This design comes from an exercise in tuning for a short achievable clock period and few clock cycles on the open sky130 flow, not from production work. The RTL was checked by simulation tests, not by an equivalence proof against the original design. Not every run is shown, and edits may drop behaviour that the tests do not exercise. No driver is modelled on the clock port, so clocking that relies on it looks cheaper here than on a real chip.

==> flow/flow/run.sh <==
#!/bin/bash
# Layout flow: the standard synthesis, then the standard ORFS steps with
# their timing repair asked to reach below the clock period (a setup margin;
# the SDC, clock and I/O constraints are the standard flow's, unchanged), without gate
# cloning (its clones can leave small slew/capacitance violations after
# routing), and with more antenna-repair passes after detailed routing.
# Each step's output goes to a log of its own in the work folder.
set -euo pipefail
KNOBS=(SETUP_SLACK_MARGIN=${MARGIN:-18} TNS_END_PERCENT=${TNS:-30} SKIP_GATE_CLONING=1 MAX_REPAIR_ANTENNAS_ITER_DRT=12)
bash standard.sh synth > flow_1_synth.log 2>&1
bash standard.sh "${KNOBS[@]}" floorplan > flow_2_floorplan.log 2>&1
bash standard.sh "${KNOBS[@]}" place > flow_3_place.log 2>&1
bash standard.sh "${KNOBS[@]}" cts > flow_4_cts.log 2>&1
bash standard.sh "${KNOBS[@]}" grt > flow_5_grt.log 2>&1
bash standard.sh "${KNOBS[@]}" finish > flow_6_route_finish.log 2>&1
==> flow/standard.sh <==
#!/bin/bash
# synth_recipe.tcl (not shown) runs the flow's synth.tcl, then flattens the netlist and writes it again
# the make line also repeats each setting of config.mk as NAME=value (left out here)
make -C /OpenROAD-flow-scripts/flow DESIGN_CONFIG=/design/flow/config.mk WORK_HOME=/design/flow/orfs CLKGATE_MAP_FILE= SYNTH_SCRIPT=/design/flow/synth_recipe.tcl "${@:-finish}"
==> flow/config.mk <==
export PLATFORM = sky130hd
export DESIGN_NAME = cpu
export DESIGN_NICKNAME = cpu
export VERILOG_FILES = /design/flow/design.v
export SDC_FILE = /design/flow/constraint.sdc
export NUM_CORES = 8
export LEC_CHECK = 0
export CAP_MARGIN = 35
export CORE_MARGIN = 2
export CORE_UTILIZATION = 40
export SLEW_MARGIN = 35
export SYNTH_HIERARCHICAL = 1
==> flow/constraint.sdc <==
create_clock -name core_clock -period 25.0 [get_ports {clk}]
set_input_delay 5.0000 -clock core_clock [delete_from_list [all_inputs] [get_ports {clk}]]
set_output_delay 5.0000 -clock core_clock [all_outputs]
set_load 0.01 [all_outputs]
==> flow/design.v <==
module fadd_c1(
  input wire [31:0] s,
  input wire [31:0] t,
  output wire [26:0] g27,
  output wire [26:0] l27,
  output wire [7:0] exp_g,
  output wire sign_g,
  output wire is_add,
  output wire for_sticky,
  output wire [31:0] spec_d,    
  output wire [1:0] spec        
);
  wire ss = s[31], st = t[31];
  wire [7:0] es = s[30:23], et = t[30:23];
  wire [22:0] ms = s[22:0], mt = t[22:0];
  wire gt = s[30:0] > t[30:0];
  wire lt = s[30:0] < t[30:0];
  assign is_add = ss == st;
  assign sign_g = gt ? ss : st;
  assign exp_g = gt ? es : et;
  wire [22:0] man_g = gt ? ms : mt;
  wire [22:0] man_l = lt ? ms : mt;
  wire [7:0] d_st = es - et;
  wire [7:0] d_ts = et - es;
  wire [7:0] rel = es >= et ? d_st : d_ts;
  wire [4:0] pre_shift = (rel > 8'd25) ? 5'd31 : rel[4:0];
  wire [55:0] l56 = {2'b01, man_l, 31'b0} >> pre_shift;
  assign g27 = {2'b01, man_g, 2'b00};
  assign l27 = l56[55:29];
  assign for_sticky = |l56[28:0];
  wire s_nan = es == 8'd255 && ms != 23'd0;
  wire t_nan = et == 8'd255 && mt != 23'd0;
  wire s_inf = es == 8'd255 && ms == 23'd0;
  wire t_inf = et == 8'd255 && mt == 23'd0;
  wire s_zero = es == 8'd0 && ms == 23'd0;
  wire t_zero = et == 8'd0 && mt == 23'd0;
  wire d_is_s = t_zero || (gt && rel > 8'd24);
  wire d_is_t = s_zero || (lt && rel > 8'd24);
  wire d_is_zero = (ss != st) && (es == et) && (ms == mt);
  assign spec = {t_nan || s_nan || s_inf || t_inf, d_is_s || d_is_t || d_is_zero};
  assign spec_d =
    t_nan ? {st, 8'd255, mt} :
    s_nan ? {ss, 8'd255, ms} :
    s_inf && t_inf ? (ss == st ? {ss, 8'd255, 23'd0} : {1'b0, 8'd255, 1'b1, 22'd0}) :
    s_inf ? {ss, 8'd255, 23'd0} :
    t_inf ? {st, 8'd255, 23'd0} :
    d_is_s ? s :
    d_is_t ? t : 32'd0;
endmodule
module fadd_c2(
  input wire [26:0] g27,
  input wire [26:0] l27,
  input wire is_add,
  input wire [7:0] exp_g,
  output wire [26:0] d27,
  output wire [4:0] shift,
  output wire [4:0] shift_left
);
  assign d27 = is_add ? g27 + l27 : g27 - l27;
  assign shift =
    d27[25] ? 5'd0 : d27[24] ? 5'd1 : d27[23] ? 5'd2 : d27[22] ? 5'd3 :
    d27[21] ? 5'd4 : d27[20] ? 5'd5 : d27[19] ? 5'd6 : d27[18] ? 5'd7 :
    d27[17] ? 5'd8 : d27[16] ? 5'd9 : d27[15] ? 5'd10 : d27[14] ? 5'd11 :
    d27[13] ? 5'd12 : d27[12] ? 5'd13 : d27[11] ? 5'd14 : d27[10] ? 5'd15 :
    d27[9] ? 5'd16 : d27[8] ? 5'd17 : d27[7] ? 5'd18 : d27[6] ? 5'd19 :
    d27[5] ? 5'd20 : d27[4] ? 5'd21 : d27[3] ? 5'd22 : d27[2] ? 5'd23 :
    d27[1] ? 5'd24 : d27[0] ? 5'd25 : 5'd26;
  wire [7:0] eg_m1 = exp_g - 8'd1;
  assign shift_left = {3'b0, shift} >= exp_g ? eg_m1[4:0] : shift;
endmodule
module fadd_c3(
  input wire [26:0] d27,
  input wire [7:0] exp_g,
  input wire sign_g,
  input wire is_add,
  input wire for_sticky,
  input wire [4:0] shift,
  input wire [4:0] shift_left,
  input wire [31:0] spec_d,
  input wire [1:0] spec,
  output wire [31:0] d
);
  wire carry = d27[26];
  wire [7:0] exp_b = is_add ? exp_g + {7'b0, carry} : exp_g - {3'b0, shift_left};
  wire [55:0] dc = {d27, 29'd0};
  wire [55:0] d56 = is_add ? dc >> carry : dc << shift_left;
  wire [22:0] scaled = d56[53:31];
  wire ulp = d56[31], guard = d56[30], round = d56[29];
  wire sticky = for_sticky || (carry && d27[0]);
  wire flag = (ulp && guard && !round && !sticky) || (guard && !round && sticky && is_add) || (guard && round);
  wire [23:0] rounded = {1'b0, scaled} + {23'b0, flag};
  wire carry_round = rounded[23];
  wire [7:0] exp_d = exp_b + {7'b0, carry_round};
  wire d_is_inf = exp_d == 8'd255 && carry;
  wire d_is_den = !is_add && (shift_left < shift);
  assign d =
    spec[1] ? spec_d :
    d_is_inf ? {sign_g, 8'd255, 23'b0} :
    spec[0] ? spec_d :
    d_is_den ? {sign_g, 8'd0, rounded[22:0]} :
    {sign_g, exp_d, rounded[22:0]};
endmodule
module fadd_p(
  input wire clk,
  input wire [31:0] s,
  input wire [31:0] t,
  output wire [31:0] d,         
  output reg [31:0] q
);
  wire [26:0] g27, l27; wire [7:0] exp_g; wire sign_g, is_add, for_sticky; wire [1:0] spec;
  wire [31:0] spec_d;
  fadd_c1 u1(s, t, g27, l27, exp_g, sign_g, is_add, for_sticky, spec_d, spec);
  reg [26:0] g27_2, l27_2; reg [7:0] exp_g_2; reg sign_g_2, is_add_2, for_sticky_2; reg [1:0] spec_2;
  reg [31:0] spec_d_2;
  always @(posedge clk) begin
    g27_2 <= g27; l27_2 <= l27; exp_g_2 <= exp_g; sign_g_2 <= sign_g; is_add_2 <= is_add;
    for_sticky_2 <= for_sticky; spec_2 <= spec; spec_d_2 <= spec_d;
  end
  wire [26:0] d27; wire [4:0] shift, shift_left;
  fadd_c2 u2(g27_2, l27_2, is_add_2, exp_g_2, d27, shift, shift_left);
  reg [26:0] d27_3; reg [7:0] exp_g_3; reg sign_g_3, is_add_3, for_sticky_3; reg [1:0] spec_3;
  reg [31:0] spec_d_3; reg [4:0] shift_3, shift_left_3;
  always @(posedge clk) begin
    d27_3 <= d27; exp_g_3 <= exp_g_2; sign_g_3 <= sign_g_2; is_add_3 <= is_add_2;
    for_sticky_3 <= for_sticky_2; spec_3 <= spec_2; spec_d_3 <= spec_d_2;
    shift_3 <= shift; shift_left_3 <= shift_left;
  end
  fadd_c3 u3(d27_3, exp_g_3, sign_g_3, is_add_3, for_sticky_3, shift_3, shift_left_3, spec_d_3, spec_3, d);
  always @(posedge clk) q <= d;
endmodule
module fmul_s1(
  input wire [31:0] s,
  input wire [31:0] t,
  output wire [47:0] ps,
  output wire [47:0] pc,
  output wire [4:0] info,       
  output wire [7:0] exp0,       
  output wire [31:0] spec_d     
);
  wire [7:0] es = s[30:23], et = t[30:23];
  wire [22:0] ms = s[22:0], mt = t[22:0];
  csmul #(24, 24) um({1'b1, ms}, {1'b1, mt}, ps, pc);
  wire [8:0] sum9 = {1'b0, es} + {1'b0, et};
  wire sign_d = s[31] ^ t[31];
  wire underflow = sum9 < 9'd127;
  wire ovf0 = sum9 >= 9'd382;
  wire ovf1 = sum9 >= 9'd381;
  wire s_nan = es == 8'd255 && ms != 23'd0;
  wire t_nan = et == 8'd255 && mt != 23'd0;
  wire s_inf = es == 8'd255 && ms == 23'd0;
  wire t_inf = et == 8'd255 && mt == 23'd0;
  wire s_zero = es == 8'd0 && ms == 23'd0;
  wire t_zero = et == 8'd0 && mt == 23'd0;
  wire spec = s_nan || t_nan || s_inf || t_inf || s_zero || t_zero;
  assign info = {sign_d, underflow, ovf0, ovf1, spec};
  assign exp0 = es + et - 8'd127;
  assign spec_d =
    s_nan ? {s[31], es, 1'b1, ms[21:0]} :
    t_nan ? {t[31], et, 1'b1, mt[21:0]} :
    (s_inf || t_inf) ? {sign_d, 8'd255, 23'b0} :
    {sign_d, 31'b0};
endmodule
module fmul_s2(
  input wire [47:0] m,          
  input wire [4:0] info,
  input wire [7:0] exp0,
  input wire [31:0] spec_d,
  output wire [31:0] d
);
  wire sign_d = info[4], underflow = info[3], ovf0 = info[2], ovf1 = info[1], spec = info[0];
  wire carry = m[47];
  wire [23:0] m24 = carry ? m[47:24] : m[46:23];
  wire ulp = carry ? m[24] : m[23];
  wire guard = carry ? m[23] : m[22];
  wire round = carry ? m[22] : m[21];
  wire sticky = carry ? |m[21:0] : |m[20:0];
  wire flag = guard && (ulp || round || sticky);
  wire [23:0] one_m = m24 + {23'b0, flag};
  wire overflow = carry ? ovf1 : ovf0;
  wire [7:0] exp_d = exp0 + {7'b0, carry};
  assign d =
    spec ? spec_d :
    overflow ? {sign_d, 8'd255, 23'b0} :
    underflow ? {sign_d, 31'b0} :
    {sign_d, exp_d, one_m[22:0]};
endmodule
module fmul_p(
  input wire clk,
  input wire [31:0] s,
  input wire [31:0] t,
  output wire [31:0] d,         
  output reg [31:0] q
);
  wire [47:0] ps, pc;
  wire [4:0] info;
  wire [7:0] exp0;
  wire [31:0] spec_d;
  fmul_s1 u1(s, t, ps, pc, info, exp0, spec_d);
  reg [47:0] ps_r, pc_r;
  reg [4:0] info_r;
  reg [7:0] exp0_r;
  reg [31:0] spec_r;
  fmul_s2 u2(ps_r + pc_r, info_r, exp0_r, spec_r, d);
  always @(posedge clk) begin
    ps_r <= ps;
    pc_r <= pc;
    info_r <= info;
    exp0_r <= exp0;
    spec_r <= spec_d;
    q <= d;
  end
endmodule
module csmul #(parameter NA = 24, parameter NB = 24) (
  input wire [NA-1:0] a,
  input wire [NB-1:0] b,
  output wire [NA+NB-1:0] s,
  output wire [NA+NB-1:0] c
);
  localparam W = NA + NB;
  function integer nrows(input integer lvl);
    integer r, i;
    begin
      r = NB;
      for (i = 0; i < lvl; i = i + 1) r = (r / 3) * 2 + (r % 3);
      nrows = r;
    end
  endfunction
  function integer nlev(input integer dummy);
    integer r, l;
    begin
      r = NB;
      l = 0;
      for (l = 0; r > 2; l = l + 1) r = (r / 3) * 2 + (r % 3);
      nlev = l;
    end
  endfunction
  localparam L = nlev(0);
  wire [W*NB*(L+1)-1:0] R;
  genvar i, l, g;
  generate
    for (i = 0; i < NB; i = i + 1) begin : pp
      assign R[i*W +: W] = b[i] ? ({{NB{1'b0}}, a} << i) : {W{1'b0}};
    end
    for (l = 0; l < L; l = l + 1) begin : lev
      localparam RI = nrows(l);
      for (g = 0; g < RI / 3; g = g + 1) begin : grp
        wire [W-1:0] x = R[(l*NB + 3*g)*W +: W];
        wire [W-1:0] y = R[(l*NB + 3*g + 1)*W +: W];
        wire [W-1:0] z = R[(l*NB + 3*g + 2)*W +: W];
        assign R[((l+1)*NB + 2*g)*W +: W] = x ^ y ^ z;
        assign R[((l+1)*NB + 2*g + 1)*W +: W] = ((x & y) | (x & z) | (y & z)) << 1;
      end
      for (g = 0; g < RI % 3; g = g + 1) begin : pass
        assign R[((l+1)*NB + 2*(RI/3) + g)*W +: W] = R[(l*NB + 3*(RI/3) + g)*W +: W];
      end
      for (g = nrows(l+1); g < NB; g = g + 1) begin : unused
        assign R[((l+1)*NB + g)*W +: W] = {W{1'b0}};
      end
    end
    if (nrows(L) > 1) begin : two
      assign c = R[(L*NB + 1)*W +: W];
    end else begin : one
      assign c = {W{1'b0}};
    end
  endgenerate
  assign s = R[(L*NB)*W +: W];
endmodule
module csmula #(parameter NA = 24, parameter NB = 24) (
  input wire [NA-1:0] a,
  input wire [NB-1:0] b,
  input wire [NA+NB-1:0] e,
  output wire [NA+NB-1:0] s,
  output wire [NA+NB-1:0] c
);
  localparam W = NA + NB;
  localparam N0 = NB + 1;
  function integer nrows(input integer lvl);
    integer r, i;
    begin
      r = N0;
      for (i = 0; i < lvl; i = i + 1) r = (r / 3) * 2 + (r % 3);
      nrows = r;
    end
  endfunction
  function integer nlev(input integer dummy);
    integer r, l;
    begin
      r = N0;
      l = 0;
      for (l = 0; r > 2; l = l + 1) r = (r / 3) * 2 + (r % 3);
      nlev = l;
    end
  endfunction
  localparam L = nlev(0);
  wire [W*N0*(L+1)-1:0] R;
  genvar i, l, g;
  generate
    for (i = 0; i < NB; i = i + 1) begin : pp
      assign R[i*W +: W] = b[i] ? ({{NB{1'b0}}, a} << i) : {W{1'b0}};
    end
    assign R[NB*W +: W] = e;
    for (l = 0; l < L; l = l + 1) begin : lev
      localparam RI = nrows(l);
      for (g = 0; g < RI / 3; g = g + 1) begin : grp
        wire [W-1:0] x = R[(l*N0 + 3*g)*W +: W];
        wire [W-1:0] y = R[(l*N0 + 3*g + 1)*W +: W];
        wire [W-1:0] z = R[(l*N0 + 3*g + 2)*W +: W];
        assign R[((l+1)*N0 + 2*g)*W +: W] = x ^ y ^ z;
        assign R[((l+1)*N0 + 2*g + 1)*W +: W] = ((x & y) | (x & z) | (y & z)) << 1;
      end
      for (g = 0; g < RI % 3; g = g + 1) begin : pass
        assign R[((l+1)*N0 + 2*(RI/3) + g)*W +: W] = R[(l*N0 + 3*(RI/3) + g)*W +: W];
      end
      for (g = nrows(l+1); g < N0; g = g + 1) begin : unused
        assign R[((l+1)*N0 + g)*W +: W] = {W{1'b0}};
      end
    end
    if (nrows(L) > 1) begin : two
      assign c = R[(L*N0 + 1)*W +: W];
    end else begin : one
      assign c = {W{1'b0}};
    end
  endgenerate
  assign s = R[(L*N0)*W +: W];
endmodule
module fdiv_p(
  input wire clk,
  input wire [31:0] a,
  input wire [31:0] b,
  output wire [31:0] d,         
  output reg [31:0] q,
  output wire [31:0] inv7       
);
  wire [8:0] u0;
  wire [17:0] usq0;
  finv_tab ut(b[22:15], u0, usq0);
  reg [8:0] u1;
  reg [17:0] usq1;
  reg [31:0] a1, b1;
  always @(posedge clk) begin
    u1 <= u0; usq1 <= usq0; a1 <= a; b1 <= b;
  end
  wire [23:0] m1 = {1'b1, b1[22:0]};
  wire [41:0] p1s, p1c;
  csmul #(24, 18) um1(m1, usq1, p1s, p1c);
  reg [41:0] p1s_2, p1c_2;
  reg [8:0] u_2;
  reg [23:0] m_2;
  reg [8:0] e_2;    
  reg mz_2;         
  reg [31:0] a_2;
  always @(posedge clk) begin
    p1s_2 <= p1s; p1c_2 <= p1c; u_2 <= u1; m_2 <= m1;
    e_2 <= b1[31:23]; mz_2 <= b1[22:0] == 23'd0; a_2 <= a1;
  end
  wire [41:0] p1 = p1s_2 + p1c_2;
  wire [33:0] x1w = {1'b0, u_2, 24'b0} - {1'b0, p1[41:9]};
  reg [31:0] x1_3;
  reg [23:0] m_3;
  reg [8:0] e_3;
  reg mz_3;
  reg [31:0] a_3;
  always @(posedge clk) begin
    x1_3 <= x1w[31:0]; m_3 <= m_2; e_3 <= e_2; mz_3 <= mz_2; a_3 <= a_2;
  end
  wire [55:0] p2s, p2c;
  csmul #(24, 32) um2(m_3, x1_3, p2s, p2c);
  reg [55:0] p2s_4, p2c_4;
  reg [31:0] x1_4;
  reg [8:0] e_4;
  reg mz_4;
  reg [31:0] a_4;
  always @(posedge clk) begin
    p2s_4 <= p2s; p2c_4 <= p2c; x1_4 <= x1_3; e_4 <= e_3; mz_4 <= mz_3; a_4 <= a_3;
  end
  wire [55:0] p2 = p2s_4 + p2c_4;
  reg [32:0] b2_5;
  reg [31:0] x1_5;
  reg [8:0] e_5;
  reg mz_5;
  reg [31:0] a_5;
  always @(posedge clk) begin
    b2_5 <= p2[55:23]; x1_5 <= x1_4; e_5 <= e_4; mz_5 <= mz_4; a_5 <= a_4;
  end
  wire [64:0] p3s, p3c;
  csmul #(33, 32) um3(b2_5, x1_5, p3s, p3c);
  reg [64:0] p3s_6, p3c_6;
  reg [31:0] x1_6;
  reg [8:0] e_6;
  reg mz_6;
  reg [31:0] a_6;
  always @(posedge clk) begin
    p3s_6 <= p3s; p3c_6 <= p3c; x1_6 <= x1_5; e_6 <= e_5; mz_6 <= mz_5; a_6 <= a_5;
  end
  wire [64:0] p3 = p3s_6 + p3c_6;
  wire [33:0] x2w = {1'b0, x1_6, 1'b0} - {2'b0, p3[63:32]};
  reg [32:0] x2_7;
  reg [8:0] e_7;
  reg mz_7;
  reg [31:0] a_7;
  always @(posedge clk) begin
    x2_7 <= x2w[32:0]; e_7 <= e_6; mz_7 <= mz_6; a_7 <= a_6;
  end
  wire [22:0] tm;
  wire fl;
  wire [4:0] info;
  wire [7:0] exp0;
  wire [31:0] spec_d;
  fdiv_s7 u7(a_7, e_7, mz_7, x2_7, tm, fl, info, exp0, spec_d, inv7);
  wire [47:0] ps, pc;
  csmula #(24, 24) um4({1'b1, a_7[22:0]}, {1'b1, tm}, fl ? {24'b0, 1'b1, a_7[22:0]} : 48'b0, ps, pc);
  reg [47:0] ps_8, pc_8;
  reg [4:0] info_8;
  reg [7:0] exp0_8;
  reg [31:0] spec_8;
  always @(posedge clk) begin
    ps_8 <= ps; pc_8 <= pc;
    info_8 <= info;
    exp0_8 <= exp0;
    spec_8 <= spec_d;
  end
  fmul_s2 u2(ps_8 + pc_8, info_8, exp0_8, spec_8, d);
  always @(posedge clk) q <= d;
endmodule
module fdiv_s7(
  input wire [31:0] a,
  input wire [8:0] e_b,         
  input wire mz,                
  input wire [32:0] x2,
  output wire [22:0] tm,
  output wire fl,
  output wire [4:0] info,
  output wire [7:0] exp0,
  output wire [31:0] spec_d,
  output wire [31:0] inv         
);
  wire [7:0] eb = e_b[7:0];
  wire ulp = x2[8], guard = x2[7], round = x2[6];
  wire sticky = |x2[5:0];
  wire e253 = eb == 8'd253, e254 = eb == 8'd254;
  assign fl = !e253 && !e254 && !mz && guard && (ulp || round || sticky);
  assign tm = e253 ? x2[31:9] : e254 ? x2[32:10] : mz ? 23'd0 : x2[30:8];
  wire [22:0] mt = tm + {22'b0, fl};                  
  wire [7:0] et = e254 ? 8'd0 : mz ? 8'd254 - eb : 8'd253 - eb;    
  wire st = e_b[8];
  wire [7:0] es = a[30:23];
  wire [22:0] ms = a[22:0];
  wire [8:0] sum9 = {1'b0, es} + {1'b0, et};
  wire sign_d = a[31] ^ st;
  wire underflow = sum9 < 9'd127;
  wire ovf0 = sum9 >= 9'd382;
  wire ovf1 = sum9 >= 9'd381;
  wire mt_zero = tm == 23'd0 && !fl;
  wire s_nan = es == 8'd255 && ms != 23'd0;
  wire t_nan = et == 8'd255 && !mt_zero;
  wire s_inf = es == 8'd255 && ms == 23'd0;
  wire t_inf = et == 8'd255 && mt_zero;
  wire s_zero = es == 8'd0 && ms == 23'd0;
  wire t_zero = et == 8'd0 && mt_zero;
  wire spec = s_nan || t_nan || s_inf || t_inf || s_zero || t_zero;
  assign info = {sign_d, underflow, ovf0, ovf1, spec};
  assign exp0 = es + et - 8'd127;
  assign inv = {st, et, mt};
  assign spec_d =
    s_nan ? {a[31], es, 1'b1, ms[21:0]} :
    t_nan ? {st, et, 1'b1, mt[21:0]} :
    (s_inf || t_inf) ? {sign_d, 8'd255, 23'b0} :
    {sign_d, 31'b0};
endmodule
module finv_tab(input wire [7:0] i, output wire [8:0] u, output wire [17:0] usq);
  assign u =
    i == 8'd0 ? 9'd511 :
    i == 8'd1 ? 9'd510 :
    i == 8'd2 ? 9'd508 :
    i == 8'd3 ? 9'd506 :
    i == 8'd4 ? 9'd504 :
    i == 8'd5 ? 9'd502 :
    i == 8'd6 ? 9'd500 :
    i == 8'd7 ? 9'd498 :
    i == 8'd8 ? 9'd496 :
    i == 8'd9 ? 9'd494 :
    i == 8'd10 ? 9'd492 :
    i == 8'd11 ? 9'd490 :
    i == 8'd12 ? 9'd489 :
    i == 8'd13 ? 9'd487 :
    i == 8'd14 ? 9'd485 :
    i == 8'd15 ? 9'd483 :
    i == 8'd16 ? 9'd481 :
    i == 8'd17 ? 9'd480 :
    i == 8'd18 ? 9'd478 :
    i == 8'd19 ? 9'd476 :
    i == 8'd20 ? 9'd474 :
    i == 8'd21 ? 9'd473 :
    i == 8'd22 ? 9'd471 :
    i == 8'd23 ? 9'd469 :
    i == 8'd24 ? 9'd468 :
    i == 8'd25 ? 9'd466 :
    i == 8'd26 ? 9'd464 :
    i == 8'd27 ? 9'd463 :
    i == 8'd28 ? 9'd461 :
    i == 8'd29 ? 9'd459 :
    i == 8'd30 ? 9'd458 :
    i == 8'd31 ? 9'd456 :
    i == 8'd32 ? 9'd455 :
    i == 8'd33 ? 9'd453 :
    i == 8'd34 ? 9'd451 :
    i == 8'd35 ? 9'd450 :
    i == 8'd36 ? 9'd448 :
    i == 8'd37 ? 9'd447 :
    i == 8'd38 ? 9'd445 :
    i == 8'd39 ? 9'd444 :
    i == 8'd40 ? 9'd442 :
    i == 8'd41 ? 9'd441 :
    i == 8'd42 ? 9'd439 :
    i == 8'd43 ? 9'd438 :
    i == 8'd44 ? 9'd436 :
    i == 8'd45 ? 9'd435 :
    i == 8'd46 ? 9'd434 :
    i == 8'd47 ? 9'd432 :
    i == 8'd48 ? 9'd431 :
    i == 8'd49 ? 9'd429 :
    i == 8'd50 ? 9'd428 :
    i == 8'd51 ? 9'd426 :
    i == 8'd52 ? 9'd425 :
    i == 8'd53 ? 9'd424 :
    i == 8'd54 ? 9'd422 :
    i == 8'd55 ? 9'd421 :
    i == 8'd56 ? 9'd420 :
    i == 8'd57 ? 9'd418 :
    i == 8'd58 ? 9'd417 :
    i == 8'd59 ? 9'd416 :
    i == 8'd60 ? 9'd414 :
    i == 8'd61 ? 9'd413 :
    i == 8'd62 ? 9'd412 :
    i == 8'd63 ? 9'd410 :
    i == 8'd64 ? 9'd409 :
    i == 8'd65 ? 9'd408 :
    i == 8'd66 ? 9'd407 :
    i == 8'd67 ? 9'd405 :
    i == 8'd68 ? 9'd404 :
    i == 8'd69 ? 9'd403 :
    i == 8'd70 ? 9'd402 :
    i == 8'd71 ? 9'd400 :
    i == 8'd72 ? 9'd399 :
    i == 8'd73 ? 9'd398 :
    i == 8'd74 ? 9'd397 :
    i == 8'd75 ? 9'd395 :
    i == 8'd76 ? 9'd394 :
    i == 8'd77 ? 9'd393 :
    i == 8'd78 ? 9'd392 :
    i == 8'd79 ? 9'd391 :
    i == 8'd80 ? 9'd390 :
    i == 8'd81 ? 9'd388 :
    i == 8'd82 ? 9'd387 :
    i == 8'd83 ? 9'd386 :
    i == 8'd84 ? 9'd385 :
    i == 8'd85 ? 9'd384 :
    i == 8'd86 ? 9'd383 :
    i == 8'd87 ? 9'd382 :
    i == 8'd88 ? 9'd381 :
    i == 8'd89 ? 9'd379 :
    i == 8'd90 ? 9'd378 :
    i == 8'd91 ? 9'd377 :
    i == 8'd92 ? 9'd376 :
    i == 8'd93 ? 9'd375 :
    i == 8'd94 ? 9'd374 :
    i == 8'd95 ? 9'd373 :
    i == 8'd96 ? 9'd372 :
    i == 8'd97 ? 9'd371 :
    i == 8'd98 ? 9'd370 :
    i == 8'd99 ? 9'd369 :
    i == 8'd100 ? 9'd368 :
    i == 8'd101 ? 9'd367 :
    i == 8'd102 ? 9'd366 :
    i == 8'd103 ? 9'd365 :
    i == 8'd104 ? 9'd364 :
    i == 8'd105 ? 9'd363 :
    i == 8'd106 ? 9'd362 :
    i == 8'd107 ? 9'd361 :
    i == 8'd108 ? 9'd360 :
    i == 8'd109 ? 9'd359 :
    i == 8'd110 ? 9'd358 :
    i == 8'd111 ? 9'd357 :
    i == 8'd112 ? 9'd356 :
    i == 8'd113 ? 9'd355 :
    i == 8'd114 ? 9'd354 :
    i == 8'd115 ? 9'd353 :
    i == 8'd116 ? 9'd352 :
    i == 8'd117 ? 9'd351 :
    i == 8'd118 ? 9'd350 :
    i == 8'd119 ? 9'd349 :
    i == 8'd120 ? 9'd348 :
    i == 8'd121 ? 9'd347 :
    i == 8'd122 ? 9'd346 :
    i == 8'd123 ? 9'd345 :
    i == 8'd124 ? 9'd344 :
    i == 8'd125 ? 9'd344 :
    i == 8'd126 ? 9'd343 :
    i == 8'd127 ? 9'd342 :
    i == 8'd128 ? 9'd341 :
    i == 8'd129 ? 9'd340 :
    i == 8'd130 ? 9'd339 :
    i == 8'd131 ? 9'd338 :
    i == 8'd132 ? 9'd337 :
    i == 8'd133 ? 9'd336 :
    i == 8'd134 ? 9'd336 :
    i == 8'd135 ? 9'd335 :
    i == 8'd136 ? 9'd334 :
    i == 8'd137 ? 9'd333 :
    i == 8'd138 ? 9'd332 :
    i == 8'd139 ? 9'd331 :
    i == 8'd140 ? 9'd330 :
    i == 8'd141 ? 9'd330 :
    i == 8'd142 ? 9'd329 :
    i == 8'd143 ? 9'd328 :
    i == 8'd144 ? 9'd327 :
    i == 8'd145 ? 9'd326 :
    i == 8'd146 ? 9'd326 :
    i == 8'd147 ? 9'd325 :
    i == 8'd148 ? 9'd324 :
    i == 8'd149 ? 9'd323 :
    i == 8'd150 ? 9'd322 :
    i == 8'd151 ? 9'd322 :
    i == 8'd152 ? 9'd321 :
    i == 8'd153 ? 9'd320 :
    i == 8'd154 ? 9'd319 :
    i == 8'd155 ? 9'd318 :
    i == 8'd156 ? 9'd318 :
    i == 8'd157 ? 9'd317 :
    i == 8'd158 ? 9'd316 :
    i == 8'd159 ? 9'd315 :
    i == 8'd160 ? 9'd315 :
    i == 8'd161 ? 9'd314 :
    i == 8'd162 ? 9'd313 :
    i == 8'd163 ? 9'd312 :
    i == 8'd164 ? 9'd312 :
    i == 8'd165 ? 9'd311 :
    i == 8'd166 ? 9'd310 :
    i == 8'd167 ? 9'd309 :
    i == 8'd168 ? 9'd309 :
    i == 8'd169 ? 9'd308 :
    i == 8'd170 ? 9'd307 :
    i == 8'd171 ? 9'd306 :
    i == 8'd172 ? 9'd306 :
    i == 8'd173 ? 9'd305 :
    i == 8'd174 ? 9'd304 :
    i == 8'd175 ? 9'd304 :
    i == 8'd176 ? 9'd303 :
    i == 8'd177 ? 9'd302 :
    i == 8'd178 ? 9'd302 :
    i == 8'd179 ? 9'd301 :
    i == 8'd180 ? 9'd300 :
    i == 8'd181 ? 9'd299 :
    i == 8'd182 ? 9'd299 :
    i == 8'd183 ? 9'd298 :
    i == 8'd184 ? 9'd297 :
    i == 8'd185 ? 9'd297 :
    i == 8'd186 ? 9'd296 :
    i == 8'd187 ? 9'd295 :
    i == 8'd188 ? 9'd295 :
    i == 8'd189 ? 9'd294 :
    i == 8'd190 ? 9'd293 :
    i == 8'd191 ? 9'd293 :
    i == 8'd192 ? 9'd292 :
    i == 8'd193 ? 9'd291 :
    i == 8'd194 ? 9'd291 :
    i == 8'd195 ? 9'd290 :
    i == 8'd196 ? 9'd289 :
    i == 8'd197 ? 9'd289 :
    i == 8'd198 ? 9'd288 :
    i == 8'd199 ? 9'd288 :
    i == 8'd200 ? 9'd287 :
    i == 8'd201 ? 9'd286 :
    i == 8'd202 ? 9'd286 :
    i == 8'd203 ? 9'd285 :
    i == 8'd204 ? 9'd284 :
    i == 8'd205 ? 9'd284 :
    i == 8'd206 ? 9'd283 :
    i == 8'd207 ? 9'd283 :
    i == 8'd208 ? 9'd282 :
    i == 8'd209 ? 9'd281 :
    i == 8'd210 ? 9'd281 :
    i == 8'd211 ? 9'd280 :
    i == 8'd212 ? 9'd280 :
    i == 8'd213 ? 9'd279 :
    i == 8'd214 ? 9'd278 :
    i == 8'd215 ? 9'd278 :
    i == 8'd216 ? 9'd277 :
    i == 8'd217 ? 9'd277 :
    i == 8'd218 ? 9'd276 :
    i == 8'd219 ? 9'd275 :
    i == 8'd220 ? 9'd275 :
    i == 8'd221 ? 9'd274 :
    i == 8'd222 ? 9'd274 :
    i == 8'd223 ? 9'd273 :
    i == 8'd224 ? 9'd273 :
    i == 8'd225 ? 9'd272 :
    i == 8'd226 ? 9'd271 :
    i == 8'd227 ? 9'd271 :
    i == 8'd228 ? 9'd270 :
    i == 8'd229 ? 9'd270 :
    i == 8'd230 ? 9'd269 :
    i == 8'd231 ? 9'd269 :
    i == 8'd232 ? 9'd268 :
    i == 8'd233 ? 9'd268 :
    i == 8'd234 ? 9'd267 :
    i == 8'd235 ? 9'd266 :
    i == 8'd236 ? 9'd266 :
    i == 8'd237 ? 9'd265 :
    i == 8'd238 ? 9'd265 :
    i == 8'd239 ? 9'd264 :
    i == 8'd240 ? 9'd264 :
    i == 8'd241 ? 9'd263 :
    i == 8'd242 ? 9'd263 :
    i == 8'd243 ? 9'd262 :
    i == 8'd244 ? 9'd262 :
    i == 8'd245 ? 9'd261 :
    i == 8'd246 ? 9'd261 :
    i == 8'd247 ? 9'd260 :
    i == 8'd248 ? 9'd260 :
    i == 8'd249 ? 9'd259 :
    i == 8'd250 ? 9'd259 :
    i == 8'd251 ? 9'd258 :
    i == 8'd252 ? 9'd258 :
    i == 8'd253 ? 9'd257 :
    i == 8'd254 ? 9'd257 : 9'd256;
  assign usq =
    i == 8'd0 ? 18'd261121 :
    i == 8'd1 ? 18'd260100 :
    i == 8'd2 ? 18'd258064 :
    i == 8'd3 ? 18'd256036 :
    i == 8'd4 ? 18'd254016 :
    i == 8'd5 ? 18'd252004 :
    i == 8'd6 ? 18'd250000 :
    i == 8'd7 ? 18'd248004 :
    i == 8'd8 ? 18'd246016 :
    i == 8'd9 ? 18'd244036 :
    i == 8'd10 ? 18'd242064 :
    i == 8'd11 ? 18'd240100 :
    i == 8'd12 ? 18'd239121 :
    i == 8'd13 ? 18'd237169 :
    i == 8'd14 ? 18'd235225 :
    i == 8'd15 ? 18'd233289 :
    i == 8'd16 ? 18'd231361 :
    i == 8'd17 ? 18'd230400 :
    i == 8'd18 ? 18'd228484 :
    i == 8'd19 ? 18'd226576 :
    i == 8'd20 ? 18'd224676 :
    i == 8'd21 ? 18'd223729 :
    i == 8'd22 ? 18'd221841 :
    i == 8'd23 ? 18'd219961 :
    i == 8'd24 ? 18'd219024 :
    i == 8'd25 ? 18'd217156 :
    i == 8'd26 ? 18'd215296 :
    i == 8'd27 ? 18'd214369 :
    i == 8'd28 ? 18'd212521 :
    i == 8'd29 ? 18'd210681 :
    i == 8'd30 ? 18'd209764 :
    i == 8'd31 ? 18'd207936 :
    i == 8'd32 ? 18'd207025 :
    i == 8'd33 ? 18'd205209 :
    i == 8'd34 ? 18'd203401 :
    i == 8'd35 ? 18'd202500 :
    i == 8'd36 ? 18'd200704 :
    i == 8'd37 ? 18'd199809 :
    i == 8'd38 ? 18'd198025 :
    i == 8'd39 ? 18'd197136 :
    i == 8'd40 ? 18'd195364 :
    i == 8'd41 ? 18'd194481 :
    i == 8'd42 ? 18'd192721 :
    i == 8'd43 ? 18'd191844 :
    i == 8'd44 ? 18'd190096 :
    i == 8'd45 ? 18'd189225 :
    i == 8'd46 ? 18'd188356 :
    i == 8'd47 ? 18'd186624 :
    i == 8'd48 ? 18'd185761 :
    i == 8'd49 ? 18'd184041 :
    i == 8'd50 ? 18'd183184 :
    i == 8'd51 ? 18'd181476 :
    i == 8'd52 ? 18'd180625 :
    i == 8'd53 ? 18'd179776 :
    i == 8'd54 ? 18'd178084 :
    i == 8'd55 ? 18'd177241 :
    i == 8'd56 ? 18'd176400 :
    i == 8'd57 ? 18'd174724 :
    i == 8'd58 ? 18'd173889 :
    i == 8'd59 ? 18'd173056 :
    i == 8'd60 ? 18'd171396 :
    i == 8'd61 ? 18'd170569 :
    i == 8'd62 ? 18'd169744 :
    i == 8'd63 ? 18'd168100 :
    i == 8'd64 ? 18'd167281 :
    i == 8'd65 ? 18'd166464 :
    i == 8'd66 ? 18'd165649 :
    i == 8'd67 ? 18'd164025 :
    i == 8'd68 ? 18'd163216 :
    i == 8'd69 ? 18'd162409 :
    i == 8'd70 ? 18'd161604 :
    i == 8'd71 ? 18'd160000 :
    i == 8'd72 ? 18'd159201 :
    i == 8'd73 ? 18'd158404 :
    i == 8'd74 ? 18'd157609 :
    i == 8'd75 ? 18'd156025 :
    i == 8'd76 ? 18'd155236 :
    i == 8'd77 ? 18'd154449 :
    i == 8'd78 ? 18'd153664 :
    i == 8'd79 ? 18'd152881 :
    i == 8'd80 ? 18'd152100 :
    i == 8'd81 ? 18'd150544 :
    i == 8'd82 ? 18'd149769 :
    i == 8'd83 ? 18'd148996 :
    i == 8'd84 ? 18'd148225 :
    i == 8'd85 ? 18'd147456 :
    i == 8'd86 ? 18'd146689 :
    i == 8'd87 ? 18'd145924 :
    i == 8'd88 ? 18'd145161 :
    i == 8'd89 ? 18'd143641 :
    i == 8'd90 ? 18'd142884 :
    i == 8'd91 ? 18'd142129 :
    i == 8'd92 ? 18'd141376 :
    i == 8'd93 ? 18'd140625 :
    i == 8'd94 ? 18'd139876 :
    i == 8'd95 ? 18'd139129 :
    i == 8'd96 ? 18'd138384 :
    i == 8'd97 ? 18'd137641 :
    i == 8'd98 ? 18'd136900 :
    i == 8'd99 ? 18'd136161 :
    i == 8'd100 ? 18'd135424 :
    i == 8'd101 ? 18'd134689 :
    i == 8'd102 ? 18'd133956 :
    i == 8'd103 ? 18'd133225 :
    i == 8'd104 ? 18'd132496 :
    i == 8'd105 ? 18'd131769 :
    i == 8'd106 ? 18'd131044 :
    i == 8'd107 ? 18'd130321 :
    i == 8'd108 ? 18'd129600 :
    i == 8'd109 ? 18'd128881 :
    i == 8'd110 ? 18'd128164 :
    i == 8'd111 ? 18'd127449 :
    i == 8'd112 ? 18'd126736 :
    i == 8'd113 ? 18'd126025 :
    i == 8'd114 ? 18'd125316 :
    i == 8'd115 ? 18'd124609 :
    i == 8'd116 ? 18'd123904 :
    i == 8'd117 ? 18'd123201 :
    i == 8'd118 ? 18'd122500 :
    i == 8'd119 ? 18'd121801 :
    i == 8'd120 ? 18'd121104 :
    i == 8'd121 ? 18'd120409 :
    i == 8'd122 ? 18'd119716 :
    i == 8'd123 ? 18'd119025 :
    i == 8'd124 ? 18'd118336 :
    i == 8'd125 ? 18'd118336 :
    i == 8'd126 ? 18'd117649 :
    i == 8'd127 ? 18'd116964 :
    i == 8'd128 ? 18'd116281 :
    i == 8'd129 ? 18'd115600 :
    i == 8'd130 ? 18'd114921 :
    i == 8'd131 ? 18'd114244 :
    i == 8'd132 ? 18'd113569 :
    i == 8'd133 ? 18'd112896 :
    i == 8'd134 ? 18'd112896 :
    i == 8'd135 ? 18'd112225 :
    i == 8'd136 ? 18'd111556 :
    i == 8'd137 ? 18'd110889 :
    i == 8'd138 ? 18'd110224 :
    i == 8'd139 ? 18'd109561 :
    i == 8'd140 ? 18'd108900 :
    i == 8'd141 ? 18'd108900 :
    i == 8'd142 ? 18'd108241 :
    i == 8'd143 ? 18'd107584 :
    i == 8'd144 ? 18'd106929 :
    i == 8'd145 ? 18'd106276 :
    i == 8'd146 ? 18'd106276 :
    i == 8'd147 ? 18'd105625 :
    i == 8'd148 ? 18'd104976 :
    i == 8'd149 ? 18'd104329 :
    i == 8'd150 ? 18'd103684 :
    i == 8'd151 ? 18'd103684 :
    i == 8'd152 ? 18'd103041 :
    i == 8'd153 ? 18'd102400 :
    i == 8'd154 ? 18'd101761 :
    i == 8'd155 ? 18'd101124 :
    i == 8'd156 ? 18'd101124 :
    i == 8'd157 ? 18'd100489 :
    i == 8'd158 ? 18'd99856 :
    i == 8'd159 ? 18'd99225 :
    i == 8'd160 ? 18'd99225 :
    i == 8'd161 ? 18'd98596 :
    i == 8'd162 ? 18'd97969 :
    i == 8'd163 ? 18'd97344 :
    i == 8'd164 ? 18'd97344 :
    i == 8'd165 ? 18'd96721 :
    i == 8'd166 ? 18'd96100 :
    i == 8'd167 ? 18'd95481 :
    i == 8'd168 ? 18'd95481 :
    i == 8'd169 ? 18'd94864 :
    i == 8'd170 ? 18'd94249 :
    i == 8'd171 ? 18'd93636 :
    i == 8'd172 ? 18'd93636 :
    i == 8'd173 ? 18'd93025 :
    i == 8'd174 ? 18'd92416 :
    i == 8'd175 ? 18'd92416 :
    i == 8'd176 ? 18'd91809 :
    i == 8'd177 ? 18'd91204 :
    i == 8'd178 ? 18'd91204 :
    i == 8'd179 ? 18'd90601 :
    i == 8'd180 ? 18'd90000 :
    i == 8'd181 ? 18'd89401 :
    i == 8'd182 ? 18'd89401 :
    i == 8'd183 ? 18'd88804 :
    i == 8'd184 ? 18'd88209 :
    i == 8'd185 ? 18'd88209 :
    i == 8'd186 ? 18'd87616 :
    i == 8'd187 ? 18'd87025 :
    i == 8'd188 ? 18'd87025 :
    i == 8'd189 ? 18'd86436 :
    i == 8'd190 ? 18'd85849 :
    i == 8'd191 ? 18'd85849 :
    i == 8'd192 ? 18'd85264 :
    i == 8'd193 ? 18'd84681 :
    i == 8'd194 ? 18'd84681 :
    i == 8'd195 ? 18'd84100 :
    i == 8'd196 ? 18'd83521 :
    i == 8'd197 ? 18'd83521 :
    i == 8'd198 ? 18'd82944 :
    i == 8'd199 ? 18'd82944 :
    i == 8'd200 ? 18'd82369 :
    i == 8'd201 ? 18'd81796 :
    i == 8'd202 ? 18'd81796 :
    i == 8'd203 ? 18'd81225 :
    i == 8'd204 ? 18'd80656 :
    i == 8'd205 ? 18'd80656 :
    i == 8'd206 ? 18'd80089 :
    i == 8'd207 ? 18'd80089 :
    i == 8'd208 ? 18'd79524 :
    i == 8'd209 ? 18'd78961 :
    i == 8'd210 ? 18'd78961 :
    i == 8'd211 ? 18'd78400 :
    i == 8'd212 ? 18'd78400 :
    i == 8'd213 ? 18'd77841 :
    i == 8'd214 ? 18'd77284 :
    i == 8'd215 ? 18'd77284 :
    i == 8'd216 ? 18'd76729 :
    i == 8'd217 ? 18'd76729 :
    i == 8'd218 ? 18'd76176 :
    i == 8'd219 ? 18'd75625 :
    i == 8'd220 ? 18'd75625 :
    i == 8'd221 ? 18'd75076 :
    i == 8'd222 ? 18'd75076 :
    i == 8'd223 ? 18'd74529 :
    i == 8'd224 ? 18'd74529 :
    i == 8'd225 ? 18'd73984 :
    i == 8'd226 ? 18'd73441 :
    i == 8'd227 ? 18'd73441 :
    i == 8'd228 ? 18'd72900 :
    i == 8'd229 ? 18'd72900 :
    i == 8'd230 ? 18'd72361 :
    i == 8'd231 ? 18'd72361 :
    i == 8'd232 ? 18'd71824 :
    i == 8'd233 ? 18'd71824 :
    i == 8'd234 ? 18'd71289 :
    i == 8'd235 ? 18'd70756 :
    i == 8'd236 ? 18'd70756 :
    i == 8'd237 ? 18'd70225 :
    i == 8'd238 ? 18'd70225 :
    i == 8'd239 ? 18'd69696 :
    i == 8'd240 ? 18'd69696 :
    i == 8'd241 ? 18'd69169 :
    i == 8'd242 ? 18'd69169 :
    i == 8'd243 ? 18'd68644 :
    i == 8'd244 ? 18'd68644 :
    i == 8'd245 ? 18'd68121 :
    i == 8'd246 ? 18'd68121 :
    i == 8'd247 ? 18'd67600 :
    i == 8'd248 ? 18'd67600 :
    i == 8'd249 ? 18'd67081 :
    i == 8'd250 ? 18'd67081 :
    i == 8'd251 ? 18'd66564 :
    i == 8'd252 ? 18'd66564 :
    i == 8'd253 ? 18'd66049 :
    i == 8'd254 ? 18'd66049 : 18'd65536;
endmodule
module fsqrt_p(
  input wire clk,
  input wire [31:0] s,
  output wire [31:0] d,         
  output reg [31:0] q
);
  wire [6:0] u0;
  wire [20:0] cube0;
  fsqrt_tab ut(s[23], s[22:16], u0, cube0);
  wire [8:0] tmp1 = {1'b0, s[30:23]} - 9'd127;
  wire [8:0] tmp2 = tmp1 >> 1;
  wire [8:0] tmp3 = tmp2 + 9'd127;
  reg [6:0] u1;
  reg [20:0] cube1;
  reg [31:0] s1;
  reg [7:0] ex_1;
  always @(posedge clk) begin
    u1 <= u0; cube1 <= cube0; s1 <= s; ex_1 <= tmp3[7:0];
  end
  wire [23:0] m1 = {1'b1, s1[22:0]};
  wire [44:0] p1s, p1c;
  csmul #(24, 21) um1(m1, cube1, p1s, p1c);
  reg [44:0] p1s_2, p1c_2;
  reg [6:0] u_2;
  reg [23:0] m_2;
  reg par_2, sgn_2;
  reg [7:0] ex_2;
  always @(posedge clk) begin
    p1s_2 <= p1s; p1c_2 <= p1c; u_2 <= u1; m_2 <= m1;
    par_2 <= s1[23]; sgn_2 <= s1[31]; ex_2 <= ex_1;
  end
  wire [44:0] p1 = p1s_2 + p1c_2;
  wire [29:0] e1 = par_2 ? p1[43:14] : p1[42:13];
  wire [31:0] b1 = {u_2 * 9'd3, 23'b0};
  wire [32:0] x1w = {1'b0, b1} - {3'b0, e1};
  reg [30:0] x1_3;
  reg [23:0] m_3;
  reg par_3, sgn_3;
  reg [7:0] ex_3;
  always @(posedge clk) begin
    x1_3 <= x1w[30:0]; m_3 <= m_2; par_3 <= par_2; sgn_3 <= sgn_2; ex_3 <= ex_2;
  end
  wire [54:0] pas, pac;
  csmul #(24, 31) um2(m_3, x1_3, pas, pac);
  wire [61:0] pbs, pbc;
  csmul #(31, 31) um3(x1_3, x1_3, pbs, pbc);
  reg [54:0] pas_4, pac_4;
  reg [61:0] pbs_4, pbc_4;
  reg [31:0] b2_4;
  reg [23:0] m_4;
  reg par_4, sgn_4;
  reg [7:0] ex_4;
  always @(posedge clk) begin
    pas_4 <= pas; pac_4 <= pac; pbs_4 <= pbs; pbc_4 <= pbc;
    b2_4 <= {1'b0, x1_3} + {2'b0, x1_3[30:1]};
    m_4 <= m_3; par_4 <= par_3; sgn_4 <= sgn_3; ex_4 <= ex_3;
  end
  wire [54:0] mx1 = pas_4 + pac_4;
  wire [61:0] sq = pbs_4 + pbc_4;
  reg [31:0] c2_5;
  reg [30:0] d2_5;
  reg [31:0] b2_5;
  reg [23:0] m_5;
  reg par_5, sgn_5;
  reg [7:0] ex_5;
  always @(posedge clk) begin
    c2_5 <= par_4 ? mx1[54:23] : mx1[53:22];
    d2_5 <= sq[61:31];
    b2_5 <= b2_4; m_5 <= m_4; par_5 <= par_4; sgn_5 <= sgn_4; ex_5 <= ex_4;
  end
  wire [62:0] pcs, pcc;
  csmul #(32, 31) um4(c2_5, d2_5, pcs, pcc);
  reg [62:0] pcs_6, pcc_6;
  reg [31:0] b2_6;
  reg [23:0] m_6;
  reg par_6, sgn_6;
  reg [7:0] ex_6;
  always @(posedge clk) begin
    pcs_6 <= pcs; pcc_6 <= pcc;
    b2_6 <= b2_5; m_6 <= m_5; par_6 <= par_5; sgn_6 <= sgn_5; ex_6 <= ex_5;
  end
  wire [62:0] cd = pcs_6 + pcc_6;
  wire [31:0] x2w = b2_6 - {2'b0, cd[61:32]};
  reg [30:0] x2_7;
  reg [23:0] m_7;
  reg par_7, sgn_7;
  reg [7:0] ex_7;
  always @(posedge clk) begin
    x2_7 <= x2w[30:0]; m_7 <= m_6; par_7 <= par_6; sgn_7 <= sgn_6; ex_7 <= ex_6;
  end
  wire [54:0] pds, pdc;
  csmul #(31, 24) um5(x2_7, m_7, pds, pdc);
  reg [54:0] pds_8, pdc_8;
  reg par_8, sgn_8;
  reg [7:0] ex_8;
  always @(posedge clk) begin
    pds_8 <= pds; pdc_8 <= pdc; par_8 <= par_7; sgn_8 <= sgn_7; ex_8 <= ex_7;
  end
  wire [54:0] xm = pds_8 + pdc_8;
  wire [31:0] y2 = par_8 ? xm[54:23] : xm[53:22];
  wire ulp = y2[8], guard = y2[7], round = y2[6];
  wire sticky = |y2[5:0];
  wire flag = guard && (ulp || round || sticky);
  wire [22:0] mant = y2[30:8] + {22'b0, flag};
  assign d = sgn_8 ? 32'd0 : {1'b0, ex_8, mant};
  always @(posedge clk) q <= d;
endmodule
module fsqrt_tab(input wire par, input wire [6:0] i, output wire [6:0] u, output wire [20:0] ucube);
  wire [7:0] k = {par, i};
  assign u =
    k == 8'd0 ? 7'd90 :
    k == 8'd1 ? 7'd90 :
    k == 8'd2 ? 7'd89 :
    k == 8'd3 ? 7'd89 :
    k == 8'd4 ? 7'd89 :
    k == 8'd5 ? 7'd88 :
    k == 8'd6 ? 7'd88 :
    k == 8'd7 ? 7'd88 :
    k == 8'd8 ? 7'd87 :
    k == 8'd9 ? 7'd87 :
    k == 8'd10 ? 7'd87 :
    k == 8'd11 ? 7'd86 :
    k == 8'd12 ? 7'd86 :
    k == 8'd13 ? 7'd86 :
    k == 8'd14 ? 7'd85 :
    k == 8'd15 ? 7'd85 :
    k == 8'd16 ? 7'd85 :
    k == 8'd17 ? 7'd85 :
    k == 8'd18 ? 7'd84 :
    k == 8'd19 ? 7'd84 :
    k == 8'd20 ? 7'd84 :
    k == 8'd21 ? 7'd83 :
    k == 8'd22 ? 7'd83 :
    k == 8'd23 ? 7'd83 :
    k == 8'd24 ? 7'd83 :
    k == 8'd25 ? 7'd82 :
    k == 8'd26 ? 7'd82 :
    k == 8'd27 ? 7'd82 :
    k == 8'd28 ? 7'd81 :
    k == 8'd29 ? 7'd81 :
    k == 8'd30 ? 7'd81 :
    k == 8'd31 ? 7'd81 :
    k == 8'd32 ? 7'd80 :
    k == 8'd33 ? 7'd80 :
    k == 8'd34 ? 7'd80 :
    k == 8'd35 ? 7'd80 :
    k == 8'd36 ? 7'd79 :
    k == 8'd37 ? 7'd79 :
    k == 8'd38 ? 7'd79 :
    k == 8'd39 ? 7'd79 :
    k == 8'd40 ? 7'd79 :
    k == 8'd41 ? 7'd78 :
    k == 8'd42 ? 7'd78 :
    k == 8'd43 ? 7'd78 :
    k == 8'd44 ? 7'd78 :
    k == 8'd45 ? 7'd77 :
    k == 8'd46 ? 7'd77 :
    k == 8'd47 ? 7'd77 :
    k == 8'd48 ? 7'd77 :
    k == 8'd49 ? 7'd76 :
    k == 8'd50 ? 7'd76 :
    k == 8'd51 ? 7'd76 :
    k == 8'd52 ? 7'd76 :
    k == 8'd53 ? 7'd76 :
    k == 8'd54 ? 7'd75 :
    k == 8'd55 ? 7'd75 :
    k == 8'd56 ? 7'd75 :
    k == 8'd57 ? 7'd75 :
    k == 8'd58 ? 7'd75 :
    k == 8'd59 ? 7'd74 :
    k == 8'd60 ? 7'd74 :
    k == 8'd61 ? 7'd74 :
    k == 8'd62 ? 7'd74 :
    k == 8'd63 ? 7'd74 :
    k == 8'd64 ? 7'd73 :
    k == 8'd65 ? 7'd73 :
    k == 8'd66 ? 7'd73 :
    k == 8'd67 ? 7'd73 :
    k == 8'd68 ? 7'd73 :
    k == 8'd69 ? 7'd72 :
    k == 8'd70 ? 7'd72 :
    k == 8'd71 ? 7'd72 :
    k == 8'd72 ? 7'd72 :
    k == 8'd73 ? 7'd72 :
    k == 8'd74 ? 7'd72 :
    k == 8'd75 ? 7'd71 :
    k == 8'd76 ? 7'd71 :
    k == 8'd77 ? 7'd71 :
    k == 8'd78 ? 7'd71 :
    k == 8'd79 ? 7'd71 :
    k == 8'd80 ? 7'd71 :
    k == 8'd81 ? 7'd70 :
    k == 8'd82 ? 7'd70 :
    k == 8'd83 ? 7'd70 :
    k == 8'd84 ? 7'd70 :
    k == 8'd85 ? 7'd70 :
    k == 8'd86 ? 7'd69 :
    k == 8'd87 ? 7'd69 :
    k == 8'd88 ? 7'd69 :
    k == 8'd89 ? 7'd69 :
    k == 8'd90 ? 7'd69 :
    k == 8'd91 ? 7'd69 :
    k == 8'd92 ? 7'd69 :
    k == 8'd93 ? 7'd68 :
    k == 8'd94 ? 7'd68 :
    k == 8'd95 ? 7'd68 :
    k == 8'd96 ? 7'd68 :
    k == 8'd97 ? 7'd68 :
    k == 8'd98 ? 7'd68 :
    k == 8'd99 ? 7'd67 :
    k == 8'd100 ? 7'd67 :
    k == 8'd101 ? 7'd67 :
    k == 8'd102 ? 7'd67 :
    k == 8'd103 ? 7'd67 :
    k == 8'd104 ? 7'd67 :
    k == 8'd105 ? 7'd67 :
    k == 8'd106 ? 7'd66 :
    k == 8'd107 ? 7'd66 :
    k == 8'd108 ? 7'd66 :
    k == 8'd109 ? 7'd66 :
    k == 8'd110 ? 7'd66 :
    k == 8'd111 ? 7'd66 :
    k == 8'd112 ? 7'd66 :
    k == 8'd113 ? 7'd65 :
    k == 8'd114 ? 7'd65 :
    k == 8'd115 ? 7'd65 :
    k == 8'd116 ? 7'd65 :
    k == 8'd117 ? 7'd65 :
    k == 8'd118 ? 7'd65 :
    k == 8'd119 ? 7'd65 :
    k == 8'd120 ? 7'd65 :
    k == 8'd121 ? 7'd64 :
    k == 8'd122 ? 7'd64 :
    k == 8'd123 ? 7'd64 :
    k == 8'd124 ? 7'd64 :
    k == 8'd125 ? 7'd64 :
    k == 8'd126 ? 7'd64 :
    k == 8'd127 ? 7'd64 :
    k == 8'd128 ? 7'd127 :
    k == 8'd129 ? 7'd127 :
    k == 8'd130 ? 7'd127 :
    k == 8'd131 ? 7'd126 :
    k == 8'd132 ? 7'd126 :
    k == 8'd133 ? 7'd125 :
    k == 8'd134 ? 7'd125 :
    k == 8'd135 ? 7'd124 :
    k == 8'd136 ? 7'd124 :
    k == 8'd137 ? 7'd123 :
    k == 8'd138 ? 7'd123 :
    k == 8'd139 ? 7'd122 :
    k == 8'd140 ? 7'd122 :
    k == 8'd141 ? 7'd121 :
    k == 8'd142 ? 7'd121 :
    k == 8'd143 ? 7'd121 :
    k == 8'd144 ? 7'd120 :
    k == 8'd145 ? 7'd120 :
    k == 8'd146 ? 7'd119 :
    k == 8'd147 ? 7'd119 :
    k == 8'd148 ? 7'd119 :
    k == 8'd149 ? 7'd118 :
    k == 8'd150 ? 7'd118 :
    k == 8'd151 ? 7'd117 :
    k == 8'd152 ? 7'd117 :
    k == 8'd153 ? 7'd117 :
    k == 8'd154 ? 7'd116 :
    k == 8'd155 ? 7'd116 :
    k == 8'd156 ? 7'd115 :
    k == 8'd157 ? 7'd115 :
    k == 8'd158 ? 7'd115 :
    k == 8'd159 ? 7'd114 :
    k == 8'd160 ? 7'd114 :
    k == 8'd161 ? 7'd114 :
    k == 8'd162 ? 7'd113 :
    k == 8'd163 ? 7'd113 :
    k == 8'd164 ? 7'd113 :
    k == 8'd165 ? 7'd112 :
    k == 8'd166 ? 7'd112 :
    k == 8'd167 ? 7'd112 :
    k == 8'd168 ? 7'd111 :
    k == 8'd169 ? 7'd111 :
    k == 8'd170 ? 7'd111 :
    k == 8'd171 ? 7'd110 :
    k == 8'd172 ? 7'd110 :
    k == 8'd173 ? 7'd110 :
    k == 8'd174 ? 7'd109 :
    k == 8'd175 ? 7'd109 :
    k == 8'd176 ? 7'd109 :
    k == 8'd177 ? 7'd108 :
    k == 8'd178 ? 7'd108 :
    k == 8'd179 ? 7'd108 :
    k == 8'd180 ? 7'd107 :
    k == 8'd181 ? 7'd107 :
    k == 8'd182 ? 7'd107 :
    k == 8'd183 ? 7'd107 :
    k == 8'd184 ? 7'd106 :
    k == 8'd185 ? 7'd106 :
    k == 8'd186 ? 7'd106 :
    k == 8'd187 ? 7'd105 :
    k == 8'd188 ? 7'd105 :
    k == 8'd189 ? 7'd105 :
    k == 8'd190 ? 7'd105 :
    k == 8'd191 ? 7'd104 :
    k == 8'd192 ? 7'd104 :
    k == 8'd193 ? 7'd104 :
    k == 8'd194 ? 7'd103 :
    k == 8'd195 ? 7'd103 :
    k == 8'd196 ? 7'd103 :
    k == 8'd197 ? 7'd103 :
    k == 8'd198 ? 7'd102 :
    k == 8'd199 ? 7'd102 :
    k == 8'd200 ? 7'd102 :
    k == 8'd201 ? 7'd102 :
    k == 8'd202 ? 7'd101 :
    k == 8'd203 ? 7'd101 :
    k == 8'd204 ? 7'd101 :
    k == 8'd205 ? 7'd101 :
    k == 8'd206 ? 7'd100 :
    k == 8'd207 ? 7'd100 :
    k == 8'd208 ? 7'd100 :
    k == 8'd209 ? 7'd100 :
    k == 8'd210 ? 7'd99 :
    k == 8'd211 ? 7'd99 :
    k == 8'd212 ? 7'd99 :
    k == 8'd213 ? 7'd99 :
    k == 8'd214 ? 7'd98 :
    k == 8'd215 ? 7'd98 :
    k == 8'd216 ? 7'd98 :
    k == 8'd217 ? 7'd98 :
    k == 8'd218 ? 7'd98 :
    k == 8'd219 ? 7'd97 :
    k == 8'd220 ? 7'd97 :
    k == 8'd221 ? 7'd97 :
    k == 8'd222 ? 7'd97 :
    k == 8'd223 ? 7'd96 :
    k == 8'd224 ? 7'd96 :
    k == 8'd225 ? 7'd96 :
    k == 8'd226 ? 7'd96 :
    k == 8'd227 ? 7'd96 :
    k == 8'd228 ? 7'd95 :
    k == 8'd229 ? 7'd95 :
    k == 8'd230 ? 7'd95 :
    k == 8'd231 ? 7'd95 :
    k == 8'd232 ? 7'd95 :
    k == 8'd233 ? 7'd94 :
    k == 8'd234 ? 7'd94 :
    k == 8'd235 ? 7'd94 :
    k == 8'd236 ? 7'd94 :
    k == 8'd237 ? 7'd94 :
    k == 8'd238 ? 7'd93 :
    k == 8'd239 ? 7'd93 :
    k == 8'd240 ? 7'd93 :
    k == 8'd241 ? 7'd93 :
    k == 8'd242 ? 7'd93 :
    k == 8'd243 ? 7'd92 :
    k == 8'd244 ? 7'd92 :
    k == 8'd245 ? 7'd92 :
    k == 8'd246 ? 7'd92 :
    k == 8'd247 ? 7'd92 :
    k == 8'd248 ? 7'd91 :
    k == 8'd249 ? 7'd91 :
    k == 8'd250 ? 7'd91 :
    k == 8'd251 ? 7'd91 :
    k == 8'd252 ? 7'd91 :
    k == 8'd253 ? 7'd91 :
    k == 8'd254 ? 7'd90 : 7'd90;
  assign ucube =
    k == 8'd0 ? 21'd729000 :
    k == 8'd1 ? 21'd729000 :
    k == 8'd2 ? 21'd704969 :
    k == 8'd3 ? 21'd704969 :
    k == 8'd4 ? 21'd704969 :
    k == 8'd5 ? 21'd681472 :
    k == 8'd6 ? 21'd681472 :
    k == 8'd7 ? 21'd681472 :
    k == 8'd8 ? 21'd658503 :
    k == 8'd9 ? 21'd658503 :
    k == 8'd10 ? 21'd658503 :
    k == 8'd11 ? 21'd636056 :
    k == 8'd12 ? 21'd636056 :
    k == 8'd13 ? 21'd636056 :
    k == 8'd14 ? 21'd614125 :
    k == 8'd15 ? 21'd614125 :
    k == 8'd16 ? 21'd614125 :
    k == 8'd17 ? 21'd614125 :
    k == 8'd18 ? 21'd592704 :
    k == 8'd19 ? 21'd592704 :
    k == 8'd20 ? 21'd592704 :
    k == 8'd21 ? 21'd571787 :
    k == 8'd22 ? 21'd571787 :
    k == 8'd23 ? 21'd571787 :
    k == 8'd24 ? 21'd571787 :
    k == 8'd25 ? 21'd551368 :
    k == 8'd26 ? 21'd551368 :
    k == 8'd27 ? 21'd551368 :
    k == 8'd28 ? 21'd531441 :
    k == 8'd29 ? 21'd531441 :
    k == 8'd30 ? 21'd531441 :
    k == 8'd31 ? 21'd531441 :
    k == 8'd32 ? 21'd512000 :
    k == 8'd33 ? 21'd512000 :
    k == 8'd34 ? 21'd512000 :
    k == 8'd35 ? 21'd512000 :
    k == 8'd36 ? 21'd493039 :
    k == 8'd37 ? 21'd493039 :
    k == 8'd38 ? 21'd493039 :
    k == 8'd39 ? 21'd493039 :
    k == 8'd40 ? 21'd493039 :
    k == 8'd41 ? 21'd474552 :
    k == 8'd42 ? 21'd474552 :
    k == 8'd43 ? 21'd474552 :
    k == 8'd44 ? 21'd474552 :
    k == 8'd45 ? 21'd456533 :
    k == 8'd46 ? 21'd456533 :
    k == 8'd47 ? 21'd456533 :
    k == 8'd48 ? 21'd456533 :
    k == 8'd49 ? 21'd438976 :
    k == 8'd50 ? 21'd438976 :
    k == 8'd51 ? 21'd438976 :
    k == 8'd52 ? 21'd438976 :
    k == 8'd53 ? 21'd438976 :
    k == 8'd54 ? 21'd421875 :
    k == 8'd55 ? 21'd421875 :
    k == 8'd56 ? 21'd421875 :
    k == 8'd57 ? 21'd421875 :
    k == 8'd58 ? 21'd421875 :
    k == 8'd59 ? 21'd405224 :
    k == 8'd60 ? 21'd405224 :
    k == 8'd61 ? 21'd405224 :
    k == 8'd62 ? 21'd405224 :
    k == 8'd63 ? 21'd405224 :
    k == 8'd64 ? 21'd389017 :
    k == 8'd65 ? 21'd389017 :
    k == 8'd66 ? 21'd389017 :
    k == 8'd67 ? 21'd389017 :
    k == 8'd68 ? 21'd389017 :
    k == 8'd69 ? 21'd373248 :
    k == 8'd70 ? 21'd373248 :
    k == 8'd71 ? 21'd373248 :
    k == 8'd72 ? 21'd373248 :
    k == 8'd73 ? 21'd373248 :
    k == 8'd74 ? 21'd373248 :
    k == 8'd75 ? 21'd357911 :
    k == 8'd76 ? 21'd357911 :
    k == 8'd77 ? 21'd357911 :
    k == 8'd78 ? 21'd357911 :
    k == 8'd79 ? 21'd357911 :
    k == 8'd80 ? 21'd357911 :
    k == 8'd81 ? 21'd343000 :
    k == 8'd82 ? 21'd343000 :
    k == 8'd83 ? 21'd343000 :
    k == 8'd84 ? 21'd343000 :
    k == 8'd85 ? 21'd343000 :
    k == 8'd86 ? 21'd328509 :
    k == 8'd87 ? 21'd328509 :
    k == 8'd88 ? 21'd328509 :
    k == 8'd89 ? 21'd328509 :
    k == 8'd90 ? 21'd328509 :
    k == 8'd91 ? 21'd328509 :
    k == 8'd92 ? 21'd328509 :
    k == 8'd93 ? 21'd314432 :
    k == 8'd94 ? 21'd314432 :
    k == 8'd95 ? 21'd314432 :
    k == 8'd96 ? 21'd314432 :
    k == 8'd97 ? 21'd314432 :
    k == 8'd98 ? 21'd314432 :
    k == 8'd99 ? 21'd300763 :
    k == 8'd100 ? 21'd300763 :
    k == 8'd101 ? 21'd300763 :
    k == 8'd102 ? 21'd300763 :
    k == 8'd103 ? 21'd300763 :
    k == 8'd104 ? 21'd300763 :
    k == 8'd105 ? 21'd300763 :
    k == 8'd106 ? 21'd287496 :
    k == 8'd107 ? 21'd287496 :
    k == 8'd108 ? 21'd287496 :
    k == 8'd109 ? 21'd287496 :
    k == 8'd110 ? 21'd287496 :
    k == 8'd111 ? 21'd287496 :
    k == 8'd112 ? 21'd287496 :
    k == 8'd113 ? 21'd274625 :
    k == 8'd114 ? 21'd274625 :
    k == 8'd115 ? 21'd274625 :
    k == 8'd116 ? 21'd274625 :
    k == 8'd117 ? 21'd274625 :
    k == 8'd118 ? 21'd274625 :
    k == 8'd119 ? 21'd274625 :
    k == 8'd120 ? 21'd274625 :
    k == 8'd121 ? 21'd262144 :
    k == 8'd122 ? 21'd262144 :
    k == 8'd123 ? 21'd262144 :
    k == 8'd124 ? 21'd262144 :
    k == 8'd125 ? 21'd262144 :
    k == 8'd126 ? 21'd262144 :
    k == 8'd127 ? 21'd262144 :
    k == 8'd128 ? 21'd2048383 :
    k == 8'd129 ? 21'd2048383 :
    k == 8'd130 ? 21'd2048383 :
    k == 8'd131 ? 21'd2000376 :
    k == 8'd132 ? 21'd2000376 :
    k == 8'd133 ? 21'd1953125 :
    k == 8'd134 ? 21'd1953125 :
    k == 8'd135 ? 21'd1906624 :
    k == 8'd136 ? 21'd1906624 :
    k == 8'd137 ? 21'd1860867 :
    k == 8'd138 ? 21'd1860867 :
    k == 8'd139 ? 21'd1815848 :
    k == 8'd140 ? 21'd1815848 :
    k == 8'd141 ? 21'd1771561 :
    k == 8'd142 ? 21'd1771561 :
    k == 8'd143 ? 21'd1771561 :
    k == 8'd144 ? 21'd1728000 :
    k == 8'd145 ? 21'd1728000 :
    k == 8'd146 ? 21'd1685159 :
    k == 8'd147 ? 21'd1685159 :
    k == 8'd148 ? 21'd1685159 :
    k == 8'd149 ? 21'd1643032 :
    k == 8'd150 ? 21'd1643032 :
    k == 8'd151 ? 21'd1601613 :
    k == 8'd152 ? 21'd1601613 :
    k == 8'd153 ? 21'd1601613 :
    k == 8'd154 ? 21'd1560896 :
    k == 8'd155 ? 21'd1560896 :
    k == 8'd156 ? 21'd1520875 :
    k == 8'd157 ? 21'd1520875 :
    k == 8'd158 ? 21'd1520875 :
    k == 8'd159 ? 21'd1481544 :
    k == 8'd160 ? 21'd1481544 :
    k == 8'd161 ? 21'd1481544 :
    k == 8'd162 ? 21'd1442897 :
    k == 8'd163 ? 21'd1442897 :
    k == 8'd164 ? 21'd1442897 :
    k == 8'd165 ? 21'd1404928 :
    k == 8'd166 ? 21'd1404928 :
    k == 8'd167 ? 21'd1404928 :
    k == 8'd168 ? 21'd1367631 :
    k == 8'd169 ? 21'd1367631 :
    k == 8'd170 ? 21'd1367631 :
    k == 8'd171 ? 21'd1331000 :
    k == 8'd172 ? 21'd1331000 :
    k == 8'd173 ? 21'd1331000 :
    k == 8'd174 ? 21'd1295029 :
    k == 8'd175 ? 21'd1295029 :
    k == 8'd176 ? 21'd1295029 :
    k == 8'd177 ? 21'd1259712 :
    k == 8'd178 ? 21'd1259712 :
    k == 8'd179 ? 21'd1259712 :
    k == 8'd180 ? 21'd1225043 :
    k == 8'd181 ? 21'd1225043 :
    k == 8'd182 ? 21'd1225043 :
    k == 8'd183 ? 21'd1225043 :
    k == 8'd184 ? 21'd1191016 :
    k == 8'd185 ? 21'd1191016 :
    k == 8'd186 ? 21'd1191016 :
    k == 8'd187 ? 21'd1157625 :
    k == 8'd188 ? 21'd1157625 :
    k == 8'd189 ? 21'd1157625 :
    k == 8'd190 ? 21'd1157625 :
    k == 8'd191 ? 21'd1124864 :
    k == 8'd192 ? 21'd1124864 :
    k == 8'd193 ? 21'd1124864 :
    k == 8'd194 ? 21'd1092727 :
    k == 8'd195 ? 21'd1092727 :
    k == 8'd196 ? 21'd1092727 :
    k == 8'd197 ? 21'd1092727 :
    k == 8'd198 ? 21'd1061208 :
    k == 8'd199 ? 21'd1061208 :
    k == 8'd200 ? 21'd1061208 :
    k == 8'd201 ? 21'd1061208 :
    k == 8'd202 ? 21'd1030301 :
    k == 8'd203 ? 21'd1030301 :
    k == 8'd204 ? 21'd1030301 :
    k == 8'd205 ? 21'd1030301 :
    k == 8'd206 ? 21'd1000000 :
    k == 8'd207 ? 21'd1000000 :
    k == 8'd208 ? 21'd1000000 :
    k == 8'd209 ? 21'd1000000 :
    k == 8'd210 ? 21'd970299 :
    k == 8'd211 ? 21'd970299 :
    k == 8'd212 ? 21'd970299 :
    k == 8'd213 ? 21'd970299 :
    k == 8'd214 ? 21'd941192 :
    k == 8'd215 ? 21'd941192 :
    k == 8'd216 ? 21'd941192 :
    k == 8'd217 ? 21'd941192 :
    k == 8'd218 ? 21'd941192 :
    k == 8'd219 ? 21'd912673 :
    k == 8'd220 ? 21'd912673 :
    k == 8'd221 ? 21'd912673 :
    k == 8'd222 ? 21'd912673 :
    k == 8'd223 ? 21'd884736 :
    k == 8'd224 ? 21'd884736 :
    k == 8'd225 ? 21'd884736 :
    k == 8'd226 ? 21'd884736 :
    k == 8'd227 ? 21'd884736 :
    k == 8'd228 ? 21'd857375 :
    k == 8'd229 ? 21'd857375 :
    k == 8'd230 ? 21'd857375 :
    k == 8'd231 ? 21'd857375 :
    k == 8'd232 ? 21'd857375 :
    k == 8'd233 ? 21'd830584 :
    k == 8'd234 ? 21'd830584 :
    k == 8'd235 ? 21'd830584 :
    k == 8'd236 ? 21'd830584 :
    k == 8'd237 ? 21'd830584 :
    k == 8'd238 ? 21'd804357 :
    k == 8'd239 ? 21'd804357 :
    k == 8'd240 ? 21'd804357 :
    k == 8'd241 ? 21'd804357 :
    k == 8'd242 ? 21'd804357 :
    k == 8'd243 ? 21'd778688 :
    k == 8'd244 ? 21'd778688 :
    k == 8'd245 ? 21'd778688 :
    k == 8'd246 ? 21'd778688 :
    k == 8'd247 ? 21'd778688 :
    k == 8'd248 ? 21'd753571 :
    k == 8'd249 ? 21'd753571 :
    k == 8'd250 ? 21'd753571 :
    k == 8'd251 ? 21'd753571 :
    k == 8'd252 ? 21'd753571 :
    k == 8'd253 ? 21'd753571 :
    k == 8'd254 ? 21'd729000 : 21'd729000;
endmodule
module ftoi(
  input wire [31:0] s,
  output wire [31:0] d
);
wire sign_s;
wire [7:0] exponent_s, exponent_s_minus127;
wire [22:0] mantissa_s;
wire [23:0] one_mantissa_s;
assign sign_s = s[31:31];
assign exponent_s = s[30:23];
assign exponent_s_minus127 = (exponent_s > 8'd127 ? exponent_s - 8'd127 : 8'd0);
assign mantissa_s = s[22:0];
wire [54:0] mantissa_ex, mantissa_shift;
wire [31:0] mantissa_round, tmp4;
assign mantissa_ex = {32'b1, mantissa_s};
assign mantissa_shift = (mantissa_ex << (exponent_s - 8'd126));
wire ulp, guard, round, sticky, flag, carry;
assign ulp = mantissa_shift[24:24];
assign guard = mantissa_shift[23:23];
assign round = mantissa_shift[22:22];
assign sticky = |(mantissa_shift[21:0]);
assign flag =
    (guard && (~round) && (~sticky)) ||
    (guard && (~round) && sticky) ||
    (guard && round);
assign mantissa_round = {1'b0, mantissa_shift[54:24]} + {31'b0, flag};
wire d_is_inf, d_is_zero;
assign d_is_inf = (exponent_s_minus127 >= 8'd31);
assign d_is_zero = (exponent_s < 8'd126);
assign d =
    d_is_inf ? {1'b1, 31'b0} :
    d_is_zero ? 32'd0 :
    sign_s ? ~mantissa_round + 32'b1 : mantissa_round;
endmodule
module itof_p(
  input wire clk,
  input wire [31:0] s,
  output wire [31:0] d,
  output reg [31:0] q
);
  wire [31:0] abs_s = s[31] ? ~s + 32'd1 : s;
  wire [7:0] e =
    abs_s[31] ? 8'd31 : abs_s[30] ? 8'd30 : abs_s[29] ? 8'd29 : abs_s[28] ? 8'd28 :
    abs_s[27] ? 8'd27 : abs_s[26] ? 8'd26 : abs_s[25] ? 8'd25 : abs_s[24] ? 8'd24 :
    abs_s[23] ? 8'd23 : abs_s[22] ? 8'd22 : abs_s[21] ? 8'd21 : abs_s[20] ? 8'd20 :
    abs_s[19] ? 8'd19 : abs_s[18] ? 8'd18 : abs_s[17] ? 8'd17 : abs_s[16] ? 8'd16 :
    abs_s[15] ? 8'd15 : abs_s[14] ? 8'd14 : abs_s[13] ? 8'd13 : abs_s[12] ? 8'd12 :
    abs_s[11] ? 8'd11 : abs_s[10] ? 8'd10 : abs_s[9] ? 8'd9 : abs_s[8] ? 8'd8 :
    abs_s[7] ? 8'd7 : abs_s[6] ? 8'd6 : abs_s[5] ? 8'd5 : abs_s[4] ? 8'd4 :
    abs_s[3] ? 8'd3 : abs_s[2] ? 8'd2 : abs_s[1] ? 8'd1 : 8'd0;
  wire [7:0] shift = 8'd32 - e;
  reg [31:0] tmp, s1;
  reg [7:0] exp1;
  always @(posedge clk) begin
    tmp <= abs_s << shift;
    s1 <= s;
    exp1 <= e;
  end
  wire ulp = tmp[9], guard = tmp[8], round = tmp[7];
  wire sticky = |tmp[6:0];
  wire flag = (ulp && guard && (~round) && (~sticky)) || (guard && (~round) && sticky) || (guard && round);
  wire carry = &(tmp[31:9]) && flag;
  wire d_is_zero = s1 == 32'b0;
  wire [7:0] exponent_d = d_is_zero ? 8'd0 : exp1 + 8'd127 + {7'd0, carry};
  wire [22:0] mantissa_d = d_is_zero ? 23'd0 : tmp[31:9] + {22'b0, flag};
  assign d = {s1[31], exponent_d, mantissa_d};
  always @(posedge clk) q <= d;
endmodule
module floor_p(
  input wire clk,
  input wire [31:0] s,
  output wire [31:0] d,
  output reg [31:0] q
);
  wire sign_s = s[31];
  wire [7:0] exponent_s = s[30:23];
  wire [22:0] mantissa_s = s[22:0];
  wire [7:0] e127 = exponent_s > 8'd127 ? exponent_s - 8'd127 : 8'd0;
  wire [7:0] k = 8'd23 - e127;
  wire [22:0] low = ~(23'h7fffff << k[4:0]);           
  wire flag = |(mantissa_s & low) && sign_s;
  wire [23:0] inc = {23'b0, flag} << k[4:0];
  wire d_is_s = e127 >= 8'd24;
  wire d_is_zero = (exponent_s <= 8'd126) && ~sign_s;
  wire d_is_minuszero = (exponent_s == 8'd0) && sign_s;
  wire d_is_minusone = (exponent_s <= 8'd126) && sign_s;
  wire [1:0] sel =
    d_is_s ? 2'd0 :
    d_is_zero ? 2'd1 :
    (d_is_minuszero || d_is_minusone) ? 2'd2 : 2'd3;
  wire [31:0] spec_d =
    d_is_s ? s :
    d_is_zero ? 32'd0 :
    d_is_minuszero ? {1'b1, 31'b0} : {1'b1, 8'd127, 23'b0};
  reg [22:0] hi_2, inc_2;
  reg [31:0] spec_2;
  reg norm_2, sign_2, mnz_2;
  reg [7:0] exp_2;
  always @(posedge clk) begin
    hi_2 <= mantissa_s & ~low;
    inc_2 <= inc[22:0];
    spec_2 <= spec_d;
    norm_2 <= sel == 2'd3;
    sign_2 <= sign_s;
    mnz_2 <= mantissa_s != 23'd0;
    exp_2 <= exponent_s;
  end
  wire [22:0] mantissa_d = hi_2 + inc_2;
  wire carry = sign_2 && mnz_2 && (mantissa_d == 23'd0);
  wire [7:0] exponent_d = exp_2 + {7'd0, carry};
  assign d = norm_2 ? {sign_2, exponent_d, mantissa_d} : spec_2;
  always @(posedge clk) q <= d;
endmodule
`default_nettype none
module cpu(
	input wire clk,
	input wire rstn,
	output wire[15:0] inst_addr,
	input wire[31:0] inst_data,
	output wire[18:0] mem_addr,
	output wire[31:0] mem_wdata,
	input wire[31:0] mem_rdata,
	output wire mem_enable,
	output wire[3:0] mem_wea,
	output wire uart_wenable,
	input wire uart_wdone,
	output wire[31:0] uart_wd,
	output wire uart_renable,
	input wire uart_rdone,
	input wire[31:0] uart_rd
);
	localparam OP_LW    = 6'b00_0001;
	localparam OP_SW    = 6'b00_0000;
	localparam OP_LF    = 6'b10_0001;
	localparam OP_LWR   = 6'b01_0001;
	localparam OP_LFR   = 6'b11_0001;
	localparam OP_SF    = 6'b01_0000;
	localparam OP_ADD   = 6'b00_0010;
	localparam OP_SUB   = 6'b00_0011;
	localparam OP_MUL   = 6'b00_0100;
	localparam OP_XOR   = 6'b00_0101;
	localparam OP_ADDI  = 6'b00_1000;
	localparam OP_SI    = 6'b00_1001;
	localparam OP_ORI   = 6'b00_1010;
	localparam OP_FADD  = 6'b11_0010;
	localparam OP_FSUB  = 6'b11_0011;
	localparam OP_FMUL  = 6'b11_0100;
	localparam OP_FDIV  = 6'b11_0101;
	localparam OP_FNEG  = 6'b11_0110;
	localparam OP_FABS  = 6'b11_0111;
	localparam OP_SQRT  = 6'b11_1000;
	localparam OP_FLOOR = 6'b11_1001;
	localparam OP_FTOI  = 6'b01_1010;
	localparam OP_ITOF  = 6'b10_1010;
	localparam OP_MOVF  = 6'b11_1010;
	localparam OP_J     = 6'b00_1011;
	localparam OP_JAL   = 6'b00_1100;
	localparam OP_JALR  = 6'b00_1101;
	localparam OP_SLT   = 6'b00_0111;
	localparam OP_SLTF  = 6'b01_0010;
	localparam OP_BNE   = 6'b10_1100;
	localparam OP_BLE   = 6'b10_1110;
	localparam OP_BEQF  = 6'b01_1100;
	localparam OP_BLTF  = 6'b01_1101;
	localparam OP_OUTB  = 6'b00_1110;
	localparam OP_INF   = 6'b11_1111;
	localparam OP_IN    = 6'b00_1111;
	localparam N_ITOF  = 2;
	localparam N_FLOOR = 2;
	localparam N_MUL   = 2;
	localparam N_FADD  = 3;
	localparam N_FMUL  = 2;
	localparam N_FDIV  = 9;
	localparam N_SQRT  = 9;
	localparam KM = 10;       
	localparam S_ALU = 4'd0, S_MUL = 4'd1, S_FTOI = 4'd2, S_ITOF = 4'd3, S_MEM = 4'd4,
	           S_FADD = 4'd5, S_FMUL = 4'd6, S_FDIV = 4'd7, S_SQRT = 4'd8, S_FLOOR = 4'd9;
	localparam F_ADD = 4'd0, F_SUB = 4'd1, F_XOR = 4'd2, F_OR = 4'd3, F_SLT = 4'd4,
	           F_SHIFT = 4'd5, F_SLTF = 4'd6, F_PASS = 4'd7, F_NEG = 4'd8, F_ABS = 4'd9;
	localparam T_COND = 2'd0, T_JUMP = 2'd1, T_CALL = 2'd2, T_RET = 2'd3;
	function [11:0] opkeys(input [31:0] w);
		reg [5:0] o;
		reg br, af, bf;
		begin
			o = w[31:26];
			br = (o[5] ^ o[4]) && o[3] && o[2];
			af = o[4] && o[3:1] != 3'b000;
			bf = o[4] && o[3:0] != 4'b0001;
			opkeys = {af, w[20:16], bf, (o[3:0] == 4'b0000 || br) ? w[25:21] : w[15:11]};
		end
	endfunction
	integer j;
	reg [31:0] f1_pc;
	reg f1_valid;
	reg [31:0] f2_pc, f2_pred;
	reg f2_valid;
	assign inst_addr = f1_pc[17:2];
	reg        btb_v   [0:63];
	reg [9:0]  btb_tag [0:63];
	reg [15:0] btb_tgt [0:63];
	reg [1:0]  btb_ty  [0:63];
	reg [1:0]  btb_ctr [0:63];
	reg [31:0] ras_s [0:7];
	reg [2:0]  ras_sp;
	reg [31:0] ras_a [0:7];
	reg [2:0]  ras_ap;
	reg [31:0] q_inst [0:3];
	reg [31:0] q_pc   [0:3];
	reg [31:0] q_pred [0:3];
	reg [11:0] q_keys [0:3];
	reg [1:0]  q_head;
	reg [2:0]  q_cnt;
	wire [5:0] f1_bi = f1_pc[7:2];
	wire f1_hit = btb_v[f1_bi] && btb_tag[f1_bi] == f1_pc[17:8];
	wire [31:0] f1_seq = f1_pc + 32'd4;
	wire [31:0] f1_btgt = {f1_pc[31:18], btb_tgt[f1_bi], 2'b00};
	wire [31:0] ras_s_top = ras_s[ras_sp - 3'd1];
	reg [31:0] f1_next;
	reg f1_push, f1_pop;
	always @* begin
		f1_next = f1_seq;
		f1_push = 1'b0;
		f1_pop = 1'b0;
		if (f1_hit) begin
			case (btb_ty[f1_bi])
				T_COND: if (btb_ctr[f1_bi][1]) f1_next = f1_btgt;
				T_JUMP: f1_next = f1_btgt;
				T_CALL: begin f1_next = f1_btgt; f1_push = 1'b1; end
				default: begin f1_next = ras_s_top; f1_pop = 1'b1; end
			endcase
		end
	end
	wire [2:0] f_occ = q_cnt + {2'b0, f1_valid} + {2'b0, f2_valid};
	wire f_room = f_occ <= 3'd3;
	wire [11:0] f2_keys = opkeys(inst_data);
	reg d_valid;
	reg [31:0] d_inst, d_pc, d_pred;
	reg [11:0] d_keys;
	reg [31:0] rf [1:63];
	reg        iw_v [0:KM];
	reg [4:0]  iw_r [0:KM];
	reg [3:0]  iw_s [0:KM];
	reg        fw_v [0:KM];
	reg [4:0]  fw_r [0:KM];
	reg [3:0]  fw_s [0:KM];
	reg [3:0]  ex_fn;
	reg [31:0] ex_a, ex_b;            
	reg [31:0] mu_a, mu_b;            
	reg [31:0] cv_a;                  
	reg [31:0] fa_a, fa_b;            
	reg [31:0] fm_a, fm_b;            
	reg [31:0] fd_a, fd_b;            
	reg [31:0] sq_a;                  
	reg [31:0] alu_res, mul_res, ftoi_res;
	wire [31:0] itof_d, floor_d, fadd_d, fmul_d, fdiv_d, sqrt_d;
	wire [31:0] itof_q, floor_q, fadd_q, fmul_q, fdiv_q, sqrt_q;
	wire [31:0] alu_out;
	alu u_alu(ex_fn, ex_a, ex_b, alu_out);
	wire [63:0] mu_s, mu_c;
	csmul #(32, 32) u_mul(mu_a, mu_b, mu_s, mu_c);
	reg [31:0] mu_s_r, mu_c_r;
	wire [31:0] mul_d = mu_s_r + mu_c_r;
	wire [31:0] ftoi_d;
	ftoi u_ftoi(cv_a, ftoi_d);
	itof_p u_itof(clk, cv_a, itof_d, itof_q);
	floor_p u_floor(clk, cv_a, floor_d, floor_q);
	fadd_p u_fadd(clk, fa_a, fa_b, fadd_d, fadd_q);
	fmul_p u_fmul(clk, fm_a, fm_b, fmul_d, fmul_q);
	wire [31:0] inv7;
	fdiv_p u_fdiv(clk, fd_a, fd_b, fdiv_d, fdiv_q, inv7);
	fsqrt_p u_sqrt(clk, sq_a, sqrt_d, sqrt_q);
	reg [31:0] iwb_e, fwb_e, iwb_n, fwb_n;
	always @* begin
		case (iw_s[0])
			S_MUL:   iwb_e = mul_res;
			S_FTOI:  iwb_e = ftoi_res;
			default: iwb_e = alu_res;
		endcase
		case (fw_s[0])
			S_ITOF:  fwb_e = itof_q;
			S_FLOOR: fwb_e = floor_q;
			S_FADD:  fwb_e = fadd_q;
			S_FMUL:  fwb_e = fmul_q;
			S_FDIV:  fwb_e = fdiv_q;
			S_SQRT:  fwb_e = sqrt_q;
			default: fwb_e = alu_res;
		endcase
		case (iw_s[1])
			S_MUL:   iwb_n = mul_d;
			S_FTOI:  iwb_n = ftoi_d;
			default: iwb_n = alu_out;
		endcase
		case (fw_s[1])
			S_ITOF:  fwb_n = itof_d;
			S_FLOOR: fwb_n = floor_d;
			S_FADD:  fwb_n = fadd_d;
			S_FMUL:  fwb_n = fmul_d;
			S_FDIV:  fwb_n = fdiv_d;
			S_SQRT:  fwb_n = sqrt_d;
			default: fwb_n = alu_out;
		endcase
	end
	wire [31:0] iwb = iw_s[0] == S_MEM ? mem_rdata : iwb_e;
	wire [31:0] fwb = fw_s[0] == S_MEM ? mem_rdata : fwb_e;
	wire [31:0] di = d_inst;
	wire [5:0] op = di[31:26];
	wire [4:0] f_rd = di[25:21];
	wire [15:0] imm = di[15:0];
	wire [5:0] a_key = d_keys[11:6];
	wire [5:0] b_key = d_keys[5:0];
	wire aF = a_key[5];
	wire bF = b_key[5];
	reg rc_v;
	reg [5:0] rc_key;
	reg [31:0] rc_val;
	reg fl_v [1:8];           
	reg [5:0] fl_k [1:8];
	wire fdiv_hit = op == OP_FDIV && rc_v && b_key == rc_key;
	reg uA, uB, wr, wF;
	reg [3:0] k;       
	reg [3:0] src;     
	reg [3:0] fn;      
	reg c_load, c_store, c_br, c_j, c_jal, c_jalr, c_out, c_in, c_lwr, c_fsub;
	reg b_imm;
	reg [31:0] immv;
	always @* begin
		uA = 1'b0; uB = 1'b0; wr = 1'b0; wF = op[5];
		k = 4'd2; src = S_ALU; fn = F_PASS;
		c_load = 1'b0; c_store = 1'b0; c_br = 1'b0; c_j = 1'b0; c_jal = 1'b0; c_jalr = 1'b0;
		c_out = 1'b0; c_in = 1'b0; c_lwr = 1'b0; c_fsub = 1'b0;
		b_imm = 1'b0; immv = {{16{imm[15]}}, imm};
		case (op)
			OP_LW, OP_LF: begin uA = 1'b1; wr = 1'b1; c_load = 1'b1; src = S_MEM; end
			OP_LWR, OP_LFR: begin uA = 1'b1; uB = 1'b1; wr = 1'b1; c_load = 1'b1; c_lwr = 1'b1; src = S_MEM; end
			OP_SW, OP_SF: begin uA = 1'b1; uB = 1'b1; c_store = 1'b1; end
			OP_ADD: begin uA = 1'b1; uB = 1'b1; wr = 1'b1; fn = F_ADD; end
			OP_SUB: begin uA = 1'b1; uB = 1'b1; wr = 1'b1; fn = F_SUB; end
			OP_XOR: begin uA = 1'b1; uB = 1'b1; wr = 1'b1; fn = F_XOR; end
			OP_SLT: begin uA = 1'b1; uB = 1'b1; wr = 1'b1; fn = F_SLT; end
			OP_MUL: begin uA = 1'b1; uB = 1'b1; wr = 1'b1; src = S_MUL; k = N_MUL + 1; end
			OP_ADDI: begin uA = 1'b1; wr = 1'b1; fn = F_ADD; b_imm = 1'b1; end
			OP_SI: begin uA = 1'b1; wr = 1'b1; fn = F_SHIFT; b_imm = 1'b1; end
			OP_ORI: begin uA = 1'b1; wr = 1'b1; fn = F_OR; b_imm = 1'b1; immv = {16'h0, imm}; end
			OP_FADD: begin uA = 1'b1; uB = 1'b1; wr = 1'b1; src = S_FADD; k = N_FADD + 1; end
			OP_FSUB: begin uA = 1'b1; uB = 1'b1; wr = 1'b1; src = S_FADD; k = N_FADD + 1; c_fsub = 1'b1; end
			OP_FMUL: begin uA = 1'b1; uB = 1'b1; wr = 1'b1; src = S_FMUL; k = N_FMUL + 1; end
			OP_FDIV: begin
				uA = 1'b1; wr = 1'b1;
				if (fdiv_hit) begin src = S_FMUL; k = N_FMUL + 1; end
				else begin uB = 1'b1; src = S_FDIV; k = N_FDIV + 1; end
			end
			OP_FNEG: begin uA = 1'b1; wr = 1'b1; fn = F_NEG; end
			OP_FABS: begin uA = 1'b1; wr = 1'b1; fn = F_ABS; end
			OP_MOVF: begin uA = 1'b1; wr = 1'b1; fn = F_PASS; end
			OP_SQRT: begin uA = 1'b1; wr = 1'b1; src = S_SQRT; k = N_SQRT + 1; end
			OP_FLOOR: begin uA = 1'b1; wr = 1'b1; src = S_FLOOR; k = N_FLOOR + 1; end
			OP_FTOI: begin uA = 1'b1; wr = 1'b1; src = S_FTOI; end
			OP_ITOF: begin uA = 1'b1; wr = 1'b1; src = S_ITOF; k = N_ITOF + 1; end
			OP_SLTF: begin uA = 1'b1; uB = 1'b1; wr = 1'b1; fn = F_SLTF; end
			OP_J: begin c_j = 1'b1; end
			OP_JAL: begin wr = 1'b1; c_j = 1'b1; c_jal = 1'b1; end
			OP_JALR: begin uA = 1'b1; wr = 1'b1; c_jalr = 1'b1; end
			OP_BNE, OP_BLE, OP_BEQF, OP_BLTF: begin uA = 1'b1; uB = 1'b1; c_br = 1'b1; end
			OP_OUTB: begin uA = 1'b1; c_out = 1'b1; end
			OP_IN, OP_INF: begin wr = 1'b1; c_in = 1'b1; end
			default: ;
		endcase
	end
	wire [4:0] wIdx = c_jal ? 5'd31 : f_rd;
	wire wr_eff = wr && (wF || wIdx != 5'd0);
	wire [5:0] w_key = {wF, wIdx};
	reg [KM:0] a_m, b_m, w_m;
	always @* begin
		for (j = 0; j <= KM; j = j + 1) begin
			a_m[j] = aF ? (fw_v[j] && fw_r[j] == a_key[4:0]) : (iw_v[j] && iw_r[j] == a_key[4:0]);
			b_m[j] = bF ? (fw_v[j] && fw_r[j] == b_key[4:0]) : (iw_v[j] && iw_r[j] == b_key[4:0]);
			w_m[j] = wF ? (fw_v[j] && fw_r[j] == wIdx) : (iw_v[j] && iw_r[j] == wIdx);
		end
	end
	wire a_far = |a_m[KM:2];                  
	wire b_far = |b_m[KM:2];
	wire [3:0] a_s1 = aF ? fw_s[1] : iw_s[1];    
	wire [3:0] a_s0 = aF ? fw_s[0] : iw_s[0];    
	wire [3:0] b_s1 = bF ? fw_s[1] : iw_s[1];
	wire [3:0] b_s0 = bF ? fw_s[0] : iw_s[0];
	wire a_n = a_m[1];                         
	wire a_w = a_m[0] && !a_m[1];              
	wire b_n = b_m[1];
	wire b_w = b_m[0] && !b_m[1];
	wire a_late = a_s0 == S_MEM;               
	wire b_late = b_s0 == S_MEM;
	wire [31:0] a_rf = a_key == 6'd0 ? 32'h0 : rf[a_key];
	wire [31:0] b_rf = b_key == 6'd0 ? 32'h0 : rf[b_key];
	wire [31:0] a_rw = a_w ? (aF ? fwb_e : iwb_e) : a_rf;
	wire [31:0] b_rw = b_w ? (bF ? fwb_e : iwb_e) : b_rf;
	wire [31:0] a_cap = a_n ? (aF ? fwb_n : iwb_n) : (a_w && a_late) ? mem_rdata : a_rw;
	wire [31:0] b_cap = b_n ? (bF ? fwb_n : iwb_n) : (b_w && b_late) ? mem_rdata : b_rw;
	wire [31:0] a_br = a_n ? alu_out : (a_w && a_late) ? mem_rdata : a_rw;
	wire [31:0] b_br = b_n ? alu_out : (b_w && b_late) ? mem_rdata : b_rw;
	wire a_rdyB = !a_far && (!a_n || a_s1 == S_ALU);
	wire b_rdyB = !b_far && (!b_n || b_s1 == S_ALU);
	wire ex_sum = ex_fn == F_ADD;
	wire a_rdyE = !a_far && (a_n ? (a_s1 == S_ALU && ex_sum) : !(a_w && a_late));
	wire b_rdyE = !b_far && (b_n ? (b_s1 == S_ALU && ex_sum && !a_n) : !(b_w && b_late));
	wire a_rdyC = !a_far && (!a_n || a_s1 != S_MEM);
	wire b_rdyC = !b_far && (!b_n || b_s1 != S_MEM);
	wire needAE = c_load || c_store;
	wire needBE = c_lwr;
	wire needAB = c_br || c_jalr;
	wire needBB = c_br;
	reg uart_pend;
	reg [1:0] uin_st;      
	reg [31:0] uart_data;
	wire w_slot = wF ? fw_v[k] : iw_v[k];
	wire stall =
		(uA && !(needAE ? a_rdyE : needAB ? a_rdyB : a_rdyC)) ||
		(uB && !(needBE ? b_rdyE : needBB ? b_rdyB : b_rdyC)) ||
		(wr_eff && |(w_m >> k)) ||
		(wr_eff && w_slot) ||
		(c_out && uart_pend) ||
		(c_in && uin_st != 2'd2);
	reg sl_v, sl_br, sl_tk, sl_nb, sl_n4, sl_nr;
	reg [31:0] sl_btgt, sl_pc4, sl_rtgt;
	wire mis_r = sl_v && (sl_br ? (sl_tk ? sl_nb : sl_n4) : sl_nr);
	wire [31:0] tgt_r = sl_br ? (sl_tk ? sl_btgt : sl_pc4) : sl_rtgt;
	reg fast_r;        
	wire d_ok = d_valid && !mis_r;
	wire issue = d_ok && !stall;
	wire [31:0] pc4 = d_pc + 32'd4;
	wire [31:0] btgt = d_pc + {{14{imm[15]}}, imm, 2'b00};
	wire [31:0] jtgt = {4'b0, di[25:0], 2'b00};
	wire [31:0] rtgt = {a_br[31:2], 2'b00};
	wire taken, eq_rtgt;
	brcmp u_brcmp(op, a_br, b_br, d_pred, taken, eq_rtgt);
	wire eq_pc4 = d_pred == pc4;
	wire eq_btgt = d_pred == btgt;
	wire eq_jtgt = d_pred == jtgt;
	wire redirect_fast = issue && !c_br && !c_jalr && (c_j ? !eq_jtgt : !eq_pc4);
	wire [31:0] fast_next = c_j ? jtgt : pc4;
	wire redirect = mis_r || redirect_fast;
	wire [5:0] d_bi = d_pc[7:2];
	wire d_hit_cond = btb_v[d_bi] && btb_tag[d_bi] == d_pc[17:8] && btb_ty[d_bi] == T_COND;
	wire [1:0] d_ctr = btb_ctr[d_bi];
	wire [18:0] off = c_lwr ? b_rw[18:0] : imm[15] ? {3'b111, imm} : {3'b000, imm};
	wire [18:0] ag_x = (a_n || (c_lwr && b_n)) ? ex_a[18:0] : a_rw[18:0];
	wire [18:0] ag_y = (a_n || (c_lwr && b_n)) ? ex_b[18:0] : off;
	wire [18:0] ag_z = a_n ? off : (c_lwr && b_n) ? a_rw[18:0] : 19'd0;
	wire [18:0] agu;
	add3 #(19) u_agu(ag_x, ag_y, ag_z, agu);
	reg bu_v, bu_taken, bu_hit;
	reg [5:0] bu_idx;
	reg [9:0] bu_tag;
	reg [15:0] bu_tgt;
	reg [1:0] bu_ty, bu_ctr;
	wire [1:0] bu_new_ctr = !bu_hit ? (bu_taken ? 2'b10 : 2'b01) :
	                        bu_taken ? (bu_ctr == 2'b11 ? 2'b11 : bu_ctr + 2'b01) :
	                                   (bu_ctr == 2'b00 ? 2'b00 : bu_ctr - 2'b01);
	reg [18:0] mem_addr_r;
	reg [31:0] mem_wdata_r;
	reg mem_en_r;
	reg [3:0] mem_wea_r;
	reg uart_wen_r, uart_ren_r;
	reg [31:0] uart_wd_r;
	assign mem_addr = mem_addr_r;
	assign mem_wdata = mem_wdata_r;
	assign mem_enable = mem_en_r;
	assign mem_wea = mem_wea_r;
	assign uart_wenable = uart_wen_r;
	assign uart_renable = uart_ren_r;
	assign uart_wd = uart_wd_r;
	wire d_take = !d_valid || issue;
	wire q_nonempty = q_cnt != 3'd0;
	wire [1:0] q_tail = q_head + q_cnt[1:0];
	always @(posedge clk) begin
		alu_res <= alu_out;
		mu_s_r <= mu_s[31:0];
		mu_c_r <= mu_c[31:0];
		mul_res <= mul_d;
		ftoi_res <= ftoi_d;
		sl_br <= c_br;
		sl_tk <= taken;
		sl_nb <= !eq_btgt;
		sl_n4 <= !eq_pc4;
		sl_nr <= !eq_rtgt;
		sl_btgt <= btgt;
		sl_pc4 <= pc4;
		sl_rtgt <= rtgt;
		if (uart_rdone) uart_data <= uart_rd;
		if (iw_v[0] && iw_r[0] != 5'd0) rf[{1'b0, iw_r[0]}] <= iwb;
		if (fw_v[0]) rf[{1'b1, fw_r[0]}] <= fwb;
		if (issue && (src == S_ALU || src == S_MEM)) begin
			ex_fn <= fn;
			ex_a <= (c_jal || c_jalr) ? pc4 : c_in ? uart_data : a_cap;
			ex_b <= b_imm ? immv : b_cap;
		end
		if (issue && src == S_MUL) begin
			mu_a <= a_cap;
			mu_b <= b_cap;
		end
		if (issue && (src == S_FTOI || src == S_ITOF || src == S_FLOOR)) cv_a <= a_cap;
		if (issue && src == S_FADD) begin
			fa_a <= a_cap;
			fa_b <= c_fsub ? {~b_cap[31], b_cap[30:0]} : b_cap;
		end
		if (issue && src == S_FMUL) begin
			fm_a <= a_cap;
			fm_b <= fdiv_hit ? rc_val : b_cap;
		end
		if (issue && src == S_FDIV) begin
			fd_a <= a_cap;
			fd_b <= b_cap;
		end
		if (issue && src == S_SQRT) sq_a <= a_cap;
		if (issue && (c_load || c_store)) begin
			mem_addr_r <= agu;
			mem_wdata_r <= b_cap;
		end
		if (issue && c_out) uart_wd_r <= a_cap;
		if (issue && c_jal) ras_a[ras_ap] <= pc4;
		bu_idx <= d_bi;
		bu_tag <= d_pc[17:8];
		bu_tgt <= c_br ? btgt[17:2] : jtgt[17:2];
		bu_ty <= c_br ? T_COND : c_jalr ? T_RET : c_jal ? T_CALL : T_JUMP;
		bu_taken <= taken;
		bu_hit <= d_hit_cond;
		bu_ctr <= d_ctr;
		if (bu_v) begin
			btb_tag[bu_idx] <= bu_tag;
			btb_tgt[bu_idx] <= bu_tgt;
			btb_ty[bu_idx] <= bu_ty;
			btb_ctr[bu_idx] <= bu_new_ctr;
		end
		if (f2_valid) begin
			q_inst[q_tail] <= inst_data;
			q_pc[q_tail] <= f2_pc;
			q_pred[q_tail] <= f2_pred;
			q_keys[q_tail] <= f2_keys;
		end
		if (d_take) begin
			if (q_nonempty) begin
				d_inst <= q_inst[q_head];
				d_pc <= q_pc[q_head];
				d_pred <= q_pred[q_head];
				d_keys <= q_keys[q_head];
			end else begin
				d_inst <= inst_data;
				d_pc <= f2_pc;
				d_pred <= f2_pred;
				d_keys <= f2_keys;
			end
		end
		if (f1_valid) begin
			f2_pc <= f1_pc;
			f2_pred <= f1_next;
		end
		if (mis_r || fast_r) begin
			for (j = 0; j < 8; j = j + 1) ras_s[j] <= ras_a[j];
		end else if (f1_valid && f1_push) begin
			ras_s[ras_sp] <= f1_seq;
		end
		if (!rstn) begin
			f1_pc <= 32'h0;
			f1_valid <= 1'b1;
			f2_valid <= 1'b0;
			q_cnt <= 3'd0;
			q_head <= 2'd0;
			d_valid <= 1'b0;
			ras_sp <= 3'd0;
			ras_ap <= 3'd0;
			sl_v <= 1'b0;
			fast_r <= 1'b0;
			rc_v <= 1'b0;
			for (j = 1; j <= 8; j = j + 1) fl_v[j] <= 1'b0;
			bu_v <= 1'b0;
			for (j = 0; j < 64; j = j + 1) btb_v[j] <= 1'b0;
			for (j = 0; j <= KM; j = j + 1) begin
				iw_v[j] <= 1'b0;
				fw_v[j] <= 1'b0;
			end
			mem_en_r <= 1'b0;
			mem_wea_r <= 4'h0;
			uart_wen_r <= 1'b0;
			uart_ren_r <= 1'b0;
			uart_pend <= 1'b0;
			uin_st <= 2'd0;
		end else begin
			sl_v <= issue && (c_br || c_jalr);
			fast_r <= redirect_fast;
			if (redirect) begin
				f1_pc <= mis_r ? tgt_r : fast_next;
				f1_valid <= 1'b1;
				f2_valid <= 1'b0;
				q_cnt <= 3'd0;
				d_valid <= 1'b0;
			end else begin
				f2_valid <= f1_valid;
				if (f1_valid) f1_pc <= f1_next;
				f1_valid <= f_room;
				if (d_take) begin
					d_valid <= q_nonempty || f2_valid;
					if (q_nonempty) begin
						q_head <= q_head + 2'd1;
						q_cnt <= q_cnt - 3'd1 + {2'b0, f2_valid};
					end else begin
						q_cnt <= q_cnt;
					end
				end else begin
					q_cnt <= q_cnt + {2'b0, f2_valid};
				end
			end
			if (mis_r || fast_r) ras_sp <= ras_ap;
			else if (!redirect && f1_valid && f1_push) ras_sp <= ras_sp + 3'd1;
			else if (!redirect && f1_valid && f1_pop) ras_sp <= ras_sp - 3'd1;
			if (issue && c_jal) ras_ap <= ras_ap + 3'd1;
			else if (issue && c_jalr) ras_ap <= ras_ap - 3'd1;
			bu_v <= issue && (c_br || c_j || c_jalr);
			if (bu_v) btb_v[bu_idx] <= 1'b1;
			for (j = 1; j < 8; j = j + 1) begin
				fl_v[j + 1] <= fl_v[j] && !(issue && wr_eff && w_key == fl_k[j]);
				fl_k[j + 1] <= fl_k[j];
			end
			fl_v[1] <= issue && op == OP_FDIV && !fdiv_hit && !(wr_eff && w_key == b_key);
			fl_k[1] <= b_key;
			if (fl_v[8]) begin
				rc_v <= 1'b1;
				rc_key <= fl_k[8];
				rc_val <= inv7;
			end
			if (issue && wr_eff && w_key == (fl_v[8] ? fl_k[8] : rc_key)) rc_v <= 1'b0;
			for (j = 0; j < KM; j = j + 1) begin
				iw_v[j] <= iw_v[j + 1];
				iw_r[j] <= iw_r[j + 1];
				iw_s[j] <= iw_s[j + 1];
				fw_v[j] <= fw_v[j + 1];
				fw_r[j] <= fw_r[j + 1];
				fw_s[j] <= fw_s[j + 1];
			end
			iw_v[KM] <= 1'b0;
			fw_v[KM] <= 1'b0;
			if (issue && wr_eff) begin
				if (wF) begin
					fw_v[k - 4'd1] <= 1'b1;
					fw_r[k - 4'd1] <= wIdx;
					fw_s[k - 4'd1] <= src;
				end else begin
					iw_v[k - 4'd1] <= 1'b1;
					iw_r[k - 4'd1] <= wIdx;
					iw_s[k - 4'd1] <= src;
				end
			end
			mem_en_r <= issue && (c_load || c_store);
			mem_wea_r <= (issue && c_store) ? 4'hf : 4'h0;
			uart_wen_r <= issue && c_out;
			uart_ren_r <= 1'b0;
			if (issue && c_out) uart_pend <= 1'b1;
			else if (uart_wdone || uart_rdone) uart_pend <= 1'b0;
			if (d_ok && c_in) begin
				if (uin_st == 2'd0 && !uart_pend) begin
					uart_ren_r <= 1'b1;
					uart_pend <= 1'b1;
					uin_st <= 2'd1;
				end else if (uin_st == 2'd1 && uart_rdone) begin
					uin_st <= 2'd2;
				end else if (uin_st == 2'd2 && issue) begin
					uin_st <= 2'd0;
				end
			end
		end
	end
endmodule
module alu(
	input wire [3:0] fn,
	input wire [31:0] a,
	input wire [31:0] b,
	output reg [31:0] y
);
	localparam F_ADD = 4'd0, F_SUB = 4'd1, F_XOR = 4'd2, F_OR = 4'd3, F_SLT = 4'd4,
	           F_SHIFT = 4'd5, F_SLTF = 4'd6, F_PASS = 4'd7, F_NEG = 4'd8, F_ABS = 4'd9;
	function lti(input [31:0] a, input [31:0] b);
		begin
			lti = a[31]^b[31] ? a[31] : a < b;
		end
	endfunction
	function ltf(input [31:0] a, input [31:0] b);
		begin
			ltf = (a[31] == b[31] && ((a[30:0] < b[30:0])^a[31])) || (a[31] != b[31] && a[31] && (b[30:0] != 31'h0 || a[30:0] != 31'h0));
		end
	endfunction
	wire [63:0] sra = {{32{a[31]}}, a} >> b[4:0];
	always @* begin
		case (fn)
			F_ADD:   y = a + b;
			F_SUB:   y = a - b;
			F_XOR:   y = a ^ b;
			F_OR:    y = a | b;
			F_SLT:   y = {31'h0, lti(a, b)};
			F_SHIFT: y = ~b[5] ? a << b[4:0] :
			             ~b[6] ? a >> b[4:0] : sra[31:0];
			F_SLTF:  y = {31'h0, ltf(a, b)};
			F_NEG:   y = {~a[31], a[30:0]};
			F_ABS:   y = {1'b0, a[30:0]};
			default: y = a;
		endcase
	end
endmodule
module brcmp(
	input wire [5:0] op,
	input wire [31:0] a,
	input wire [31:0] b,
	input wire [31:0] pred,
	output reg taken,
	output wire eq_rtgt
);
	localparam OP_BNE = 6'b10_1100, OP_BLE = 6'b10_1110, OP_BEQF = 6'b01_1100;
	function lti(input [31:0] a, input [31:0] b);
		begin
			lti = a[31]^b[31] ? a[31] : a < b;
		end
	endfunction
	function eqf(input [31:0] a, input [31:0] b);
		begin
			eqf = a[31]^b[31] ? a[30:0] == 31'h0 && b[30:0] == 31'h0 : a == b;
		end
	endfunction
	function ltf(input [31:0] a, input [31:0] b);
		begin
			ltf = (a[31] == b[31] && ((a[30:0] < b[30:0])^a[31])) || (a[31] != b[31] && a[31] && (b[30:0] != 31'h0 || a[30:0] != 31'h0));
		end
	endfunction
	always @* begin
		case (op)
			OP_BNE:  taken = b != a;
			OP_BLE:  taken = ~lti(a, b);
			OP_BEQF: taken = eqf(a, b);
			default: taken = ltf(b, a);
		endcase
	end
	assign eq_rtgt = pred == {a[31:2], 2'b00};
endmodule
module add3 #(parameter W = 19) (
	input wire [W-1:0] x,
	input wire [W-1:0] y,
	input wire [W-1:0] z,
	output wire [W-1:0] s
);
	assign s = x + y + z;
endmodule
`default_nettype wire
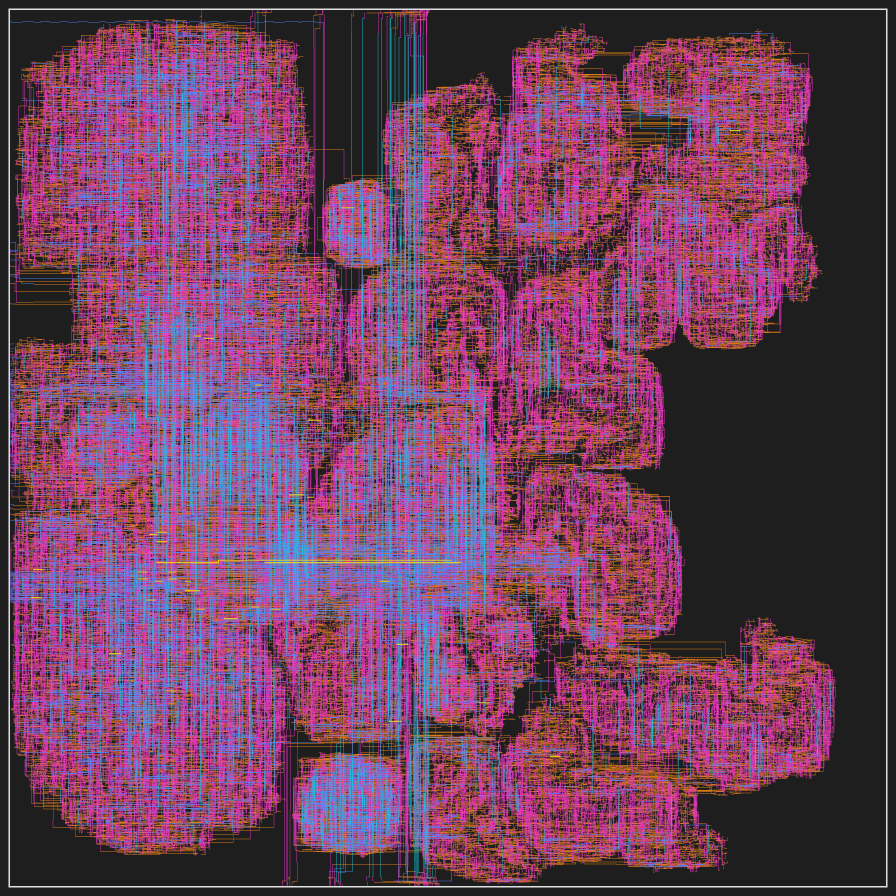
(run_1/metal_stack.png)
Key: magenta = met2 [wire length 952 mm]; cyan = met4 [wire length 122 mm]; blue = met3 [wire length 206 mm]; orange = met1 [wire length 859 mm]; yellow = met5 [wire length 1160 um]

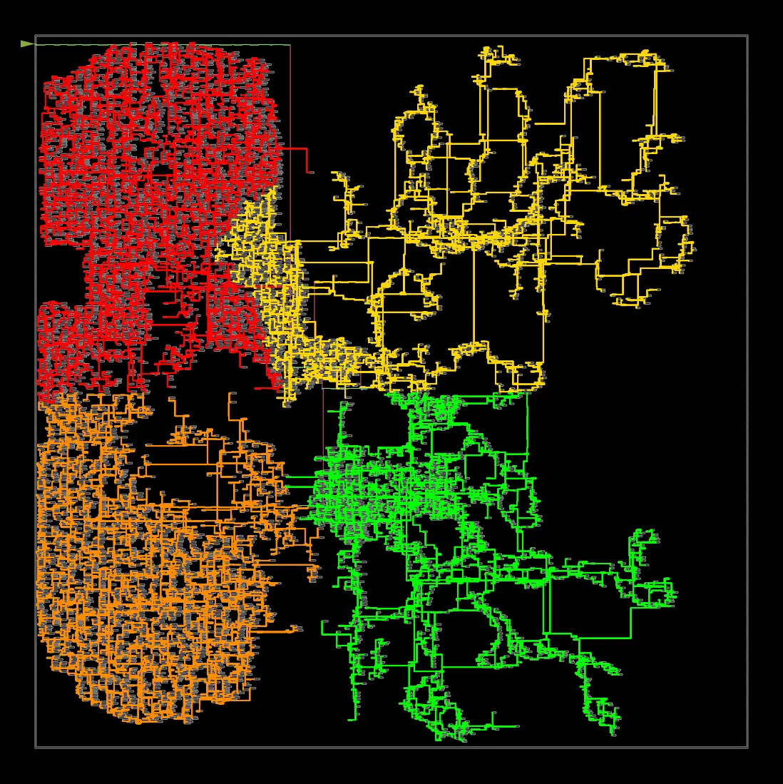
(run_1/cts_layout.png)
CTS sink count: 9057
root buf cell: clkbuf_16

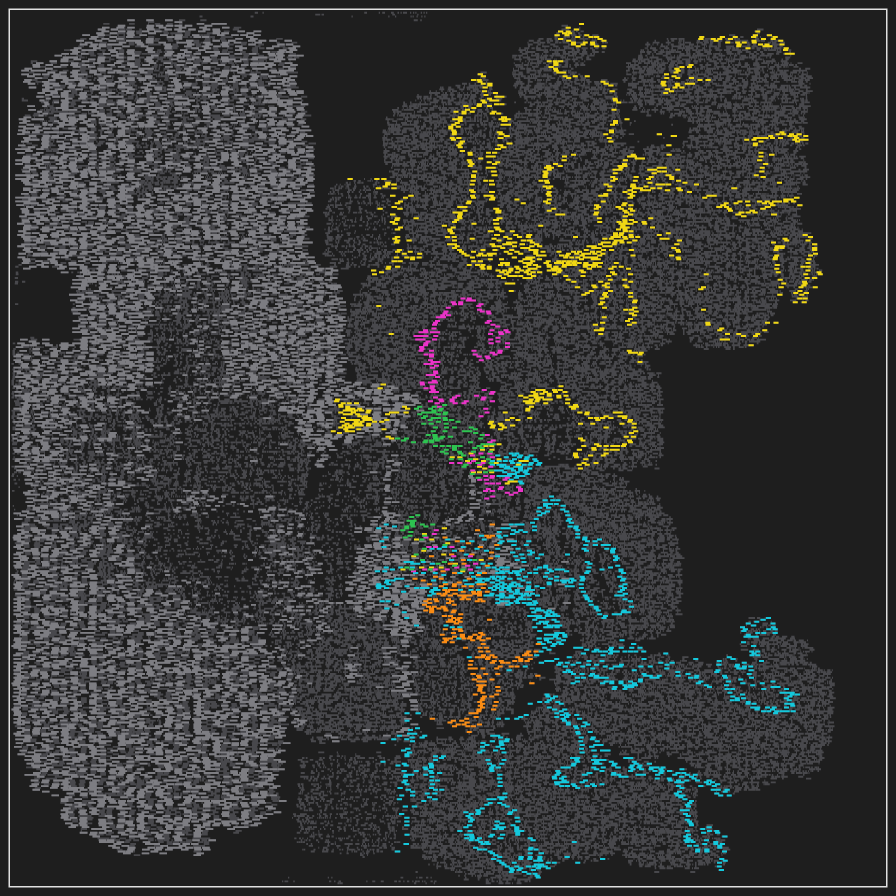
(run_1/hierarchy.png)
Other sequential cells in the stronger gray, the rest of the logic in the fainter gray.
Key: yellow = u_sqrt [placed flops 1079]; magenta = u_fmul [placed flops 173, where center]; orange = u_fadd [placed flops 213]; cyan = u_fdiv [placed flops 1085]; green = u_floor [placed flops 121, where center]
Another 6386 sequential cells are not colored.
die area: 1630000 sq um
fin cells: 76900
final core occ: 44.0%

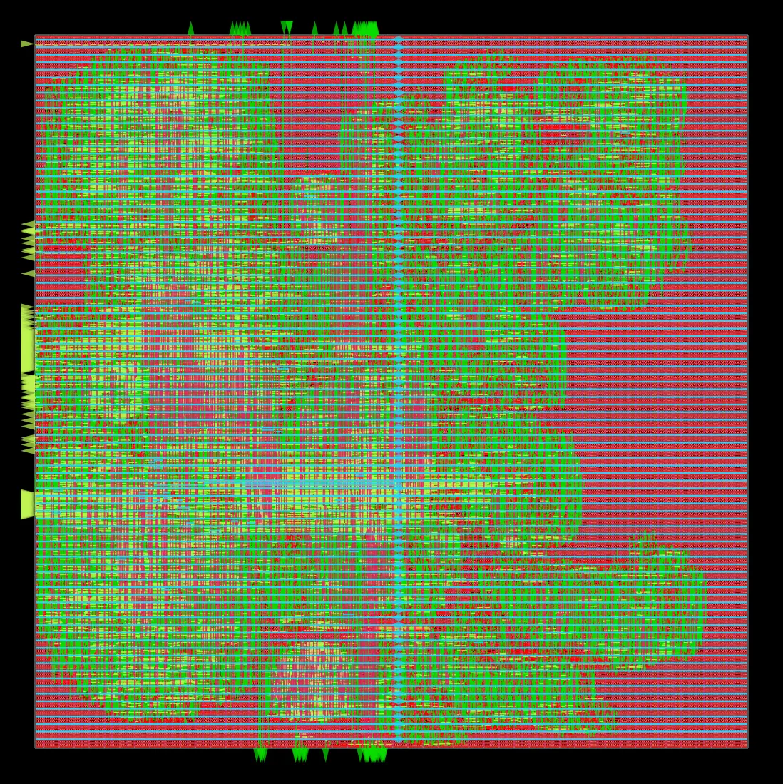
(run_1/layout.png)
Die H: 1.28 mm
Rows: 467

==> impl_metrics.toml, run 1 <==
[sta]
fmax_mhz = 131
rsz0062_at_grt = "true"
slew_headroom_pct = 21.1
hold_viol = 0

[layout]
syn_to_final_growth_pct = 9.80
fin_area_sq_um = 710000
drive_above_1_share_pct = 13.1
multiInputGateArea_sq_um = 370000

[place]
placedCellCount = 74500
numPortBuffers = 205
gp_congestion = 1.01

[critical_path]
critPathLaunch = "uart_wd_r[14]"
cp_slowest_cell = "edfxtp_1"
critPathLaunchType = "register"
arrival_ns = 2.61
reg2reg_from = "d_keys[4]"
path_max_fanout = 17

[die]
initial_core_util_pct = 40.1
die_x_mm = 1.28
core_sq_um = 1610000

[logic_synthesis]
syn_avg_cell_area_sq_um = 11.8
synth_area_sq_um = 647000

[global_route]
antenna_found_initial = 240
grt_max_degree = 120
grt_pass1_vias = 444000

[clocking]
cts-buffers-inserted = 965
cts_buffer_depth = 5
hold_buffers = 0
h-tree-depth = 6
clkLatencyLatePin_ns = 1.32

[routing]
drt-initial-drc-count = 47300
avgViaCountPerCell = 5.68
antenna_violating_nets_post_route = 0
remaining_drc_errors = 0

[outcome]
outcome = "complete, no violations"
Testbench counts for the RTL of run 1, summed over its fixed seeds: cycles 127,137.
-- run 1: layer usage --
| layer | share of wire [%] | routed length (um) | global-route usage [%] |
|---|---|---|---|
| met1 | 40 | 859000 | 34.9 |
| met2 | 44 | 952000 | 39.8 |
| met3 | 9.6 | 206000 | 5.83 |
| met4 | 5.7 | 122000 | 12.6 |
| met5 | 0.054 | 1160 | 0.323 |
-- run 1: sequential cells by signal, summed over array words and instances, names as in the netlist, 64 cells and up, named ones only --
register,flops
rf,2016
btb_tgt,1024
btb_tag,640
ras_a,256
ras_s,256
btb_ctr,128
btb_ty,128
q_pc,128
q_pred,128
q_inst,108
btb_v,64
u_fdiv.p3c_6,64
u_fdiv.p3s_6,64
-- run 1: per-stage QoR --
stage | hold slack [ns] | utilization, %
2_1_floorplan | 0.310 | -
3_3_place_gp | 0.310 | 41.5
3_5_place_dp | 0.312 | 41.6
4_1_cts | 0.264 | 43.8
5_1_grt | 0.281 | 44.0
6_report | 0.270 | 44.0
-- run 1: path summary, 6_finish.rpt --
kind / slack, ns / cells past startpoint / end
hold / removal: 0.27 / 0 / u_sqrt.b2_6[20]
setup reg to reg: 17.77 / 18 / fa_a[30]
setup / recovery: 17.39 / 1 / uart_wd[14]
hold reg to reg: 0.27 / 0 / u_sqrt.b2_6[20]
-- run 1: cells in the final DEF (no fill, tap or decap), types with 189 or more instances in the layout --
cell and instances:
a211oi_1 268, diode_2 473, fa_1 6900, nand2b_1 195, nor2_1 1758, clkbuf_1 191
nand2_1 5092, clkbuf_16 976, and3_1 191, mux2i_1 511, nand3_1 549, nor3_1 457
a21oi_1 1503, and2_1 5088, o21ai_0 1195, mux2_2 372, dfxtp_1 2993, nand4_1 321
xnor2_1 748, mux4_2 2332, nor4_1 292, buf_4 1245, edfxtp_1 5814, a31oi_1 227
ha_1 2390, nor2b_1 189, a22oi_1 190, xor2_1 578, conb_1 192, inv_1 6564
o211ai_1 249, a21o_1 409
-- run 1: layout make-up --
class	instances	area share, %
inverters	6596	3.49
clock buffers	1262	3.72
multi-input cells	35800	52.1
clock inverters	553	0.903
flip-flops and latches	9057	33.8
diodes	473	0.167
repair buffers	1639	2.01
well taps	21600	3.80
-- run 1: repair_timing --
item | 4_1_cts | 5_1_grt
setup endpoints to repair | 1269 | 925
pin swaps | 34 | 95
gates resized for setup | 459 | 362
setup buffers | 63 | 103
==> inputs of run 2 (changes only) <==
--- a/flow/design.v
+++ b/flow/design.v
@@ -1804,7 +1804,10 @@
 	reg [9:0]  btb_tag [0:63];
 	reg [15:0] btb_tgt [0:63];
 	reg [1:0]  btb_ty  [0:63];
-	reg [1:0]  btb_ctr [0:63];
+	reg [1:0]  btb_ctr [0:63];    
+	reg [5:0]  btb_lh  [0:63];    
+	reg [1:0]  btb_ch  [0:63];    
+	reg [1:0]  pht     [0:63];    
 	reg [31:0] ras_s [0:7];
 	reg [2:0]  ras_sp;
 	reg [31:0] ras_a [0:7];
@@ -1828,7 +1831,7 @@
 		f1_pop = 1'b0;
 		if (f1_hit) begin
 			case (btb_ty[f1_bi])
-				T_COND: if (btb_ctr[f1_bi][1]) f1_next = f1_btgt;
+				T_COND: if (btb_ch[f1_bi][1] ? pht[btb_lh[f1_bi] ^ f1_bi][1] : btb_ctr[f1_bi][1]) f1_next = f1_btgt;
 				T_JUMP: f1_next = f1_btgt;
 				T_CALL: begin f1_next = f1_btgt; f1_push = 1'b1; end
 				default: begin f1_next = ras_s_top; f1_pop = 1'b1; end
@@ -2044,22 +2047,32 @@
 	wire [31:0] fast_next = c_j ? jtgt : pc4;
 	wire redirect = mis_r || redirect_fast;
 	wire [5:0] d_bi = d_pc[7:2];
-	wire d_hit_cond = btb_v[d_bi] && btb_tag[d_bi] == d_pc[17:8] && btb_ty[d_bi] == T_COND;
-	wire [1:0] d_ctr = btb_ctr[d_bi];
 	wire [18:0] off = c_lwr ? b_rw[18:0] : imm[15] ? {3'b111, imm} : {3'b000, imm};
 	wire [18:0] ag_x = (a_n || (c_lwr && b_n)) ? ex_a[18:0] : a_rw[18:0];
 	wire [18:0] ag_y = (a_n || (c_lwr && b_n)) ? ex_b[18:0] : off;
 	wire [18:0] ag_z = a_n ? off : (c_lwr && b_n) ? a_rw[18:0] : 19'd0;
 	wire [18:0] agu;
 	add3 #(19) u_agu(ag_x, ag_y, ag_z, agu);
-	reg bu_v, bu_taken, bu_hit;
+	reg bu_v, bu_taken;
 	reg [5:0] bu_idx;
 	reg [9:0] bu_tag;
 	reg [15:0] bu_tgt;
-	reg [1:0] bu_ty, bu_ctr;
-	wire [1:0] bu_new_ctr = !bu_hit ? (bu_taken ? 2'b10 : 2'b01) :
-	                        bu_taken ? (bu_ctr == 2'b11 ? 2'b11 : bu_ctr + 2'b01) :
-	                                   (bu_ctr == 2'b00 ? 2'b00 : bu_ctr - 2'b01);
+	reg [1:0] bu_ty;
+	wire bu_hit = btb_v[bu_idx] && btb_tag[bu_idx] == bu_tag && btb_ty[bu_idx] == T_COND;
+	wire [1:0] bu_ctr = btb_ctr[bu_idx];
+	wire [5:0] bu_lh = btb_lh[bu_idx];
+	wire [1:0] bu_ch = btb_ch[bu_idx];
+	wire [5:0] bu_pi = bu_lh ^ bu_idx;
+	wire [1:0] bu_pht = pht[bu_pi];
+	function [1:0] cnt(input [1:0] c, input up);
+		begin
+			cnt = up ? (c == 2'b11 ? 2'b11 : c + 2'b01) : (c == 2'b00 ? 2'b00 : c - 2'b01);
+		end
+	endfunction
+	wire [1:0] bu_new_ctr = !bu_hit ? (bu_taken ? 2'b10 : 2'b01) : cnt(bu_ctr, bu_taken);
+	wire [5:0] bu_new_lh = !bu_hit ? {5'b0, bu_taken} : {bu_lh[4:0], bu_taken};
+	wire [1:0] bu_new_ch = !bu_hit ? 2'b01 :
+	                       bu_ctr[1] == bu_pht[1] ? bu_ch : cnt(bu_ch, bu_pht[1] == bu_taken);
 	reg [18:0] mem_addr_r;
 	reg [31:0] mem_wdata_r;
 	reg mem_en_r;
@@ -2127,13 +2140,13 @@
 		bu_tgt <= c_br ? btgt[17:2] : jtgt[17:2];
 		bu_ty <= c_br ? T_COND : c_jalr ? T_RET : c_jal ? T_CALL : T_JUMP;
 		bu_taken <= taken;
-		bu_hit <= d_hit_cond;
-		bu_ctr <= d_ctr;
 		if (bu_v) begin
 			btb_tag[bu_idx] <= bu_tag;
 			btb_tgt[bu_idx] <= bu_tgt;
 			btb_ty[bu_idx] <= bu_ty;
 			btb_ctr[bu_idx] <= bu_new_ctr;
+			btb_lh[bu_idx] <= bu_new_lh;
+			btb_ch[bu_idx] <= bu_new_ch;
 		end
 		if (f2_valid) begin
 			q_inst[q_tail] <= inst_data;
@@ -2177,7 +2190,10 @@
 			rc_v <= 1'b0;
 			for (j = 1; j <= 8; j = j + 1) fl_v[j] <= 1'b0;
 			bu_v <= 1'b0;
-			for (j = 0; j < 64; j = j + 1) btb_v[j] <= 1'b0;
+			for (j = 0; j < 64; j = j + 1) begin
+				btb_v[j] <= 1'b0;
+				pht[j] <= 2'b01;
+			end
 			for (j = 0; j <= KM; j = j + 1) begin
 				iw_v[j] <= 1'b0;
 				fw_v[j] <= 1'b0;
@@ -2220,6 +2236,7 @@
 			else if (issue && c_jalr) ras_ap <= ras_ap - 3'd1;
 			bu_v <= issue && (c_br || c_j || c_jalr);
 			if (bu_v) btb_v[bu_idx] <= 1'b1;
+			if (bu_v && bu_hit) pht[bu_pi] <= cnt(bu_pht, bu_taken);
 			for (j = 1; j < 8; j = j + 1) begin
 				fl_v[j + 1] <= fl_v[j] && !(issue && wr_eff && w_key == fl_k[j]);
 				fl_k[j + 1] <= fl_k[j];
==> run 2 against run 1 <==
Compared with the run above:
- clock-buffer cell count rose by 201
- first-iteration DRC count rose by 18%
- worst hold slack got worse by 0.063 ns
- highest routed layer unchanged
- die area rose by 4.3%
- synthesized area rose by 4.3%
- flip-flop and latch count rose by 631
- still clean on timing, DRC and antenna
- final cell count rose by 4.3%
- setup slack got worse by 0.050 ns
==> impl_metrics.toml, run 2 <==
[routing]
drt-initial-drc-count = 56100
avgViaCountPerCell = 5.83
routed_wl_mm = 2380
remaining_drc_errors = 0
antenna_violating_nets_post_route = 0

[sta]
finalSetupTns_ns = 0
slew_headroom_pct = 26.5
fin_crit_sh_pct = 30.7
rsz0062_at_grt = "true"
hold_viol = 0
min_period_ns = 7.66
worst_slew_pin_slew_ns = 1.09
fmax_mhz = 130

[critical_path]
rr_worst_depth = 16
path_max_fanout = 2
critPathLaunchType = "register"
path_depth = 1
crit_buf_inv = 1
arrival_ns = 2.66
cp_slowest_cell = "edfxtp_1"

[place]
numPortBuffers = 205
gp_congestion = 0.988
placedCellCount = 77800

[layout]
stdcell_count = 80300
layout_common_cells = "fa_1, inv_1, edfxtp_1"
syn_to_final_growth_pct = 10.5
drive_above_1_share_pct = 13.1
layout_commonest_cell = "fa_1"
largest_reg_flops = 2016
multiInputGateArea_sq_um = 379000

[die]
num_rows = 477
die_h_mm = 1.30
die_x_mm = 1.30
core_sq_um = 1680000
initial_core_util_pct = 40.1
die_area_sq_um = 1700000

[global_route]
grt_max_degree = 150
grt_pass1_vias = 472000
antenna_found_initial = 313

[logic_synthesis]
synth_area_sq_um = 675000
syn_inst = 57400
syn_avg_cell_area_sq_um = 11.8

[clocking]
cts_buffer_depth = 6
hold_buffers = 0
clkLatencyLatePin_ns = 1.39
root_buffer = "clkbuf_16"

[min_path]
hold_path_depth = 0

[outcome]
outcome = "complete, no violations"
Testbench counts for the RTL of run 2, summed over its fixed seeds: cycles 125,790.
run 2: per-layer routing:
layer | global-route usage (%) | share of wire [%] | vias to the layer above
li1 | - | - | 194000
met2 | 42.3 | 44 | 25700
met1 | 36.3 | 38 | 242000
met5 | 0 | 0.039 | -
met4 | 14.5 | 6.3 | 140
met3 | 7.18 | 11 | 5714
run 2: final timing paths:
check | from | end | slack [ns]
setup / recovery | mem_addr_r[14] | mem_addr[14] | 17.34
hold / removal | u_sqrt.u1[3] | u_sqrt.u_2[3] | 0.21
setup reg to reg | register | ras_s[4][12] | 17.72
hold reg to reg | u_sqrt.u1[3] | u_sqrt.u_2[3] | 0.21
run 2: through the flow:
step           setup WS (ns)  instance area, sq um  utilization [%]  hold slack [ns]
3_5_place_dp           15.83                703000             41.7            0.312
6_report               17.34                746000             44.3            0.207
3_3_place_gp           15.37                701000             41.6            0.309
2_1_floorplan          16.87                676000                -            0.310
4_1_cts                17.35                742000             44.0            0.240
5_1_grt                17.33                745000             44.2            0.247
run 2: timing repair:
| action | CTS | global route |
|---|---|---|
| setup buffers | 60 | 142 |
| cloned | 0 | 0 |
| setup endpoints to repair | 1476 | 1579 |
| gates resized for setup | 348 | 644 |
| pin swaps | 27 | 80 |
run 2: layout make-up:
cell class / instances / area share (%)
well taps: 22500 / 3.78
inverters: 6633 / 3.34
clock inverters: 502 / 0.722
flip-flops and latches: 9688 / 34.8
repair buffers: 1855 / 2.33
multi-input cells: 37400 / 50.8
clock buffers: 1463 / 4.19
diodes: 267 / 0.0896
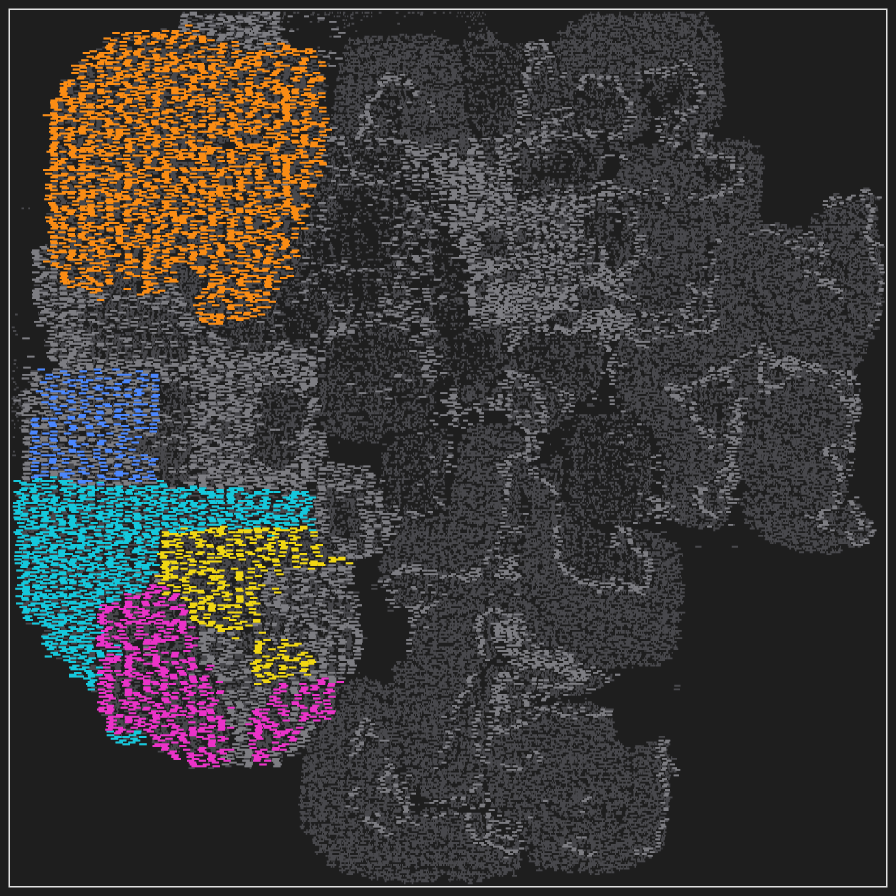
(run_2/registers.png)
Other sequential cells in the stronger gray, the rest of the logic in the fainter gray.
Key: orange = rf [placed flops 2016, where upper left]; magenta = btb_tag [placed flops 640, where lower left]; blue = ras_s [placed flops 256, where middle left]; yellow = btb_lh [placed flops 384]; cyan = btb_tgt [placed flops 1024, where middle left]
Another 5368 sequential cells are not colored.
Seq area share: 34.8%
final core occ: 44.3%

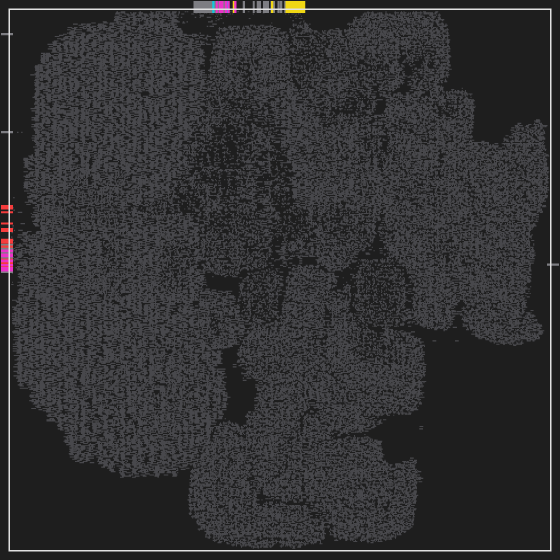
(run_2/pins.png)
Pins as bars across the die edge, other pins in gray.
Key: red = inst_addr [pins 16, direction output, edge left]; blue = mem_wea [pins 4, direction output, edge top]; yellow = mem_wdata [pins 32, direction output, edge top]; cyan = uart_wdone [pins 1, direction input, edge top]; magenta = mem_addr [pins 19, direction output, edge 12 left, 7 top]
All pins by edge: 144 top, 61 left, 1 right.

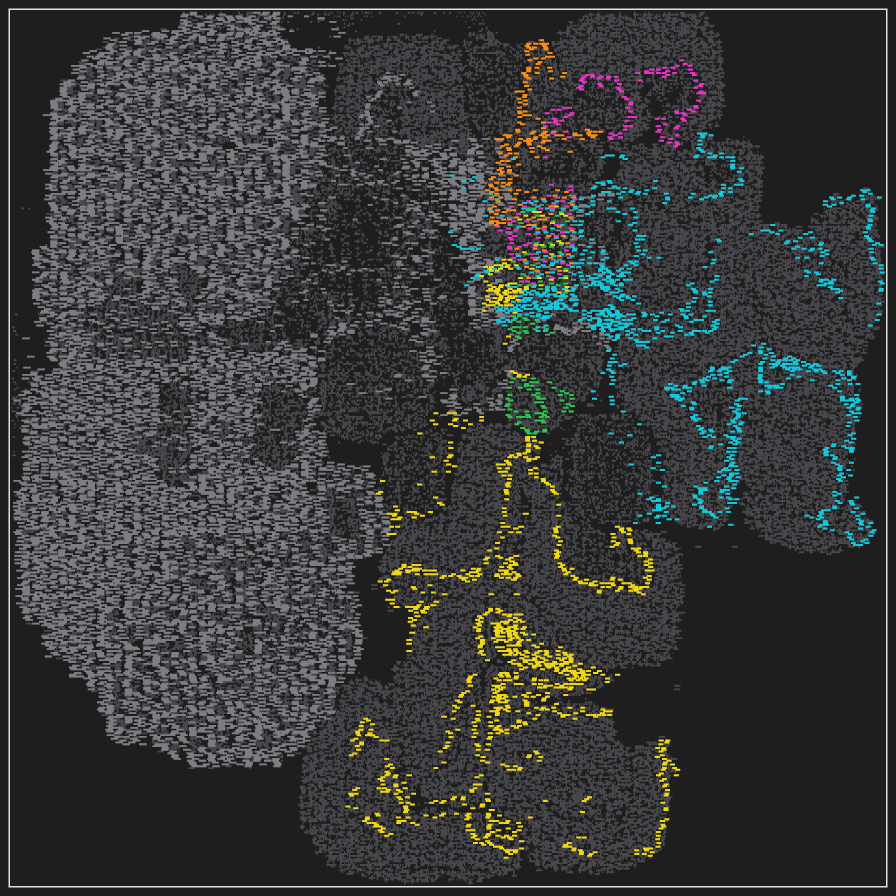
(run_2/hierarchy.png)
Other sequential cells in the stronger gray, the rest of the logic in the fainter gray.
Key: yellow = u_sqrt [placed flops 1079]; green = u_floor [placed flops 121, where center]; cyan = u_fdiv [placed flops 1085]; magenta = u_fmul [placed flops 173]; orange = u_fadd [placed flops 213, where top center]

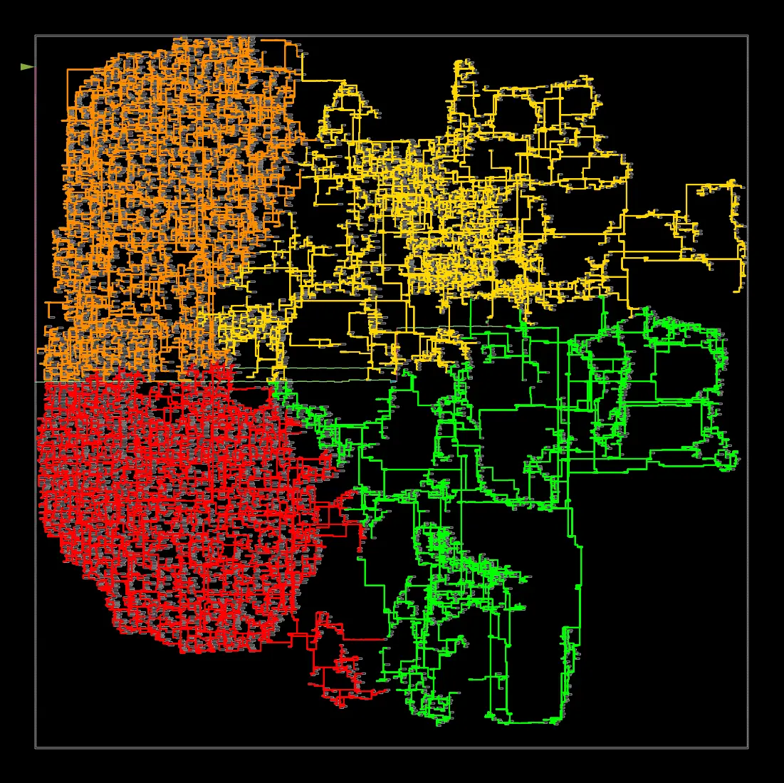
(run_2/cts_layout.png)
CTS Buf Count: 1150
CTS sink count: 9688
H-tree depth: 7
Seq Cell Count: 9688

==> inputs of run 3 (changes only) <==
--- a/flow/design.v
+++ b/flow/design.v
@@ -27,7 +27,11 @@
   wire [55:0] l56 = {2'b01, man_l, 31'b0} >> pre_shift;
   assign g27 = {2'b01, man_g, 2'b00};
   assign l27 = l56[55:29];
-  assign for_sticky = |l56[28:0];
+  wire [4:0] tz_s, tz_t;
+  tzc23 uzs(ms, tz_s);
+  tzc23 uzt(mt, tz_t);
+  wire [4:0] tz_l = lt ? tz_s : tz_t;
+  assign for_sticky = pre_shift > 5'd2 && tz_l < pre_shift - 5'd2;
   wire s_nan = es == 8'd255 && ms != 23'd0;
   wire t_nan = et == 8'd255 && mt != 23'd0;
   wire s_inf = es == 8'd255 && ms == 23'd0;
@@ -47,6 +51,14 @@
     d_is_s ? s :
     d_is_t ? t : 32'd0;
 endmodule
+module tzc23(input wire [22:0] x, output reg [4:0] n);
+  integer i;
+  always @* begin
+    n = 5'd23;
+    for (i = 22; i >= 0; i = i - 1)
+      if (x[i]) n = i;
+  end
+endmodule
 module fadd_c2(
   input wire [26:0] g27,
   input wire [26:0] l27,
@@ -1607,35 +1619,18 @@
   input wire [31:0] s,
   output wire [31:0] d
 );
-wire sign_s;
-wire [7:0] exponent_s, exponent_s_minus127;
-wire [22:0] mantissa_s;
-wire [23:0] one_mantissa_s;
-assign sign_s = s[31:31];
-assign exponent_s = s[30:23];
-assign exponent_s_minus127 = (exponent_s > 8'd127 ? exponent_s - 8'd127 : 8'd0);
-assign mantissa_s = s[22:0];
-wire [54:0] mantissa_ex, mantissa_shift;
-wire [31:0] mantissa_round, tmp4;
-assign mantissa_ex = {32'b1, mantissa_s};
-assign mantissa_shift = (mantissa_ex << (exponent_s - 8'd126));
-wire ulp, guard, round, sticky, flag, carry;
-assign ulp = mantissa_shift[24:24];
-assign guard = mantissa_shift[23:23];
-assign round = mantissa_shift[22:22];
-assign sticky = |(mantissa_shift[21:0]);
-assign flag =
-    (guard && (~round) && (~sticky)) ||
-    (guard && (~round) && sticky) ||
-    (guard && round);
-assign mantissa_round = {1'b0, mantissa_shift[54:24]} + {31'b0, flag};
-wire d_is_inf, d_is_zero;
-assign d_is_inf = (exponent_s_minus127 >= 8'd31);
-assign d_is_zero = (exponent_s < 8'd126);
-assign d =
+  wire sign_s = s[31];
+  wire [7:0] exponent_s = s[30:23];
+  wire [54:0] mantissa_shift = {32'b1, s[22:0]} << (exponent_s - 8'd126);
+  wire [31:0] m = {1'b0, mantissa_shift[54:24]};
+  wire guard = mantissa_shift[23];
+  wire [31:0] x = sign_s ? ~m : m;
+  wire [31:0] r = x + {31'b0, sign_s ^ guard};
+  wire d_is_inf = exponent_s >= 8'd158;
+  wire d_is_zero = exponent_s < 8'd126;
+  assign d =
     d_is_inf ? {1'b1, 31'b0} :
-    d_is_zero ? 32'd0 :
-    sign_s ? ~mantissa_round + 32'b1 : mantissa_round;
+    d_is_zero ? 32'd0 : r;
 endmodule
 module itof_p(
   input wire clk,
@@ -1799,7 +1794,8 @@
 	reg f1_valid;
 	reg [31:0] f2_pc, f2_pred;
 	reg f2_valid;
-	assign inst_addr = f1_pc[17:2];
+	reg [15:0] ia_n;
+	assign inst_addr = ~ia_n;
 	reg        btb_v   [0:63];
 	reg [9:0]  btb_tag [0:63];
 	reg [15:0] btb_tgt [0:63];
@@ -1822,7 +1818,11 @@
 	wire f1_hit = btb_v[f1_bi] && btb_tag[f1_bi] == f1_pc[17:8];
 	wire [31:0] f1_seq = f1_pc + 32'd4;
 	wire [31:0] f1_btgt = {f1_pc[31:18], btb_tgt[f1_bi], 2'b00};
-	wire [31:0] ras_s_top = ras_s[ras_sp - 3'd1];
+	reg push_r;
+	reg [2:0] push_idx;
+	reg [31:0] push_val;
+	wire [2:0] ras_top_i = ras_sp - 3'd1;
+	wire [31:0] ras_s_top = (push_r && push_idx == ras_top_i) ? push_val : ras_s[ras_top_i];
 	reg [31:0] f1_next;
 	reg f1_push, f1_pop;
 	always @* begin
@@ -1921,9 +1921,16 @@
 	reg rc_v;
 	reg [5:0] rc_key;
 	reg [31:0] rc_val;
+	reg pc_v;
+	reg [5:0] pc_key;
+	reg [31:0] pc_val;
 	reg fl_v [1:8];           
 	reg [5:0] fl_k [1:8];
-	wire fdiv_hit = op == OP_FDIV && rc_v && b_key == rc_key;
+	reg fl_p [1:8];           
+	wire hit_r = rc_v && b_key == rc_key;
+	wire hit_p = pc_v && b_key == pc_key;
+	wire fdiv_hit = op == OP_FDIV && (hit_r || hit_p);
+	wire [31:0] rc_hit_val = hit_r ? rc_val : pc_val;
 	reg uA, uB, wr, wF;
 	reg [3:0] k;       
 	reg [3:0] src;     
@@ -1978,11 +1985,12 @@
 	wire wr_eff = wr && (wF || wIdx != 5'd0);
 	wire [5:0] w_key = {wF, wIdx};
 	reg [KM:0] a_m, b_m, w_m;
+	integer jm;
 	always @* begin
-		for (j = 0; j <= KM; j = j + 1) begin
-			a_m[j] = aF ? (fw_v[j] && fw_r[j] == a_key[4:0]) : (iw_v[j] && iw_r[j] == a_key[4:0]);
-			b_m[j] = bF ? (fw_v[j] && fw_r[j] == b_key[4:0]) : (iw_v[j] && iw_r[j] == b_key[4:0]);
-			w_m[j] = wF ? (fw_v[j] && fw_r[j] == wIdx) : (iw_v[j] && iw_r[j] == wIdx);
+		for (jm = 0; jm <= KM; jm = jm + 1) begin
+			a_m[jm] = aF ? (fw_v[jm] && fw_r[jm] == a_key[4:0]) : (iw_v[jm] && iw_r[jm] == a_key[4:0]);
+			b_m[jm] = bF ? (fw_v[jm] && fw_r[jm] == b_key[4:0]) : (iw_v[jm] && iw_r[jm] == b_key[4:0]);
+			w_m[jm] = wF ? (fw_v[jm] && fw_r[jm] == wIdx) : (iw_v[jm] && iw_r[jm] == wIdx);
 		end
 	end
 	wire a_far = |a_m[KM:2];                  
@@ -2003,6 +2011,10 @@
 	wire [31:0] b_rw = b_w ? (bF ? fwb_e : iwb_e) : b_rf;
 	wire [31:0] a_cap = a_n ? (aF ? fwb_n : iwb_n) : (a_w && a_late) ? mem_rdata : a_rw;
 	wire [31:0] b_cap = b_n ? (bF ? fwb_n : iwb_n) : (b_w && b_late) ? mem_rdata : b_rw;
+	wire [31:0] a_capf = a_n ? fwb_n : (a_w && a_late) ? mem_rdata : a_rw;
+	wire [31:0] b_capf = b_n ? fwb_n : (b_w && b_late) ? mem_rdata : b_rw;
+	wire [31:0] a_capi = a_n ? iwb_n : (a_w && a_late) ? mem_rdata : a_rw;
+	wire [31:0] b_capi = b_n ? iwb_n : (b_w && b_late) ? mem_rdata : b_rw;
 	wire [31:0] a_br = a_n ? alu_out : (a_w && a_late) ? mem_rdata : a_rw;
 	wire [31:0] b_br = b_n ? alu_out : (b_w && b_late) ? mem_rdata : b_rw;
 	wire a_rdyB = !a_far && (!a_n || a_s1 == S_ALU);
@@ -2031,9 +2043,20 @@
 	reg [31:0] sl_btgt, sl_pc4, sl_rtgt;
 	wire mis_r = sl_v && (sl_br ? (sl_tk ? sl_nb : sl_n4) : sl_nr);
 	wire [31:0] tgt_r = sl_br ? (sl_tk ? sl_btgt : sl_pc4) : sl_rtgt;
-	reg fast_r;        
-	wire d_ok = d_valid && !mis_r;
+	reg fast_r;
+	reg [31:0] fast_tgt;
+	wire d_ok = d_valid && !mis_r && !fast_r;
 	wire issue = d_ok && !stall;
+	reg [KM:1] pf_younger;
+	integer jp;
+	always @* begin
+		for (jp = 1; jp <= KM; jp = jp + 1) pf_younger[jp] = fw_v[jp] && fw_r[jp] == fw_r[0];
+	end
+	wire [5:0] pf_key = {1'b1, fw_r[0]};
+	wire pf_busy = fl_v[1] && fl_p[1] || fl_v[2] && fl_p[2] || fl_v[3] && fl_p[3] || fl_v[4] && fl_p[4] ||
+	               fl_v[5] && fl_p[5] || fl_v[6] && fl_p[6] || fl_v[7] && fl_p[7] || fl_v[8] && fl_p[8];
+	wire pf_go = fw_v[0] && fw_s[0] == S_MEM && !(|pf_younger) && !pf_busy &&
+	             !(d_ok && op == OP_FDIV) && !(d_ok && wr_eff && w_key == pf_key);
 	wire [31:0] pc4 = d_pc + 32'd4;
 	wire [31:0] btgt = d_pc + {{14{imm[15]}}, imm, 2'b00};
 	wire [31:0] jtgt = {4'b0, di[25:0], 2'b00};
@@ -2043,9 +2066,9 @@
 	wire eq_pc4 = d_pred == pc4;
 	wire eq_btgt = d_pred == btgt;
 	wire eq_jtgt = d_pred == jtgt;
-	wire redirect_fast = issue && !c_br && !c_jalr && (c_j ? !eq_jtgt : !eq_pc4);
+	wire mis_fast = !c_br && !c_jalr && (c_j ? !eq_jtgt : !eq_pc4);
 	wire [31:0] fast_next = c_j ? jtgt : pc4;
-	wire redirect = mis_r || redirect_fast;
+	wire redirect = mis_r || fast_r;
 	wire [5:0] d_bi = d_pc[7:2];
 	wire [18:0] off = c_lwr ? b_rw[18:0] : imm[15] ? {3'b111, imm} : {3'b000, imm};
 	wire [18:0] ag_x = (a_n || (c_lwr && b_n)) ? ex_a[18:0] : a_rw[18:0];
@@ -2062,7 +2085,8 @@
 	wire [1:0] bu_ctr = btb_ctr[bu_idx];
 	wire [5:0] bu_lh = btb_lh[bu_idx];
 	wire [1:0] bu_ch = btb_ch[bu_idx];
-	wire [5:0] bu_pi = bu_lh ^ bu_idx;
+	reg [5:0] bu_lhd;    
+	wire [5:0] bu_pi = bu_lhd ^ bu_idx;
 	wire [1:0] bu_pht = pht[bu_pi];
 	function [1:0] cnt(input [1:0] c, input up);
 		begin
@@ -2086,6 +2110,9 @@
 	assign uart_wenable = uart_wen_r;
 	assign uart_renable = uart_ren_r;
 	assign uart_wd = uart_wd_r;
+	wire [31:0] f1_pc_n = !rstn ? 32'h0 :
+	                      redirect ? (mis_r ? tgt_r : fast_tgt) :
+	                      f1_valid ? f1_next : f1_pc;
 	wire d_take = !d_valid || issue;
 	wire q_nonempty = q_cnt != 3'd0;
 	wire [1:0] q_tail = q_head + q_cnt[1:0];
@@ -2106,36 +2133,40 @@
 		if (uart_rdone) uart_data <= uart_rd;
 		if (iw_v[0] && iw_r[0] != 5'd0) rf[{1'b0, iw_r[0]}] <= iwb;
 		if (fw_v[0]) rf[{1'b1, fw_r[0]}] <= fwb;
-		if (issue && (src == S_ALU || src == S_MEM)) begin
+		if (d_ok && src == S_ALU) begin
 			ex_fn <= fn;
 			ex_a <= (c_jal || c_jalr) ? pc4 : c_in ? uart_data : a_cap;
 			ex_b <= b_imm ? immv : b_cap;
 		end
-		if (issue && src == S_MUL) begin
-			mu_a <= a_cap;
-			mu_b <= b_cap;
+		if (d_ok && src == S_MUL) begin
+			mu_a <= a_capi;
+			mu_b <= b_capi;
 		end
-		if (issue && (src == S_FTOI || src == S_ITOF || src == S_FLOOR)) cv_a <= a_cap;
-		if (issue && src == S_FADD) begin
-			fa_a <= a_cap;
-			fa_b <= c_fsub ? {~b_cap[31], b_cap[30:0]} : b_cap;
+		if (d_ok && (src == S_FTOI || src == S_ITOF || src == S_FLOOR)) cv_a <= a_cap;
+		if (d_ok && src == S_FADD) begin
+			fa_a <= a_capf;
+			fa_b <= c_fsub ? {~b_capf[31], b_capf[30:0]} : b_capf;
 		end
-		if (issue && src == S_FMUL) begin
-			fm_a <= a_cap;
-			fm_b <= fdiv_hit ? rc_val : b_cap;
+		if (d_ok && src == S_FMUL) begin
+			fm_a <= a_capf;
+			fm_b <= fdiv_hit ? rc_hit_val : b_capf;
 		end
-		if (issue && src == S_FDIV) begin
-			fd_a <= a_cap;
-			fd_b <= b_cap;
+		if (pf_go) fd_b <= mem_rdata;
+		else if (d_ok && src == S_FDIV) begin
+			fd_a <= a_capf;
+			fd_b <= b_capf;
 		end
-		if (issue && src == S_SQRT) sq_a <= a_cap;
-		if (issue && (c_load || c_store)) begin
-			mem_addr_r <= agu;
-			mem_wdata_r <= b_cap;
-		end
-		if (issue && c_out) uart_wd_r <= a_cap;
+		if (d_ok && src == S_SQRT) sq_a <= a_capf;
+		fast_tgt <= fast_next;
+		push_idx <= ras_sp;
+		push_val <= f1_seq;
+		mem_addr_r <= agu;
+		mem_wdata_r <= b_cap;
+		uart_wd_r <= a_capi;
+		ia_n <= ~f1_pc_n[17:2];
 		if (issue && c_jal) ras_a[ras_ap] <= pc4;
 		bu_idx <= d_bi;
+		bu_lhd <= btb_lh[d_bi];
 		bu_tag <= d_pc[17:8];
 		bu_tgt <= c_br ? btgt[17:2] : jtgt[17:2];
 		bu_ty <= c_br ? T_COND : c_jalr ? T_RET : c_jal ? T_CALL : T_JUMP;
@@ -2173,8 +2204,8 @@
 		end
 		if (mis_r || fast_r) begin
 			for (j = 0; j < 8; j = j + 1) ras_s[j] <= ras_a[j];
-		end else if (f1_valid && f1_push) begin
-			ras_s[ras_sp] <= f1_seq;
+		end else if (push_r) begin
+			ras_s[push_idx] <= push_val;
 		end
 		if (!rstn) begin
 			f1_pc <= 32'h0;
@@ -2187,7 +2218,9 @@
 			ras_ap <= 3'd0;
 			sl_v <= 1'b0;
 			fast_r <= 1'b0;
+			push_r <= 1'b0;
 			rc_v <= 1'b0;
+			pc_v <= 1'b0;
 			for (j = 1; j <= 8; j = j + 1) fl_v[j] <= 1'b0;
 			bu_v <= 1'b0;
 			for (j = 0; j < 64; j = j + 1) begin
@@ -2206,16 +2239,16 @@
 			uin_st <= 2'd0;
 		end else begin
 			sl_v <= issue && (c_br || c_jalr);
-			fast_r <= redirect_fast;
+			fast_r <= issue && mis_fast;
 			if (redirect) begin
-				f1_pc <= mis_r ? tgt_r : fast_next;
+				f1_pc <= f1_pc_n;
 				f1_valid <= 1'b1;
 				f2_valid <= 1'b0;
 				q_cnt <= 3'd0;
 				d_valid <= 1'b0;
 			end else begin
 				f2_valid <= f1_valid;
-				if (f1_valid) f1_pc <= f1_next;
+				f1_pc <= f1_pc_n;
 				f1_valid <= f_room;
 				if (d_take) begin
 					d_valid <= q_nonempty || f2_valid;
@@ -2232,6 +2265,7 @@
 			if (mis_r || fast_r) ras_sp <= ras_ap;
 			else if (!redirect && f1_valid && f1_push) ras_sp <= ras_sp + 3'd1;
 			else if (!redirect && f1_valid && f1_pop) ras_sp <= ras_sp - 3'd1;
+			push_r <= !redirect && f1_valid && f1_push;
 			if (issue && c_jal) ras_ap <= ras_ap + 3'd1;
 			else if (issue && c_jalr) ras_ap <= ras_ap - 3'd1;
 			bu_v <= issue && (c_br || c_j || c_jalr);
@@ -2240,15 +2274,23 @@
 			for (j = 1; j < 8; j = j + 1) begin
 				fl_v[j + 1] <= fl_v[j] && !(issue && wr_eff && w_key == fl_k[j]);
 				fl_k[j + 1] <= fl_k[j];
+				fl_p[j + 1] <= fl_p[j];
 			end
-			fl_v[1] <= issue && op == OP_FDIV && !fdiv_hit && !(wr_eff && w_key == b_key);
-			fl_k[1] <= b_key;
-			if (fl_v[8]) begin
+			fl_v[1] <= pf_go || (issue && op == OP_FDIV && !fdiv_hit && !(wr_eff && w_key == b_key));
+			fl_k[1] <= pf_go ? pf_key : b_key;
+			fl_p[1] <= pf_go;
+			if (fl_v[8] && !fl_p[8]) begin
 				rc_v <= 1'b1;
 				rc_key <= fl_k[8];
 				rc_val <= inv7;
 			end
-			if (issue && wr_eff && w_key == (fl_v[8] ? fl_k[8] : rc_key)) rc_v <= 1'b0;
+			if (issue && wr_eff && w_key == ((fl_v[8] && !fl_p[8]) ? fl_k[8] : rc_key)) rc_v <= 1'b0;
+			if (fl_v[8] && fl_p[8]) begin
+				pc_v <= 1'b1;
+				pc_key <= fl_k[8];
+				pc_val <= inv7;
+			end
+			if (issue && wr_eff && w_key == ((fl_v[8] && fl_p[8]) ? fl_k[8] : pc_key)) pc_v <= 1'b0;
 			for (j = 0; j < KM; j = j + 1) begin
 				iw_v[j] <= iw_v[j + 1];
 				iw_r[j] <= iw_r[j + 1];
==> flow/flow/run.sh (replaced) <==
#!/bin/bash
# Layout flow: the standard synthesis, then the standard ORFS steps with
# their timing repair asked to reach below the clock period (a setup margin;
# the SDC, clock and I/O constraints are the standard flow's, unchanged), without gate
# cloning (its clones can leave small slew/capacitance violations after
# routing), with the port buffers made of ordinary buffers (sizable by the
# repair) rather than delay cells, and with more antenna-repair passes after
# detailed routing.
# Each step's output goes to a log of its own in the work folder.
set -euo pipefail
KNOBS=(SETUP_SLACK_MARGIN=${MARGIN:-18.3} TNS_END_PERCENT=${TNS:-30} SKIP_GATE_CLONING=1
       MAX_REPAIR_ANTENNAS_ITER_DRT=12 "BUFFER_PORTS_ARGS=-buffer_cell sky130_fd_sc_hd__buf_4")
bash standard.sh synth > flow_1_synth.log 2>&1
bash standard.sh "${KNOBS[@]}" floorplan > flow_2_floorplan.log 2>&1
bash standard.sh "${KNOBS[@]}" place > flow_3_place.log 2>&1
bash standard.sh "${KNOBS[@]}" cts > flow_4_cts.log 2>&1
bash standard.sh "${KNOBS[@]}" grt > flow_5_grt.log 2>&1
bash standard.sh "${KNOBS[@]}" finish > flow_6_route_finish.log 2>&1
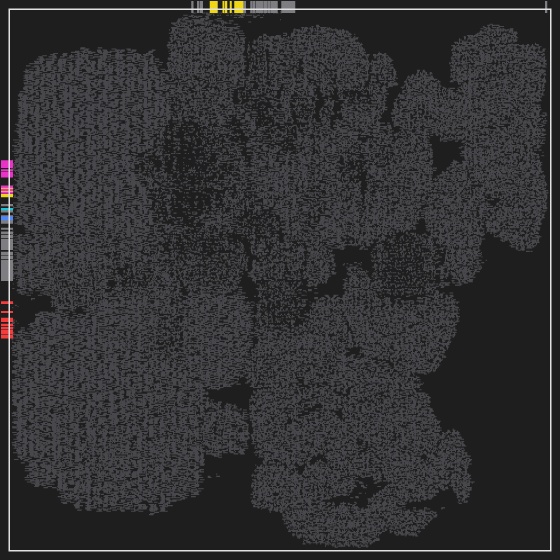
(run_3/pins.png)
Pins as bars across the die edge, other pins in gray.
Key: magenta = mem_addr [pins 19, direction output, edge left]; blue = mem_wea [pins 4, direction output, edge left]; red = inst_addr [pins 16, direction output, edge left]; cyan = uart_wdone [pins 1, direction input, edge left]; yellow = mem_wdata [pins 32, direction output, edge 25 top, 7 left]
port bufs: 205
Die Wd: 1.31 mm
Die H: 1.31 mm

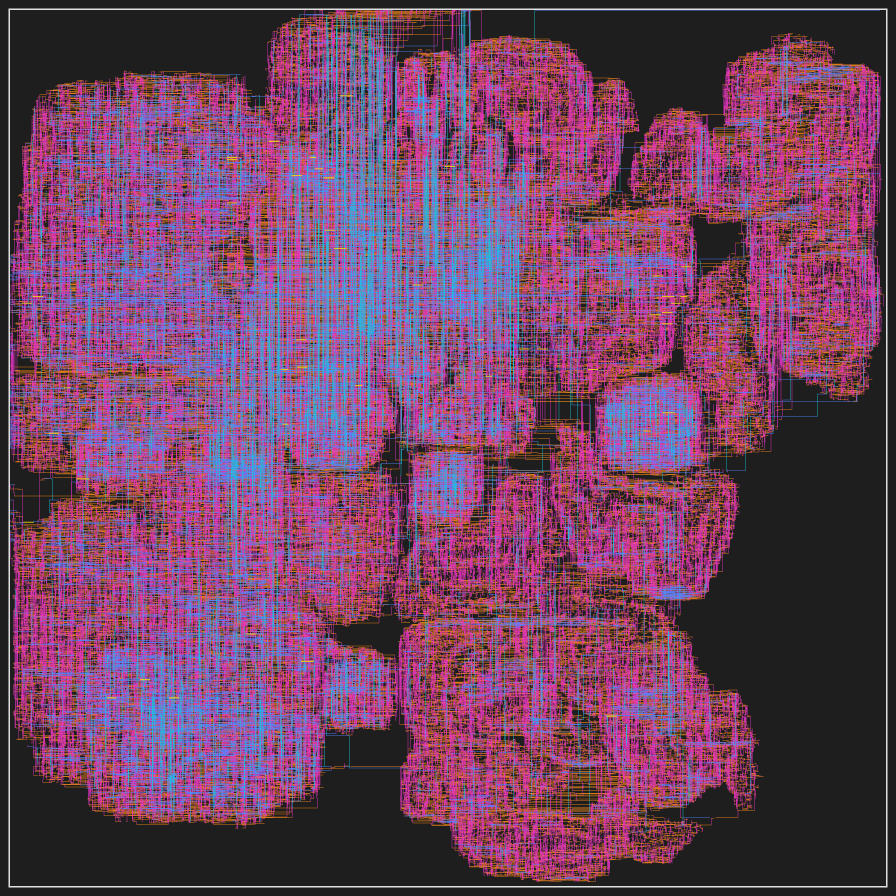
(run_3/metal_stack.png)
Key: magenta = met2 [wire length 1050 mm]; orange = met1 [wire length 929 mm]; cyan = met4 [wire length 143 mm]; yellow = met5 [wire length 620 um]; blue = met3 [wire length 245 mm]

==> run 3 against run 2 <==
Compared with the run above:
- flip-flop and latch count up 143
- worst hold slack better by 0.0050 ns
- core utilization down 0.072 points
- sequential share of layout area up 0.28 points
- via count down 0.53%
- fmax up 8.6%
- non-clock buffer count down 168
- largest cell class unchanged
==> impl_metrics.toml, run 3 <==
[outcome]
outcome = "complete, no violations"

[sta]
finalSetupTns_ns = 0
fmax_mhz = 142
slew_headroom_pct = 24.8
hold_ws_ns = 0.212
min_period_ns = 7.06
hold_viol = 0
worst_slew_pin_slew_ns = 1.13
fin_crit_sh_pct = 28.2

[clocking]
clkLatencyLatePin_ns = 1.39
clk_pin_slew_worst_paths_ns = 0.07
root_buffer = "clkbuf_16"
cts.sinks = 9831
hold_buffers = 0
cts-buffers-inserted = 1167

[place]
gp_congestion = 0.991
placedCellCount = 77700
dpl.hpwl_mm = 1640

[global_route]
antenna_found_initial = 279
grt_max_degree = 149
busiest_layer = "met2"
grt_util_met2_pct = 41.9
use_met1_pct = 36.2
grt_use_met3_pct = 6.68

[critical_path]
path_max_fanout = 17
reg2reg_from = "ex_b[5]"
critPathLaunchType = "register"
cp_slowest_cell = "o32a_1"
critPathLaunch = "ex_b[5]"

[layout]
layout_commonest_cell = "fa_1"
largest_reg_flops = 2016
syn_to_final_growth_pct = 10.3
layout_common_cells = "fa_1, inv_1, edfxtp_1"
drive_above_1_share_pct = 13.6

[die]
core_sq_um = 1690000
initial_core_util_pct = 40.1

[logic_synthesis]
syn_inst = 57100
syn_avg_cell_area_sq_um = 11.9
synth_area_sq_um = 678000

[routing]
routed_wl_mm = 2370
avgViaCountPerCell = 5.82
antenna_violating_nets_post_route = 0
drt-initial-drc-count = 54300

[min_path]
hold_start = "u_sqrt.ex_3[0]"
Testbench counts for the RTL of run 3, summed over its fixed seeds: cycles 122,120.
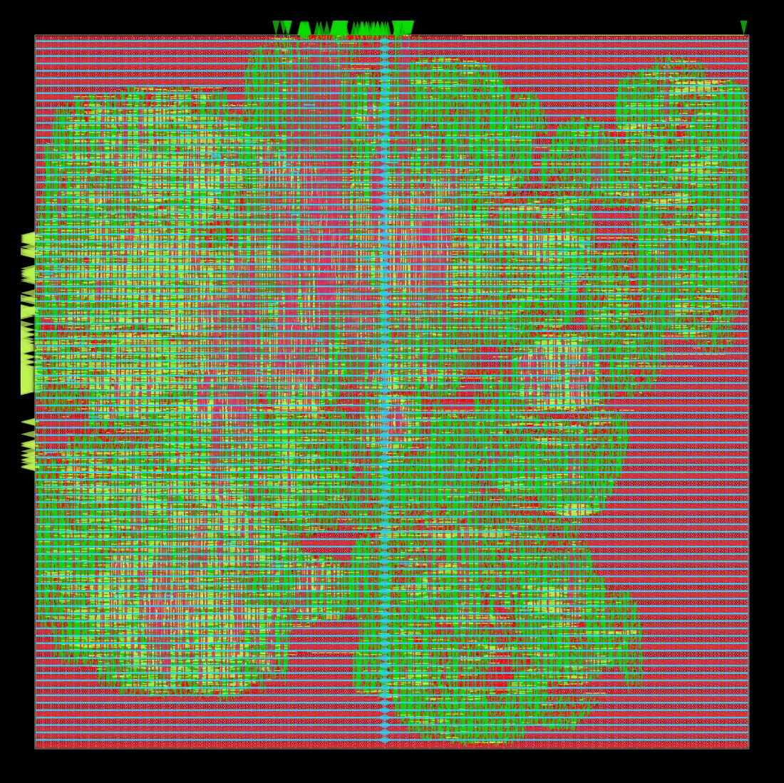
(run_3/layout.png)
I/O pins: 206
Rows: 478
fin cells: 80000

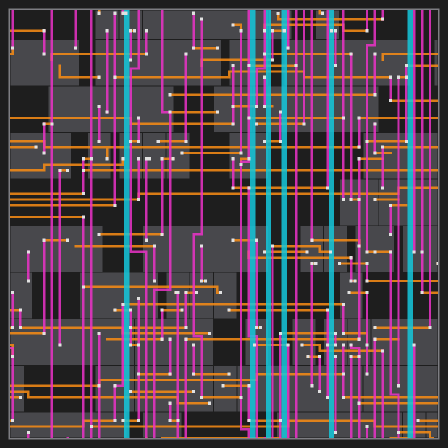
(run_3/zoom.png)
Window x 967 to 992, y 314 to 339 um. Cells in gray, sequential cells in the stronger gray; small squares are vias.
Key: magenta = met2; orange = met1; cyan = met4
Sequential cells in the window: 0. Most frequent: inv_1 (16), fa_1 (15), and2_1 (8). 47 logic cells have their middle in the window.

[run 3: path summary, 6_finish.rpt]
| kind | to | cells after the start |
|---|---|---|
| setup / recovery | bu_taken | 21 |
| hold / removal | u_sqrt.ex_4[0] | 0 |
| setup reg to reg | bu_taken | 21 |
| hold reg to reg | u_sqrt.ex_4[0] | 0 |
[run 3: per-stage QoR]
stage / worst slack (ns) / utilization [%] / cell area, sq um
floorplan: 17.96 / - / 679000
global placement: 15.94 / 41.6 / 704000
detailed placement: 15.90 / 41.7 / 706000
CTS: 17.90 / 44.0 / 744000
global route: 17.92 / 44.2 / 747000
finish: 17.94 / 44.2 / 748000
[run 3: area by class of cell]
class / count / area [sq um] / share of cell area [%]
clock buffers: 1487 / 31900 / 4.27
well taps: 22600 / 28200 / 3.78
flip-flops and latches: 9831 / 262000 / 35.0
multi-input cells: 37100 / 379000 / 50.7
repair buffers: 1687 / 15300 / 2.04
inverters: 6639 / 24900 / 3.34
diodes: 232 / 581 / 0.0777
clock inverters: 524 / 5370 / 0.718
[run 3: critical path, delay by kind of cell (launching register included)]
family | cells | cell delay (ns)
adders and majority gates | 2 | 0.89
muxes | 1 | 0.23
AOI/OAI and AO/OA | 9 | 2.98
DFF | 1 | 0.65
and+or+nand+nor | 7 | 1.56
buffers and inverters | 2 | 0.62
[run 3: layer usage]
layer  vias to the layer above  share of wire (%)  wire length [um]
li1                     194000                  -                 -
met4                        94                6.0            143000
met5                         -              0.026               620
met3                      5300                 10            245000
met1                    242000                 39            929000
met2                     24300                 44           1050000
[run 3: repair_timing]
| action | 4_1_cts | 5_1_grt |
|---|---|---|
| setup endpoints to repair | 1579 | 1025 |
| pin swaps | 20 | 69 |
| gates cloned | 0 | 0 |
| gates resized for setup | 335 | 294 |
| buffers inserted | 33 | 40 |
==> inputs of run 4 (changes only) <==
--- a/flow/design.v
+++ b/flow/design.v
@@ -1796,13 +1796,13 @@
 	reg f2_valid;
 	reg [15:0] ia_n;
 	assign inst_addr = ~ia_n;
-	reg        btb_v   [0:63];
-	reg [9:0]  btb_tag [0:63];
-	reg [15:0] btb_tgt [0:63];
-	reg [1:0]  btb_ty  [0:63];
-	reg [1:0]  btb_ctr [0:63];    
-	reg [5:0]  btb_lh  [0:63];    
-	reg [1:0]  btb_ch  [0:63];    
+	reg        btb_v   [0:31];
+	reg [10:0] btb_tag [0:31];
+	reg [15:0] btb_tgt [0:31];
+	reg [1:0]  btb_ty  [0:31];
+	reg [1:0]  btb_ctr [0:31];    
+	reg [5:0]  btb_lh  [0:31];    
+	reg [1:0]  btb_ch  [0:31];    
 	reg [1:0]  pht     [0:63];    
 	reg [31:0] ras_s [0:7];
 	reg [2:0]  ras_sp;
@@ -1814,8 +1814,8 @@
 	reg [11:0] q_keys [0:3];
 	reg [1:0]  q_head;
 	reg [2:0]  q_cnt;
-	wire [5:0] f1_bi = f1_pc[7:2];
-	wire f1_hit = btb_v[f1_bi] && btb_tag[f1_bi] == f1_pc[17:8];
+	wire [4:0] f1_bi = f1_pc[6:2];
+	wire f1_hit = btb_v[f1_bi] && btb_tag[f1_bi] == f1_pc[17:7];
 	wire [31:0] f1_seq = f1_pc + 32'd4;
 	wire [31:0] f1_btgt = {f1_pc[31:18], btb_tgt[f1_bi], 2'b00};
 	reg push_r;
@@ -1831,7 +1831,7 @@
 		f1_pop = 1'b0;
 		if (f1_hit) begin
 			case (btb_ty[f1_bi])
-				T_COND: if (btb_ch[f1_bi][1] ? pht[btb_lh[f1_bi] ^ f1_bi][1] : btb_ctr[f1_bi][1]) f1_next = f1_btgt;
+				T_COND: if (btb_ch[f1_bi][1] ? pht[btb_lh[f1_bi] ^ {1'b0, f1_bi}][1] : btb_ctr[f1_bi][1]) f1_next = f1_btgt;
 				T_JUMP: f1_next = f1_btgt;
 				T_CALL: begin f1_next = f1_btgt; f1_push = 1'b1; end
 				default: begin f1_next = ras_s_top; f1_pop = 1'b1; end
@@ -1842,6 +1842,7 @@
 	wire f_room = f_occ <= 3'd3;
 	wire [11:0] f2_keys = opkeys(inst_data);
 	reg d_valid;
+	reg d_el;           
 	reg [31:0] d_inst, d_pc, d_pred;
 	reg [11:0] d_keys;
 	reg [31:0] rf [1:63];
@@ -1851,6 +1852,8 @@
 	reg        fw_v [0:KM];
 	reg [4:0]  fw_r [0:KM];
 	reg [3:0]  fw_s [0:KM];
+	reg        iw_e [0:KM];    
+	reg        fw_e [0:KM];
 	reg [3:0]  ex_fn;
 	reg [31:0] ex_a, ex_b;            
 	reg [31:0] mu_a, mu_b;            
@@ -1860,6 +1863,7 @@
 	reg [31:0] fd_a, fd_b;            
 	reg [31:0] sq_a;                  
 	reg [31:0] alu_res, mul_res, ftoi_res;
+	reg [31:0] ld_hold;       
 	wire [31:0] itof_d, floor_d, fadd_d, fmul_d, fdiv_d, sqrt_d;
 	wire [31:0] itof_q, floor_q, fadd_q, fmul_q, fdiv_q, sqrt_q;
 	wire [31:0] alu_out;
@@ -1880,11 +1884,13 @@
 	reg [31:0] iwb_e, fwb_e, iwb_n, fwb_n;
 	always @* begin
 		case (iw_s[0])
+			S_MEM:   iwb_e = ld_hold;
 			S_MUL:   iwb_e = mul_res;
 			S_FTOI:  iwb_e = ftoi_res;
 			default: iwb_e = alu_res;
 		endcase
 		case (fw_s[0])
+			S_MEM:   fwb_e = ld_hold;
 			S_ITOF:  fwb_e = itof_q;
 			S_FLOOR: fwb_e = floor_q;
 			S_FADD:  fwb_e = fadd_q;
@@ -1908,8 +1914,8 @@
 			default: fwb_n = alu_out;
 		endcase
 	end
-	wire [31:0] iwb = iw_s[0] == S_MEM ? mem_rdata : iwb_e;
-	wire [31:0] fwb = fw_s[0] == S_MEM ? mem_rdata : fwb_e;
+	wire [31:0] iwb = (iw_s[0] == S_MEM && !iw_e[0]) ? mem_rdata : iwb_e;
+	wire [31:0] fwb = (fw_s[0] == S_MEM && !fw_e[0]) ? mem_rdata : fwb_e;
 	wire [31:0] di = d_inst;
 	wire [5:0] op = di[31:26];
 	wire [4:0] f_rd = di[25:21];
@@ -1945,7 +1951,7 @@
 		c_out = 1'b0; c_in = 1'b0; c_lwr = 1'b0; c_fsub = 1'b0;
 		b_imm = 1'b0; immv = {{16{imm[15]}}, imm};
 		case (op)
-			OP_LW, OP_LF: begin uA = 1'b1; wr = 1'b1; c_load = 1'b1; src = S_MEM; end
+			OP_LW, OP_LF: begin uA = !d_el; wr = 1'b1; c_load = 1'b1; src = S_MEM; end
 			OP_LWR, OP_LFR: begin uA = 1'b1; uB = 1'b1; wr = 1'b1; c_load = 1'b1; c_lwr = 1'b1; src = S_MEM; end
 			OP_SW, OP_SF: begin uA = 1'b1; uB = 1'b1; c_store = 1'b1; end
 			OP_ADD: begin uA = 1'b1; uB = 1'b1; wr = 1'b1; fn = F_ADD; end
@@ -2003,27 +2009,35 @@
 	wire a_w = a_m[0] && !a_m[1];              
 	wire b_n = b_m[1];
 	wire b_w = b_m[0] && !b_m[1];
-	wire a_late = a_s0 == S_MEM;               
-	wire b_late = b_s0 == S_MEM;
+	wire a_e1 = aF ? fw_e[1] : iw_e[1];         
+	wire b_e1 = bF ? fw_e[1] : iw_e[1];
+	wire a_e0 = aF ? fw_e[0] : iw_e[0];
+	wire b_e0 = bF ? fw_e[0] : iw_e[0];
+	wire a_late = a_s0 == S_MEM && !a_e0;      
+	wire b_late = b_s0 == S_MEM && !b_e0;
+	wire a_ld1 = a_s1 == S_MEM && a_e1;        
+	wire b_ld1 = b_s1 == S_MEM && b_e1;
 	wire [31:0] a_rf = a_key == 6'd0 ? 32'h0 : rf[a_key];
 	wire [31:0] b_rf = b_key == 6'd0 ? 32'h0 : rf[b_key];
 	wire [31:0] a_rw = a_w ? (aF ? fwb_e : iwb_e) : a_rf;
 	wire [31:0] b_rw = b_w ? (bF ? fwb_e : iwb_e) : b_rf;
-	wire [31:0] a_cap = a_n ? (aF ? fwb_n : iwb_n) : (a_w && a_late) ? mem_rdata : a_rw;
-	wire [31:0] b_cap = b_n ? (bF ? fwb_n : iwb_n) : (b_w && b_late) ? mem_rdata : b_rw;
-	wire [31:0] a_capf = a_n ? fwb_n : (a_w && a_late) ? mem_rdata : a_rw;
-	wire [31:0] b_capf = b_n ? fwb_n : (b_w && b_late) ? mem_rdata : b_rw;
-	wire [31:0] a_capi = a_n ? iwb_n : (a_w && a_late) ? mem_rdata : a_rw;
-	wire [31:0] b_capi = b_n ? iwb_n : (b_w && b_late) ? mem_rdata : b_rw;
-	wire [31:0] a_br = a_n ? alu_out : (a_w && a_late) ? mem_rdata : a_rw;
-	wire [31:0] b_br = b_n ? alu_out : (b_w && b_late) ? mem_rdata : b_rw;
-	wire a_rdyB = !a_far && (!a_n || a_s1 == S_ALU);
-	wire b_rdyB = !b_far && (!b_n || b_s1 == S_ALU);
+	wire a_mem = (a_n && a_ld1) || (a_w && a_late);    
+	wire b_mem = (b_n && b_ld1) || (b_w && b_late);
+	wire [31:0] a_cap = a_mem ? mem_rdata : a_n ? (aF ? fwb_n : iwb_n) : a_rw;
+	wire [31:0] b_cap = b_mem ? mem_rdata : b_n ? (bF ? fwb_n : iwb_n) : b_rw;
+	wire [31:0] a_capf = a_mem ? mem_rdata : a_n ? fwb_n : a_rw;
+	wire [31:0] b_capf = b_mem ? mem_rdata : b_n ? fwb_n : b_rw;
+	wire [31:0] a_capi = a_mem ? mem_rdata : a_n ? iwb_n : a_rw;
+	wire [31:0] b_capi = b_mem ? mem_rdata : b_n ? iwb_n : b_rw;
+	wire [31:0] a_br = a_mem ? mem_rdata : a_n ? alu_out : a_rw;
+	wire [31:0] b_br = b_mem ? mem_rdata : b_n ? alu_out : b_rw;
+	wire a_rdyB = !a_far && (!a_n || a_s1 == S_ALU || a_ld1);
+	wire b_rdyB = !b_far && (!b_n || b_s1 == S_ALU || b_ld1);
 	wire ex_sum = ex_fn == F_ADD;
 	wire a_rdyE = !a_far && (a_n ? (a_s1 == S_ALU && ex_sum) : !(a_w && a_late));
 	wire b_rdyE = !b_far && (b_n ? (b_s1 == S_ALU && ex_sum && !a_n) : !(b_w && b_late));
-	wire a_rdyC = !a_far && (!a_n || a_s1 != S_MEM);
-	wire b_rdyC = !b_far && (!b_n || b_s1 != S_MEM);
+	wire a_rdyC = !a_far && (!a_n || a_s1 != S_MEM || a_e1);
+	wire b_rdyC = !b_far && (!b_n || b_s1 != S_MEM || b_e1);
 	wire needAE = c_load || c_store;
 	wire needBE = c_lwr;
 	wire needAB = c_br || c_jalr;
@@ -2069,7 +2083,7 @@
 	wire mis_fast = !c_br && !c_jalr && (c_j ? !eq_jtgt : !eq_pc4);
 	wire [31:0] fast_next = c_j ? jtgt : pc4;
 	wire redirect = mis_r || fast_r;
-	wire [5:0] d_bi = d_pc[7:2];
+	wire [4:0] d_bi = d_pc[6:2];
 	wire [18:0] off = c_lwr ? b_rw[18:0] : imm[15] ? {3'b111, imm} : {3'b000, imm};
 	wire [18:0] ag_x = (a_n || (c_lwr && b_n)) ? ex_a[18:0] : a_rw[18:0];
 	wire [18:0] ag_y = (a_n || (c_lwr && b_n)) ? ex_b[18:0] : off;
@@ -2077,8 +2091,8 @@
 	wire [18:0] agu;
 	add3 #(19) u_agu(ag_x, ag_y, ag_z, agu);
 	reg bu_v, bu_taken;
-	reg [5:0] bu_idx;
-	reg [9:0] bu_tag;
+	reg [4:0] bu_idx;
+	reg [10:0] bu_tag;
 	reg [15:0] bu_tgt;
 	reg [1:0] bu_ty;
 	wire bu_hit = btb_v[bu_idx] && btb_tag[bu_idx] == bu_tag && btb_ty[bu_idx] == T_COND;
@@ -2086,8 +2100,10 @@
 	wire [5:0] bu_lh = btb_lh[bu_idx];
 	wire [1:0] bu_ch = btb_ch[bu_idx];
 	reg [5:0] bu_lhd;    
-	wire [5:0] bu_pi = bu_lhd ^ bu_idx;
+	wire [5:0] bu_pi = bu_lhd ^ {1'b0, bu_idx};
 	wire [1:0] bu_pht = pht[bu_pi];
+	reg pu_v, pu_taken;
+	reg [5:0] pu_pi;
 	function [1:0] cnt(input [1:0] c, input up);
 		begin
 			cnt = up ? (c == 2'b11 ? 2'b11 : c + 2'b01) : (c == 2'b00 ? 2'b00 : c - 2'b01);
@@ -2116,8 +2132,25 @@
 	wire d_take = !d_valid || issue;
 	wire q_nonempty = q_cnt != 3'd0;
 	wire [1:0] q_tail = q_head + q_cnt[1:0];
+	wire [31:0] qh_inst = q_inst[q_head];
+	wire [4:0] qh_base = qh_inst[20:16];
+	wire qh_ld = qh_inst[31:26] == OP_LW || qh_inst[31:26] == OP_LF;
+	reg qh_pend;
+	integer je;
+	always @* begin
+		qh_pend = iw_v[0] && iw_r[0] == qh_base && iw_s[0] == S_MEM && !iw_e[0];
+		for (je = 1; je <= KM; je = je + 1)
+			if (iw_v[je] && iw_r[je] == qh_base) qh_pend = 1'b1;
+	end
+	wire qh_w = iw_v[0] && iw_r[0] == qh_base;
+	wire [31:0] qh_rb = qh_base == 5'd0 ? 32'h0 : qh_w ? iwb_e : rf[{1'b0, qh_base}];
+	wire [18:0] el_addr = qh_rb[18:0] + {{3{qh_inst[15]}}, qh_inst[15:0]};
+	wire el_go = q_nonempty && qh_ld && !qh_pend && !mis_r && !fast_r &&
+	             !(d_ok && (c_load || c_store)) &&
+	             !(d_ok && wr_eff && !wF && wIdx == qh_base);
 	always @(posedge clk) begin
 		alu_res <= alu_out;
+		ld_hold <= mem_rdata;
 		mu_s_r <= mu_s[31:0];
 		mu_c_r <= mu_c[31:0];
 		mul_res <= mul_d;
@@ -2151,7 +2184,7 @@
 			fm_a <= a_capf;
 			fm_b <= fdiv_hit ? rc_hit_val : b_capf;
 		end
-		if (pf_go) fd_b <= mem_rdata;
+		if (pf_go) fd_b <= fw_e[0] ? ld_hold : mem_rdata;
 		else if (d_ok && src == S_FDIV) begin
 			fd_a <= a_capf;
 			fd_b <= b_capf;
@@ -2160,14 +2193,16 @@
 		fast_tgt <= fast_next;
 		push_idx <= ras_sp;
 		push_val <= f1_seq;
-		mem_addr_r <= agu;
+		mem_addr_r <= el_go ? el_addr : agu;
 		mem_wdata_r <= b_cap;
 		uart_wd_r <= a_capi;
 		ia_n <= ~f1_pc_n[17:2];
 		if (issue && c_jal) ras_a[ras_ap] <= pc4;
+		pu_pi <= bu_pi;
+		pu_taken <= bu_taken;
 		bu_idx <= d_bi;
 		bu_lhd <= btb_lh[d_bi];
-		bu_tag <= d_pc[17:8];
+		bu_tag <= d_pc[17:7];
 		bu_tgt <= c_br ? btgt[17:2] : jtgt[17:2];
 		bu_ty <= c_br ? T_COND : c_jalr ? T_RET : c_jal ? T_CALL : T_JUMP;
 		bu_taken <= taken;
@@ -2185,6 +2220,7 @@
 			q_pred[q_tail] <= f2_pred;
 			q_keys[q_tail] <= f2_keys;
 		end
+		d_el <= d_take && q_nonempty && el_go;
 		if (d_take) begin
 			if (q_nonempty) begin
 				d_inst <= q_inst[q_head];
@@ -2223,10 +2259,9 @@
 			pc_v <= 1'b0;
 			for (j = 1; j <= 8; j = j + 1) fl_v[j] <= 1'b0;
 			bu_v <= 1'b0;
-			for (j = 0; j < 64; j = j + 1) begin
-				btb_v[j] <= 1'b0;
-				pht[j] <= 2'b01;
-			end
+			pu_v <= 1'b0;
+			for (j = 0; j < 32; j = j + 1) btb_v[j] <= 1'b0;
+			for (j = 0; j < 64; j = j + 1) pht[j] <= 2'b01;
 			for (j = 0; j <= KM; j = j + 1) begin
 				iw_v[j] <= 1'b0;
 				fw_v[j] <= 1'b0;
@@ -2270,7 +2305,8 @@
 			else if (issue && c_jalr) ras_ap <= ras_ap - 3'd1;
 			bu_v <= issue && (c_br || c_j || c_jalr);
 			if (bu_v) btb_v[bu_idx] <= 1'b1;
-			if (bu_v && bu_hit) pht[bu_pi] <= cnt(bu_pht, bu_taken);
+			pu_v <= bu_v && bu_hit;
+			if (pu_v) pht[pu_pi] <= cnt(pht[pu_pi], pu_taken);
 			for (j = 1; j < 8; j = j + 1) begin
 				fl_v[j + 1] <= fl_v[j] && !(issue && wr_eff && w_key == fl_k[j]);
 				fl_k[j + 1] <= fl_k[j];
@@ -2295,9 +2331,11 @@
 				iw_v[j] <= iw_v[j + 1];
 				iw_r[j] <= iw_r[j + 1];
 				iw_s[j] <= iw_s[j + 1];
+				iw_e[j] <= iw_e[j + 1];
 				fw_v[j] <= fw_v[j + 1];
 				fw_r[j] <= fw_r[j + 1];
 				fw_s[j] <= fw_s[j + 1];
+				fw_e[j] <= fw_e[j + 1];
 			end
 			iw_v[KM] <= 1'b0;
 			fw_v[KM] <= 1'b0;
@@ -2306,13 +2344,15 @@
 					fw_v[k - 4'd1] <= 1'b1;
 					fw_r[k - 4'd1] <= wIdx;
 					fw_s[k - 4'd1] <= src;
+					fw_e[k - 4'd1] <= c_load && d_el;
 				end else begin
 					iw_v[k - 4'd1] <= 1'b1;
 					iw_r[k - 4'd1] <= wIdx;
 					iw_s[k - 4'd1] <= src;
+					iw_e[k - 4'd1] <= c_load && d_el;
 				end
 			end
-			mem_en_r <= issue && (c_load || c_store);
+			mem_en_r <= el_go || (issue && (c_store || (c_load && !d_el)));
 			mem_wea_r <= (issue && c_store) ? 4'hf : 4'h0;
 			uart_wen_r <= issue && c_out;
 			uart_ren_r <= 1'b0;
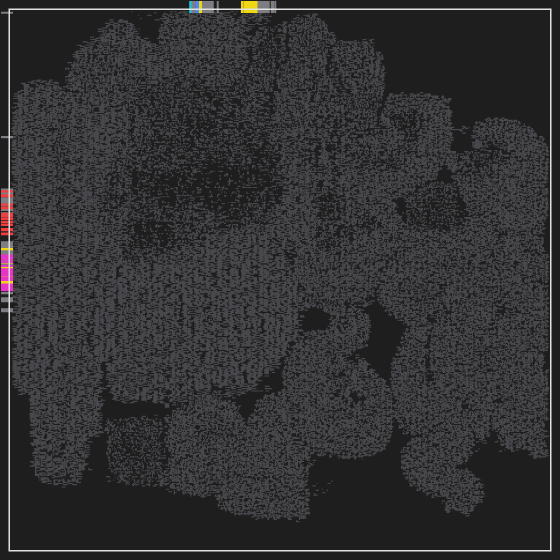
(run_4/pins.png)
Pins as bars across the die edge, other pins in gray.
Key: magenta = mem_addr [pins 19, direction output, edge left]; yellow = mem_wdata [pins 32, direction output, edge 19 top, 13 left]; blue = mem_wea [pins 4, direction output, edge top]; red = inst_addr [pins 16, direction output, edge left]; cyan = uart_wdone [pins 1, direction input, edge top]
Die H: 1.27 mm
Die Wd: 1.27 mm

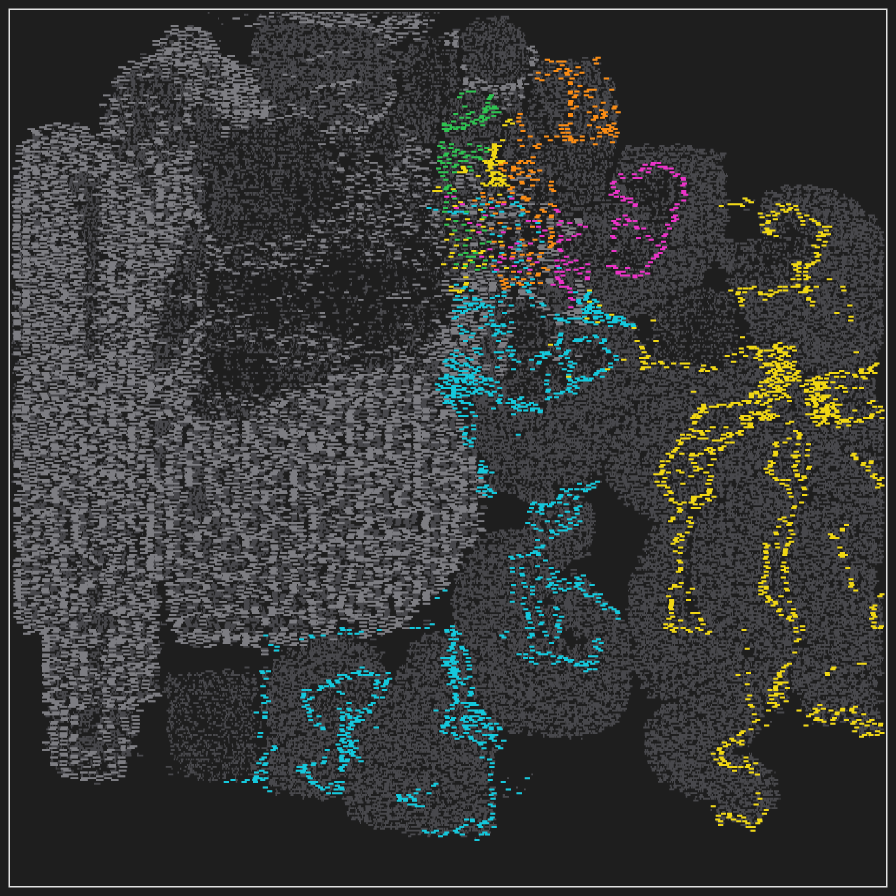
(run_4/hierarchy.png)
Other sequential cells in the stronger gray, the rest of the logic in the fainter gray.
Key: yellow = u_sqrt [placed flops 1079]; cyan = u_fdiv [placed flops 1085]; green = u_floor [placed flops 121, where top center]; magenta = u_fmul [placed flops 173]; orange = u_fadd [placed flops 213, where top center]
Another 6002 sequential cells are not colored.

==> run 4 against run 3 <==
Compared with the run above:
- still clean on timing, DRC and antenna
- flip-flop and latch count fell by 1158
- clock-buffer cell count fell by 234
- first-iteration DRC count fell by 7.6%
- via count fell by 3.3%
- critical path type is now register to output port
- highest routed layer unchanged
==> impl_metrics.toml, run 4 <==
[die]
core_sq_um = 1600000
io_pins = 206
die_area_sq_um = 1610000

[layout]
layout_common_cells = "fa_1, inv_1, nand2_1"
largest_reg_flops = 2016
drive_above_1_share_pct = 12.7
stdcell_count = 78200
syn_to_final_growth_pct = 9.66

[critical_path]
crit_buf_inv = 1
critPathTopFamily = "flip-flops"
path_depth = 1
arrival_ns = 2.12
critPathLaunchType = "register"
rrSetupSlack_ns = 17.98
cp_slowest_cell = "dfxtp_2"
path_max_fanout = 1

[place]
placedCellCount = 75800
gp_congestion = 1.04
dpl.hpwl_mm = 1640
numPortBuffers = 205

[routing]
avgViaCountPerCell = 5.76
antenna_violating_nets_post_route = 0
drt-initial-drc-count = 50200

[clocking]
clk_pin_slew_worst_paths_ns = 0.06
h-tree-depth = 6
cts_buffer_depth = 5

[global_route]
antenna_found_initial = 261
grt_pass1_vias = 457000

[sta]
fin_crit_sh_pct = 28.5
slew_headroom_pct = 11.4
fmax_mhz = 140
hold_viol = 0
rsz0062_at_grt = "true"

[min_path]
hold_path_depth = 0
hold_start = "u_fdiv.e_6[0]"

[outcome]
outcome = "complete, no violations"

[logic_synthesis]
syn_inst = 56700
Testbench counts for the RTL of run 4, summed over its fixed seeds: cycles 118,261.
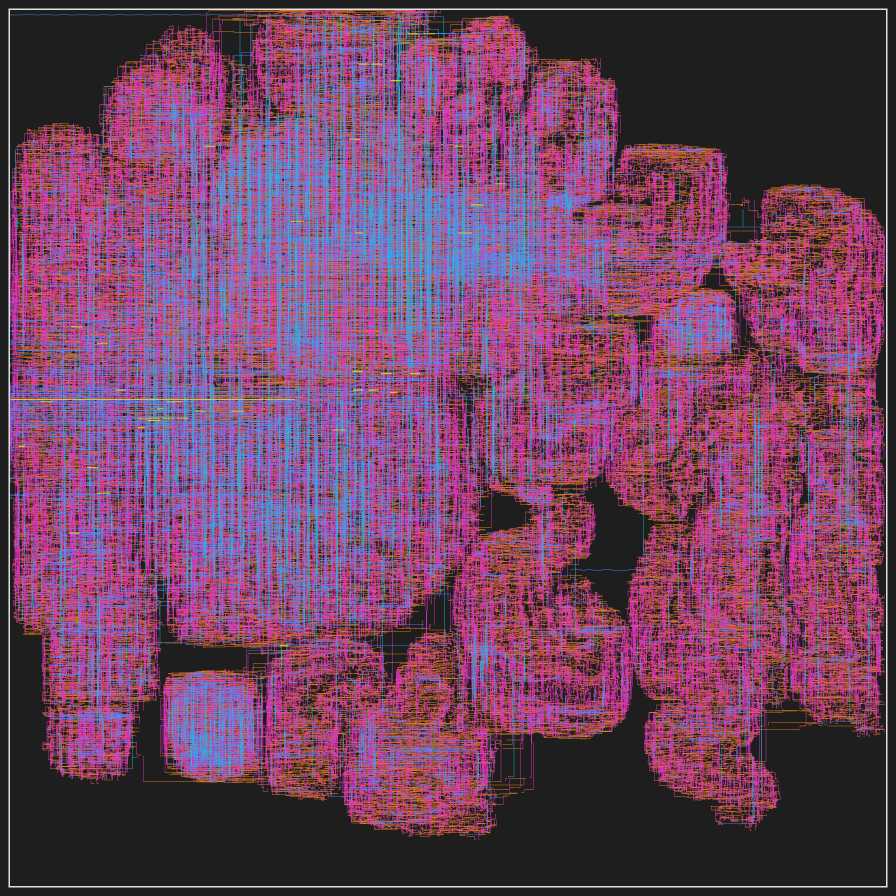
(run_4/metal_stack.png)
Key: magenta = met2 [wire length 1030 mm]; cyan = met4 [wire length 157 mm]; blue = met3 [wire length 211 mm]; orange = met1 [wire length 891 mm]; yellow = met5 [wire length 979 um]
WL/cell: 29.3 um
via count: 450000
Post-Route WL: 2290 mm
Global Route Usage Sum: 28.0%

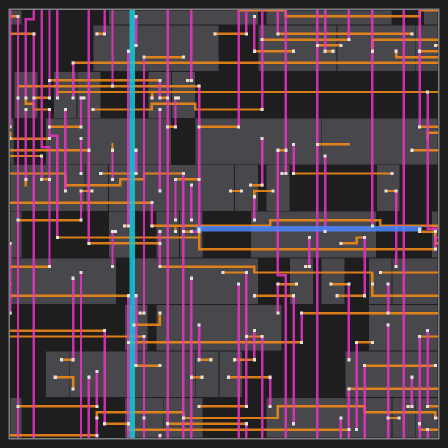
(run_4/zoom.png)
Window x 940 to 965, y 305 to 330 um. Cells in gray, sequential cells in the stronger gray; small squares are vias.
Key: orange = met1; blue = met3; magenta = met2; cyan = met4
Most frequent: inv_1 (14), fa_1 (14), nand2_1 (6). Sequential cells in the window: 0. 40 logic cells have their middle in the window.

-- run 4: worst max path at each step --
stage                          end
floorplan                pc_val[0]
global placement          bu_taken
detailed placement        bu_taken
CTS                  mem_wdata[15]
global route        mem_addr_r[17]
finish                 mem_addr[4]
-- run 4: cell type report --
cell class	count	area, sq um
Fill cell	149000	898000
Multi-Input combinational cell	37700	376000
Sequential cell	8673	227000
Tap cell	21200	26600
Clock buffer	1253	26300
Inverter	6663	25000
Timing Repair Buffer	1648	14600
Clock inverter	505	6320
Antenna cell	473	1180
-- run 4: per-layer routing --
metal  wire (um)  global-route usage (%)  up-vias
li1            -                       -   190000
met1      891000                    36.5   233000
met2     1030000                    43.7    22200
met3      211000                    5.48     4752
met4      157000                    15.9       82
met5         979                       0        -
-- run 4: metrics by stage --
stage	setup slack (ns)	util (%)	hold WS, ns	cell area [sq um]
after floorplan	17.24	-	0.310	642000
after global placement	15.96	41.5	0.310	664000
after detailed placement	15.99	41.6	0.312	666000
after CTS	17.89	43.8	0.261	701000
after global routing	17.91	43.9	0.261	703000
final	17.88	43.9	0.248	703000
-- run 4: what timing repair did --
action	CTS	global route
setup endpoints to repair	1002	1115
gates resized for setup	383	82
hold buffers	0	0
pin swaps	37	4
buffers inserted	74	10
==> inputs of run 5 (changes only) <==
--- a/flow/design.v
+++ b/flow/design.v
@@ -2166,30 +2166,19 @@
 		if (uart_rdone) uart_data <= uart_rd;
 		if (iw_v[0] && iw_r[0] != 5'd0) rf[{1'b0, iw_r[0]}] <= iwb;
 		if (fw_v[0]) rf[{1'b1, fw_r[0]}] <= fwb;
-		if (d_ok && src == S_ALU) begin
-			ex_fn <= fn;
-			ex_a <= (c_jal || c_jalr) ? pc4 : c_in ? uart_data : a_cap;
-			ex_b <= b_imm ? immv : b_cap;
-		end
-		if (d_ok && src == S_MUL) begin
-			mu_a <= a_capi;
-			mu_b <= b_capi;
-		end
-		if (d_ok && (src == S_FTOI || src == S_ITOF || src == S_FLOOR)) cv_a <= a_cap;
-		if (d_ok && src == S_FADD) begin
-			fa_a <= a_capf;
-			fa_b <= c_fsub ? {~b_capf[31], b_capf[30:0]} : b_capf;
-		end
-		if (d_ok && src == S_FMUL) begin
-			fm_a <= a_capf;
-			fm_b <= fdiv_hit ? rc_hit_val : b_capf;
-		end
-		if (pf_go) fd_b <= fw_e[0] ? ld_hold : mem_rdata;
-		else if (d_ok && src == S_FDIV) begin
-			fd_a <= a_capf;
-			fd_b <= b_capf;
-		end
-		if (d_ok && src == S_SQRT) sq_a <= a_capf;
+		ex_fn <= fn;
+		ex_a <= (c_jal || c_jalr) ? pc4 : c_in ? uart_data : a_cap;
+		ex_b <= b_imm ? immv : b_cap;
+		mu_a <= src == S_MUL ? a_capi : 32'h0;
+		mu_b <= src == S_MUL ? b_capi : 32'h0;
+		cv_a <= (src == S_FTOI || src == S_ITOF || src == S_FLOOR) ? a_cap : 32'h0;
+		fa_a <= src == S_FADD ? a_capf : 32'h0;
+		fa_b <= src != S_FADD ? 32'h0 : c_fsub ? {~b_capf[31], b_capf[30:0]} : b_capf;
+		fm_a <= src == S_FMUL ? a_capf : 32'h0;
+		fm_b <= src != S_FMUL ? 32'h0 : fdiv_hit ? rc_hit_val : b_capf;
+		fd_a <= src == S_FDIV ? a_capf : 32'h0;
+		fd_b <= pf_go ? (fw_e[0] ? ld_hold : mem_rdata) : src == S_FDIV ? b_capf : 32'h0;
+		sq_a <= src == S_SQRT ? a_capf : 32'h0;
 		fast_tgt <= fast_next;
 		push_idx <= ras_sp;
 		push_val <= f1_seq;
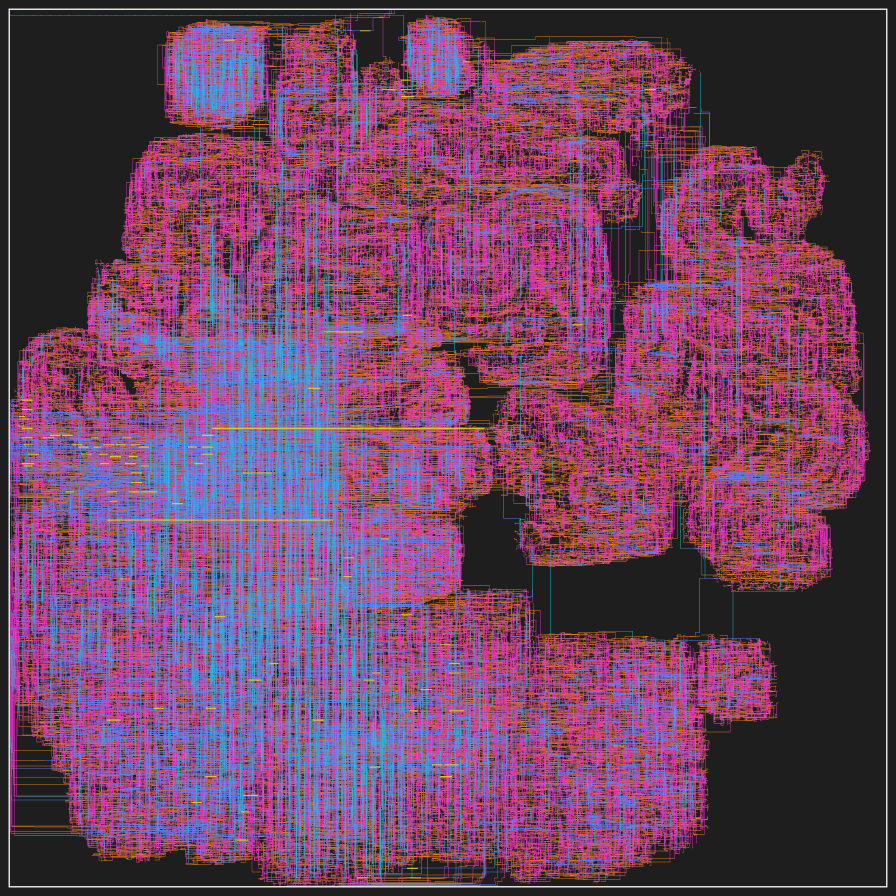
(run_5/metal_stack.png)
Key: magenta = met2 [wire length 989 mm]; yellow = met5 [wire length 2030 um]; orange = met1 [wire length 889 mm]; blue = met3 [wire length 248 mm]; cyan = met4 [wire length 153 mm]

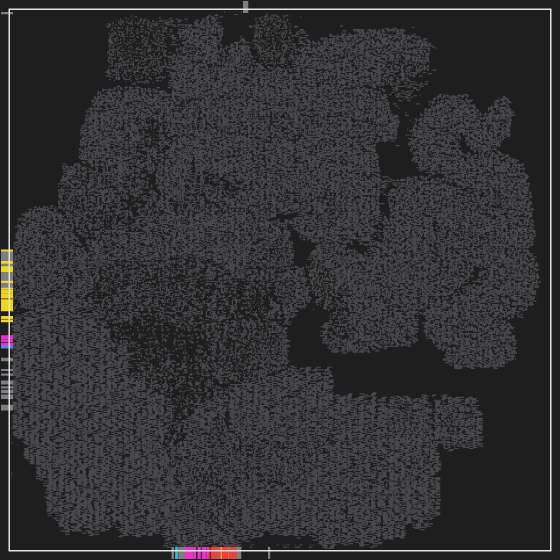
(run_5/pins.png)
Pins as bars across the die edge, other pins in gray.
Key: yellow = mem_wdata [pins 32, direction output, edge 28 left, 4 bottom]; magenta = mem_addr [pins 19, direction output, edge 13 bottom, 6 left]; blue = mem_wea [pins 4, direction output, edge left]; cyan = uart_wdone [pins 1, direction input, edge bottom]; red = inst_addr [pins 16, direction output, edge bottom]
All pins by edge: 122 left, 81 bottom, 3 top.

==> run 5 against run 4 <==
Compared with the run above:
- still clean on timing, DRC and antenna
- critical path depth is the same
- clock skew grew 0.032 ns
- synthesized cell count shrank 0.69%
==> impl_metrics.toml, run 5 <==
[clocking]
h-tree-depth = 6
clkLatencyLatePin_ns = 1.38
clk_pin_slew_worst_paths_ns = 0.07
cts.sinks = 8674
hold_buffers = 0
root_buffer = "clkbuf_16"

[outcome]
outcome = "complete, no violations"

[sta]
fin_ws_ns = 17.92
rsz0062_at_grt = "true"
hold_viol = 0
fmax_mhz = 141
fin_crit_sh_pct = 28.3
worst_slew_pin_slew_ns = 1.20
min_period_ns = 7.08

[die]
die_x_mm = 1.27
initial_core_util_pct = 40.1
io_pins = 206
num_rows = 463
die_h_mm = 1.27

[layout]
largest_reg_flops = 2016
layout_common_cells = "fa_1, inv_1, nand2_1"
fin_area_sq_um = 700000
syn_to_final_growth_pct = 9.88

[critical_path]
crit_buf_inv = 1
arrival_ns = 2.08
path_max_fanout = 1

[place]
pre_cts_ws_ns = 16.60
gp_congestion = 1.03
dpl.hpwl_mm = 1630

[routing]
routed_wl_mm = 2280
antenna_violating_nets_post_route = 0
vias = 451000
remaining_drc_errors = 0

[global_route]
grt_usage_pct = 27.9
grt_pass1_vias = 451000
antenna_found_initial = 301

[logic_synthesis]
syn_inst = 56300
Testbench counts for the RTL of run 5, summed over its fixed seeds: cycles 118,261.
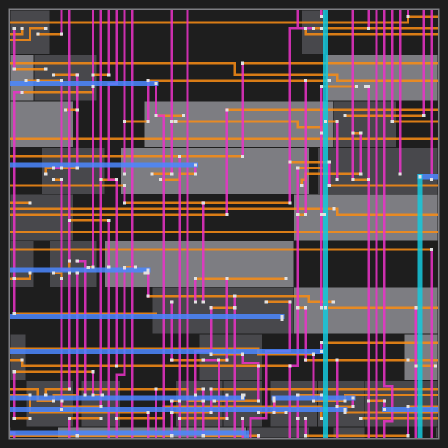
(run_5/zoom.png)
Window x 937 to 962, y 304 to 329 um. Cells in gray, sequential cells in the stronger gray; small squares are vias.
Key: cyan = met4; blue = met3; magenta = met2; orange = met1
Most frequent: edfxtp_1 (6), mux2i_1 (4), a22oi_1 (3). 21 logic cells have their middle in the window. Netlist names of flops here include btb_lh (6). Sequential cells in the window: 6.

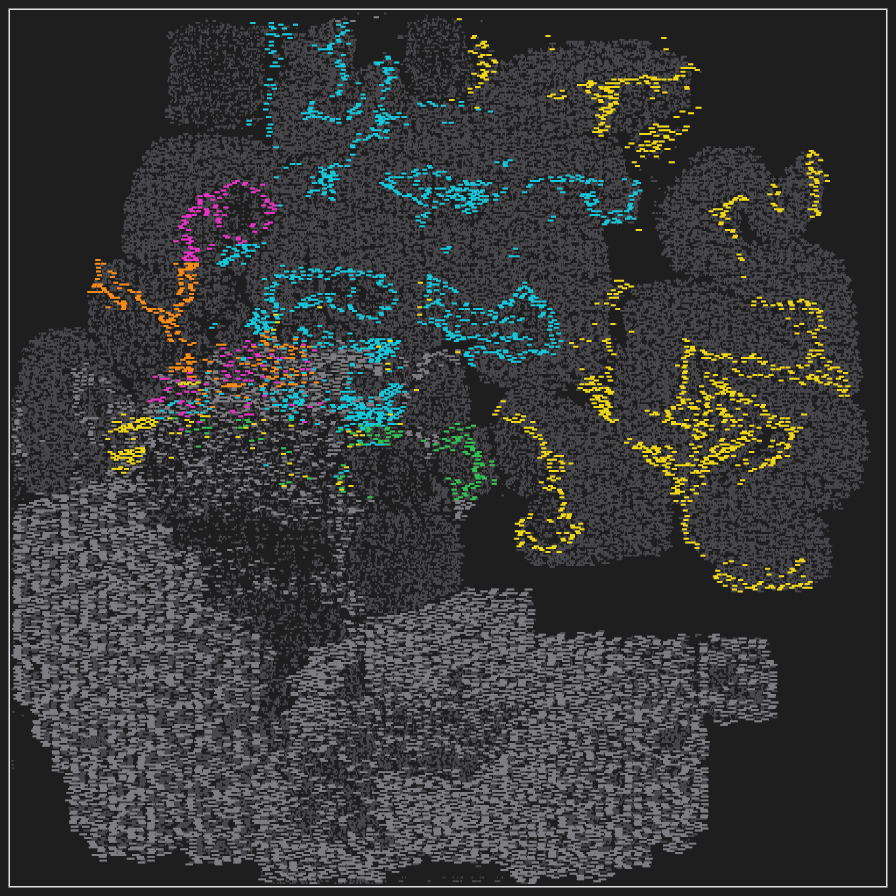
(run_5/hierarchy.png)
Other sequential cells in the stronger gray, the rest of the logic in the fainter gray.
Key: green = u_floor [placed flops 121, where center]; yellow = u_sqrt [placed flops 1079]; orange = u_fadd [placed flops 213]; magenta = u_fmul [placed flops 173, where upper left]; cyan = u_fdiv [placed flops 1085]
die area: 1600000 sq um
final core occ: 44.1%
fin cells: 77600

[run 5: cell count changes in the layout (fill, tap and decap cells not counted), sizes merged, moves of 49 or more]
cell | before | now
o21ai | 1534 | 1591
diode | 473 | 369
edfxtp | 5255 | 4867
dfxtp | 3418 | 3807
nor2 | 2017 | 2114
a22oi | 421 | 329
nand3 | 732 | 592
clkbuf | 1255 | 1163
a21oi | 1660 | 1866
mux4 | 2009 | 2119
nand2 | 5648 | 5258
nor3 | 502 | 551
[run 5: per-stage QoR]
| step | util (%) | hold WS [ns] | cells |
|---|---|---|---|
| after global routing | 44.0 | 0.238 | 77400 |
| after floorplan | - | 0.310 | 56500 |
| after detailed placement | 41.6 | 0.312 | 75300 |
| final | 44.1 | 0.205 | 77600 |
| after CTS | 43.8 | 0.219 | 77200 |
| after global placement | 41.5 | 0.310 | 75300 |
[run 5: layout make-up]
cell class	instances	area, sq um
Multi-Input combinational cell	37300	376000
Clock inverter	609	7630
Inverter	6632	24900
Fill cell	147000	889000
Timing Repair Buffer	1692	15400
Tap cell	21200	26500
Clock buffer	1159	25200
Antenna cell	369	923
Sequential cell	8674	223000
[run 5: path summary, 6_finish.rpt]
path                       startpoint                   to  slack [ns]  depth (start not counted)
hold reg to reg   u_fadd.spec_d_2[11]  u_fadd.spec_d_3[11]        0.20                          0
setup / recovery      mem_wdata_r[13]        mem_wdata[13]       17.92                          1
hold / removal    u_fadd.spec_d_2[11]  u_fadd.spec_d_3[11]        0.20                          0
setup reg to reg             cv_a[25]             cv_a[25]       18.25                         18
[run 5: what timing repair did]
action | CTS | global route
pin swaps | 22 | 54
setup endpoints to repair | 878 | 737
resized for setup | 367 | 283
hold endpoints to repair | 0 | 0
setup buffers | 60 | 74
[run 5: metal layers]
layer  part of all wire (%)  track usage (%)  vias up
met2                     43             41.8    24100
met1                     39             36.6   233000
li1                       -                -   188000
met3                     11             7.97     5649
met4                    6.7             15.7      192
met5                  0.089           0.0470        -
[run 5: worst reg2reg max path, delay by kind of cell, from the launching register on]
family | cells | cell delay [ns]
AOI/OAI and AO/OA | 9 | 2.05
xor gates and xnor gates | 1 | 0.78
adders and majority gates | 1 | 0.51
buffers and inverters | 2 | 0.57
DFF | 1 | 0.31
and+or+nand+nor | 5 | 2.46
==> inputs of run 6 (changes only) <==
--- a/flow/flow/run.sh
+++ b/flow/flow/run.sh
@@ -4,12 +4,13 @@
 # the SDC, clock and I/O constraints are the standard flow's, unchanged), without gate
 # cloning (its clones can leave small slew/capacitance violations after
 # routing), with the port buffers made of ordinary buffers (sizable by the
-# repair) rather than delay cells, and with more antenna-repair passes after
-# detailed routing.
+# repair) rather than delay cells, with the clock pin at the middle of an edge
+# (flow/clkpin.tcl), and with more antenna-repair passes after detailed routing.
 # Each step's output goes to a log of its own in the work folder.
 set -euo pipefail
 KNOBS=(SETUP_SLACK_MARGIN=${MARGIN:-18.3} TNS_END_PERCENT=${TNS:-30} SKIP_GATE_CLONING=1
-       MAX_REPAIR_ANTENNAS_ITER_DRT=12 "BUFFER_PORTS_ARGS=-buffer_cell sky130_fd_sc_hd__buf_4")
+       MAX_REPAIR_ANTENNAS_ITER_DRT=12 "BUFFER_PORTS_ARGS=-buffer_cell sky130_fd_sc_hd__buf_4"
+       "PRE_IO_PLACEMENT_TCL=$PWD/flow/clkpin.tcl")
 bash standard.sh synth > flow_1_synth.log 2>&1
 bash standard.sh "${KNOBS[@]}" floorplan > flow_2_floorplan.log 2>&1
 bash standard.sh "${KNOBS[@]}" place > flow_3_place.log 2>&1
==> flow/flow/clkpin.tcl (new file) <==
# The clock pin goes at the middle of the top edge, the nearest edge point to
# the clock tree's root at the middle of the core, instead of wherever the pin
# placer would put it (a corner, in earlier layouts).
set die [ord::get_die_area]
set xl [lindex $die 0]
set xh [lindex $die 2]
set w [expr {$xh - $xl}]
set_io_pin_constraint -pin_names {clk} \
  -region [format "top:%.2f-%.2f" [expr {$xl + 0.49 * $w}] [expr {$xl + 0.51 * $w}]]
--- a/flow/config.mk
+++ b/flow/config.mk
@@ -7,6 +7,6 @@
 export LEC_CHECK = 0
 export CAP_MARGIN = 35
 export CORE_MARGIN = 2
-export CORE_UTILIZATION = 40
+export CORE_UTILIZATION = 50
 export SLEW_MARGIN = 35
 export SYNTH_HIERARCHICAL = 1
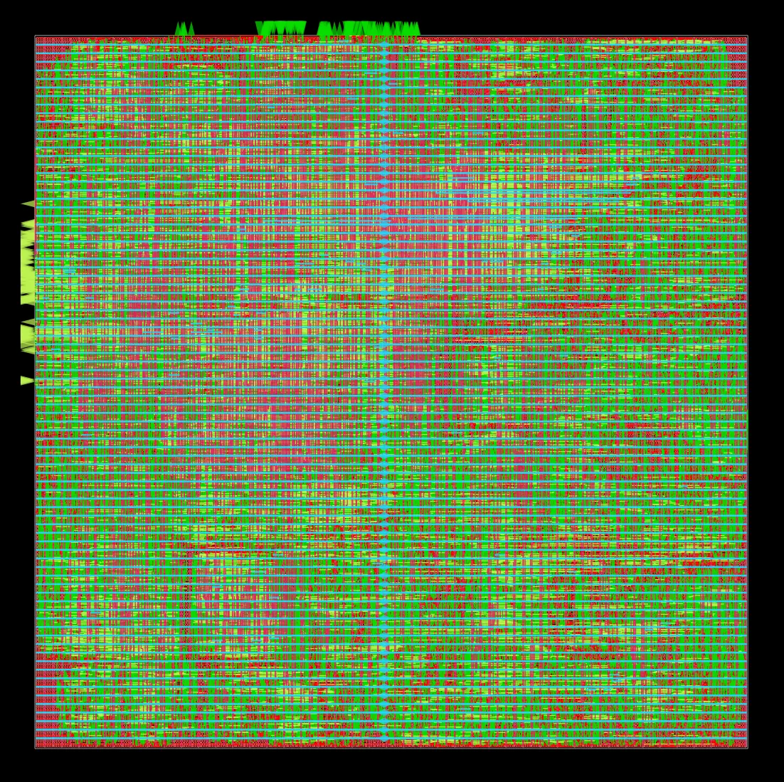
(run_6/layout.png)
fin area: 697000 sq um
Die H: 1.13 mm
Die Wd: 1.13 mm

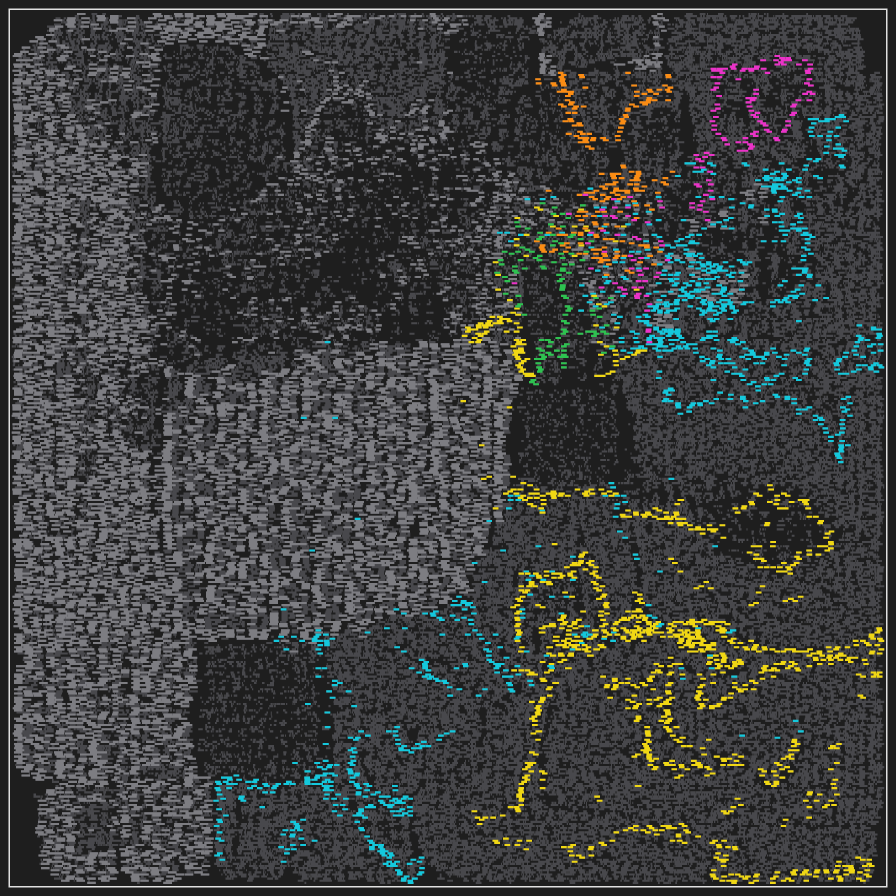
(run_6/hierarchy.png)
Other sequential cells in the stronger gray, the rest of the logic in the fainter gray.
Key: yellow = u_sqrt [placed flops 1079]; green = u_floor [placed flops 121]; orange = u_fadd [placed flops 213]; cyan = u_fdiv [placed flops 1085]; magenta = u_fmul [placed flops 173, where upper right]
die area: 1280000 sq um
final core occ: 54.9%

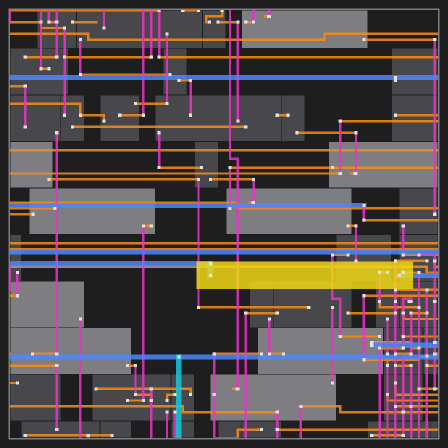
(run_6/zoom.png)
Window x 837 to 862, y 271 to 296 um. Cells in gray, sequential cells in the stronger gray; small squares are vias.
Key: magenta = met2; orange = met1; cyan = met4; yellow = met5; blue = met3
28 logic cells have their middle in the window. Netlist names of flops here include u_sqrt.pas_4 (5), u_sqrt.pac_4 (3). Sequential cells in the window: 8. Most frequent: dfxtp_1 (8), inv_1 (4), ha_1 (3).

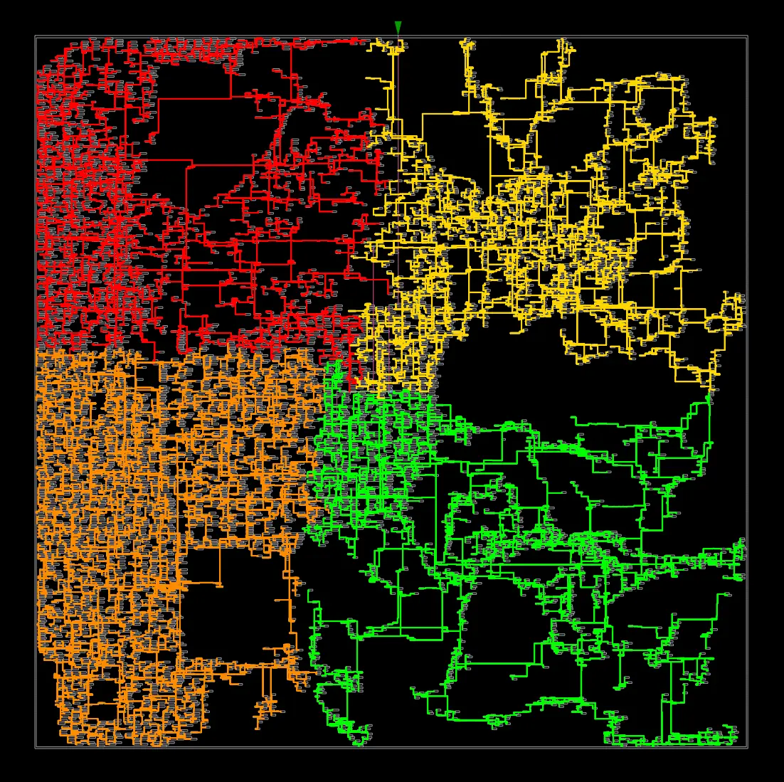
(run_6/cts_layout.png)
CTS sink count: 8674
CTS Buf Count: 949
Seq Cell Count: 8674
H-tree depth: 6

==> run 6 against run 5 <==
Compared with the run above:
- highest routed layer unchanged
- non-clock buffer count rose by 175
- critical path depth grew 1
- final cell count fell by 5.0%
- first-iteration DRC count rose by 3.8%
- routed wire length rose by 8.0%
- flip-flop and latch count unchanged
==> impl_metrics.toml, run 6 <==
[routing]
wl_per_cell_um = 33.4
drt-initial-drc-count = 53200
antenna_violating_nets_post_route = 0
avgViaCountPerCell = 6.24

[sta]
worst_slew_pin_slew_ns = 1.27
min_period_ns = 7.24
slew_headroom_pct = 15.5
finalSetupTns_ns = 0
fmax_mhz = 138

[place]
gp_congestion = 1.05

[die]
core_sq_um = 1270000
initial_core_util_pct = 50.1
num_rows = 414
io_pins = 206

[critical_path]
arrival_ns = 2.24
crit_buf_inv = 2
path_max_fanout = 5

[global_route]
antenna_found_initial = 340
grt_pass1_vias = 473000

[logic_synthesis]
synth_area_sq_um = 637000
syn_inst = 56300
syn_avg_cell_area_sq_um = 11.3

[outcome]
outcome = "complete, no violations"

[layout]
n_fill_cell = 108000
layout_common_cells = "fa_1, inv_1, nand2_1"

[clocking]
clk_pin_slew_worst_paths_ns = 0.06
clkLatencyLatePin_ns = 1.27
==> run 6: stage by stage <==
stage	cells	worst slack [ns]	instance area, sq um
after CTS	73000	17.69	693000
after floorplan	56500	18.04	638000
after global routing	73500	17.65	697000
after global placement	71100	15.84	655000
after detailed placement	71200	16.36	657000
final	73700	17.76	697000
==> run 6: worst paths after layout <==
path                     to  slack, ns          from  depth (start not counted)
min           u_fdiv.a_2[7]       0.25  u_fdiv.a1[7]                          0
max reg2reg  mem_addr_r[16]      18.01    fw_s[0][3]                         20
max            inst_addr[0]      17.76       ia_n[0]                          2
min reg2reg   u_fdiv.a_2[7]       0.25  u_fdiv.a1[7]                          0
==> run 6: area by class of cell <==
class | instances | area [sq um] | area share (%)
multi-input combinational | 37300 | 377000 | 54.1
tap | 16800 | 21100 | 3.02
clock inverter | 538 | 7000 | 1.00
inverter | 6632 | 24900 | 3.57
timing repair buffer | 1867 | 16600 | 2.38
clock buffer | 1228 | 26200 | 3.75
antenna | 595 | 1490 | 0.214
sequential | 8674 | 223000 | 32.0
==> run 6: worst register-to-register path: cells and delay by family (launching register included) <==
| kind | cells | cell delay (ns) |
|---|---|---|
| compound gates | 7 | 2.42 |
| simple gates | 7 | 1.72 |
| fa+ha+maj | 2 | 1.06 |
| buf+inv | 2 | 0.73 |
| flops | 1 | 0.49 |
| mux | 1 | 0.27 |
| xor+xnor | 1 | 0.12 |
==> run 6: timing repair <==
action	in CTS	in global routing
setup endpoints to repair	927	985
pin swaps	41	72
hold buffers	0	0
buffers inserted	82	73
resized for setup	332	345
==> run 6: metal layers <==
| layer | part of all wire [%] | routed length [um] | up-vias | GRT usage (%) |
|---|---|---|---|---|
| li1 | - | - | 189000 | - |
| met1 | 38 | 941000 | 239000 | 49.2 |
| met3 | 11 | 260000 | 5928 | 10.4 |
| met2 | 44 | 1090000 | 26000 | 57.6 |
| met4 | 7.1 | 174000 | 154 | 22.2 |
| met5 | 0.081 | 2000 | - | 0.433 |
==> run_6/pins.png <==
Pins as bars across the die edge, other pins in gray.
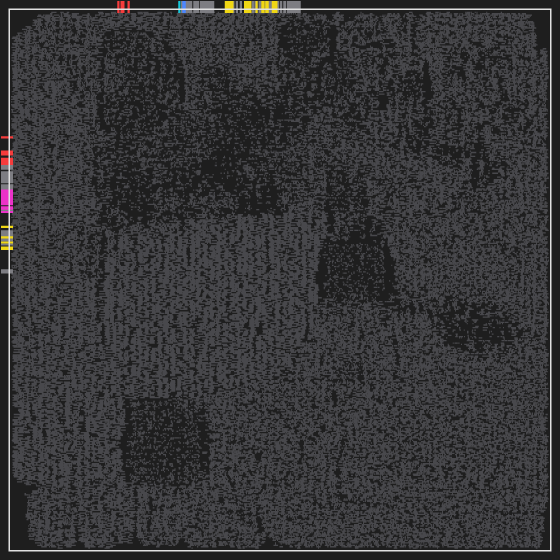

==> inputs of run 7 (changes only) <==
--- a/flow/design.v
+++ b/flow/design.v
@@ -1803,6 +1803,7 @@
 	reg [1:0]  btb_ctr [0:31];    
 	reg [5:0]  btb_lh  [0:31];    
 	reg [1:0]  btb_ch  [0:31];    
+	reg        btb_pl  [0:31];    
 	reg [1:0]  pht     [0:63];    
 	reg [31:0] ras_s [0:7];
 	reg [2:0]  ras_sp;
@@ -1831,7 +1832,7 @@
 		f1_pop = 1'b0;
 		if (f1_hit) begin
 			case (btb_ty[f1_bi])
-				T_COND: if (btb_ch[f1_bi][1] ? pht[btb_lh[f1_bi] ^ {1'b0, f1_bi}][1] : btb_ctr[f1_bi][1]) f1_next = f1_btgt;
+				T_COND: if (btb_ch[f1_bi][1] ? btb_pl[f1_bi] : btb_ctr[f1_bi][1]) f1_next = f1_btgt;
 				T_JUMP: f1_next = f1_btgt;
 				T_CALL: begin f1_next = f1_btgt; f1_push = 1'b1; end
 				default: begin f1_next = ras_s_top; f1_pop = 1'b1; end
@@ -2102,8 +2103,11 @@
 	reg [5:0] bu_lhd;    
 	wire [5:0] bu_pi = bu_lhd ^ {1'b0, bu_idx};
 	wire [1:0] bu_pht = pht[bu_pi];
-	reg pu_v, pu_taken;
-	reg [5:0] pu_pi;
+	reg pu_v, pu_taken, pu_b;
+	reg [5:0] pu_pi, pu_npi;
+	reg [4:0] pu_idx;
+	wire [1:0] pu_pht = pht[pu_pi];
+	wire [1:0] pu_npht = pu_npi == pu_pi ? cnt(pu_pht, pu_taken) : pht[pu_npi];
 	function [1:0] cnt(input [1:0] c, input up);
 		begin
 			cnt = up ? (c == 2'b11 ? 2'b11 : c + 2'b01) : (c == 2'b00 ? 2'b00 : c - 2'b01);
@@ -2189,6 +2193,9 @@
 		if (issue && c_jal) ras_a[ras_ap] <= pc4;
 		pu_pi <= bu_pi;
 		pu_taken <= bu_taken;
+		pu_npi <= bu_new_lh ^ {1'b0, bu_idx};
+		pu_idx <= bu_idx;
+		if (pu_b) btb_pl[pu_idx] <= pu_npht[1];
 		bu_idx <= d_bi;
 		bu_lhd <= btb_lh[d_bi];
 		bu_tag <= d_pc[17:7];
@@ -2249,6 +2256,7 @@
 			for (j = 1; j <= 8; j = j + 1) fl_v[j] <= 1'b0;
 			bu_v <= 1'b0;
 			pu_v <= 1'b0;
+			pu_b <= 1'b0;
 			for (j = 0; j < 32; j = j + 1) btb_v[j] <= 1'b0;
 			for (j = 0; j < 64; j = j + 1) pht[j] <= 2'b01;
 			for (j = 0; j <= KM; j = j + 1) begin
@@ -2295,7 +2303,8 @@
 			bu_v <= issue && (c_br || c_j || c_jalr);
 			if (bu_v) btb_v[bu_idx] <= 1'b1;
 			pu_v <= bu_v && bu_hit;
-			if (pu_v) pht[pu_pi] <= cnt(pht[pu_pi], pu_taken);
+			pu_b <= bu_v;
+			if (pu_v) pht[pu_pi] <= cnt(pu_pht, pu_taken);
 			for (j = 1; j < 8; j = j + 1) begin
 				fl_v[j + 1] <= fl_v[j] && !(issue && wr_eff && w_key == fl_k[j]);
 				fl_k[j + 1] <= fl_k[j];
--- a/flow/flow/run.sh
+++ b/flow/flow/run.sh
@@ -8,7 +8,7 @@
 # (flow/clkpin.tcl), and with more antenna-repair passes after detailed routing.
 # Each step's output goes to a log of its own in the work folder.
 set -euo pipefail
-KNOBS=(SETUP_SLACK_MARGIN=${MARGIN:-18.3} TNS_END_PERCENT=${TNS:-30} SKIP_GATE_CLONING=1
+KNOBS=(SETUP_SLACK_MARGIN=${MARGIN:-18.3} TNS_END_PERCENT=${TNS:-100} SKIP_GATE_CLONING=1
        MAX_REPAIR_ANTENNAS_ITER_DRT=12 "BUFFER_PORTS_ARGS=-buffer_cell sky130_fd_sc_hd__buf_4"
        "PRE_IO_PLACEMENT_TCL=$PWD/flow/clkpin.tcl")
 bash standard.sh synth > flow_1_synth.log 2>&1
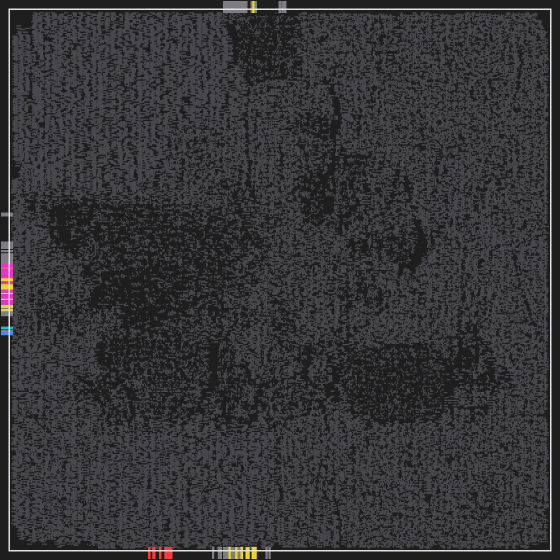
(run_7/pins.png)
Pins as bars across the die edge, other pins in gray.
Key: red = inst_addr [pins 16, direction output, edge bottom]; cyan = uart_wdone [pins 1, direction input, edge left]; yellow = mem_wdata [pins 32, direction output, edge 18 left, 13 bottom, 1 top]; magenta = mem_addr [pins 19, direction output, edge left]; blue = mem_wea [pins 4, direction output, edge left]
All pins by edge: 108 left, 63 bottom, 35 top.

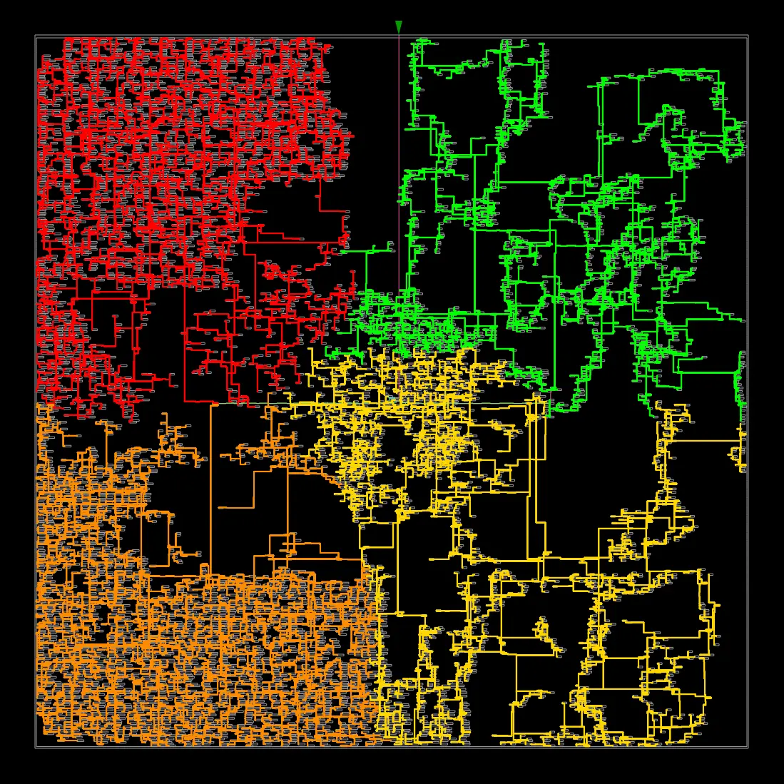
(run_7/cts_layout.png)
CTS Buf Count: 947
CTS sink count: 8715
Seq Cell Count: 8715

==> run 7 against run 6 <==
Compared with the run above:
- register-to-register slack worse by 0.13 ns
- flip-flop and latch count grew 41
- synthesized area up 0.14%
- critical path depth is 19 higher
- die area up 0.14%
- setup slack better by 0.12 ns
- critical endpoint is now bu_taken
==> impl_metrics.toml, run 7 <==
[critical_path]
reg2reg_from = "d_inst[19]"
cp_slowest_cell = "a21oi_1"
rr_endpoint = "bu_taken"
rr_worst_depth = 21
rrSetupSlack_ns = 17.88
critPathLaunchType = "register"

[logic_synthesis]
syn_avg_cell_area_sq_um = 11.3
synth_area_sq_um = 638000

[clocking]
root_buffer = "clkbuf_16"
clk_pin_slew_worst_paths_ns = 0.07
cts_buffer_depth = 5

[place]
placed_area_sq_um = 657000
dpl.hpwl_mm = 1730
gp_congestion = 1.04

[global_route]
grt_pass1_vias = 470000
antenna_found_initial = 271

[outcome]
outcome = "complete, no violations"

[sta]
fmax_mhz = 140
min_period_ns = 7.12
fin_crit_sh_pct = 28.5
rsz0062_at_grt = "true"

[layout]
layout_common_cells = "fa_1, inv_1, nand2_1"
drive_above_1_share_pct = 13.5
n_fill_cell = 108000
largest_reg_flops = 2016

[die]
io_pins = 206
initial_core_util_pct = 50.2
die_h_mm = 1.13
die_x_mm = 1.13

[routing]
routed_wl_mm = 2420
drt-initial-drc-count = 53000
avgViaCountPerCell = 6.20

[power_and_ir_drop]
Testbench counts for the RTL of run 7, summed over its fixed seeds: cycles 118,261.
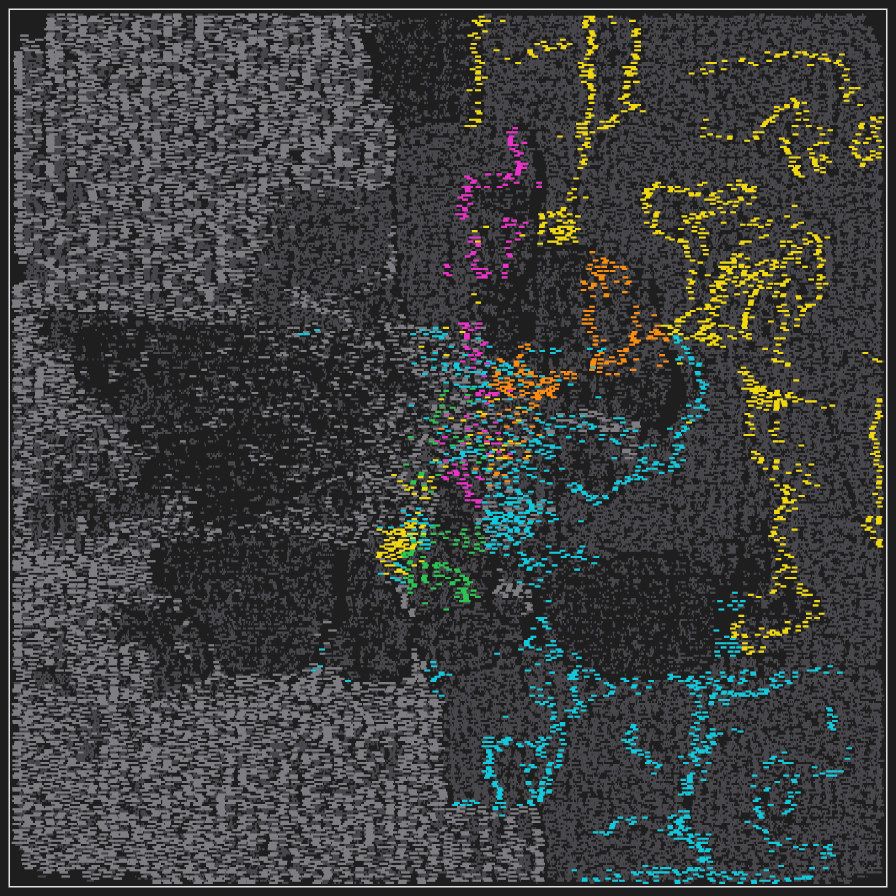
(run_7/hierarchy.png)
Other sequential cells in the stronger gray, the rest of the logic in the fainter gray.
Key: green = u_floor [placed flops 121]; magenta = u_fmul [placed flops 173]; cyan = u_fdiv [placed flops 1085]; yellow = u_sqrt [placed flops 1079]; orange = u_fadd [placed flops 213]
Another 6044 sequential cells are not colored.
fin cells: 73500
die area: 1280000 sq um
final core occ: 54.8%

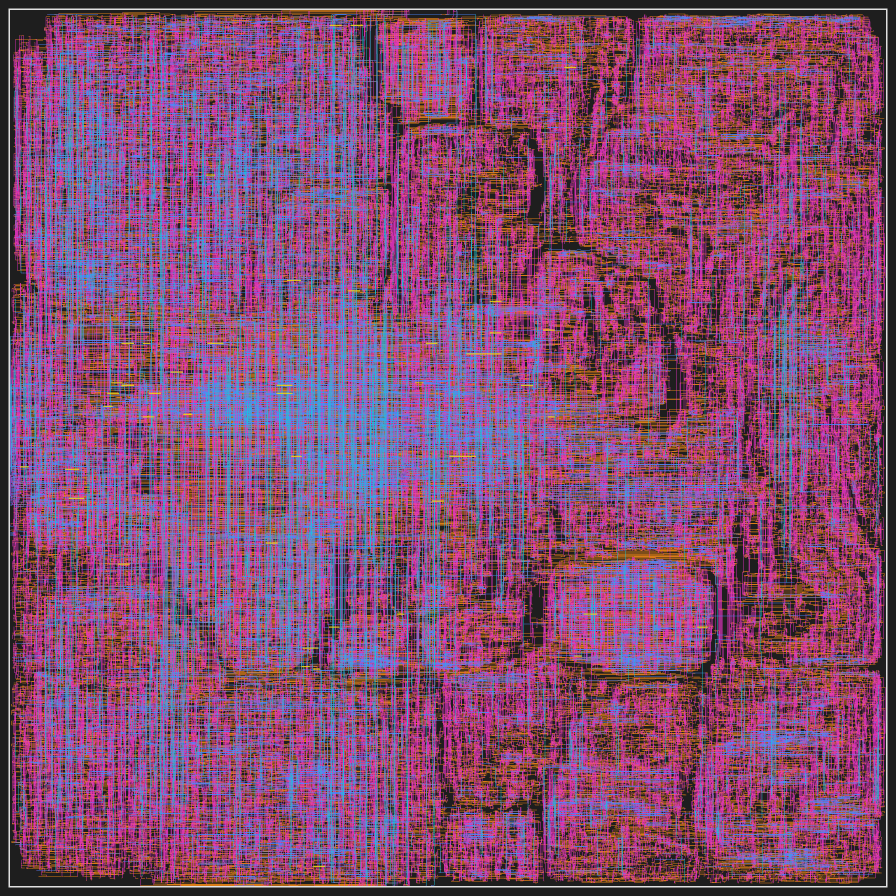
(run_7/metal_stack.png)
Key: cyan = met4 [wire length 169 mm]; blue = met3 [wire length 237 mm]; orange = met1 [wire length 941 mm]; magenta = met2 [wire length 1070 mm]; yellow = met5 [wire length 632 um]

## run 7: cell types whose count changed in the layout (fill, tap and decap cells not counted), moves of 82 or more
cell     before   now
mux4_2     2110  2028
dfxtp_1    3532  3423
diode_2     595   408
o21ai_0    1338  1230
buf_4      1582  1434
nand3_1     567   653
a22oi_1     304   396
## run 7: repair_timing
item / 4_1_cts / 5_1_grt
gates resized for setup: 585 / 293
setup buffers: 76 / 96
pin swaps: 41 / 81
endpoints found under the setup margin: 760 / 481
hold buffers: 0 / 0
## run 7: critical path: cells and delay by family, from the launching register on
| kind | cells | cell delay, ns |
|---|---|---|
| compound gates | 8 | 2.20 |
| buf+inv | 5 | 1.70 |
| simple gates | 5 | 1.65 |
| mux | 1 | 0.37 |
| fa+ha+maj | 1 | 0.35 |
| flops | 1 | 0.32 |
| xor+xnor | 1 | 0.19 |
## run 7: metal layers
layer	GRT usage [%]	part of all wire, %
met1	49.3	39
met2	56.7	44
met3	8.34	9.8
met4	21.6	7.0
met5	0.0220	0.026
## run 7: area by class of cell
| type | count | area share (%) |
|---|---|---|
| multi-input cells | 37400 | 54.0 |
| flip-flops and latches | 8715 | 32.2 |
| clock buffers | 1202 | 3.70 |
| inverters | 6615 | 3.57 |
| well taps | 16800 | 3.02 |
| repair buffers | 1788 | 2.36 |
| clock inverters | 585 | 1.07 |
| diodes | 408 | 0.146 |
## run 7: worst max-delay path by stage
stage                         start             to  slack, ns  cells after the start
CTS                 mem_wdata_r[12]  mem_wdata[12]      17.92                      1
detailed placement         register       bu_taken      16.22                     19
global route                ex_b[4]       bu_taken      17.99                     22
finish                   d_inst[19]       bu_taken      17.88                     21
global placement     u_fdiv.ps_8[1]       ex_a[14]      16.07                     32
floorplan             mem_rdata[26]       bu_taken      17.95                     11
## run 7: through the flow
stage	std cells	util, %	setup slack [ns]	hold WS [ns]
6_report	73500	54.8	17.88	0.269
5_1_grt	73400	54.8	17.99	0.272
4_1_cts	73000	54.5	17.92	0.270
3_5_place_dp	71200	51.7	16.22	0.312
3_3_place_gp	71100	51.5	16.07	0.310
2_1_floorplan	56600	-	17.95	0.310
==> run_7/layout.png <==
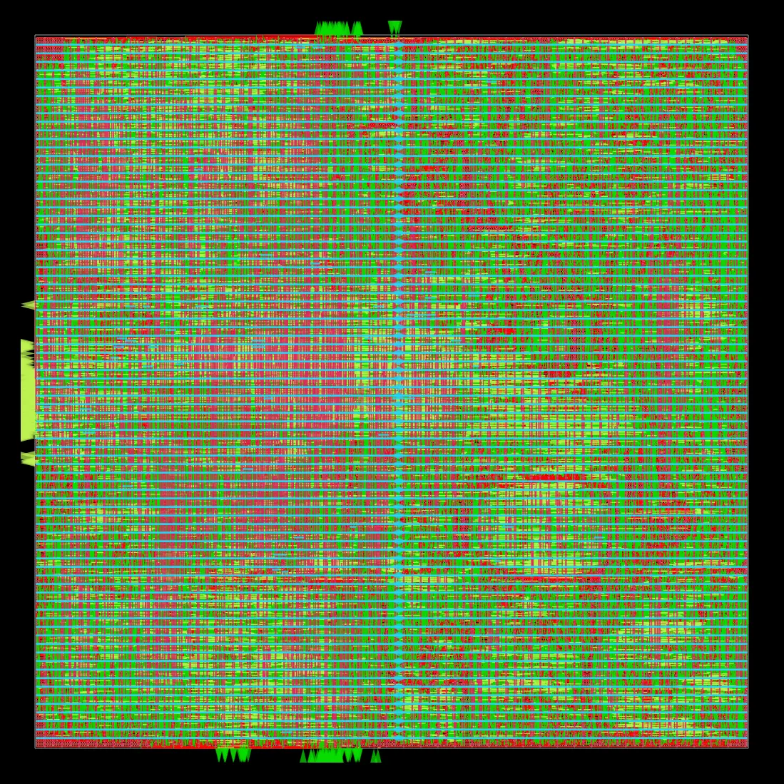

==> inputs of run 8 (changes only) <==
--- a/flow/design.v
+++ b/flow/design.v
@@ -1794,8 +1794,8 @@
 	reg f1_valid;
 	reg [31:0] f2_pc, f2_pred;
 	reg f2_valid;
-	reg [15:0] ia_n;
-	assign inst_addr = ~ia_n;
+	reg [15:0] ia_r;
+	assign inst_addr = ia_r;
 	reg        btb_v   [0:31];
 	reg [10:0] btb_tag [0:31];
 	reg [15:0] btb_tgt [0:31];
@@ -2189,7 +2189,7 @@
 		mem_addr_r <= el_go ? el_addr : agu;
 		mem_wdata_r <= b_cap;
 		uart_wd_r <= a_capi;
-		ia_n <= ~f1_pc_n[17:2];
+		ia_r <= !rstn ? 16'hffff : f1_pc_n[17:2];
 		if (issue && c_jal) ras_a[ras_ap] <= pc4;
 		pu_pi <= bu_pi;
 		pu_taken <= bu_taken;
@@ -2241,7 +2241,7 @@
 		end
 		if (!rstn) begin
 			f1_pc <= 32'h0;
-			f1_valid <= 1'b1;
+			f1_valid <= 1'b0;
 			f2_valid <= 1'b0;
 			q_cnt <= 3'd0;
 			q_head <= 2'd0;
==> flow/flow/run.sh (replaced) <==
#!/bin/bash
# Layout flow: the standard synthesis, then the standard ORFS steps with
# their timing repair asked to reach below the clock period (a setup margin;
# the SDC, clock and I/O constraints are the standard flow's, unchanged), without gate
# cloning (its clones can leave small slew/capacitance violations after
# routing), with the port buffers made of ordinary buffers (sizable by the
# repair) rather than delay cells, and with more antenna-repair passes after
# detailed routing.
# Each step's output goes to a log of its own in the work folder.
set -euo pipefail
KNOBS=(SETUP_SLACK_MARGIN=${MARGIN:-18.3} TNS_END_PERCENT=${TNS:-100} SKIP_GATE_CLONING=1
       MAX_REPAIR_ANTENNAS_ITER_DRT=12 "BUFFER_PORTS_ARGS=-buffer_cell sky130_fd_sc_hd__buf_4")
bash standard.sh synth > flow_1_synth.log 2>&1
bash standard.sh "${KNOBS[@]}" floorplan > flow_2_floorplan.log 2>&1
bash standard.sh "${KNOBS[@]}" place > flow_3_place.log 2>&1
bash standard.sh "${KNOBS[@]}" cts > flow_4_cts.log 2>&1
bash standard.sh "${KNOBS[@]}" grt > flow_5_grt.log 2>&1
bash standard.sh "${KNOBS[@]}" finish > flow_6_route_finish.log 2>&1
--- a/flow/config.mk
+++ b/flow/config.mk
@@ -7,6 +7,6 @@
 export LEC_CHECK = 0
 export CAP_MARGIN = 35
 export CORE_MARGIN = 2
-export CORE_UTILIZATION = 50
+export CORE_UTILIZATION = 40
 export SLEW_MARGIN = 35
 export SYNTH_HIERARCHICAL = 1
removed: flow/flow/clkpin.tcl
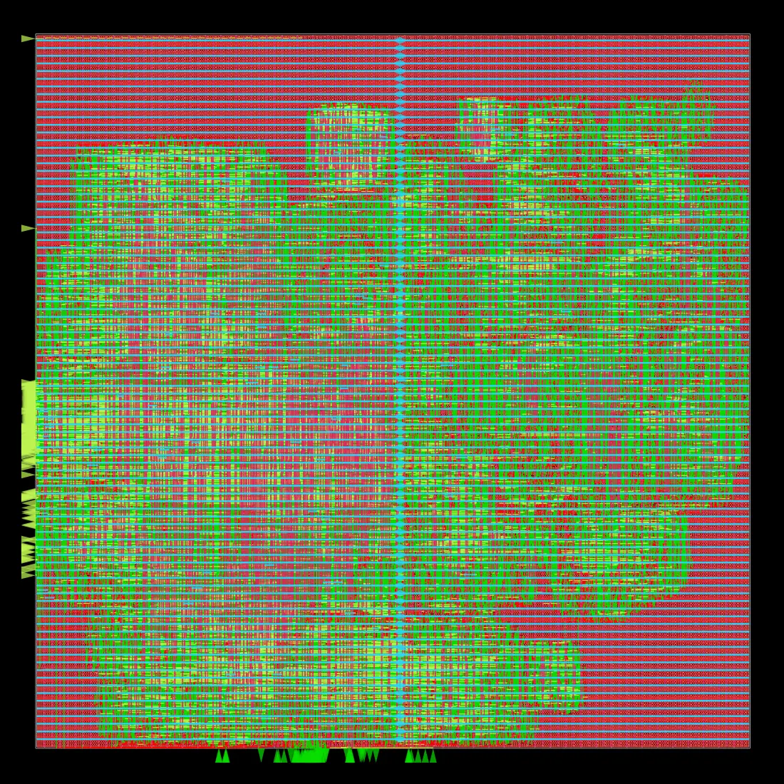
(run_8/layout.png)
die area: 1600000 sq um
fin area: 700000 sq um
Die H: 1.27 mm

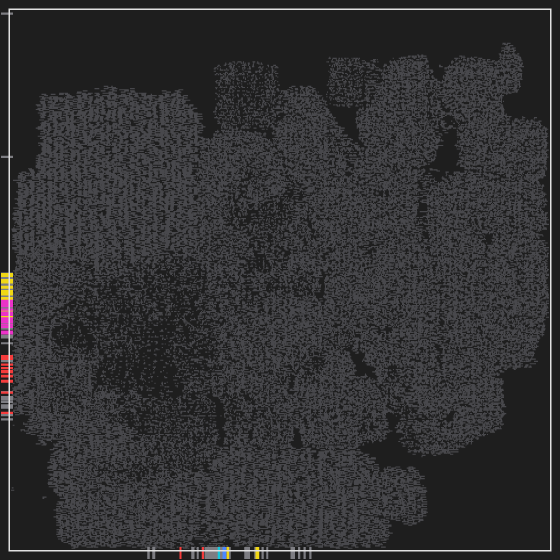
(run_8/pins.png)
Pins as bars across the die edge, other pins in gray.
Key: yellow = mem_wdata [pins 32, direction output, edge 28 left, 4 bottom]; red = inst_addr [pins 16, direction output, edge 14 left, 2 bottom]; blue = mem_wea [pins 4, direction output, edge bottom]; cyan = uart_wdone [pins 1, direction input, edge bottom]; magenta = mem_addr [pins 19, direction output, edge left]

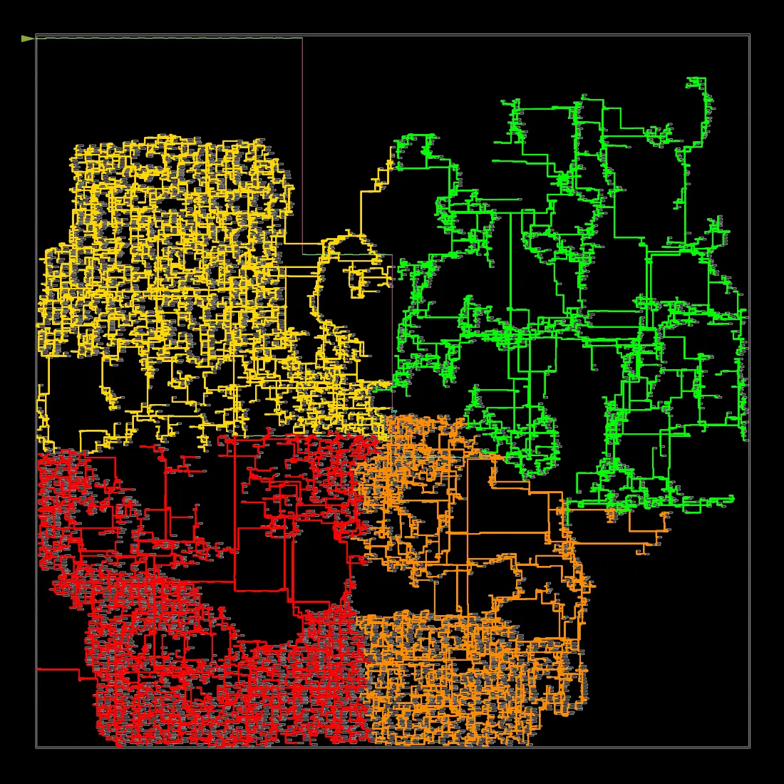
(run_8/cts_layout.png)
CTS sink count: 8716
Seq Cell Count: 8716

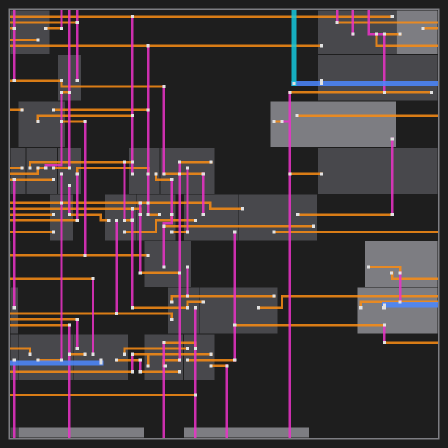
(run_8/zoom.png)
Window x 937 to 962, y 304 to 329 um. Cells in gray, sequential cells in the stronger gray; small squares are vias.
Key: blue = met3; orange = met1; cyan = met4; magenta = met2
Netlist names of flops here include u_sqrt.pds_8 (2), u_sqrt.pdc_8 (1). Most frequent: xor2_1 (3), ha_1 (3), dfxtp_1 (3). Sequential cells in the window: 3. 25 logic cells have their middle in the window.

==> run 8 against run 7 <==
Compared with the run above:
- setup slack better by 0.070 ns
- clock skew up 0.061 ns
- non-clock buffer count is 86 lower
- first-iteration DRC count down 6.6%
- routed wire length shrank 4.1%
- still clean
- clock-buffer cell count decreased by 4
- via count decreased by 2.0%
- synthesized cell count down 0.57%
- synthesized area down 0.19%
- largest cell class unchanged
==> impl_metrics.toml, run 8 <==
[outcome]
outcome = "complete, no violations"

[routing]
wl_per_cell_um = 30.0
antenna_violating_nets_post_route = 0
avgViaCountPerCell = 5.77
vias = 447000

[logic_synthesis]
synth_area_sq_um = 636000
syn_inst = 56100

[layout]
largest_reg_flops = 2016
regArea_sq_um = 224000
layout_common_cells = "fa_1, inv_1, nand2_1"
multiInputGateArea_sq_um = 375000

[sta]
rsz0062_at_grt = "true"
fin_ws_ns = 17.95
slew_headroom_pct = 25.4

[global_route]
grt_usage_pct = 28.5
antenna_found_initial = 278
grt_max_degree = 142

[clocking]
clkLatencyLatePin_ns = 1.36
clk_pin_slew_worst_paths_ns = 0.07
cts_buffer_depth = 5
hold_buffers = 0
h-tree-depth = 6

[place]
numPortBuffers = 205
gp_congestion = 1.02

[critical_path]
cp_slowest_cell = "dfxtp_4"

[die]
io_pins = 206
Testbench counts for the RTL of run 8, summed over its fixed seeds: cycles 118,301.
-- run 8: metal layers --
layer	global-route usage, %	vias up	wire (um)
met4	15.2	120	148000
li1	-	187000	-
met3	6.76	4737	232000
met5	0	-	828
met1	37.6	232000	914000
met2	43.6	22700	1030000
-- run 8: final cells by class --
type | count | share of cell area [%]
Multi-Input combinational cell | 37100 | 53.6
Clock inverter | 585 | 0.973
Antenna cell | 292 | 0.104
Tap cell | 21200 | 3.78
Inverter | 6600 | 3.54
Clock buffer | 1198 | 3.71
Sequential cell | 8716 | 32.1
Timing Repair Buffer | 1702 | 2.22
-- run 8: what timing repair did --
action	4_1_cts	5_1_grt
setup buffers	59	76
pin swaps	26	57
endpoints found under the setup margin	697	511
resized for setup	579	305
-- run 8: final timing paths --
path	end	slack [ns]	cells past startpoint
setup / recovery	mem_wdata[21]	17.95	1
hold / removal	u_fdiv.x1_5[10]	0.29	0
setup reg to reg	mem_addr_r[14]	18.26	18
hold reg to reg	u_fdiv.x1_5[10]	0.29	0
-- run 8: stage by stage --
step	area, sq um	util (%)	cells
2_1_floorplan	637000	-	56200
3_3_place_gp	660000	41.5	75100
3_5_place_dp	661000	41.6	75100
4_1_cts	697000	43.9	77000
5_1_grt	700000	44.1	77200
6_report	700000	44.1	77300
==> inputs of run 9 (changes only) <==
--- a/flow/design.v
+++ b/flow/design.v
@@ -1789,6 +1789,11 @@
 			opkeys = {af, w[20:16], bf, (o[3:0] == 4'b0000 || br) ? w[25:21] : w[15:11]};
 		end
 	endfunction
+	function [5:0] wkey(input [31:0] w);
+		begin
+			wkey = {w[31], w[31:26] == OP_JAL ? 5'd31 : w[25:21]};
+		end
+	endfunction
 	integer j;
 	reg [31:0] f1_pc;
 	reg f1_valid;
@@ -1813,6 +1818,7 @@
 	reg [31:0] q_pc   [0:3];
 	reg [31:0] q_pred [0:3];
 	reg [11:0] q_keys [0:3];
+	reg [5:0]  q_wk   [0:3];
 	reg [1:0]  q_head;
 	reg [2:0]  q_cnt;
 	wire [4:0] f1_bi = f1_pc[6:2];
@@ -1842,10 +1848,12 @@
 	wire [2:0] f_occ = q_cnt + {2'b0, f1_valid} + {2'b0, f2_valid};
 	wire f_room = f_occ <= 3'd3;
 	wire [11:0] f2_keys = opkeys(inst_data);
+	wire [5:0] f2_wk = wkey(inst_data);
 	reg d_valid;
 	reg d_el;           
 	reg [31:0] d_inst, d_pc, d_pred;
 	reg [11:0] d_keys;
+	reg [5:0] d_wk;
 	reg [31:0] rf [1:63];
 	reg        iw_v [0:KM];
 	reg [4:0]  iw_r [0:KM];
@@ -1992,12 +2000,23 @@
 	wire wr_eff = wr && (wF || wIdx != 5'd0);
 	wire [5:0] w_key = {wF, wIdx};
 	reg [KM:0] a_m, b_m, w_m;
+	wire [11:0] nk_ab = !d_take ? d_keys : q_nonempty ? q_keys[q_head] : f2_keys;
+	wire [5:0] nk_w = !d_take ? d_wk : q_nonempty ? q_wk[q_head] : f2_wk;
+	reg [KM:0] a_mn, b_mn, w_mn;
 	integer jm;
 	always @* begin
-		for (jm = 0; jm <= KM; jm = jm + 1) begin
-			a_m[jm] = aF ? (fw_v[jm] && fw_r[jm] == a_key[4:0]) : (iw_v[jm] && iw_r[jm] == a_key[4:0]);
-			b_m[jm] = bF ? (fw_v[jm] && fw_r[jm] == b_key[4:0]) : (iw_v[jm] && iw_r[jm] == b_key[4:0]);
-			w_m[jm] = wF ? (fw_v[jm] && fw_r[jm] == wIdx) : (iw_v[jm] && iw_r[jm] == wIdx);
+		for (jm = 0; jm < KM; jm = jm + 1) begin
+			a_mn[jm] = nk_ab[11] ? (fw_v[jm + 1] && fw_r[jm + 1] == nk_ab[10:6]) : (iw_v[jm + 1] && iw_r[jm + 1] == nk_ab[10:6]);
+			b_mn[jm] = nk_ab[5] ? (fw_v[jm + 1] && fw_r[jm + 1] == nk_ab[4:0]) : (iw_v[jm + 1] && iw_r[jm + 1] == nk_ab[4:0]);
+			w_mn[jm] = nk_w[5] ? (fw_v[jm + 1] && fw_r[jm + 1] == nk_w[4:0]) : (iw_v[jm + 1] && iw_r[jm + 1] == nk_w[4:0]);
+		end
+		a_mn[KM] = 1'b0;
+		b_mn[KM] = 1'b0;
+		w_mn[KM] = 1'b0;
+		if (issue && wr_eff) begin
+			if (nk_ab[11:6] == w_key) a_mn[k - 4'd1] = 1'b1;
+			if (nk_ab[5:0] == w_key) b_mn[k - 4'd1] = 1'b1;
+			if (nk_w == w_key) w_mn[k - 4'd1] = 1'b1;
 		end
 	end
 	wire a_far = |a_m[KM:2];                  
@@ -2215,6 +2234,7 @@
 			q_pc[q_tail] <= f2_pc;
 			q_pred[q_tail] <= f2_pred;
 			q_keys[q_tail] <= f2_keys;
+			q_wk[q_tail] <= f2_wk;
 		end
 		d_el <= d_take && q_nonempty && el_go;
 		if (d_take) begin
@@ -2223,11 +2243,13 @@
 				d_pc <= q_pc[q_head];
 				d_pred <= q_pred[q_head];
 				d_keys <= q_keys[q_head];
+				d_wk <= q_wk[q_head];
 			end else begin
 				d_inst <= inst_data;
 				d_pc <= f2_pc;
 				d_pred <= f2_pred;
 				d_keys <= f2_keys;
+				d_wk <= f2_wk;
 			end
 		end
 		if (f1_valid) begin
@@ -2250,6 +2272,9 @@
 			ras_ap <= 3'd0;
 			sl_v <= 1'b0;
 			fast_r <= 1'b0;
+			a_m <= {(KM+1){1'b0}};
+			b_m <= {(KM+1){1'b0}};
+			w_m <= {(KM+1){1'b0}};
 			push_r <= 1'b0;
 			rc_v <= 1'b0;
 			pc_v <= 1'b0;
@@ -2305,6 +2330,9 @@
 			pu_v <= bu_v && bu_hit;
 			pu_b <= bu_v;
 			if (pu_v) pht[pu_pi] <= cnt(pu_pht, pu_taken);
+			a_m <= a_mn;
+			b_m <= b_mn;
+			w_m <= w_mn;
 			for (j = 1; j < 8; j = j + 1) begin
 				fl_v[j + 1] <= fl_v[j] && !(issue && wr_eff && w_key == fl_k[j]);
 				fl_k[j + 1] <= fl_k[j];
==> run 9 against run 8 <==
Compared with the run above:
- design area rose by 0.50%
- register-to-register slack lost 0.03 ns
- routed wire length shrank 1.1%
- synthesized cell count up 1.8%
- via count up 1.7%
- first-iteration DRC count rose by 4.8%
- still clean on timing, DRC and antenna
- fmax shrank 0.31%
==> impl_metrics.toml, run 9 <==
[routing]
routed_wl_mm = 2300
remaining_drc_errors = 0
avgViaCountPerCell = 5.78
wl_per_cell_um = 29.2
antenna_violating_nets_post_route = 0

[sta]
fmax_mhz = 141
worst_slew_pin_slew_ns = 1.12
fin_crit_sh_pct = 28.3
finalSetupTns_ns = 0
slew_headroom_pct = 23.0
hold_viol = 0
min_period_ns = 7.07
rsz0062_at_grt = "true"

[die]
core_sq_um = 1590000
io_pins = 206
initial_core_util_pct = 40.1

[critical_path]
critPathLaunch = "mem_wdata_r[22]"
path_max_fanout = 1
rr_worst_depth = 16
reg2reg_from = "d_keys[9]"
rr_endpoint = "mem_addr_r[17]"
critPathLaunchType = "register"
rrSetupSlack_ns = 18.23

[clocking]
root_buffer = "clkbuf_16"
clkLatencyLatePin_ns = 1.35

[layout]
layout_common_cells = "fa_1, inv_1, nand2_1"
largest_reg_flops = 2016
syn_to_final_growth_pct = 10.1
layout_commonest_cell = "fa_1"
regArea_sq_um = 226000
n_fill_cell = 149000

[min_path]
hold_path_depth = 0
hold_start = "u_sqrt.ex_3[1]"
hold_end = "u_sqrt.ex_4[1]"

[place]
placed_area_sq_um = 664000
gp_congestion = 1.01
dpl.hpwl_mm = 1620
numPortBuffers = 205

[global_route]
grt_usage_pct = 28.1
grt_max_degree = 142
grt_pass1_vias = 458000

[logic_synthesis]
syn_inst = 57100
synth_area_sq_um = 639000

[outcome]
outcome = "complete, no violations"
Testbench counts for the RTL of run 9, summed over its fixed seeds: cycles 118,301.
==> run 9: area by class of cell <==
class                   instances  area share [%]
diodes                        558           0.198
clock buffers                1222            3.69
clock inverters               543           0.953
inverters                    6625            3.54
multi-input cells           38000            53.5
flip-flops and latches       8765            32.1
well taps                   21200            3.77
repair buffers               1711            2.26
==> run 9: how the worst max path moves through the flow <==
| stage | to | slack [ns] | cells after the start |
|---|---|---|---|
| 2_1_floorplan | b_m[1] | 17.53 | 12 |
| 3_3_place_gp | mem_addr_r[17] | 16.17 | 21 |
| 3_5_place_dp | mem_addr_r[14] | 16.21 | 21 |
| 4_1_cts | mem_wdata[21] | 17.94 | 1 |
| 5_1_grt | mem_wdata[22] | 17.94 | 1 |
| 6_report | mem_wdata[22] | 17.93 | 1 |
==> run 9: per-stage QoR <==
stage                     cells  setup slack (ns)  hold slack [ns]  util (%)
after floorplan           57300             17.53            0.310         -
after global placement    76000             16.17            0.309      41.5
after detailed placement  76100             16.21            0.312      41.6
after CTS                 77900             17.94            0.273      43.8
after global routing      78400             17.94            0.273      44.1
final                     78600             17.93            0.269      44.1
==> run 9: layer usage <==
metal  routed length, um  part of all wire [%]  global-route usage, %  up-vias
li1                    -                     -                      -   191000
met1              907000                    39                   37.2   235000
met2             1010000                    44                   42.6    23600
met3              238000                    10                   6.95     5020
met4              142000                   6.2                   14.6       76
met5                 555                 0.024                 0.0701        -
==> run 9: repair_timing <==
action / CTS / global route
hold buffers: 0 / 0
setup buffers: 44 / 119
pin swaps: 28 / 103
endpoints found under the hold margin: 0 / 0
resized for setup: 545 / 335
setup endpoints to repair: 630 / 547
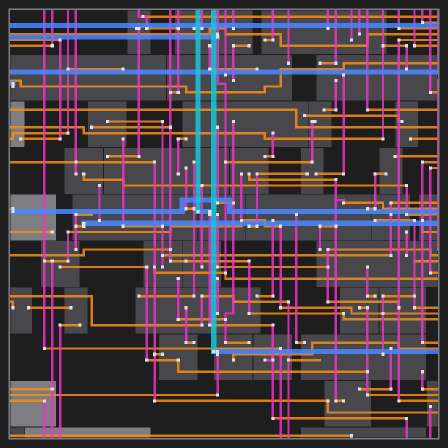
(run_9/zoom.png)
Window x 938 to 963, y 304 to 329 um. Cells in gray, sequential cells in the stronger gray; small squares are vias.
Key: orange = met1; magenta = met2; blue = met3; cyan = met4
34 logic cells have their middle in the window. Most frequent: and2_1 (14), fa_1 (10), inv_1 (6). Sequential cells in the window: 0.

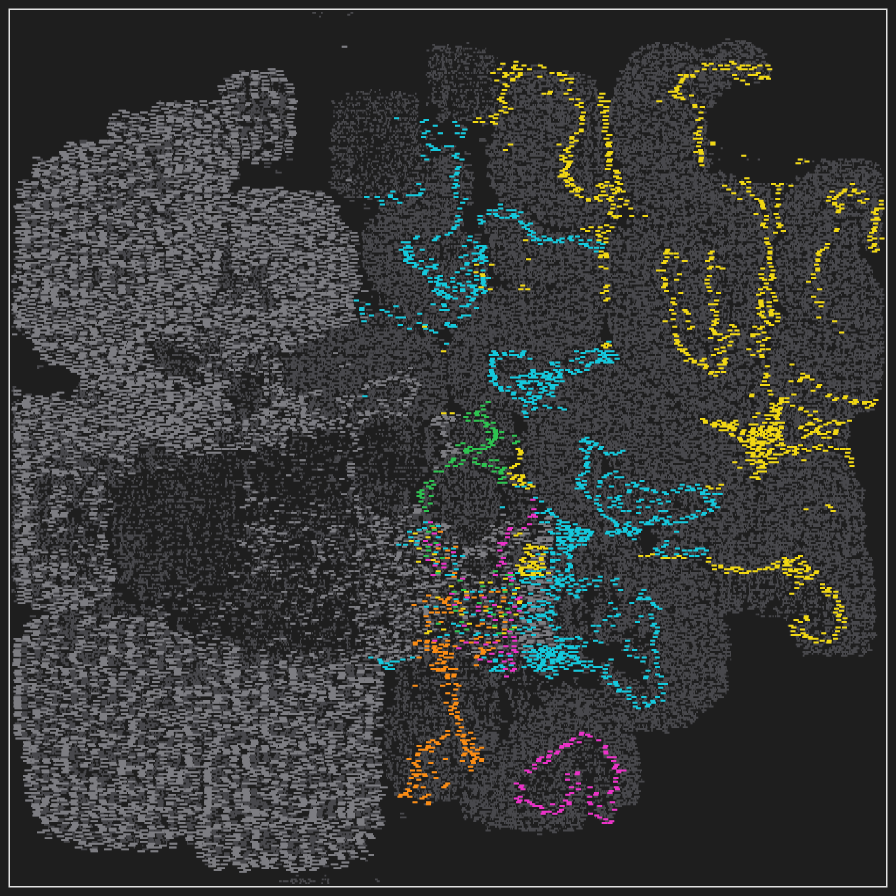
(run_9/hierarchy.png)
Other sequential cells in the stronger gray, the rest of the logic in the fainter gray.
Key: magenta = u_fmul [placed flops 173, where bottom center]; cyan = u_fdiv [placed flops 1085]; yellow = u_sqrt [placed flops 1079]; green = u_floor [placed flops 121, where center]; orange = u_fadd [placed flops 213, where bottom center]
Another 6094 sequential cells are not colored.
final core occ: 44.1%
die area: 1610000 sq um
fin cells: 78600

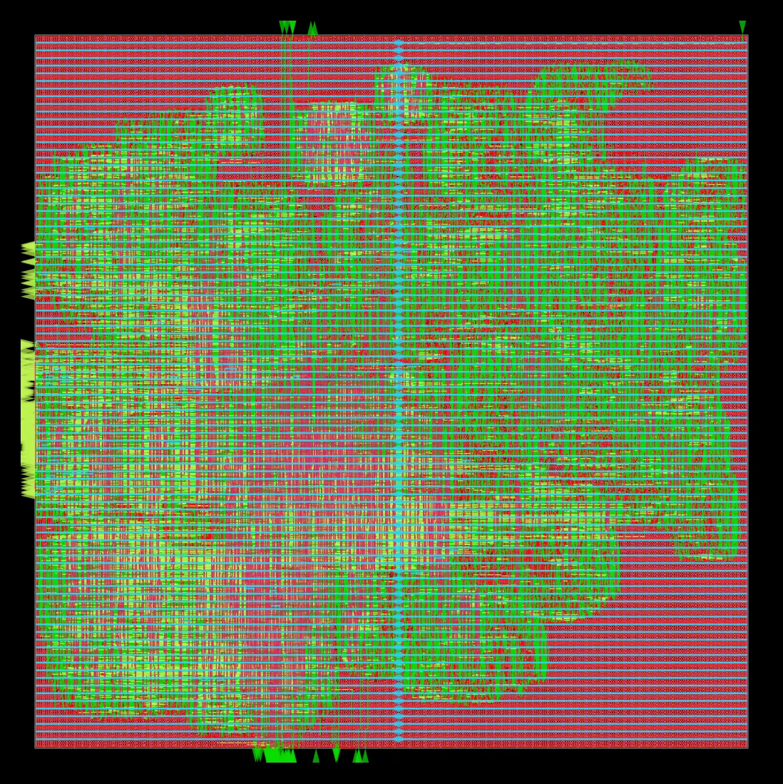
(run_9/layout.png)
Die H: 1.27 mm
Die Wd: 1.27 mm
fin area: 703000 sq um
Rows: 464

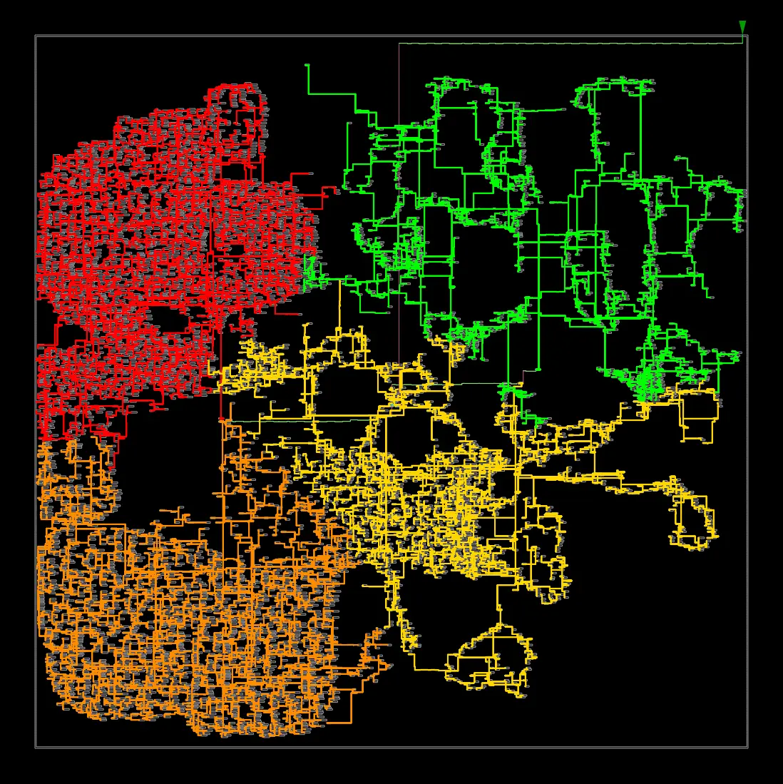
(run_9/cts_layout.png)
Seq Cell Count: 8765
CTS sink count: 8765


## Gallery

Metal layers overlaid.
image #1
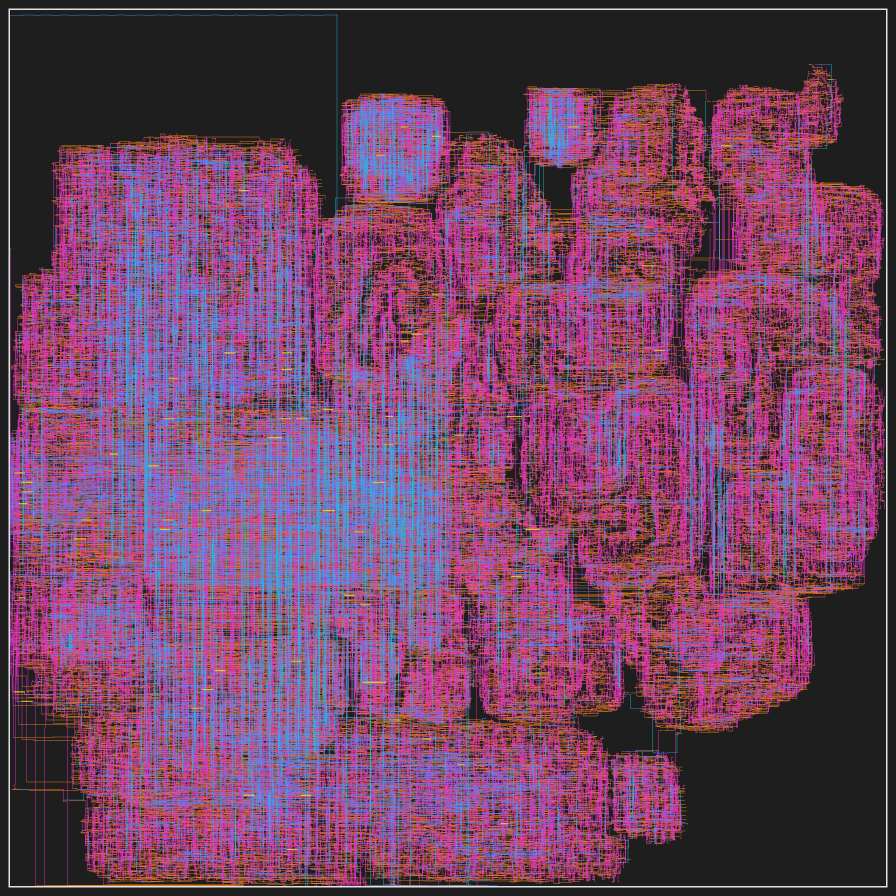
image #2
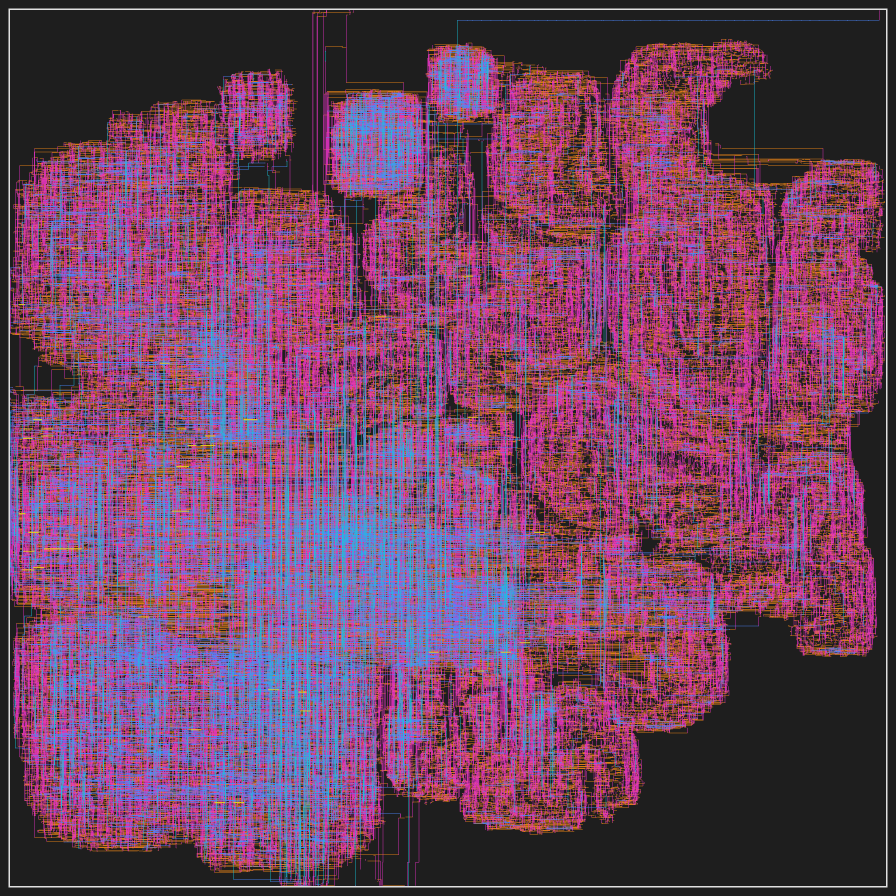
image #3
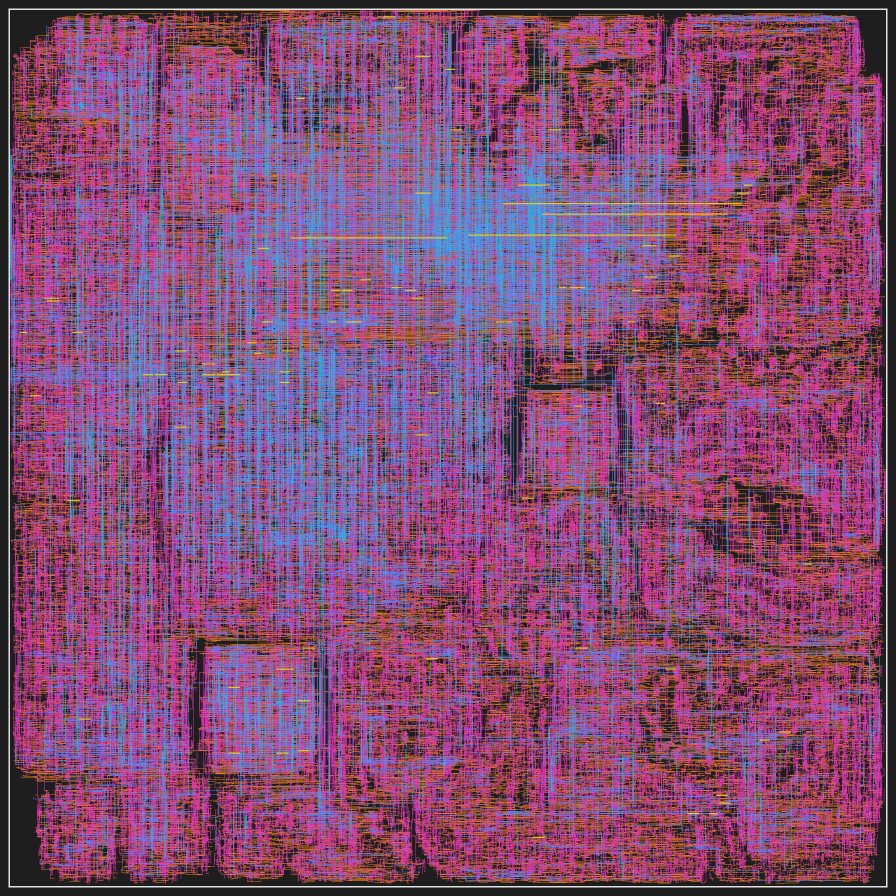
image #4
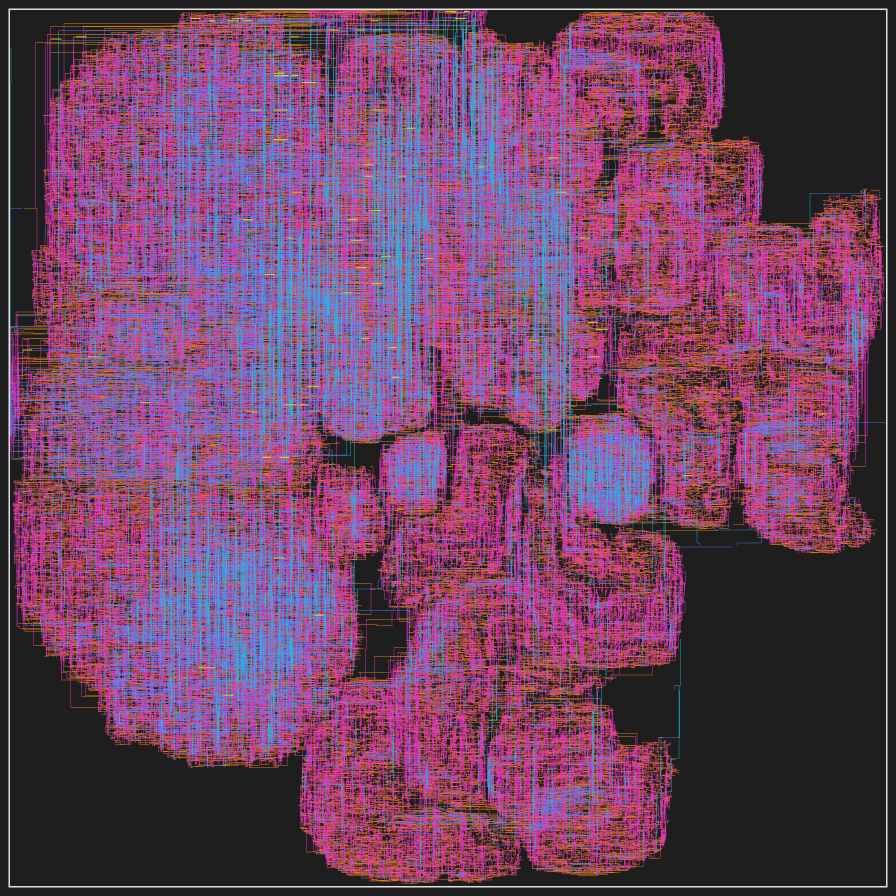
| picture | from |
|---|---|
| image #1 | run 8 |
| image #2 | run 9 |
| image #4 | run 2 |
| image #3 | run 6 |

Key to image #2:
Key: blue = met3 [wire length 238 mm]; magenta = met2 [wire length 1010 mm]; cyan = met4 [wire length 142 mm]; orange = met1 [wire length 907 mm]; yellow = met5 [wire length 556 um]

port drivers added, routing unchanged:
In the flow no input, the clock included, has a driving cell. The finished layouts below were timed again as built, in two steps. Step 1 assumes that a clkbuf_16 drives the clock port and a buf_2 every other input. Step 2 moves the port delays by t, midway between the first and last clock arrival at a register: inputs arrive t later, outputs are due t later. That takes back most of the time a late clock gives input paths. a / b / c = ideal ports / drivers / drivers and shift; a / b = the first two.
| run | shift t [ns] | setup WS [ns] | worst setup path after step 2 |
|---|---|---|---|
| run 1 | 1.401 | 17.386 / 17.201 / 16.390 | input to register |
| run 2 | 1.497 | 17.336 / 17.142 / 16.176 | input to register |
| run 3 | 1.477 | 17.941 / 17.764 / 16.407 | input to register |
| run 4 | 1.454 | 17.880 / 17.672 / 16.540 | input to register |
| run 5 | 1.445 | 17.924 / 17.738 / 16.772 | input to register |
| run 6 | 1.337 | 17.759 / 17.627 / 16.704 | input to register |
| run 7 | 1.376 | 17.882 / 17.834 / 16.736 | input to register |
| run 8 | 1.438 | 17.952 / 17.762 / 16.622 | input to register |
| run 9 | 1.433 | 17.930 / 17.741 / 17.005 | input to register |
After both steps setup and hold are still met in every run listed. The setup slack of run 3, which loses most, moves by -0.177 ns with the drivers and by -1.534 ns with both steps.
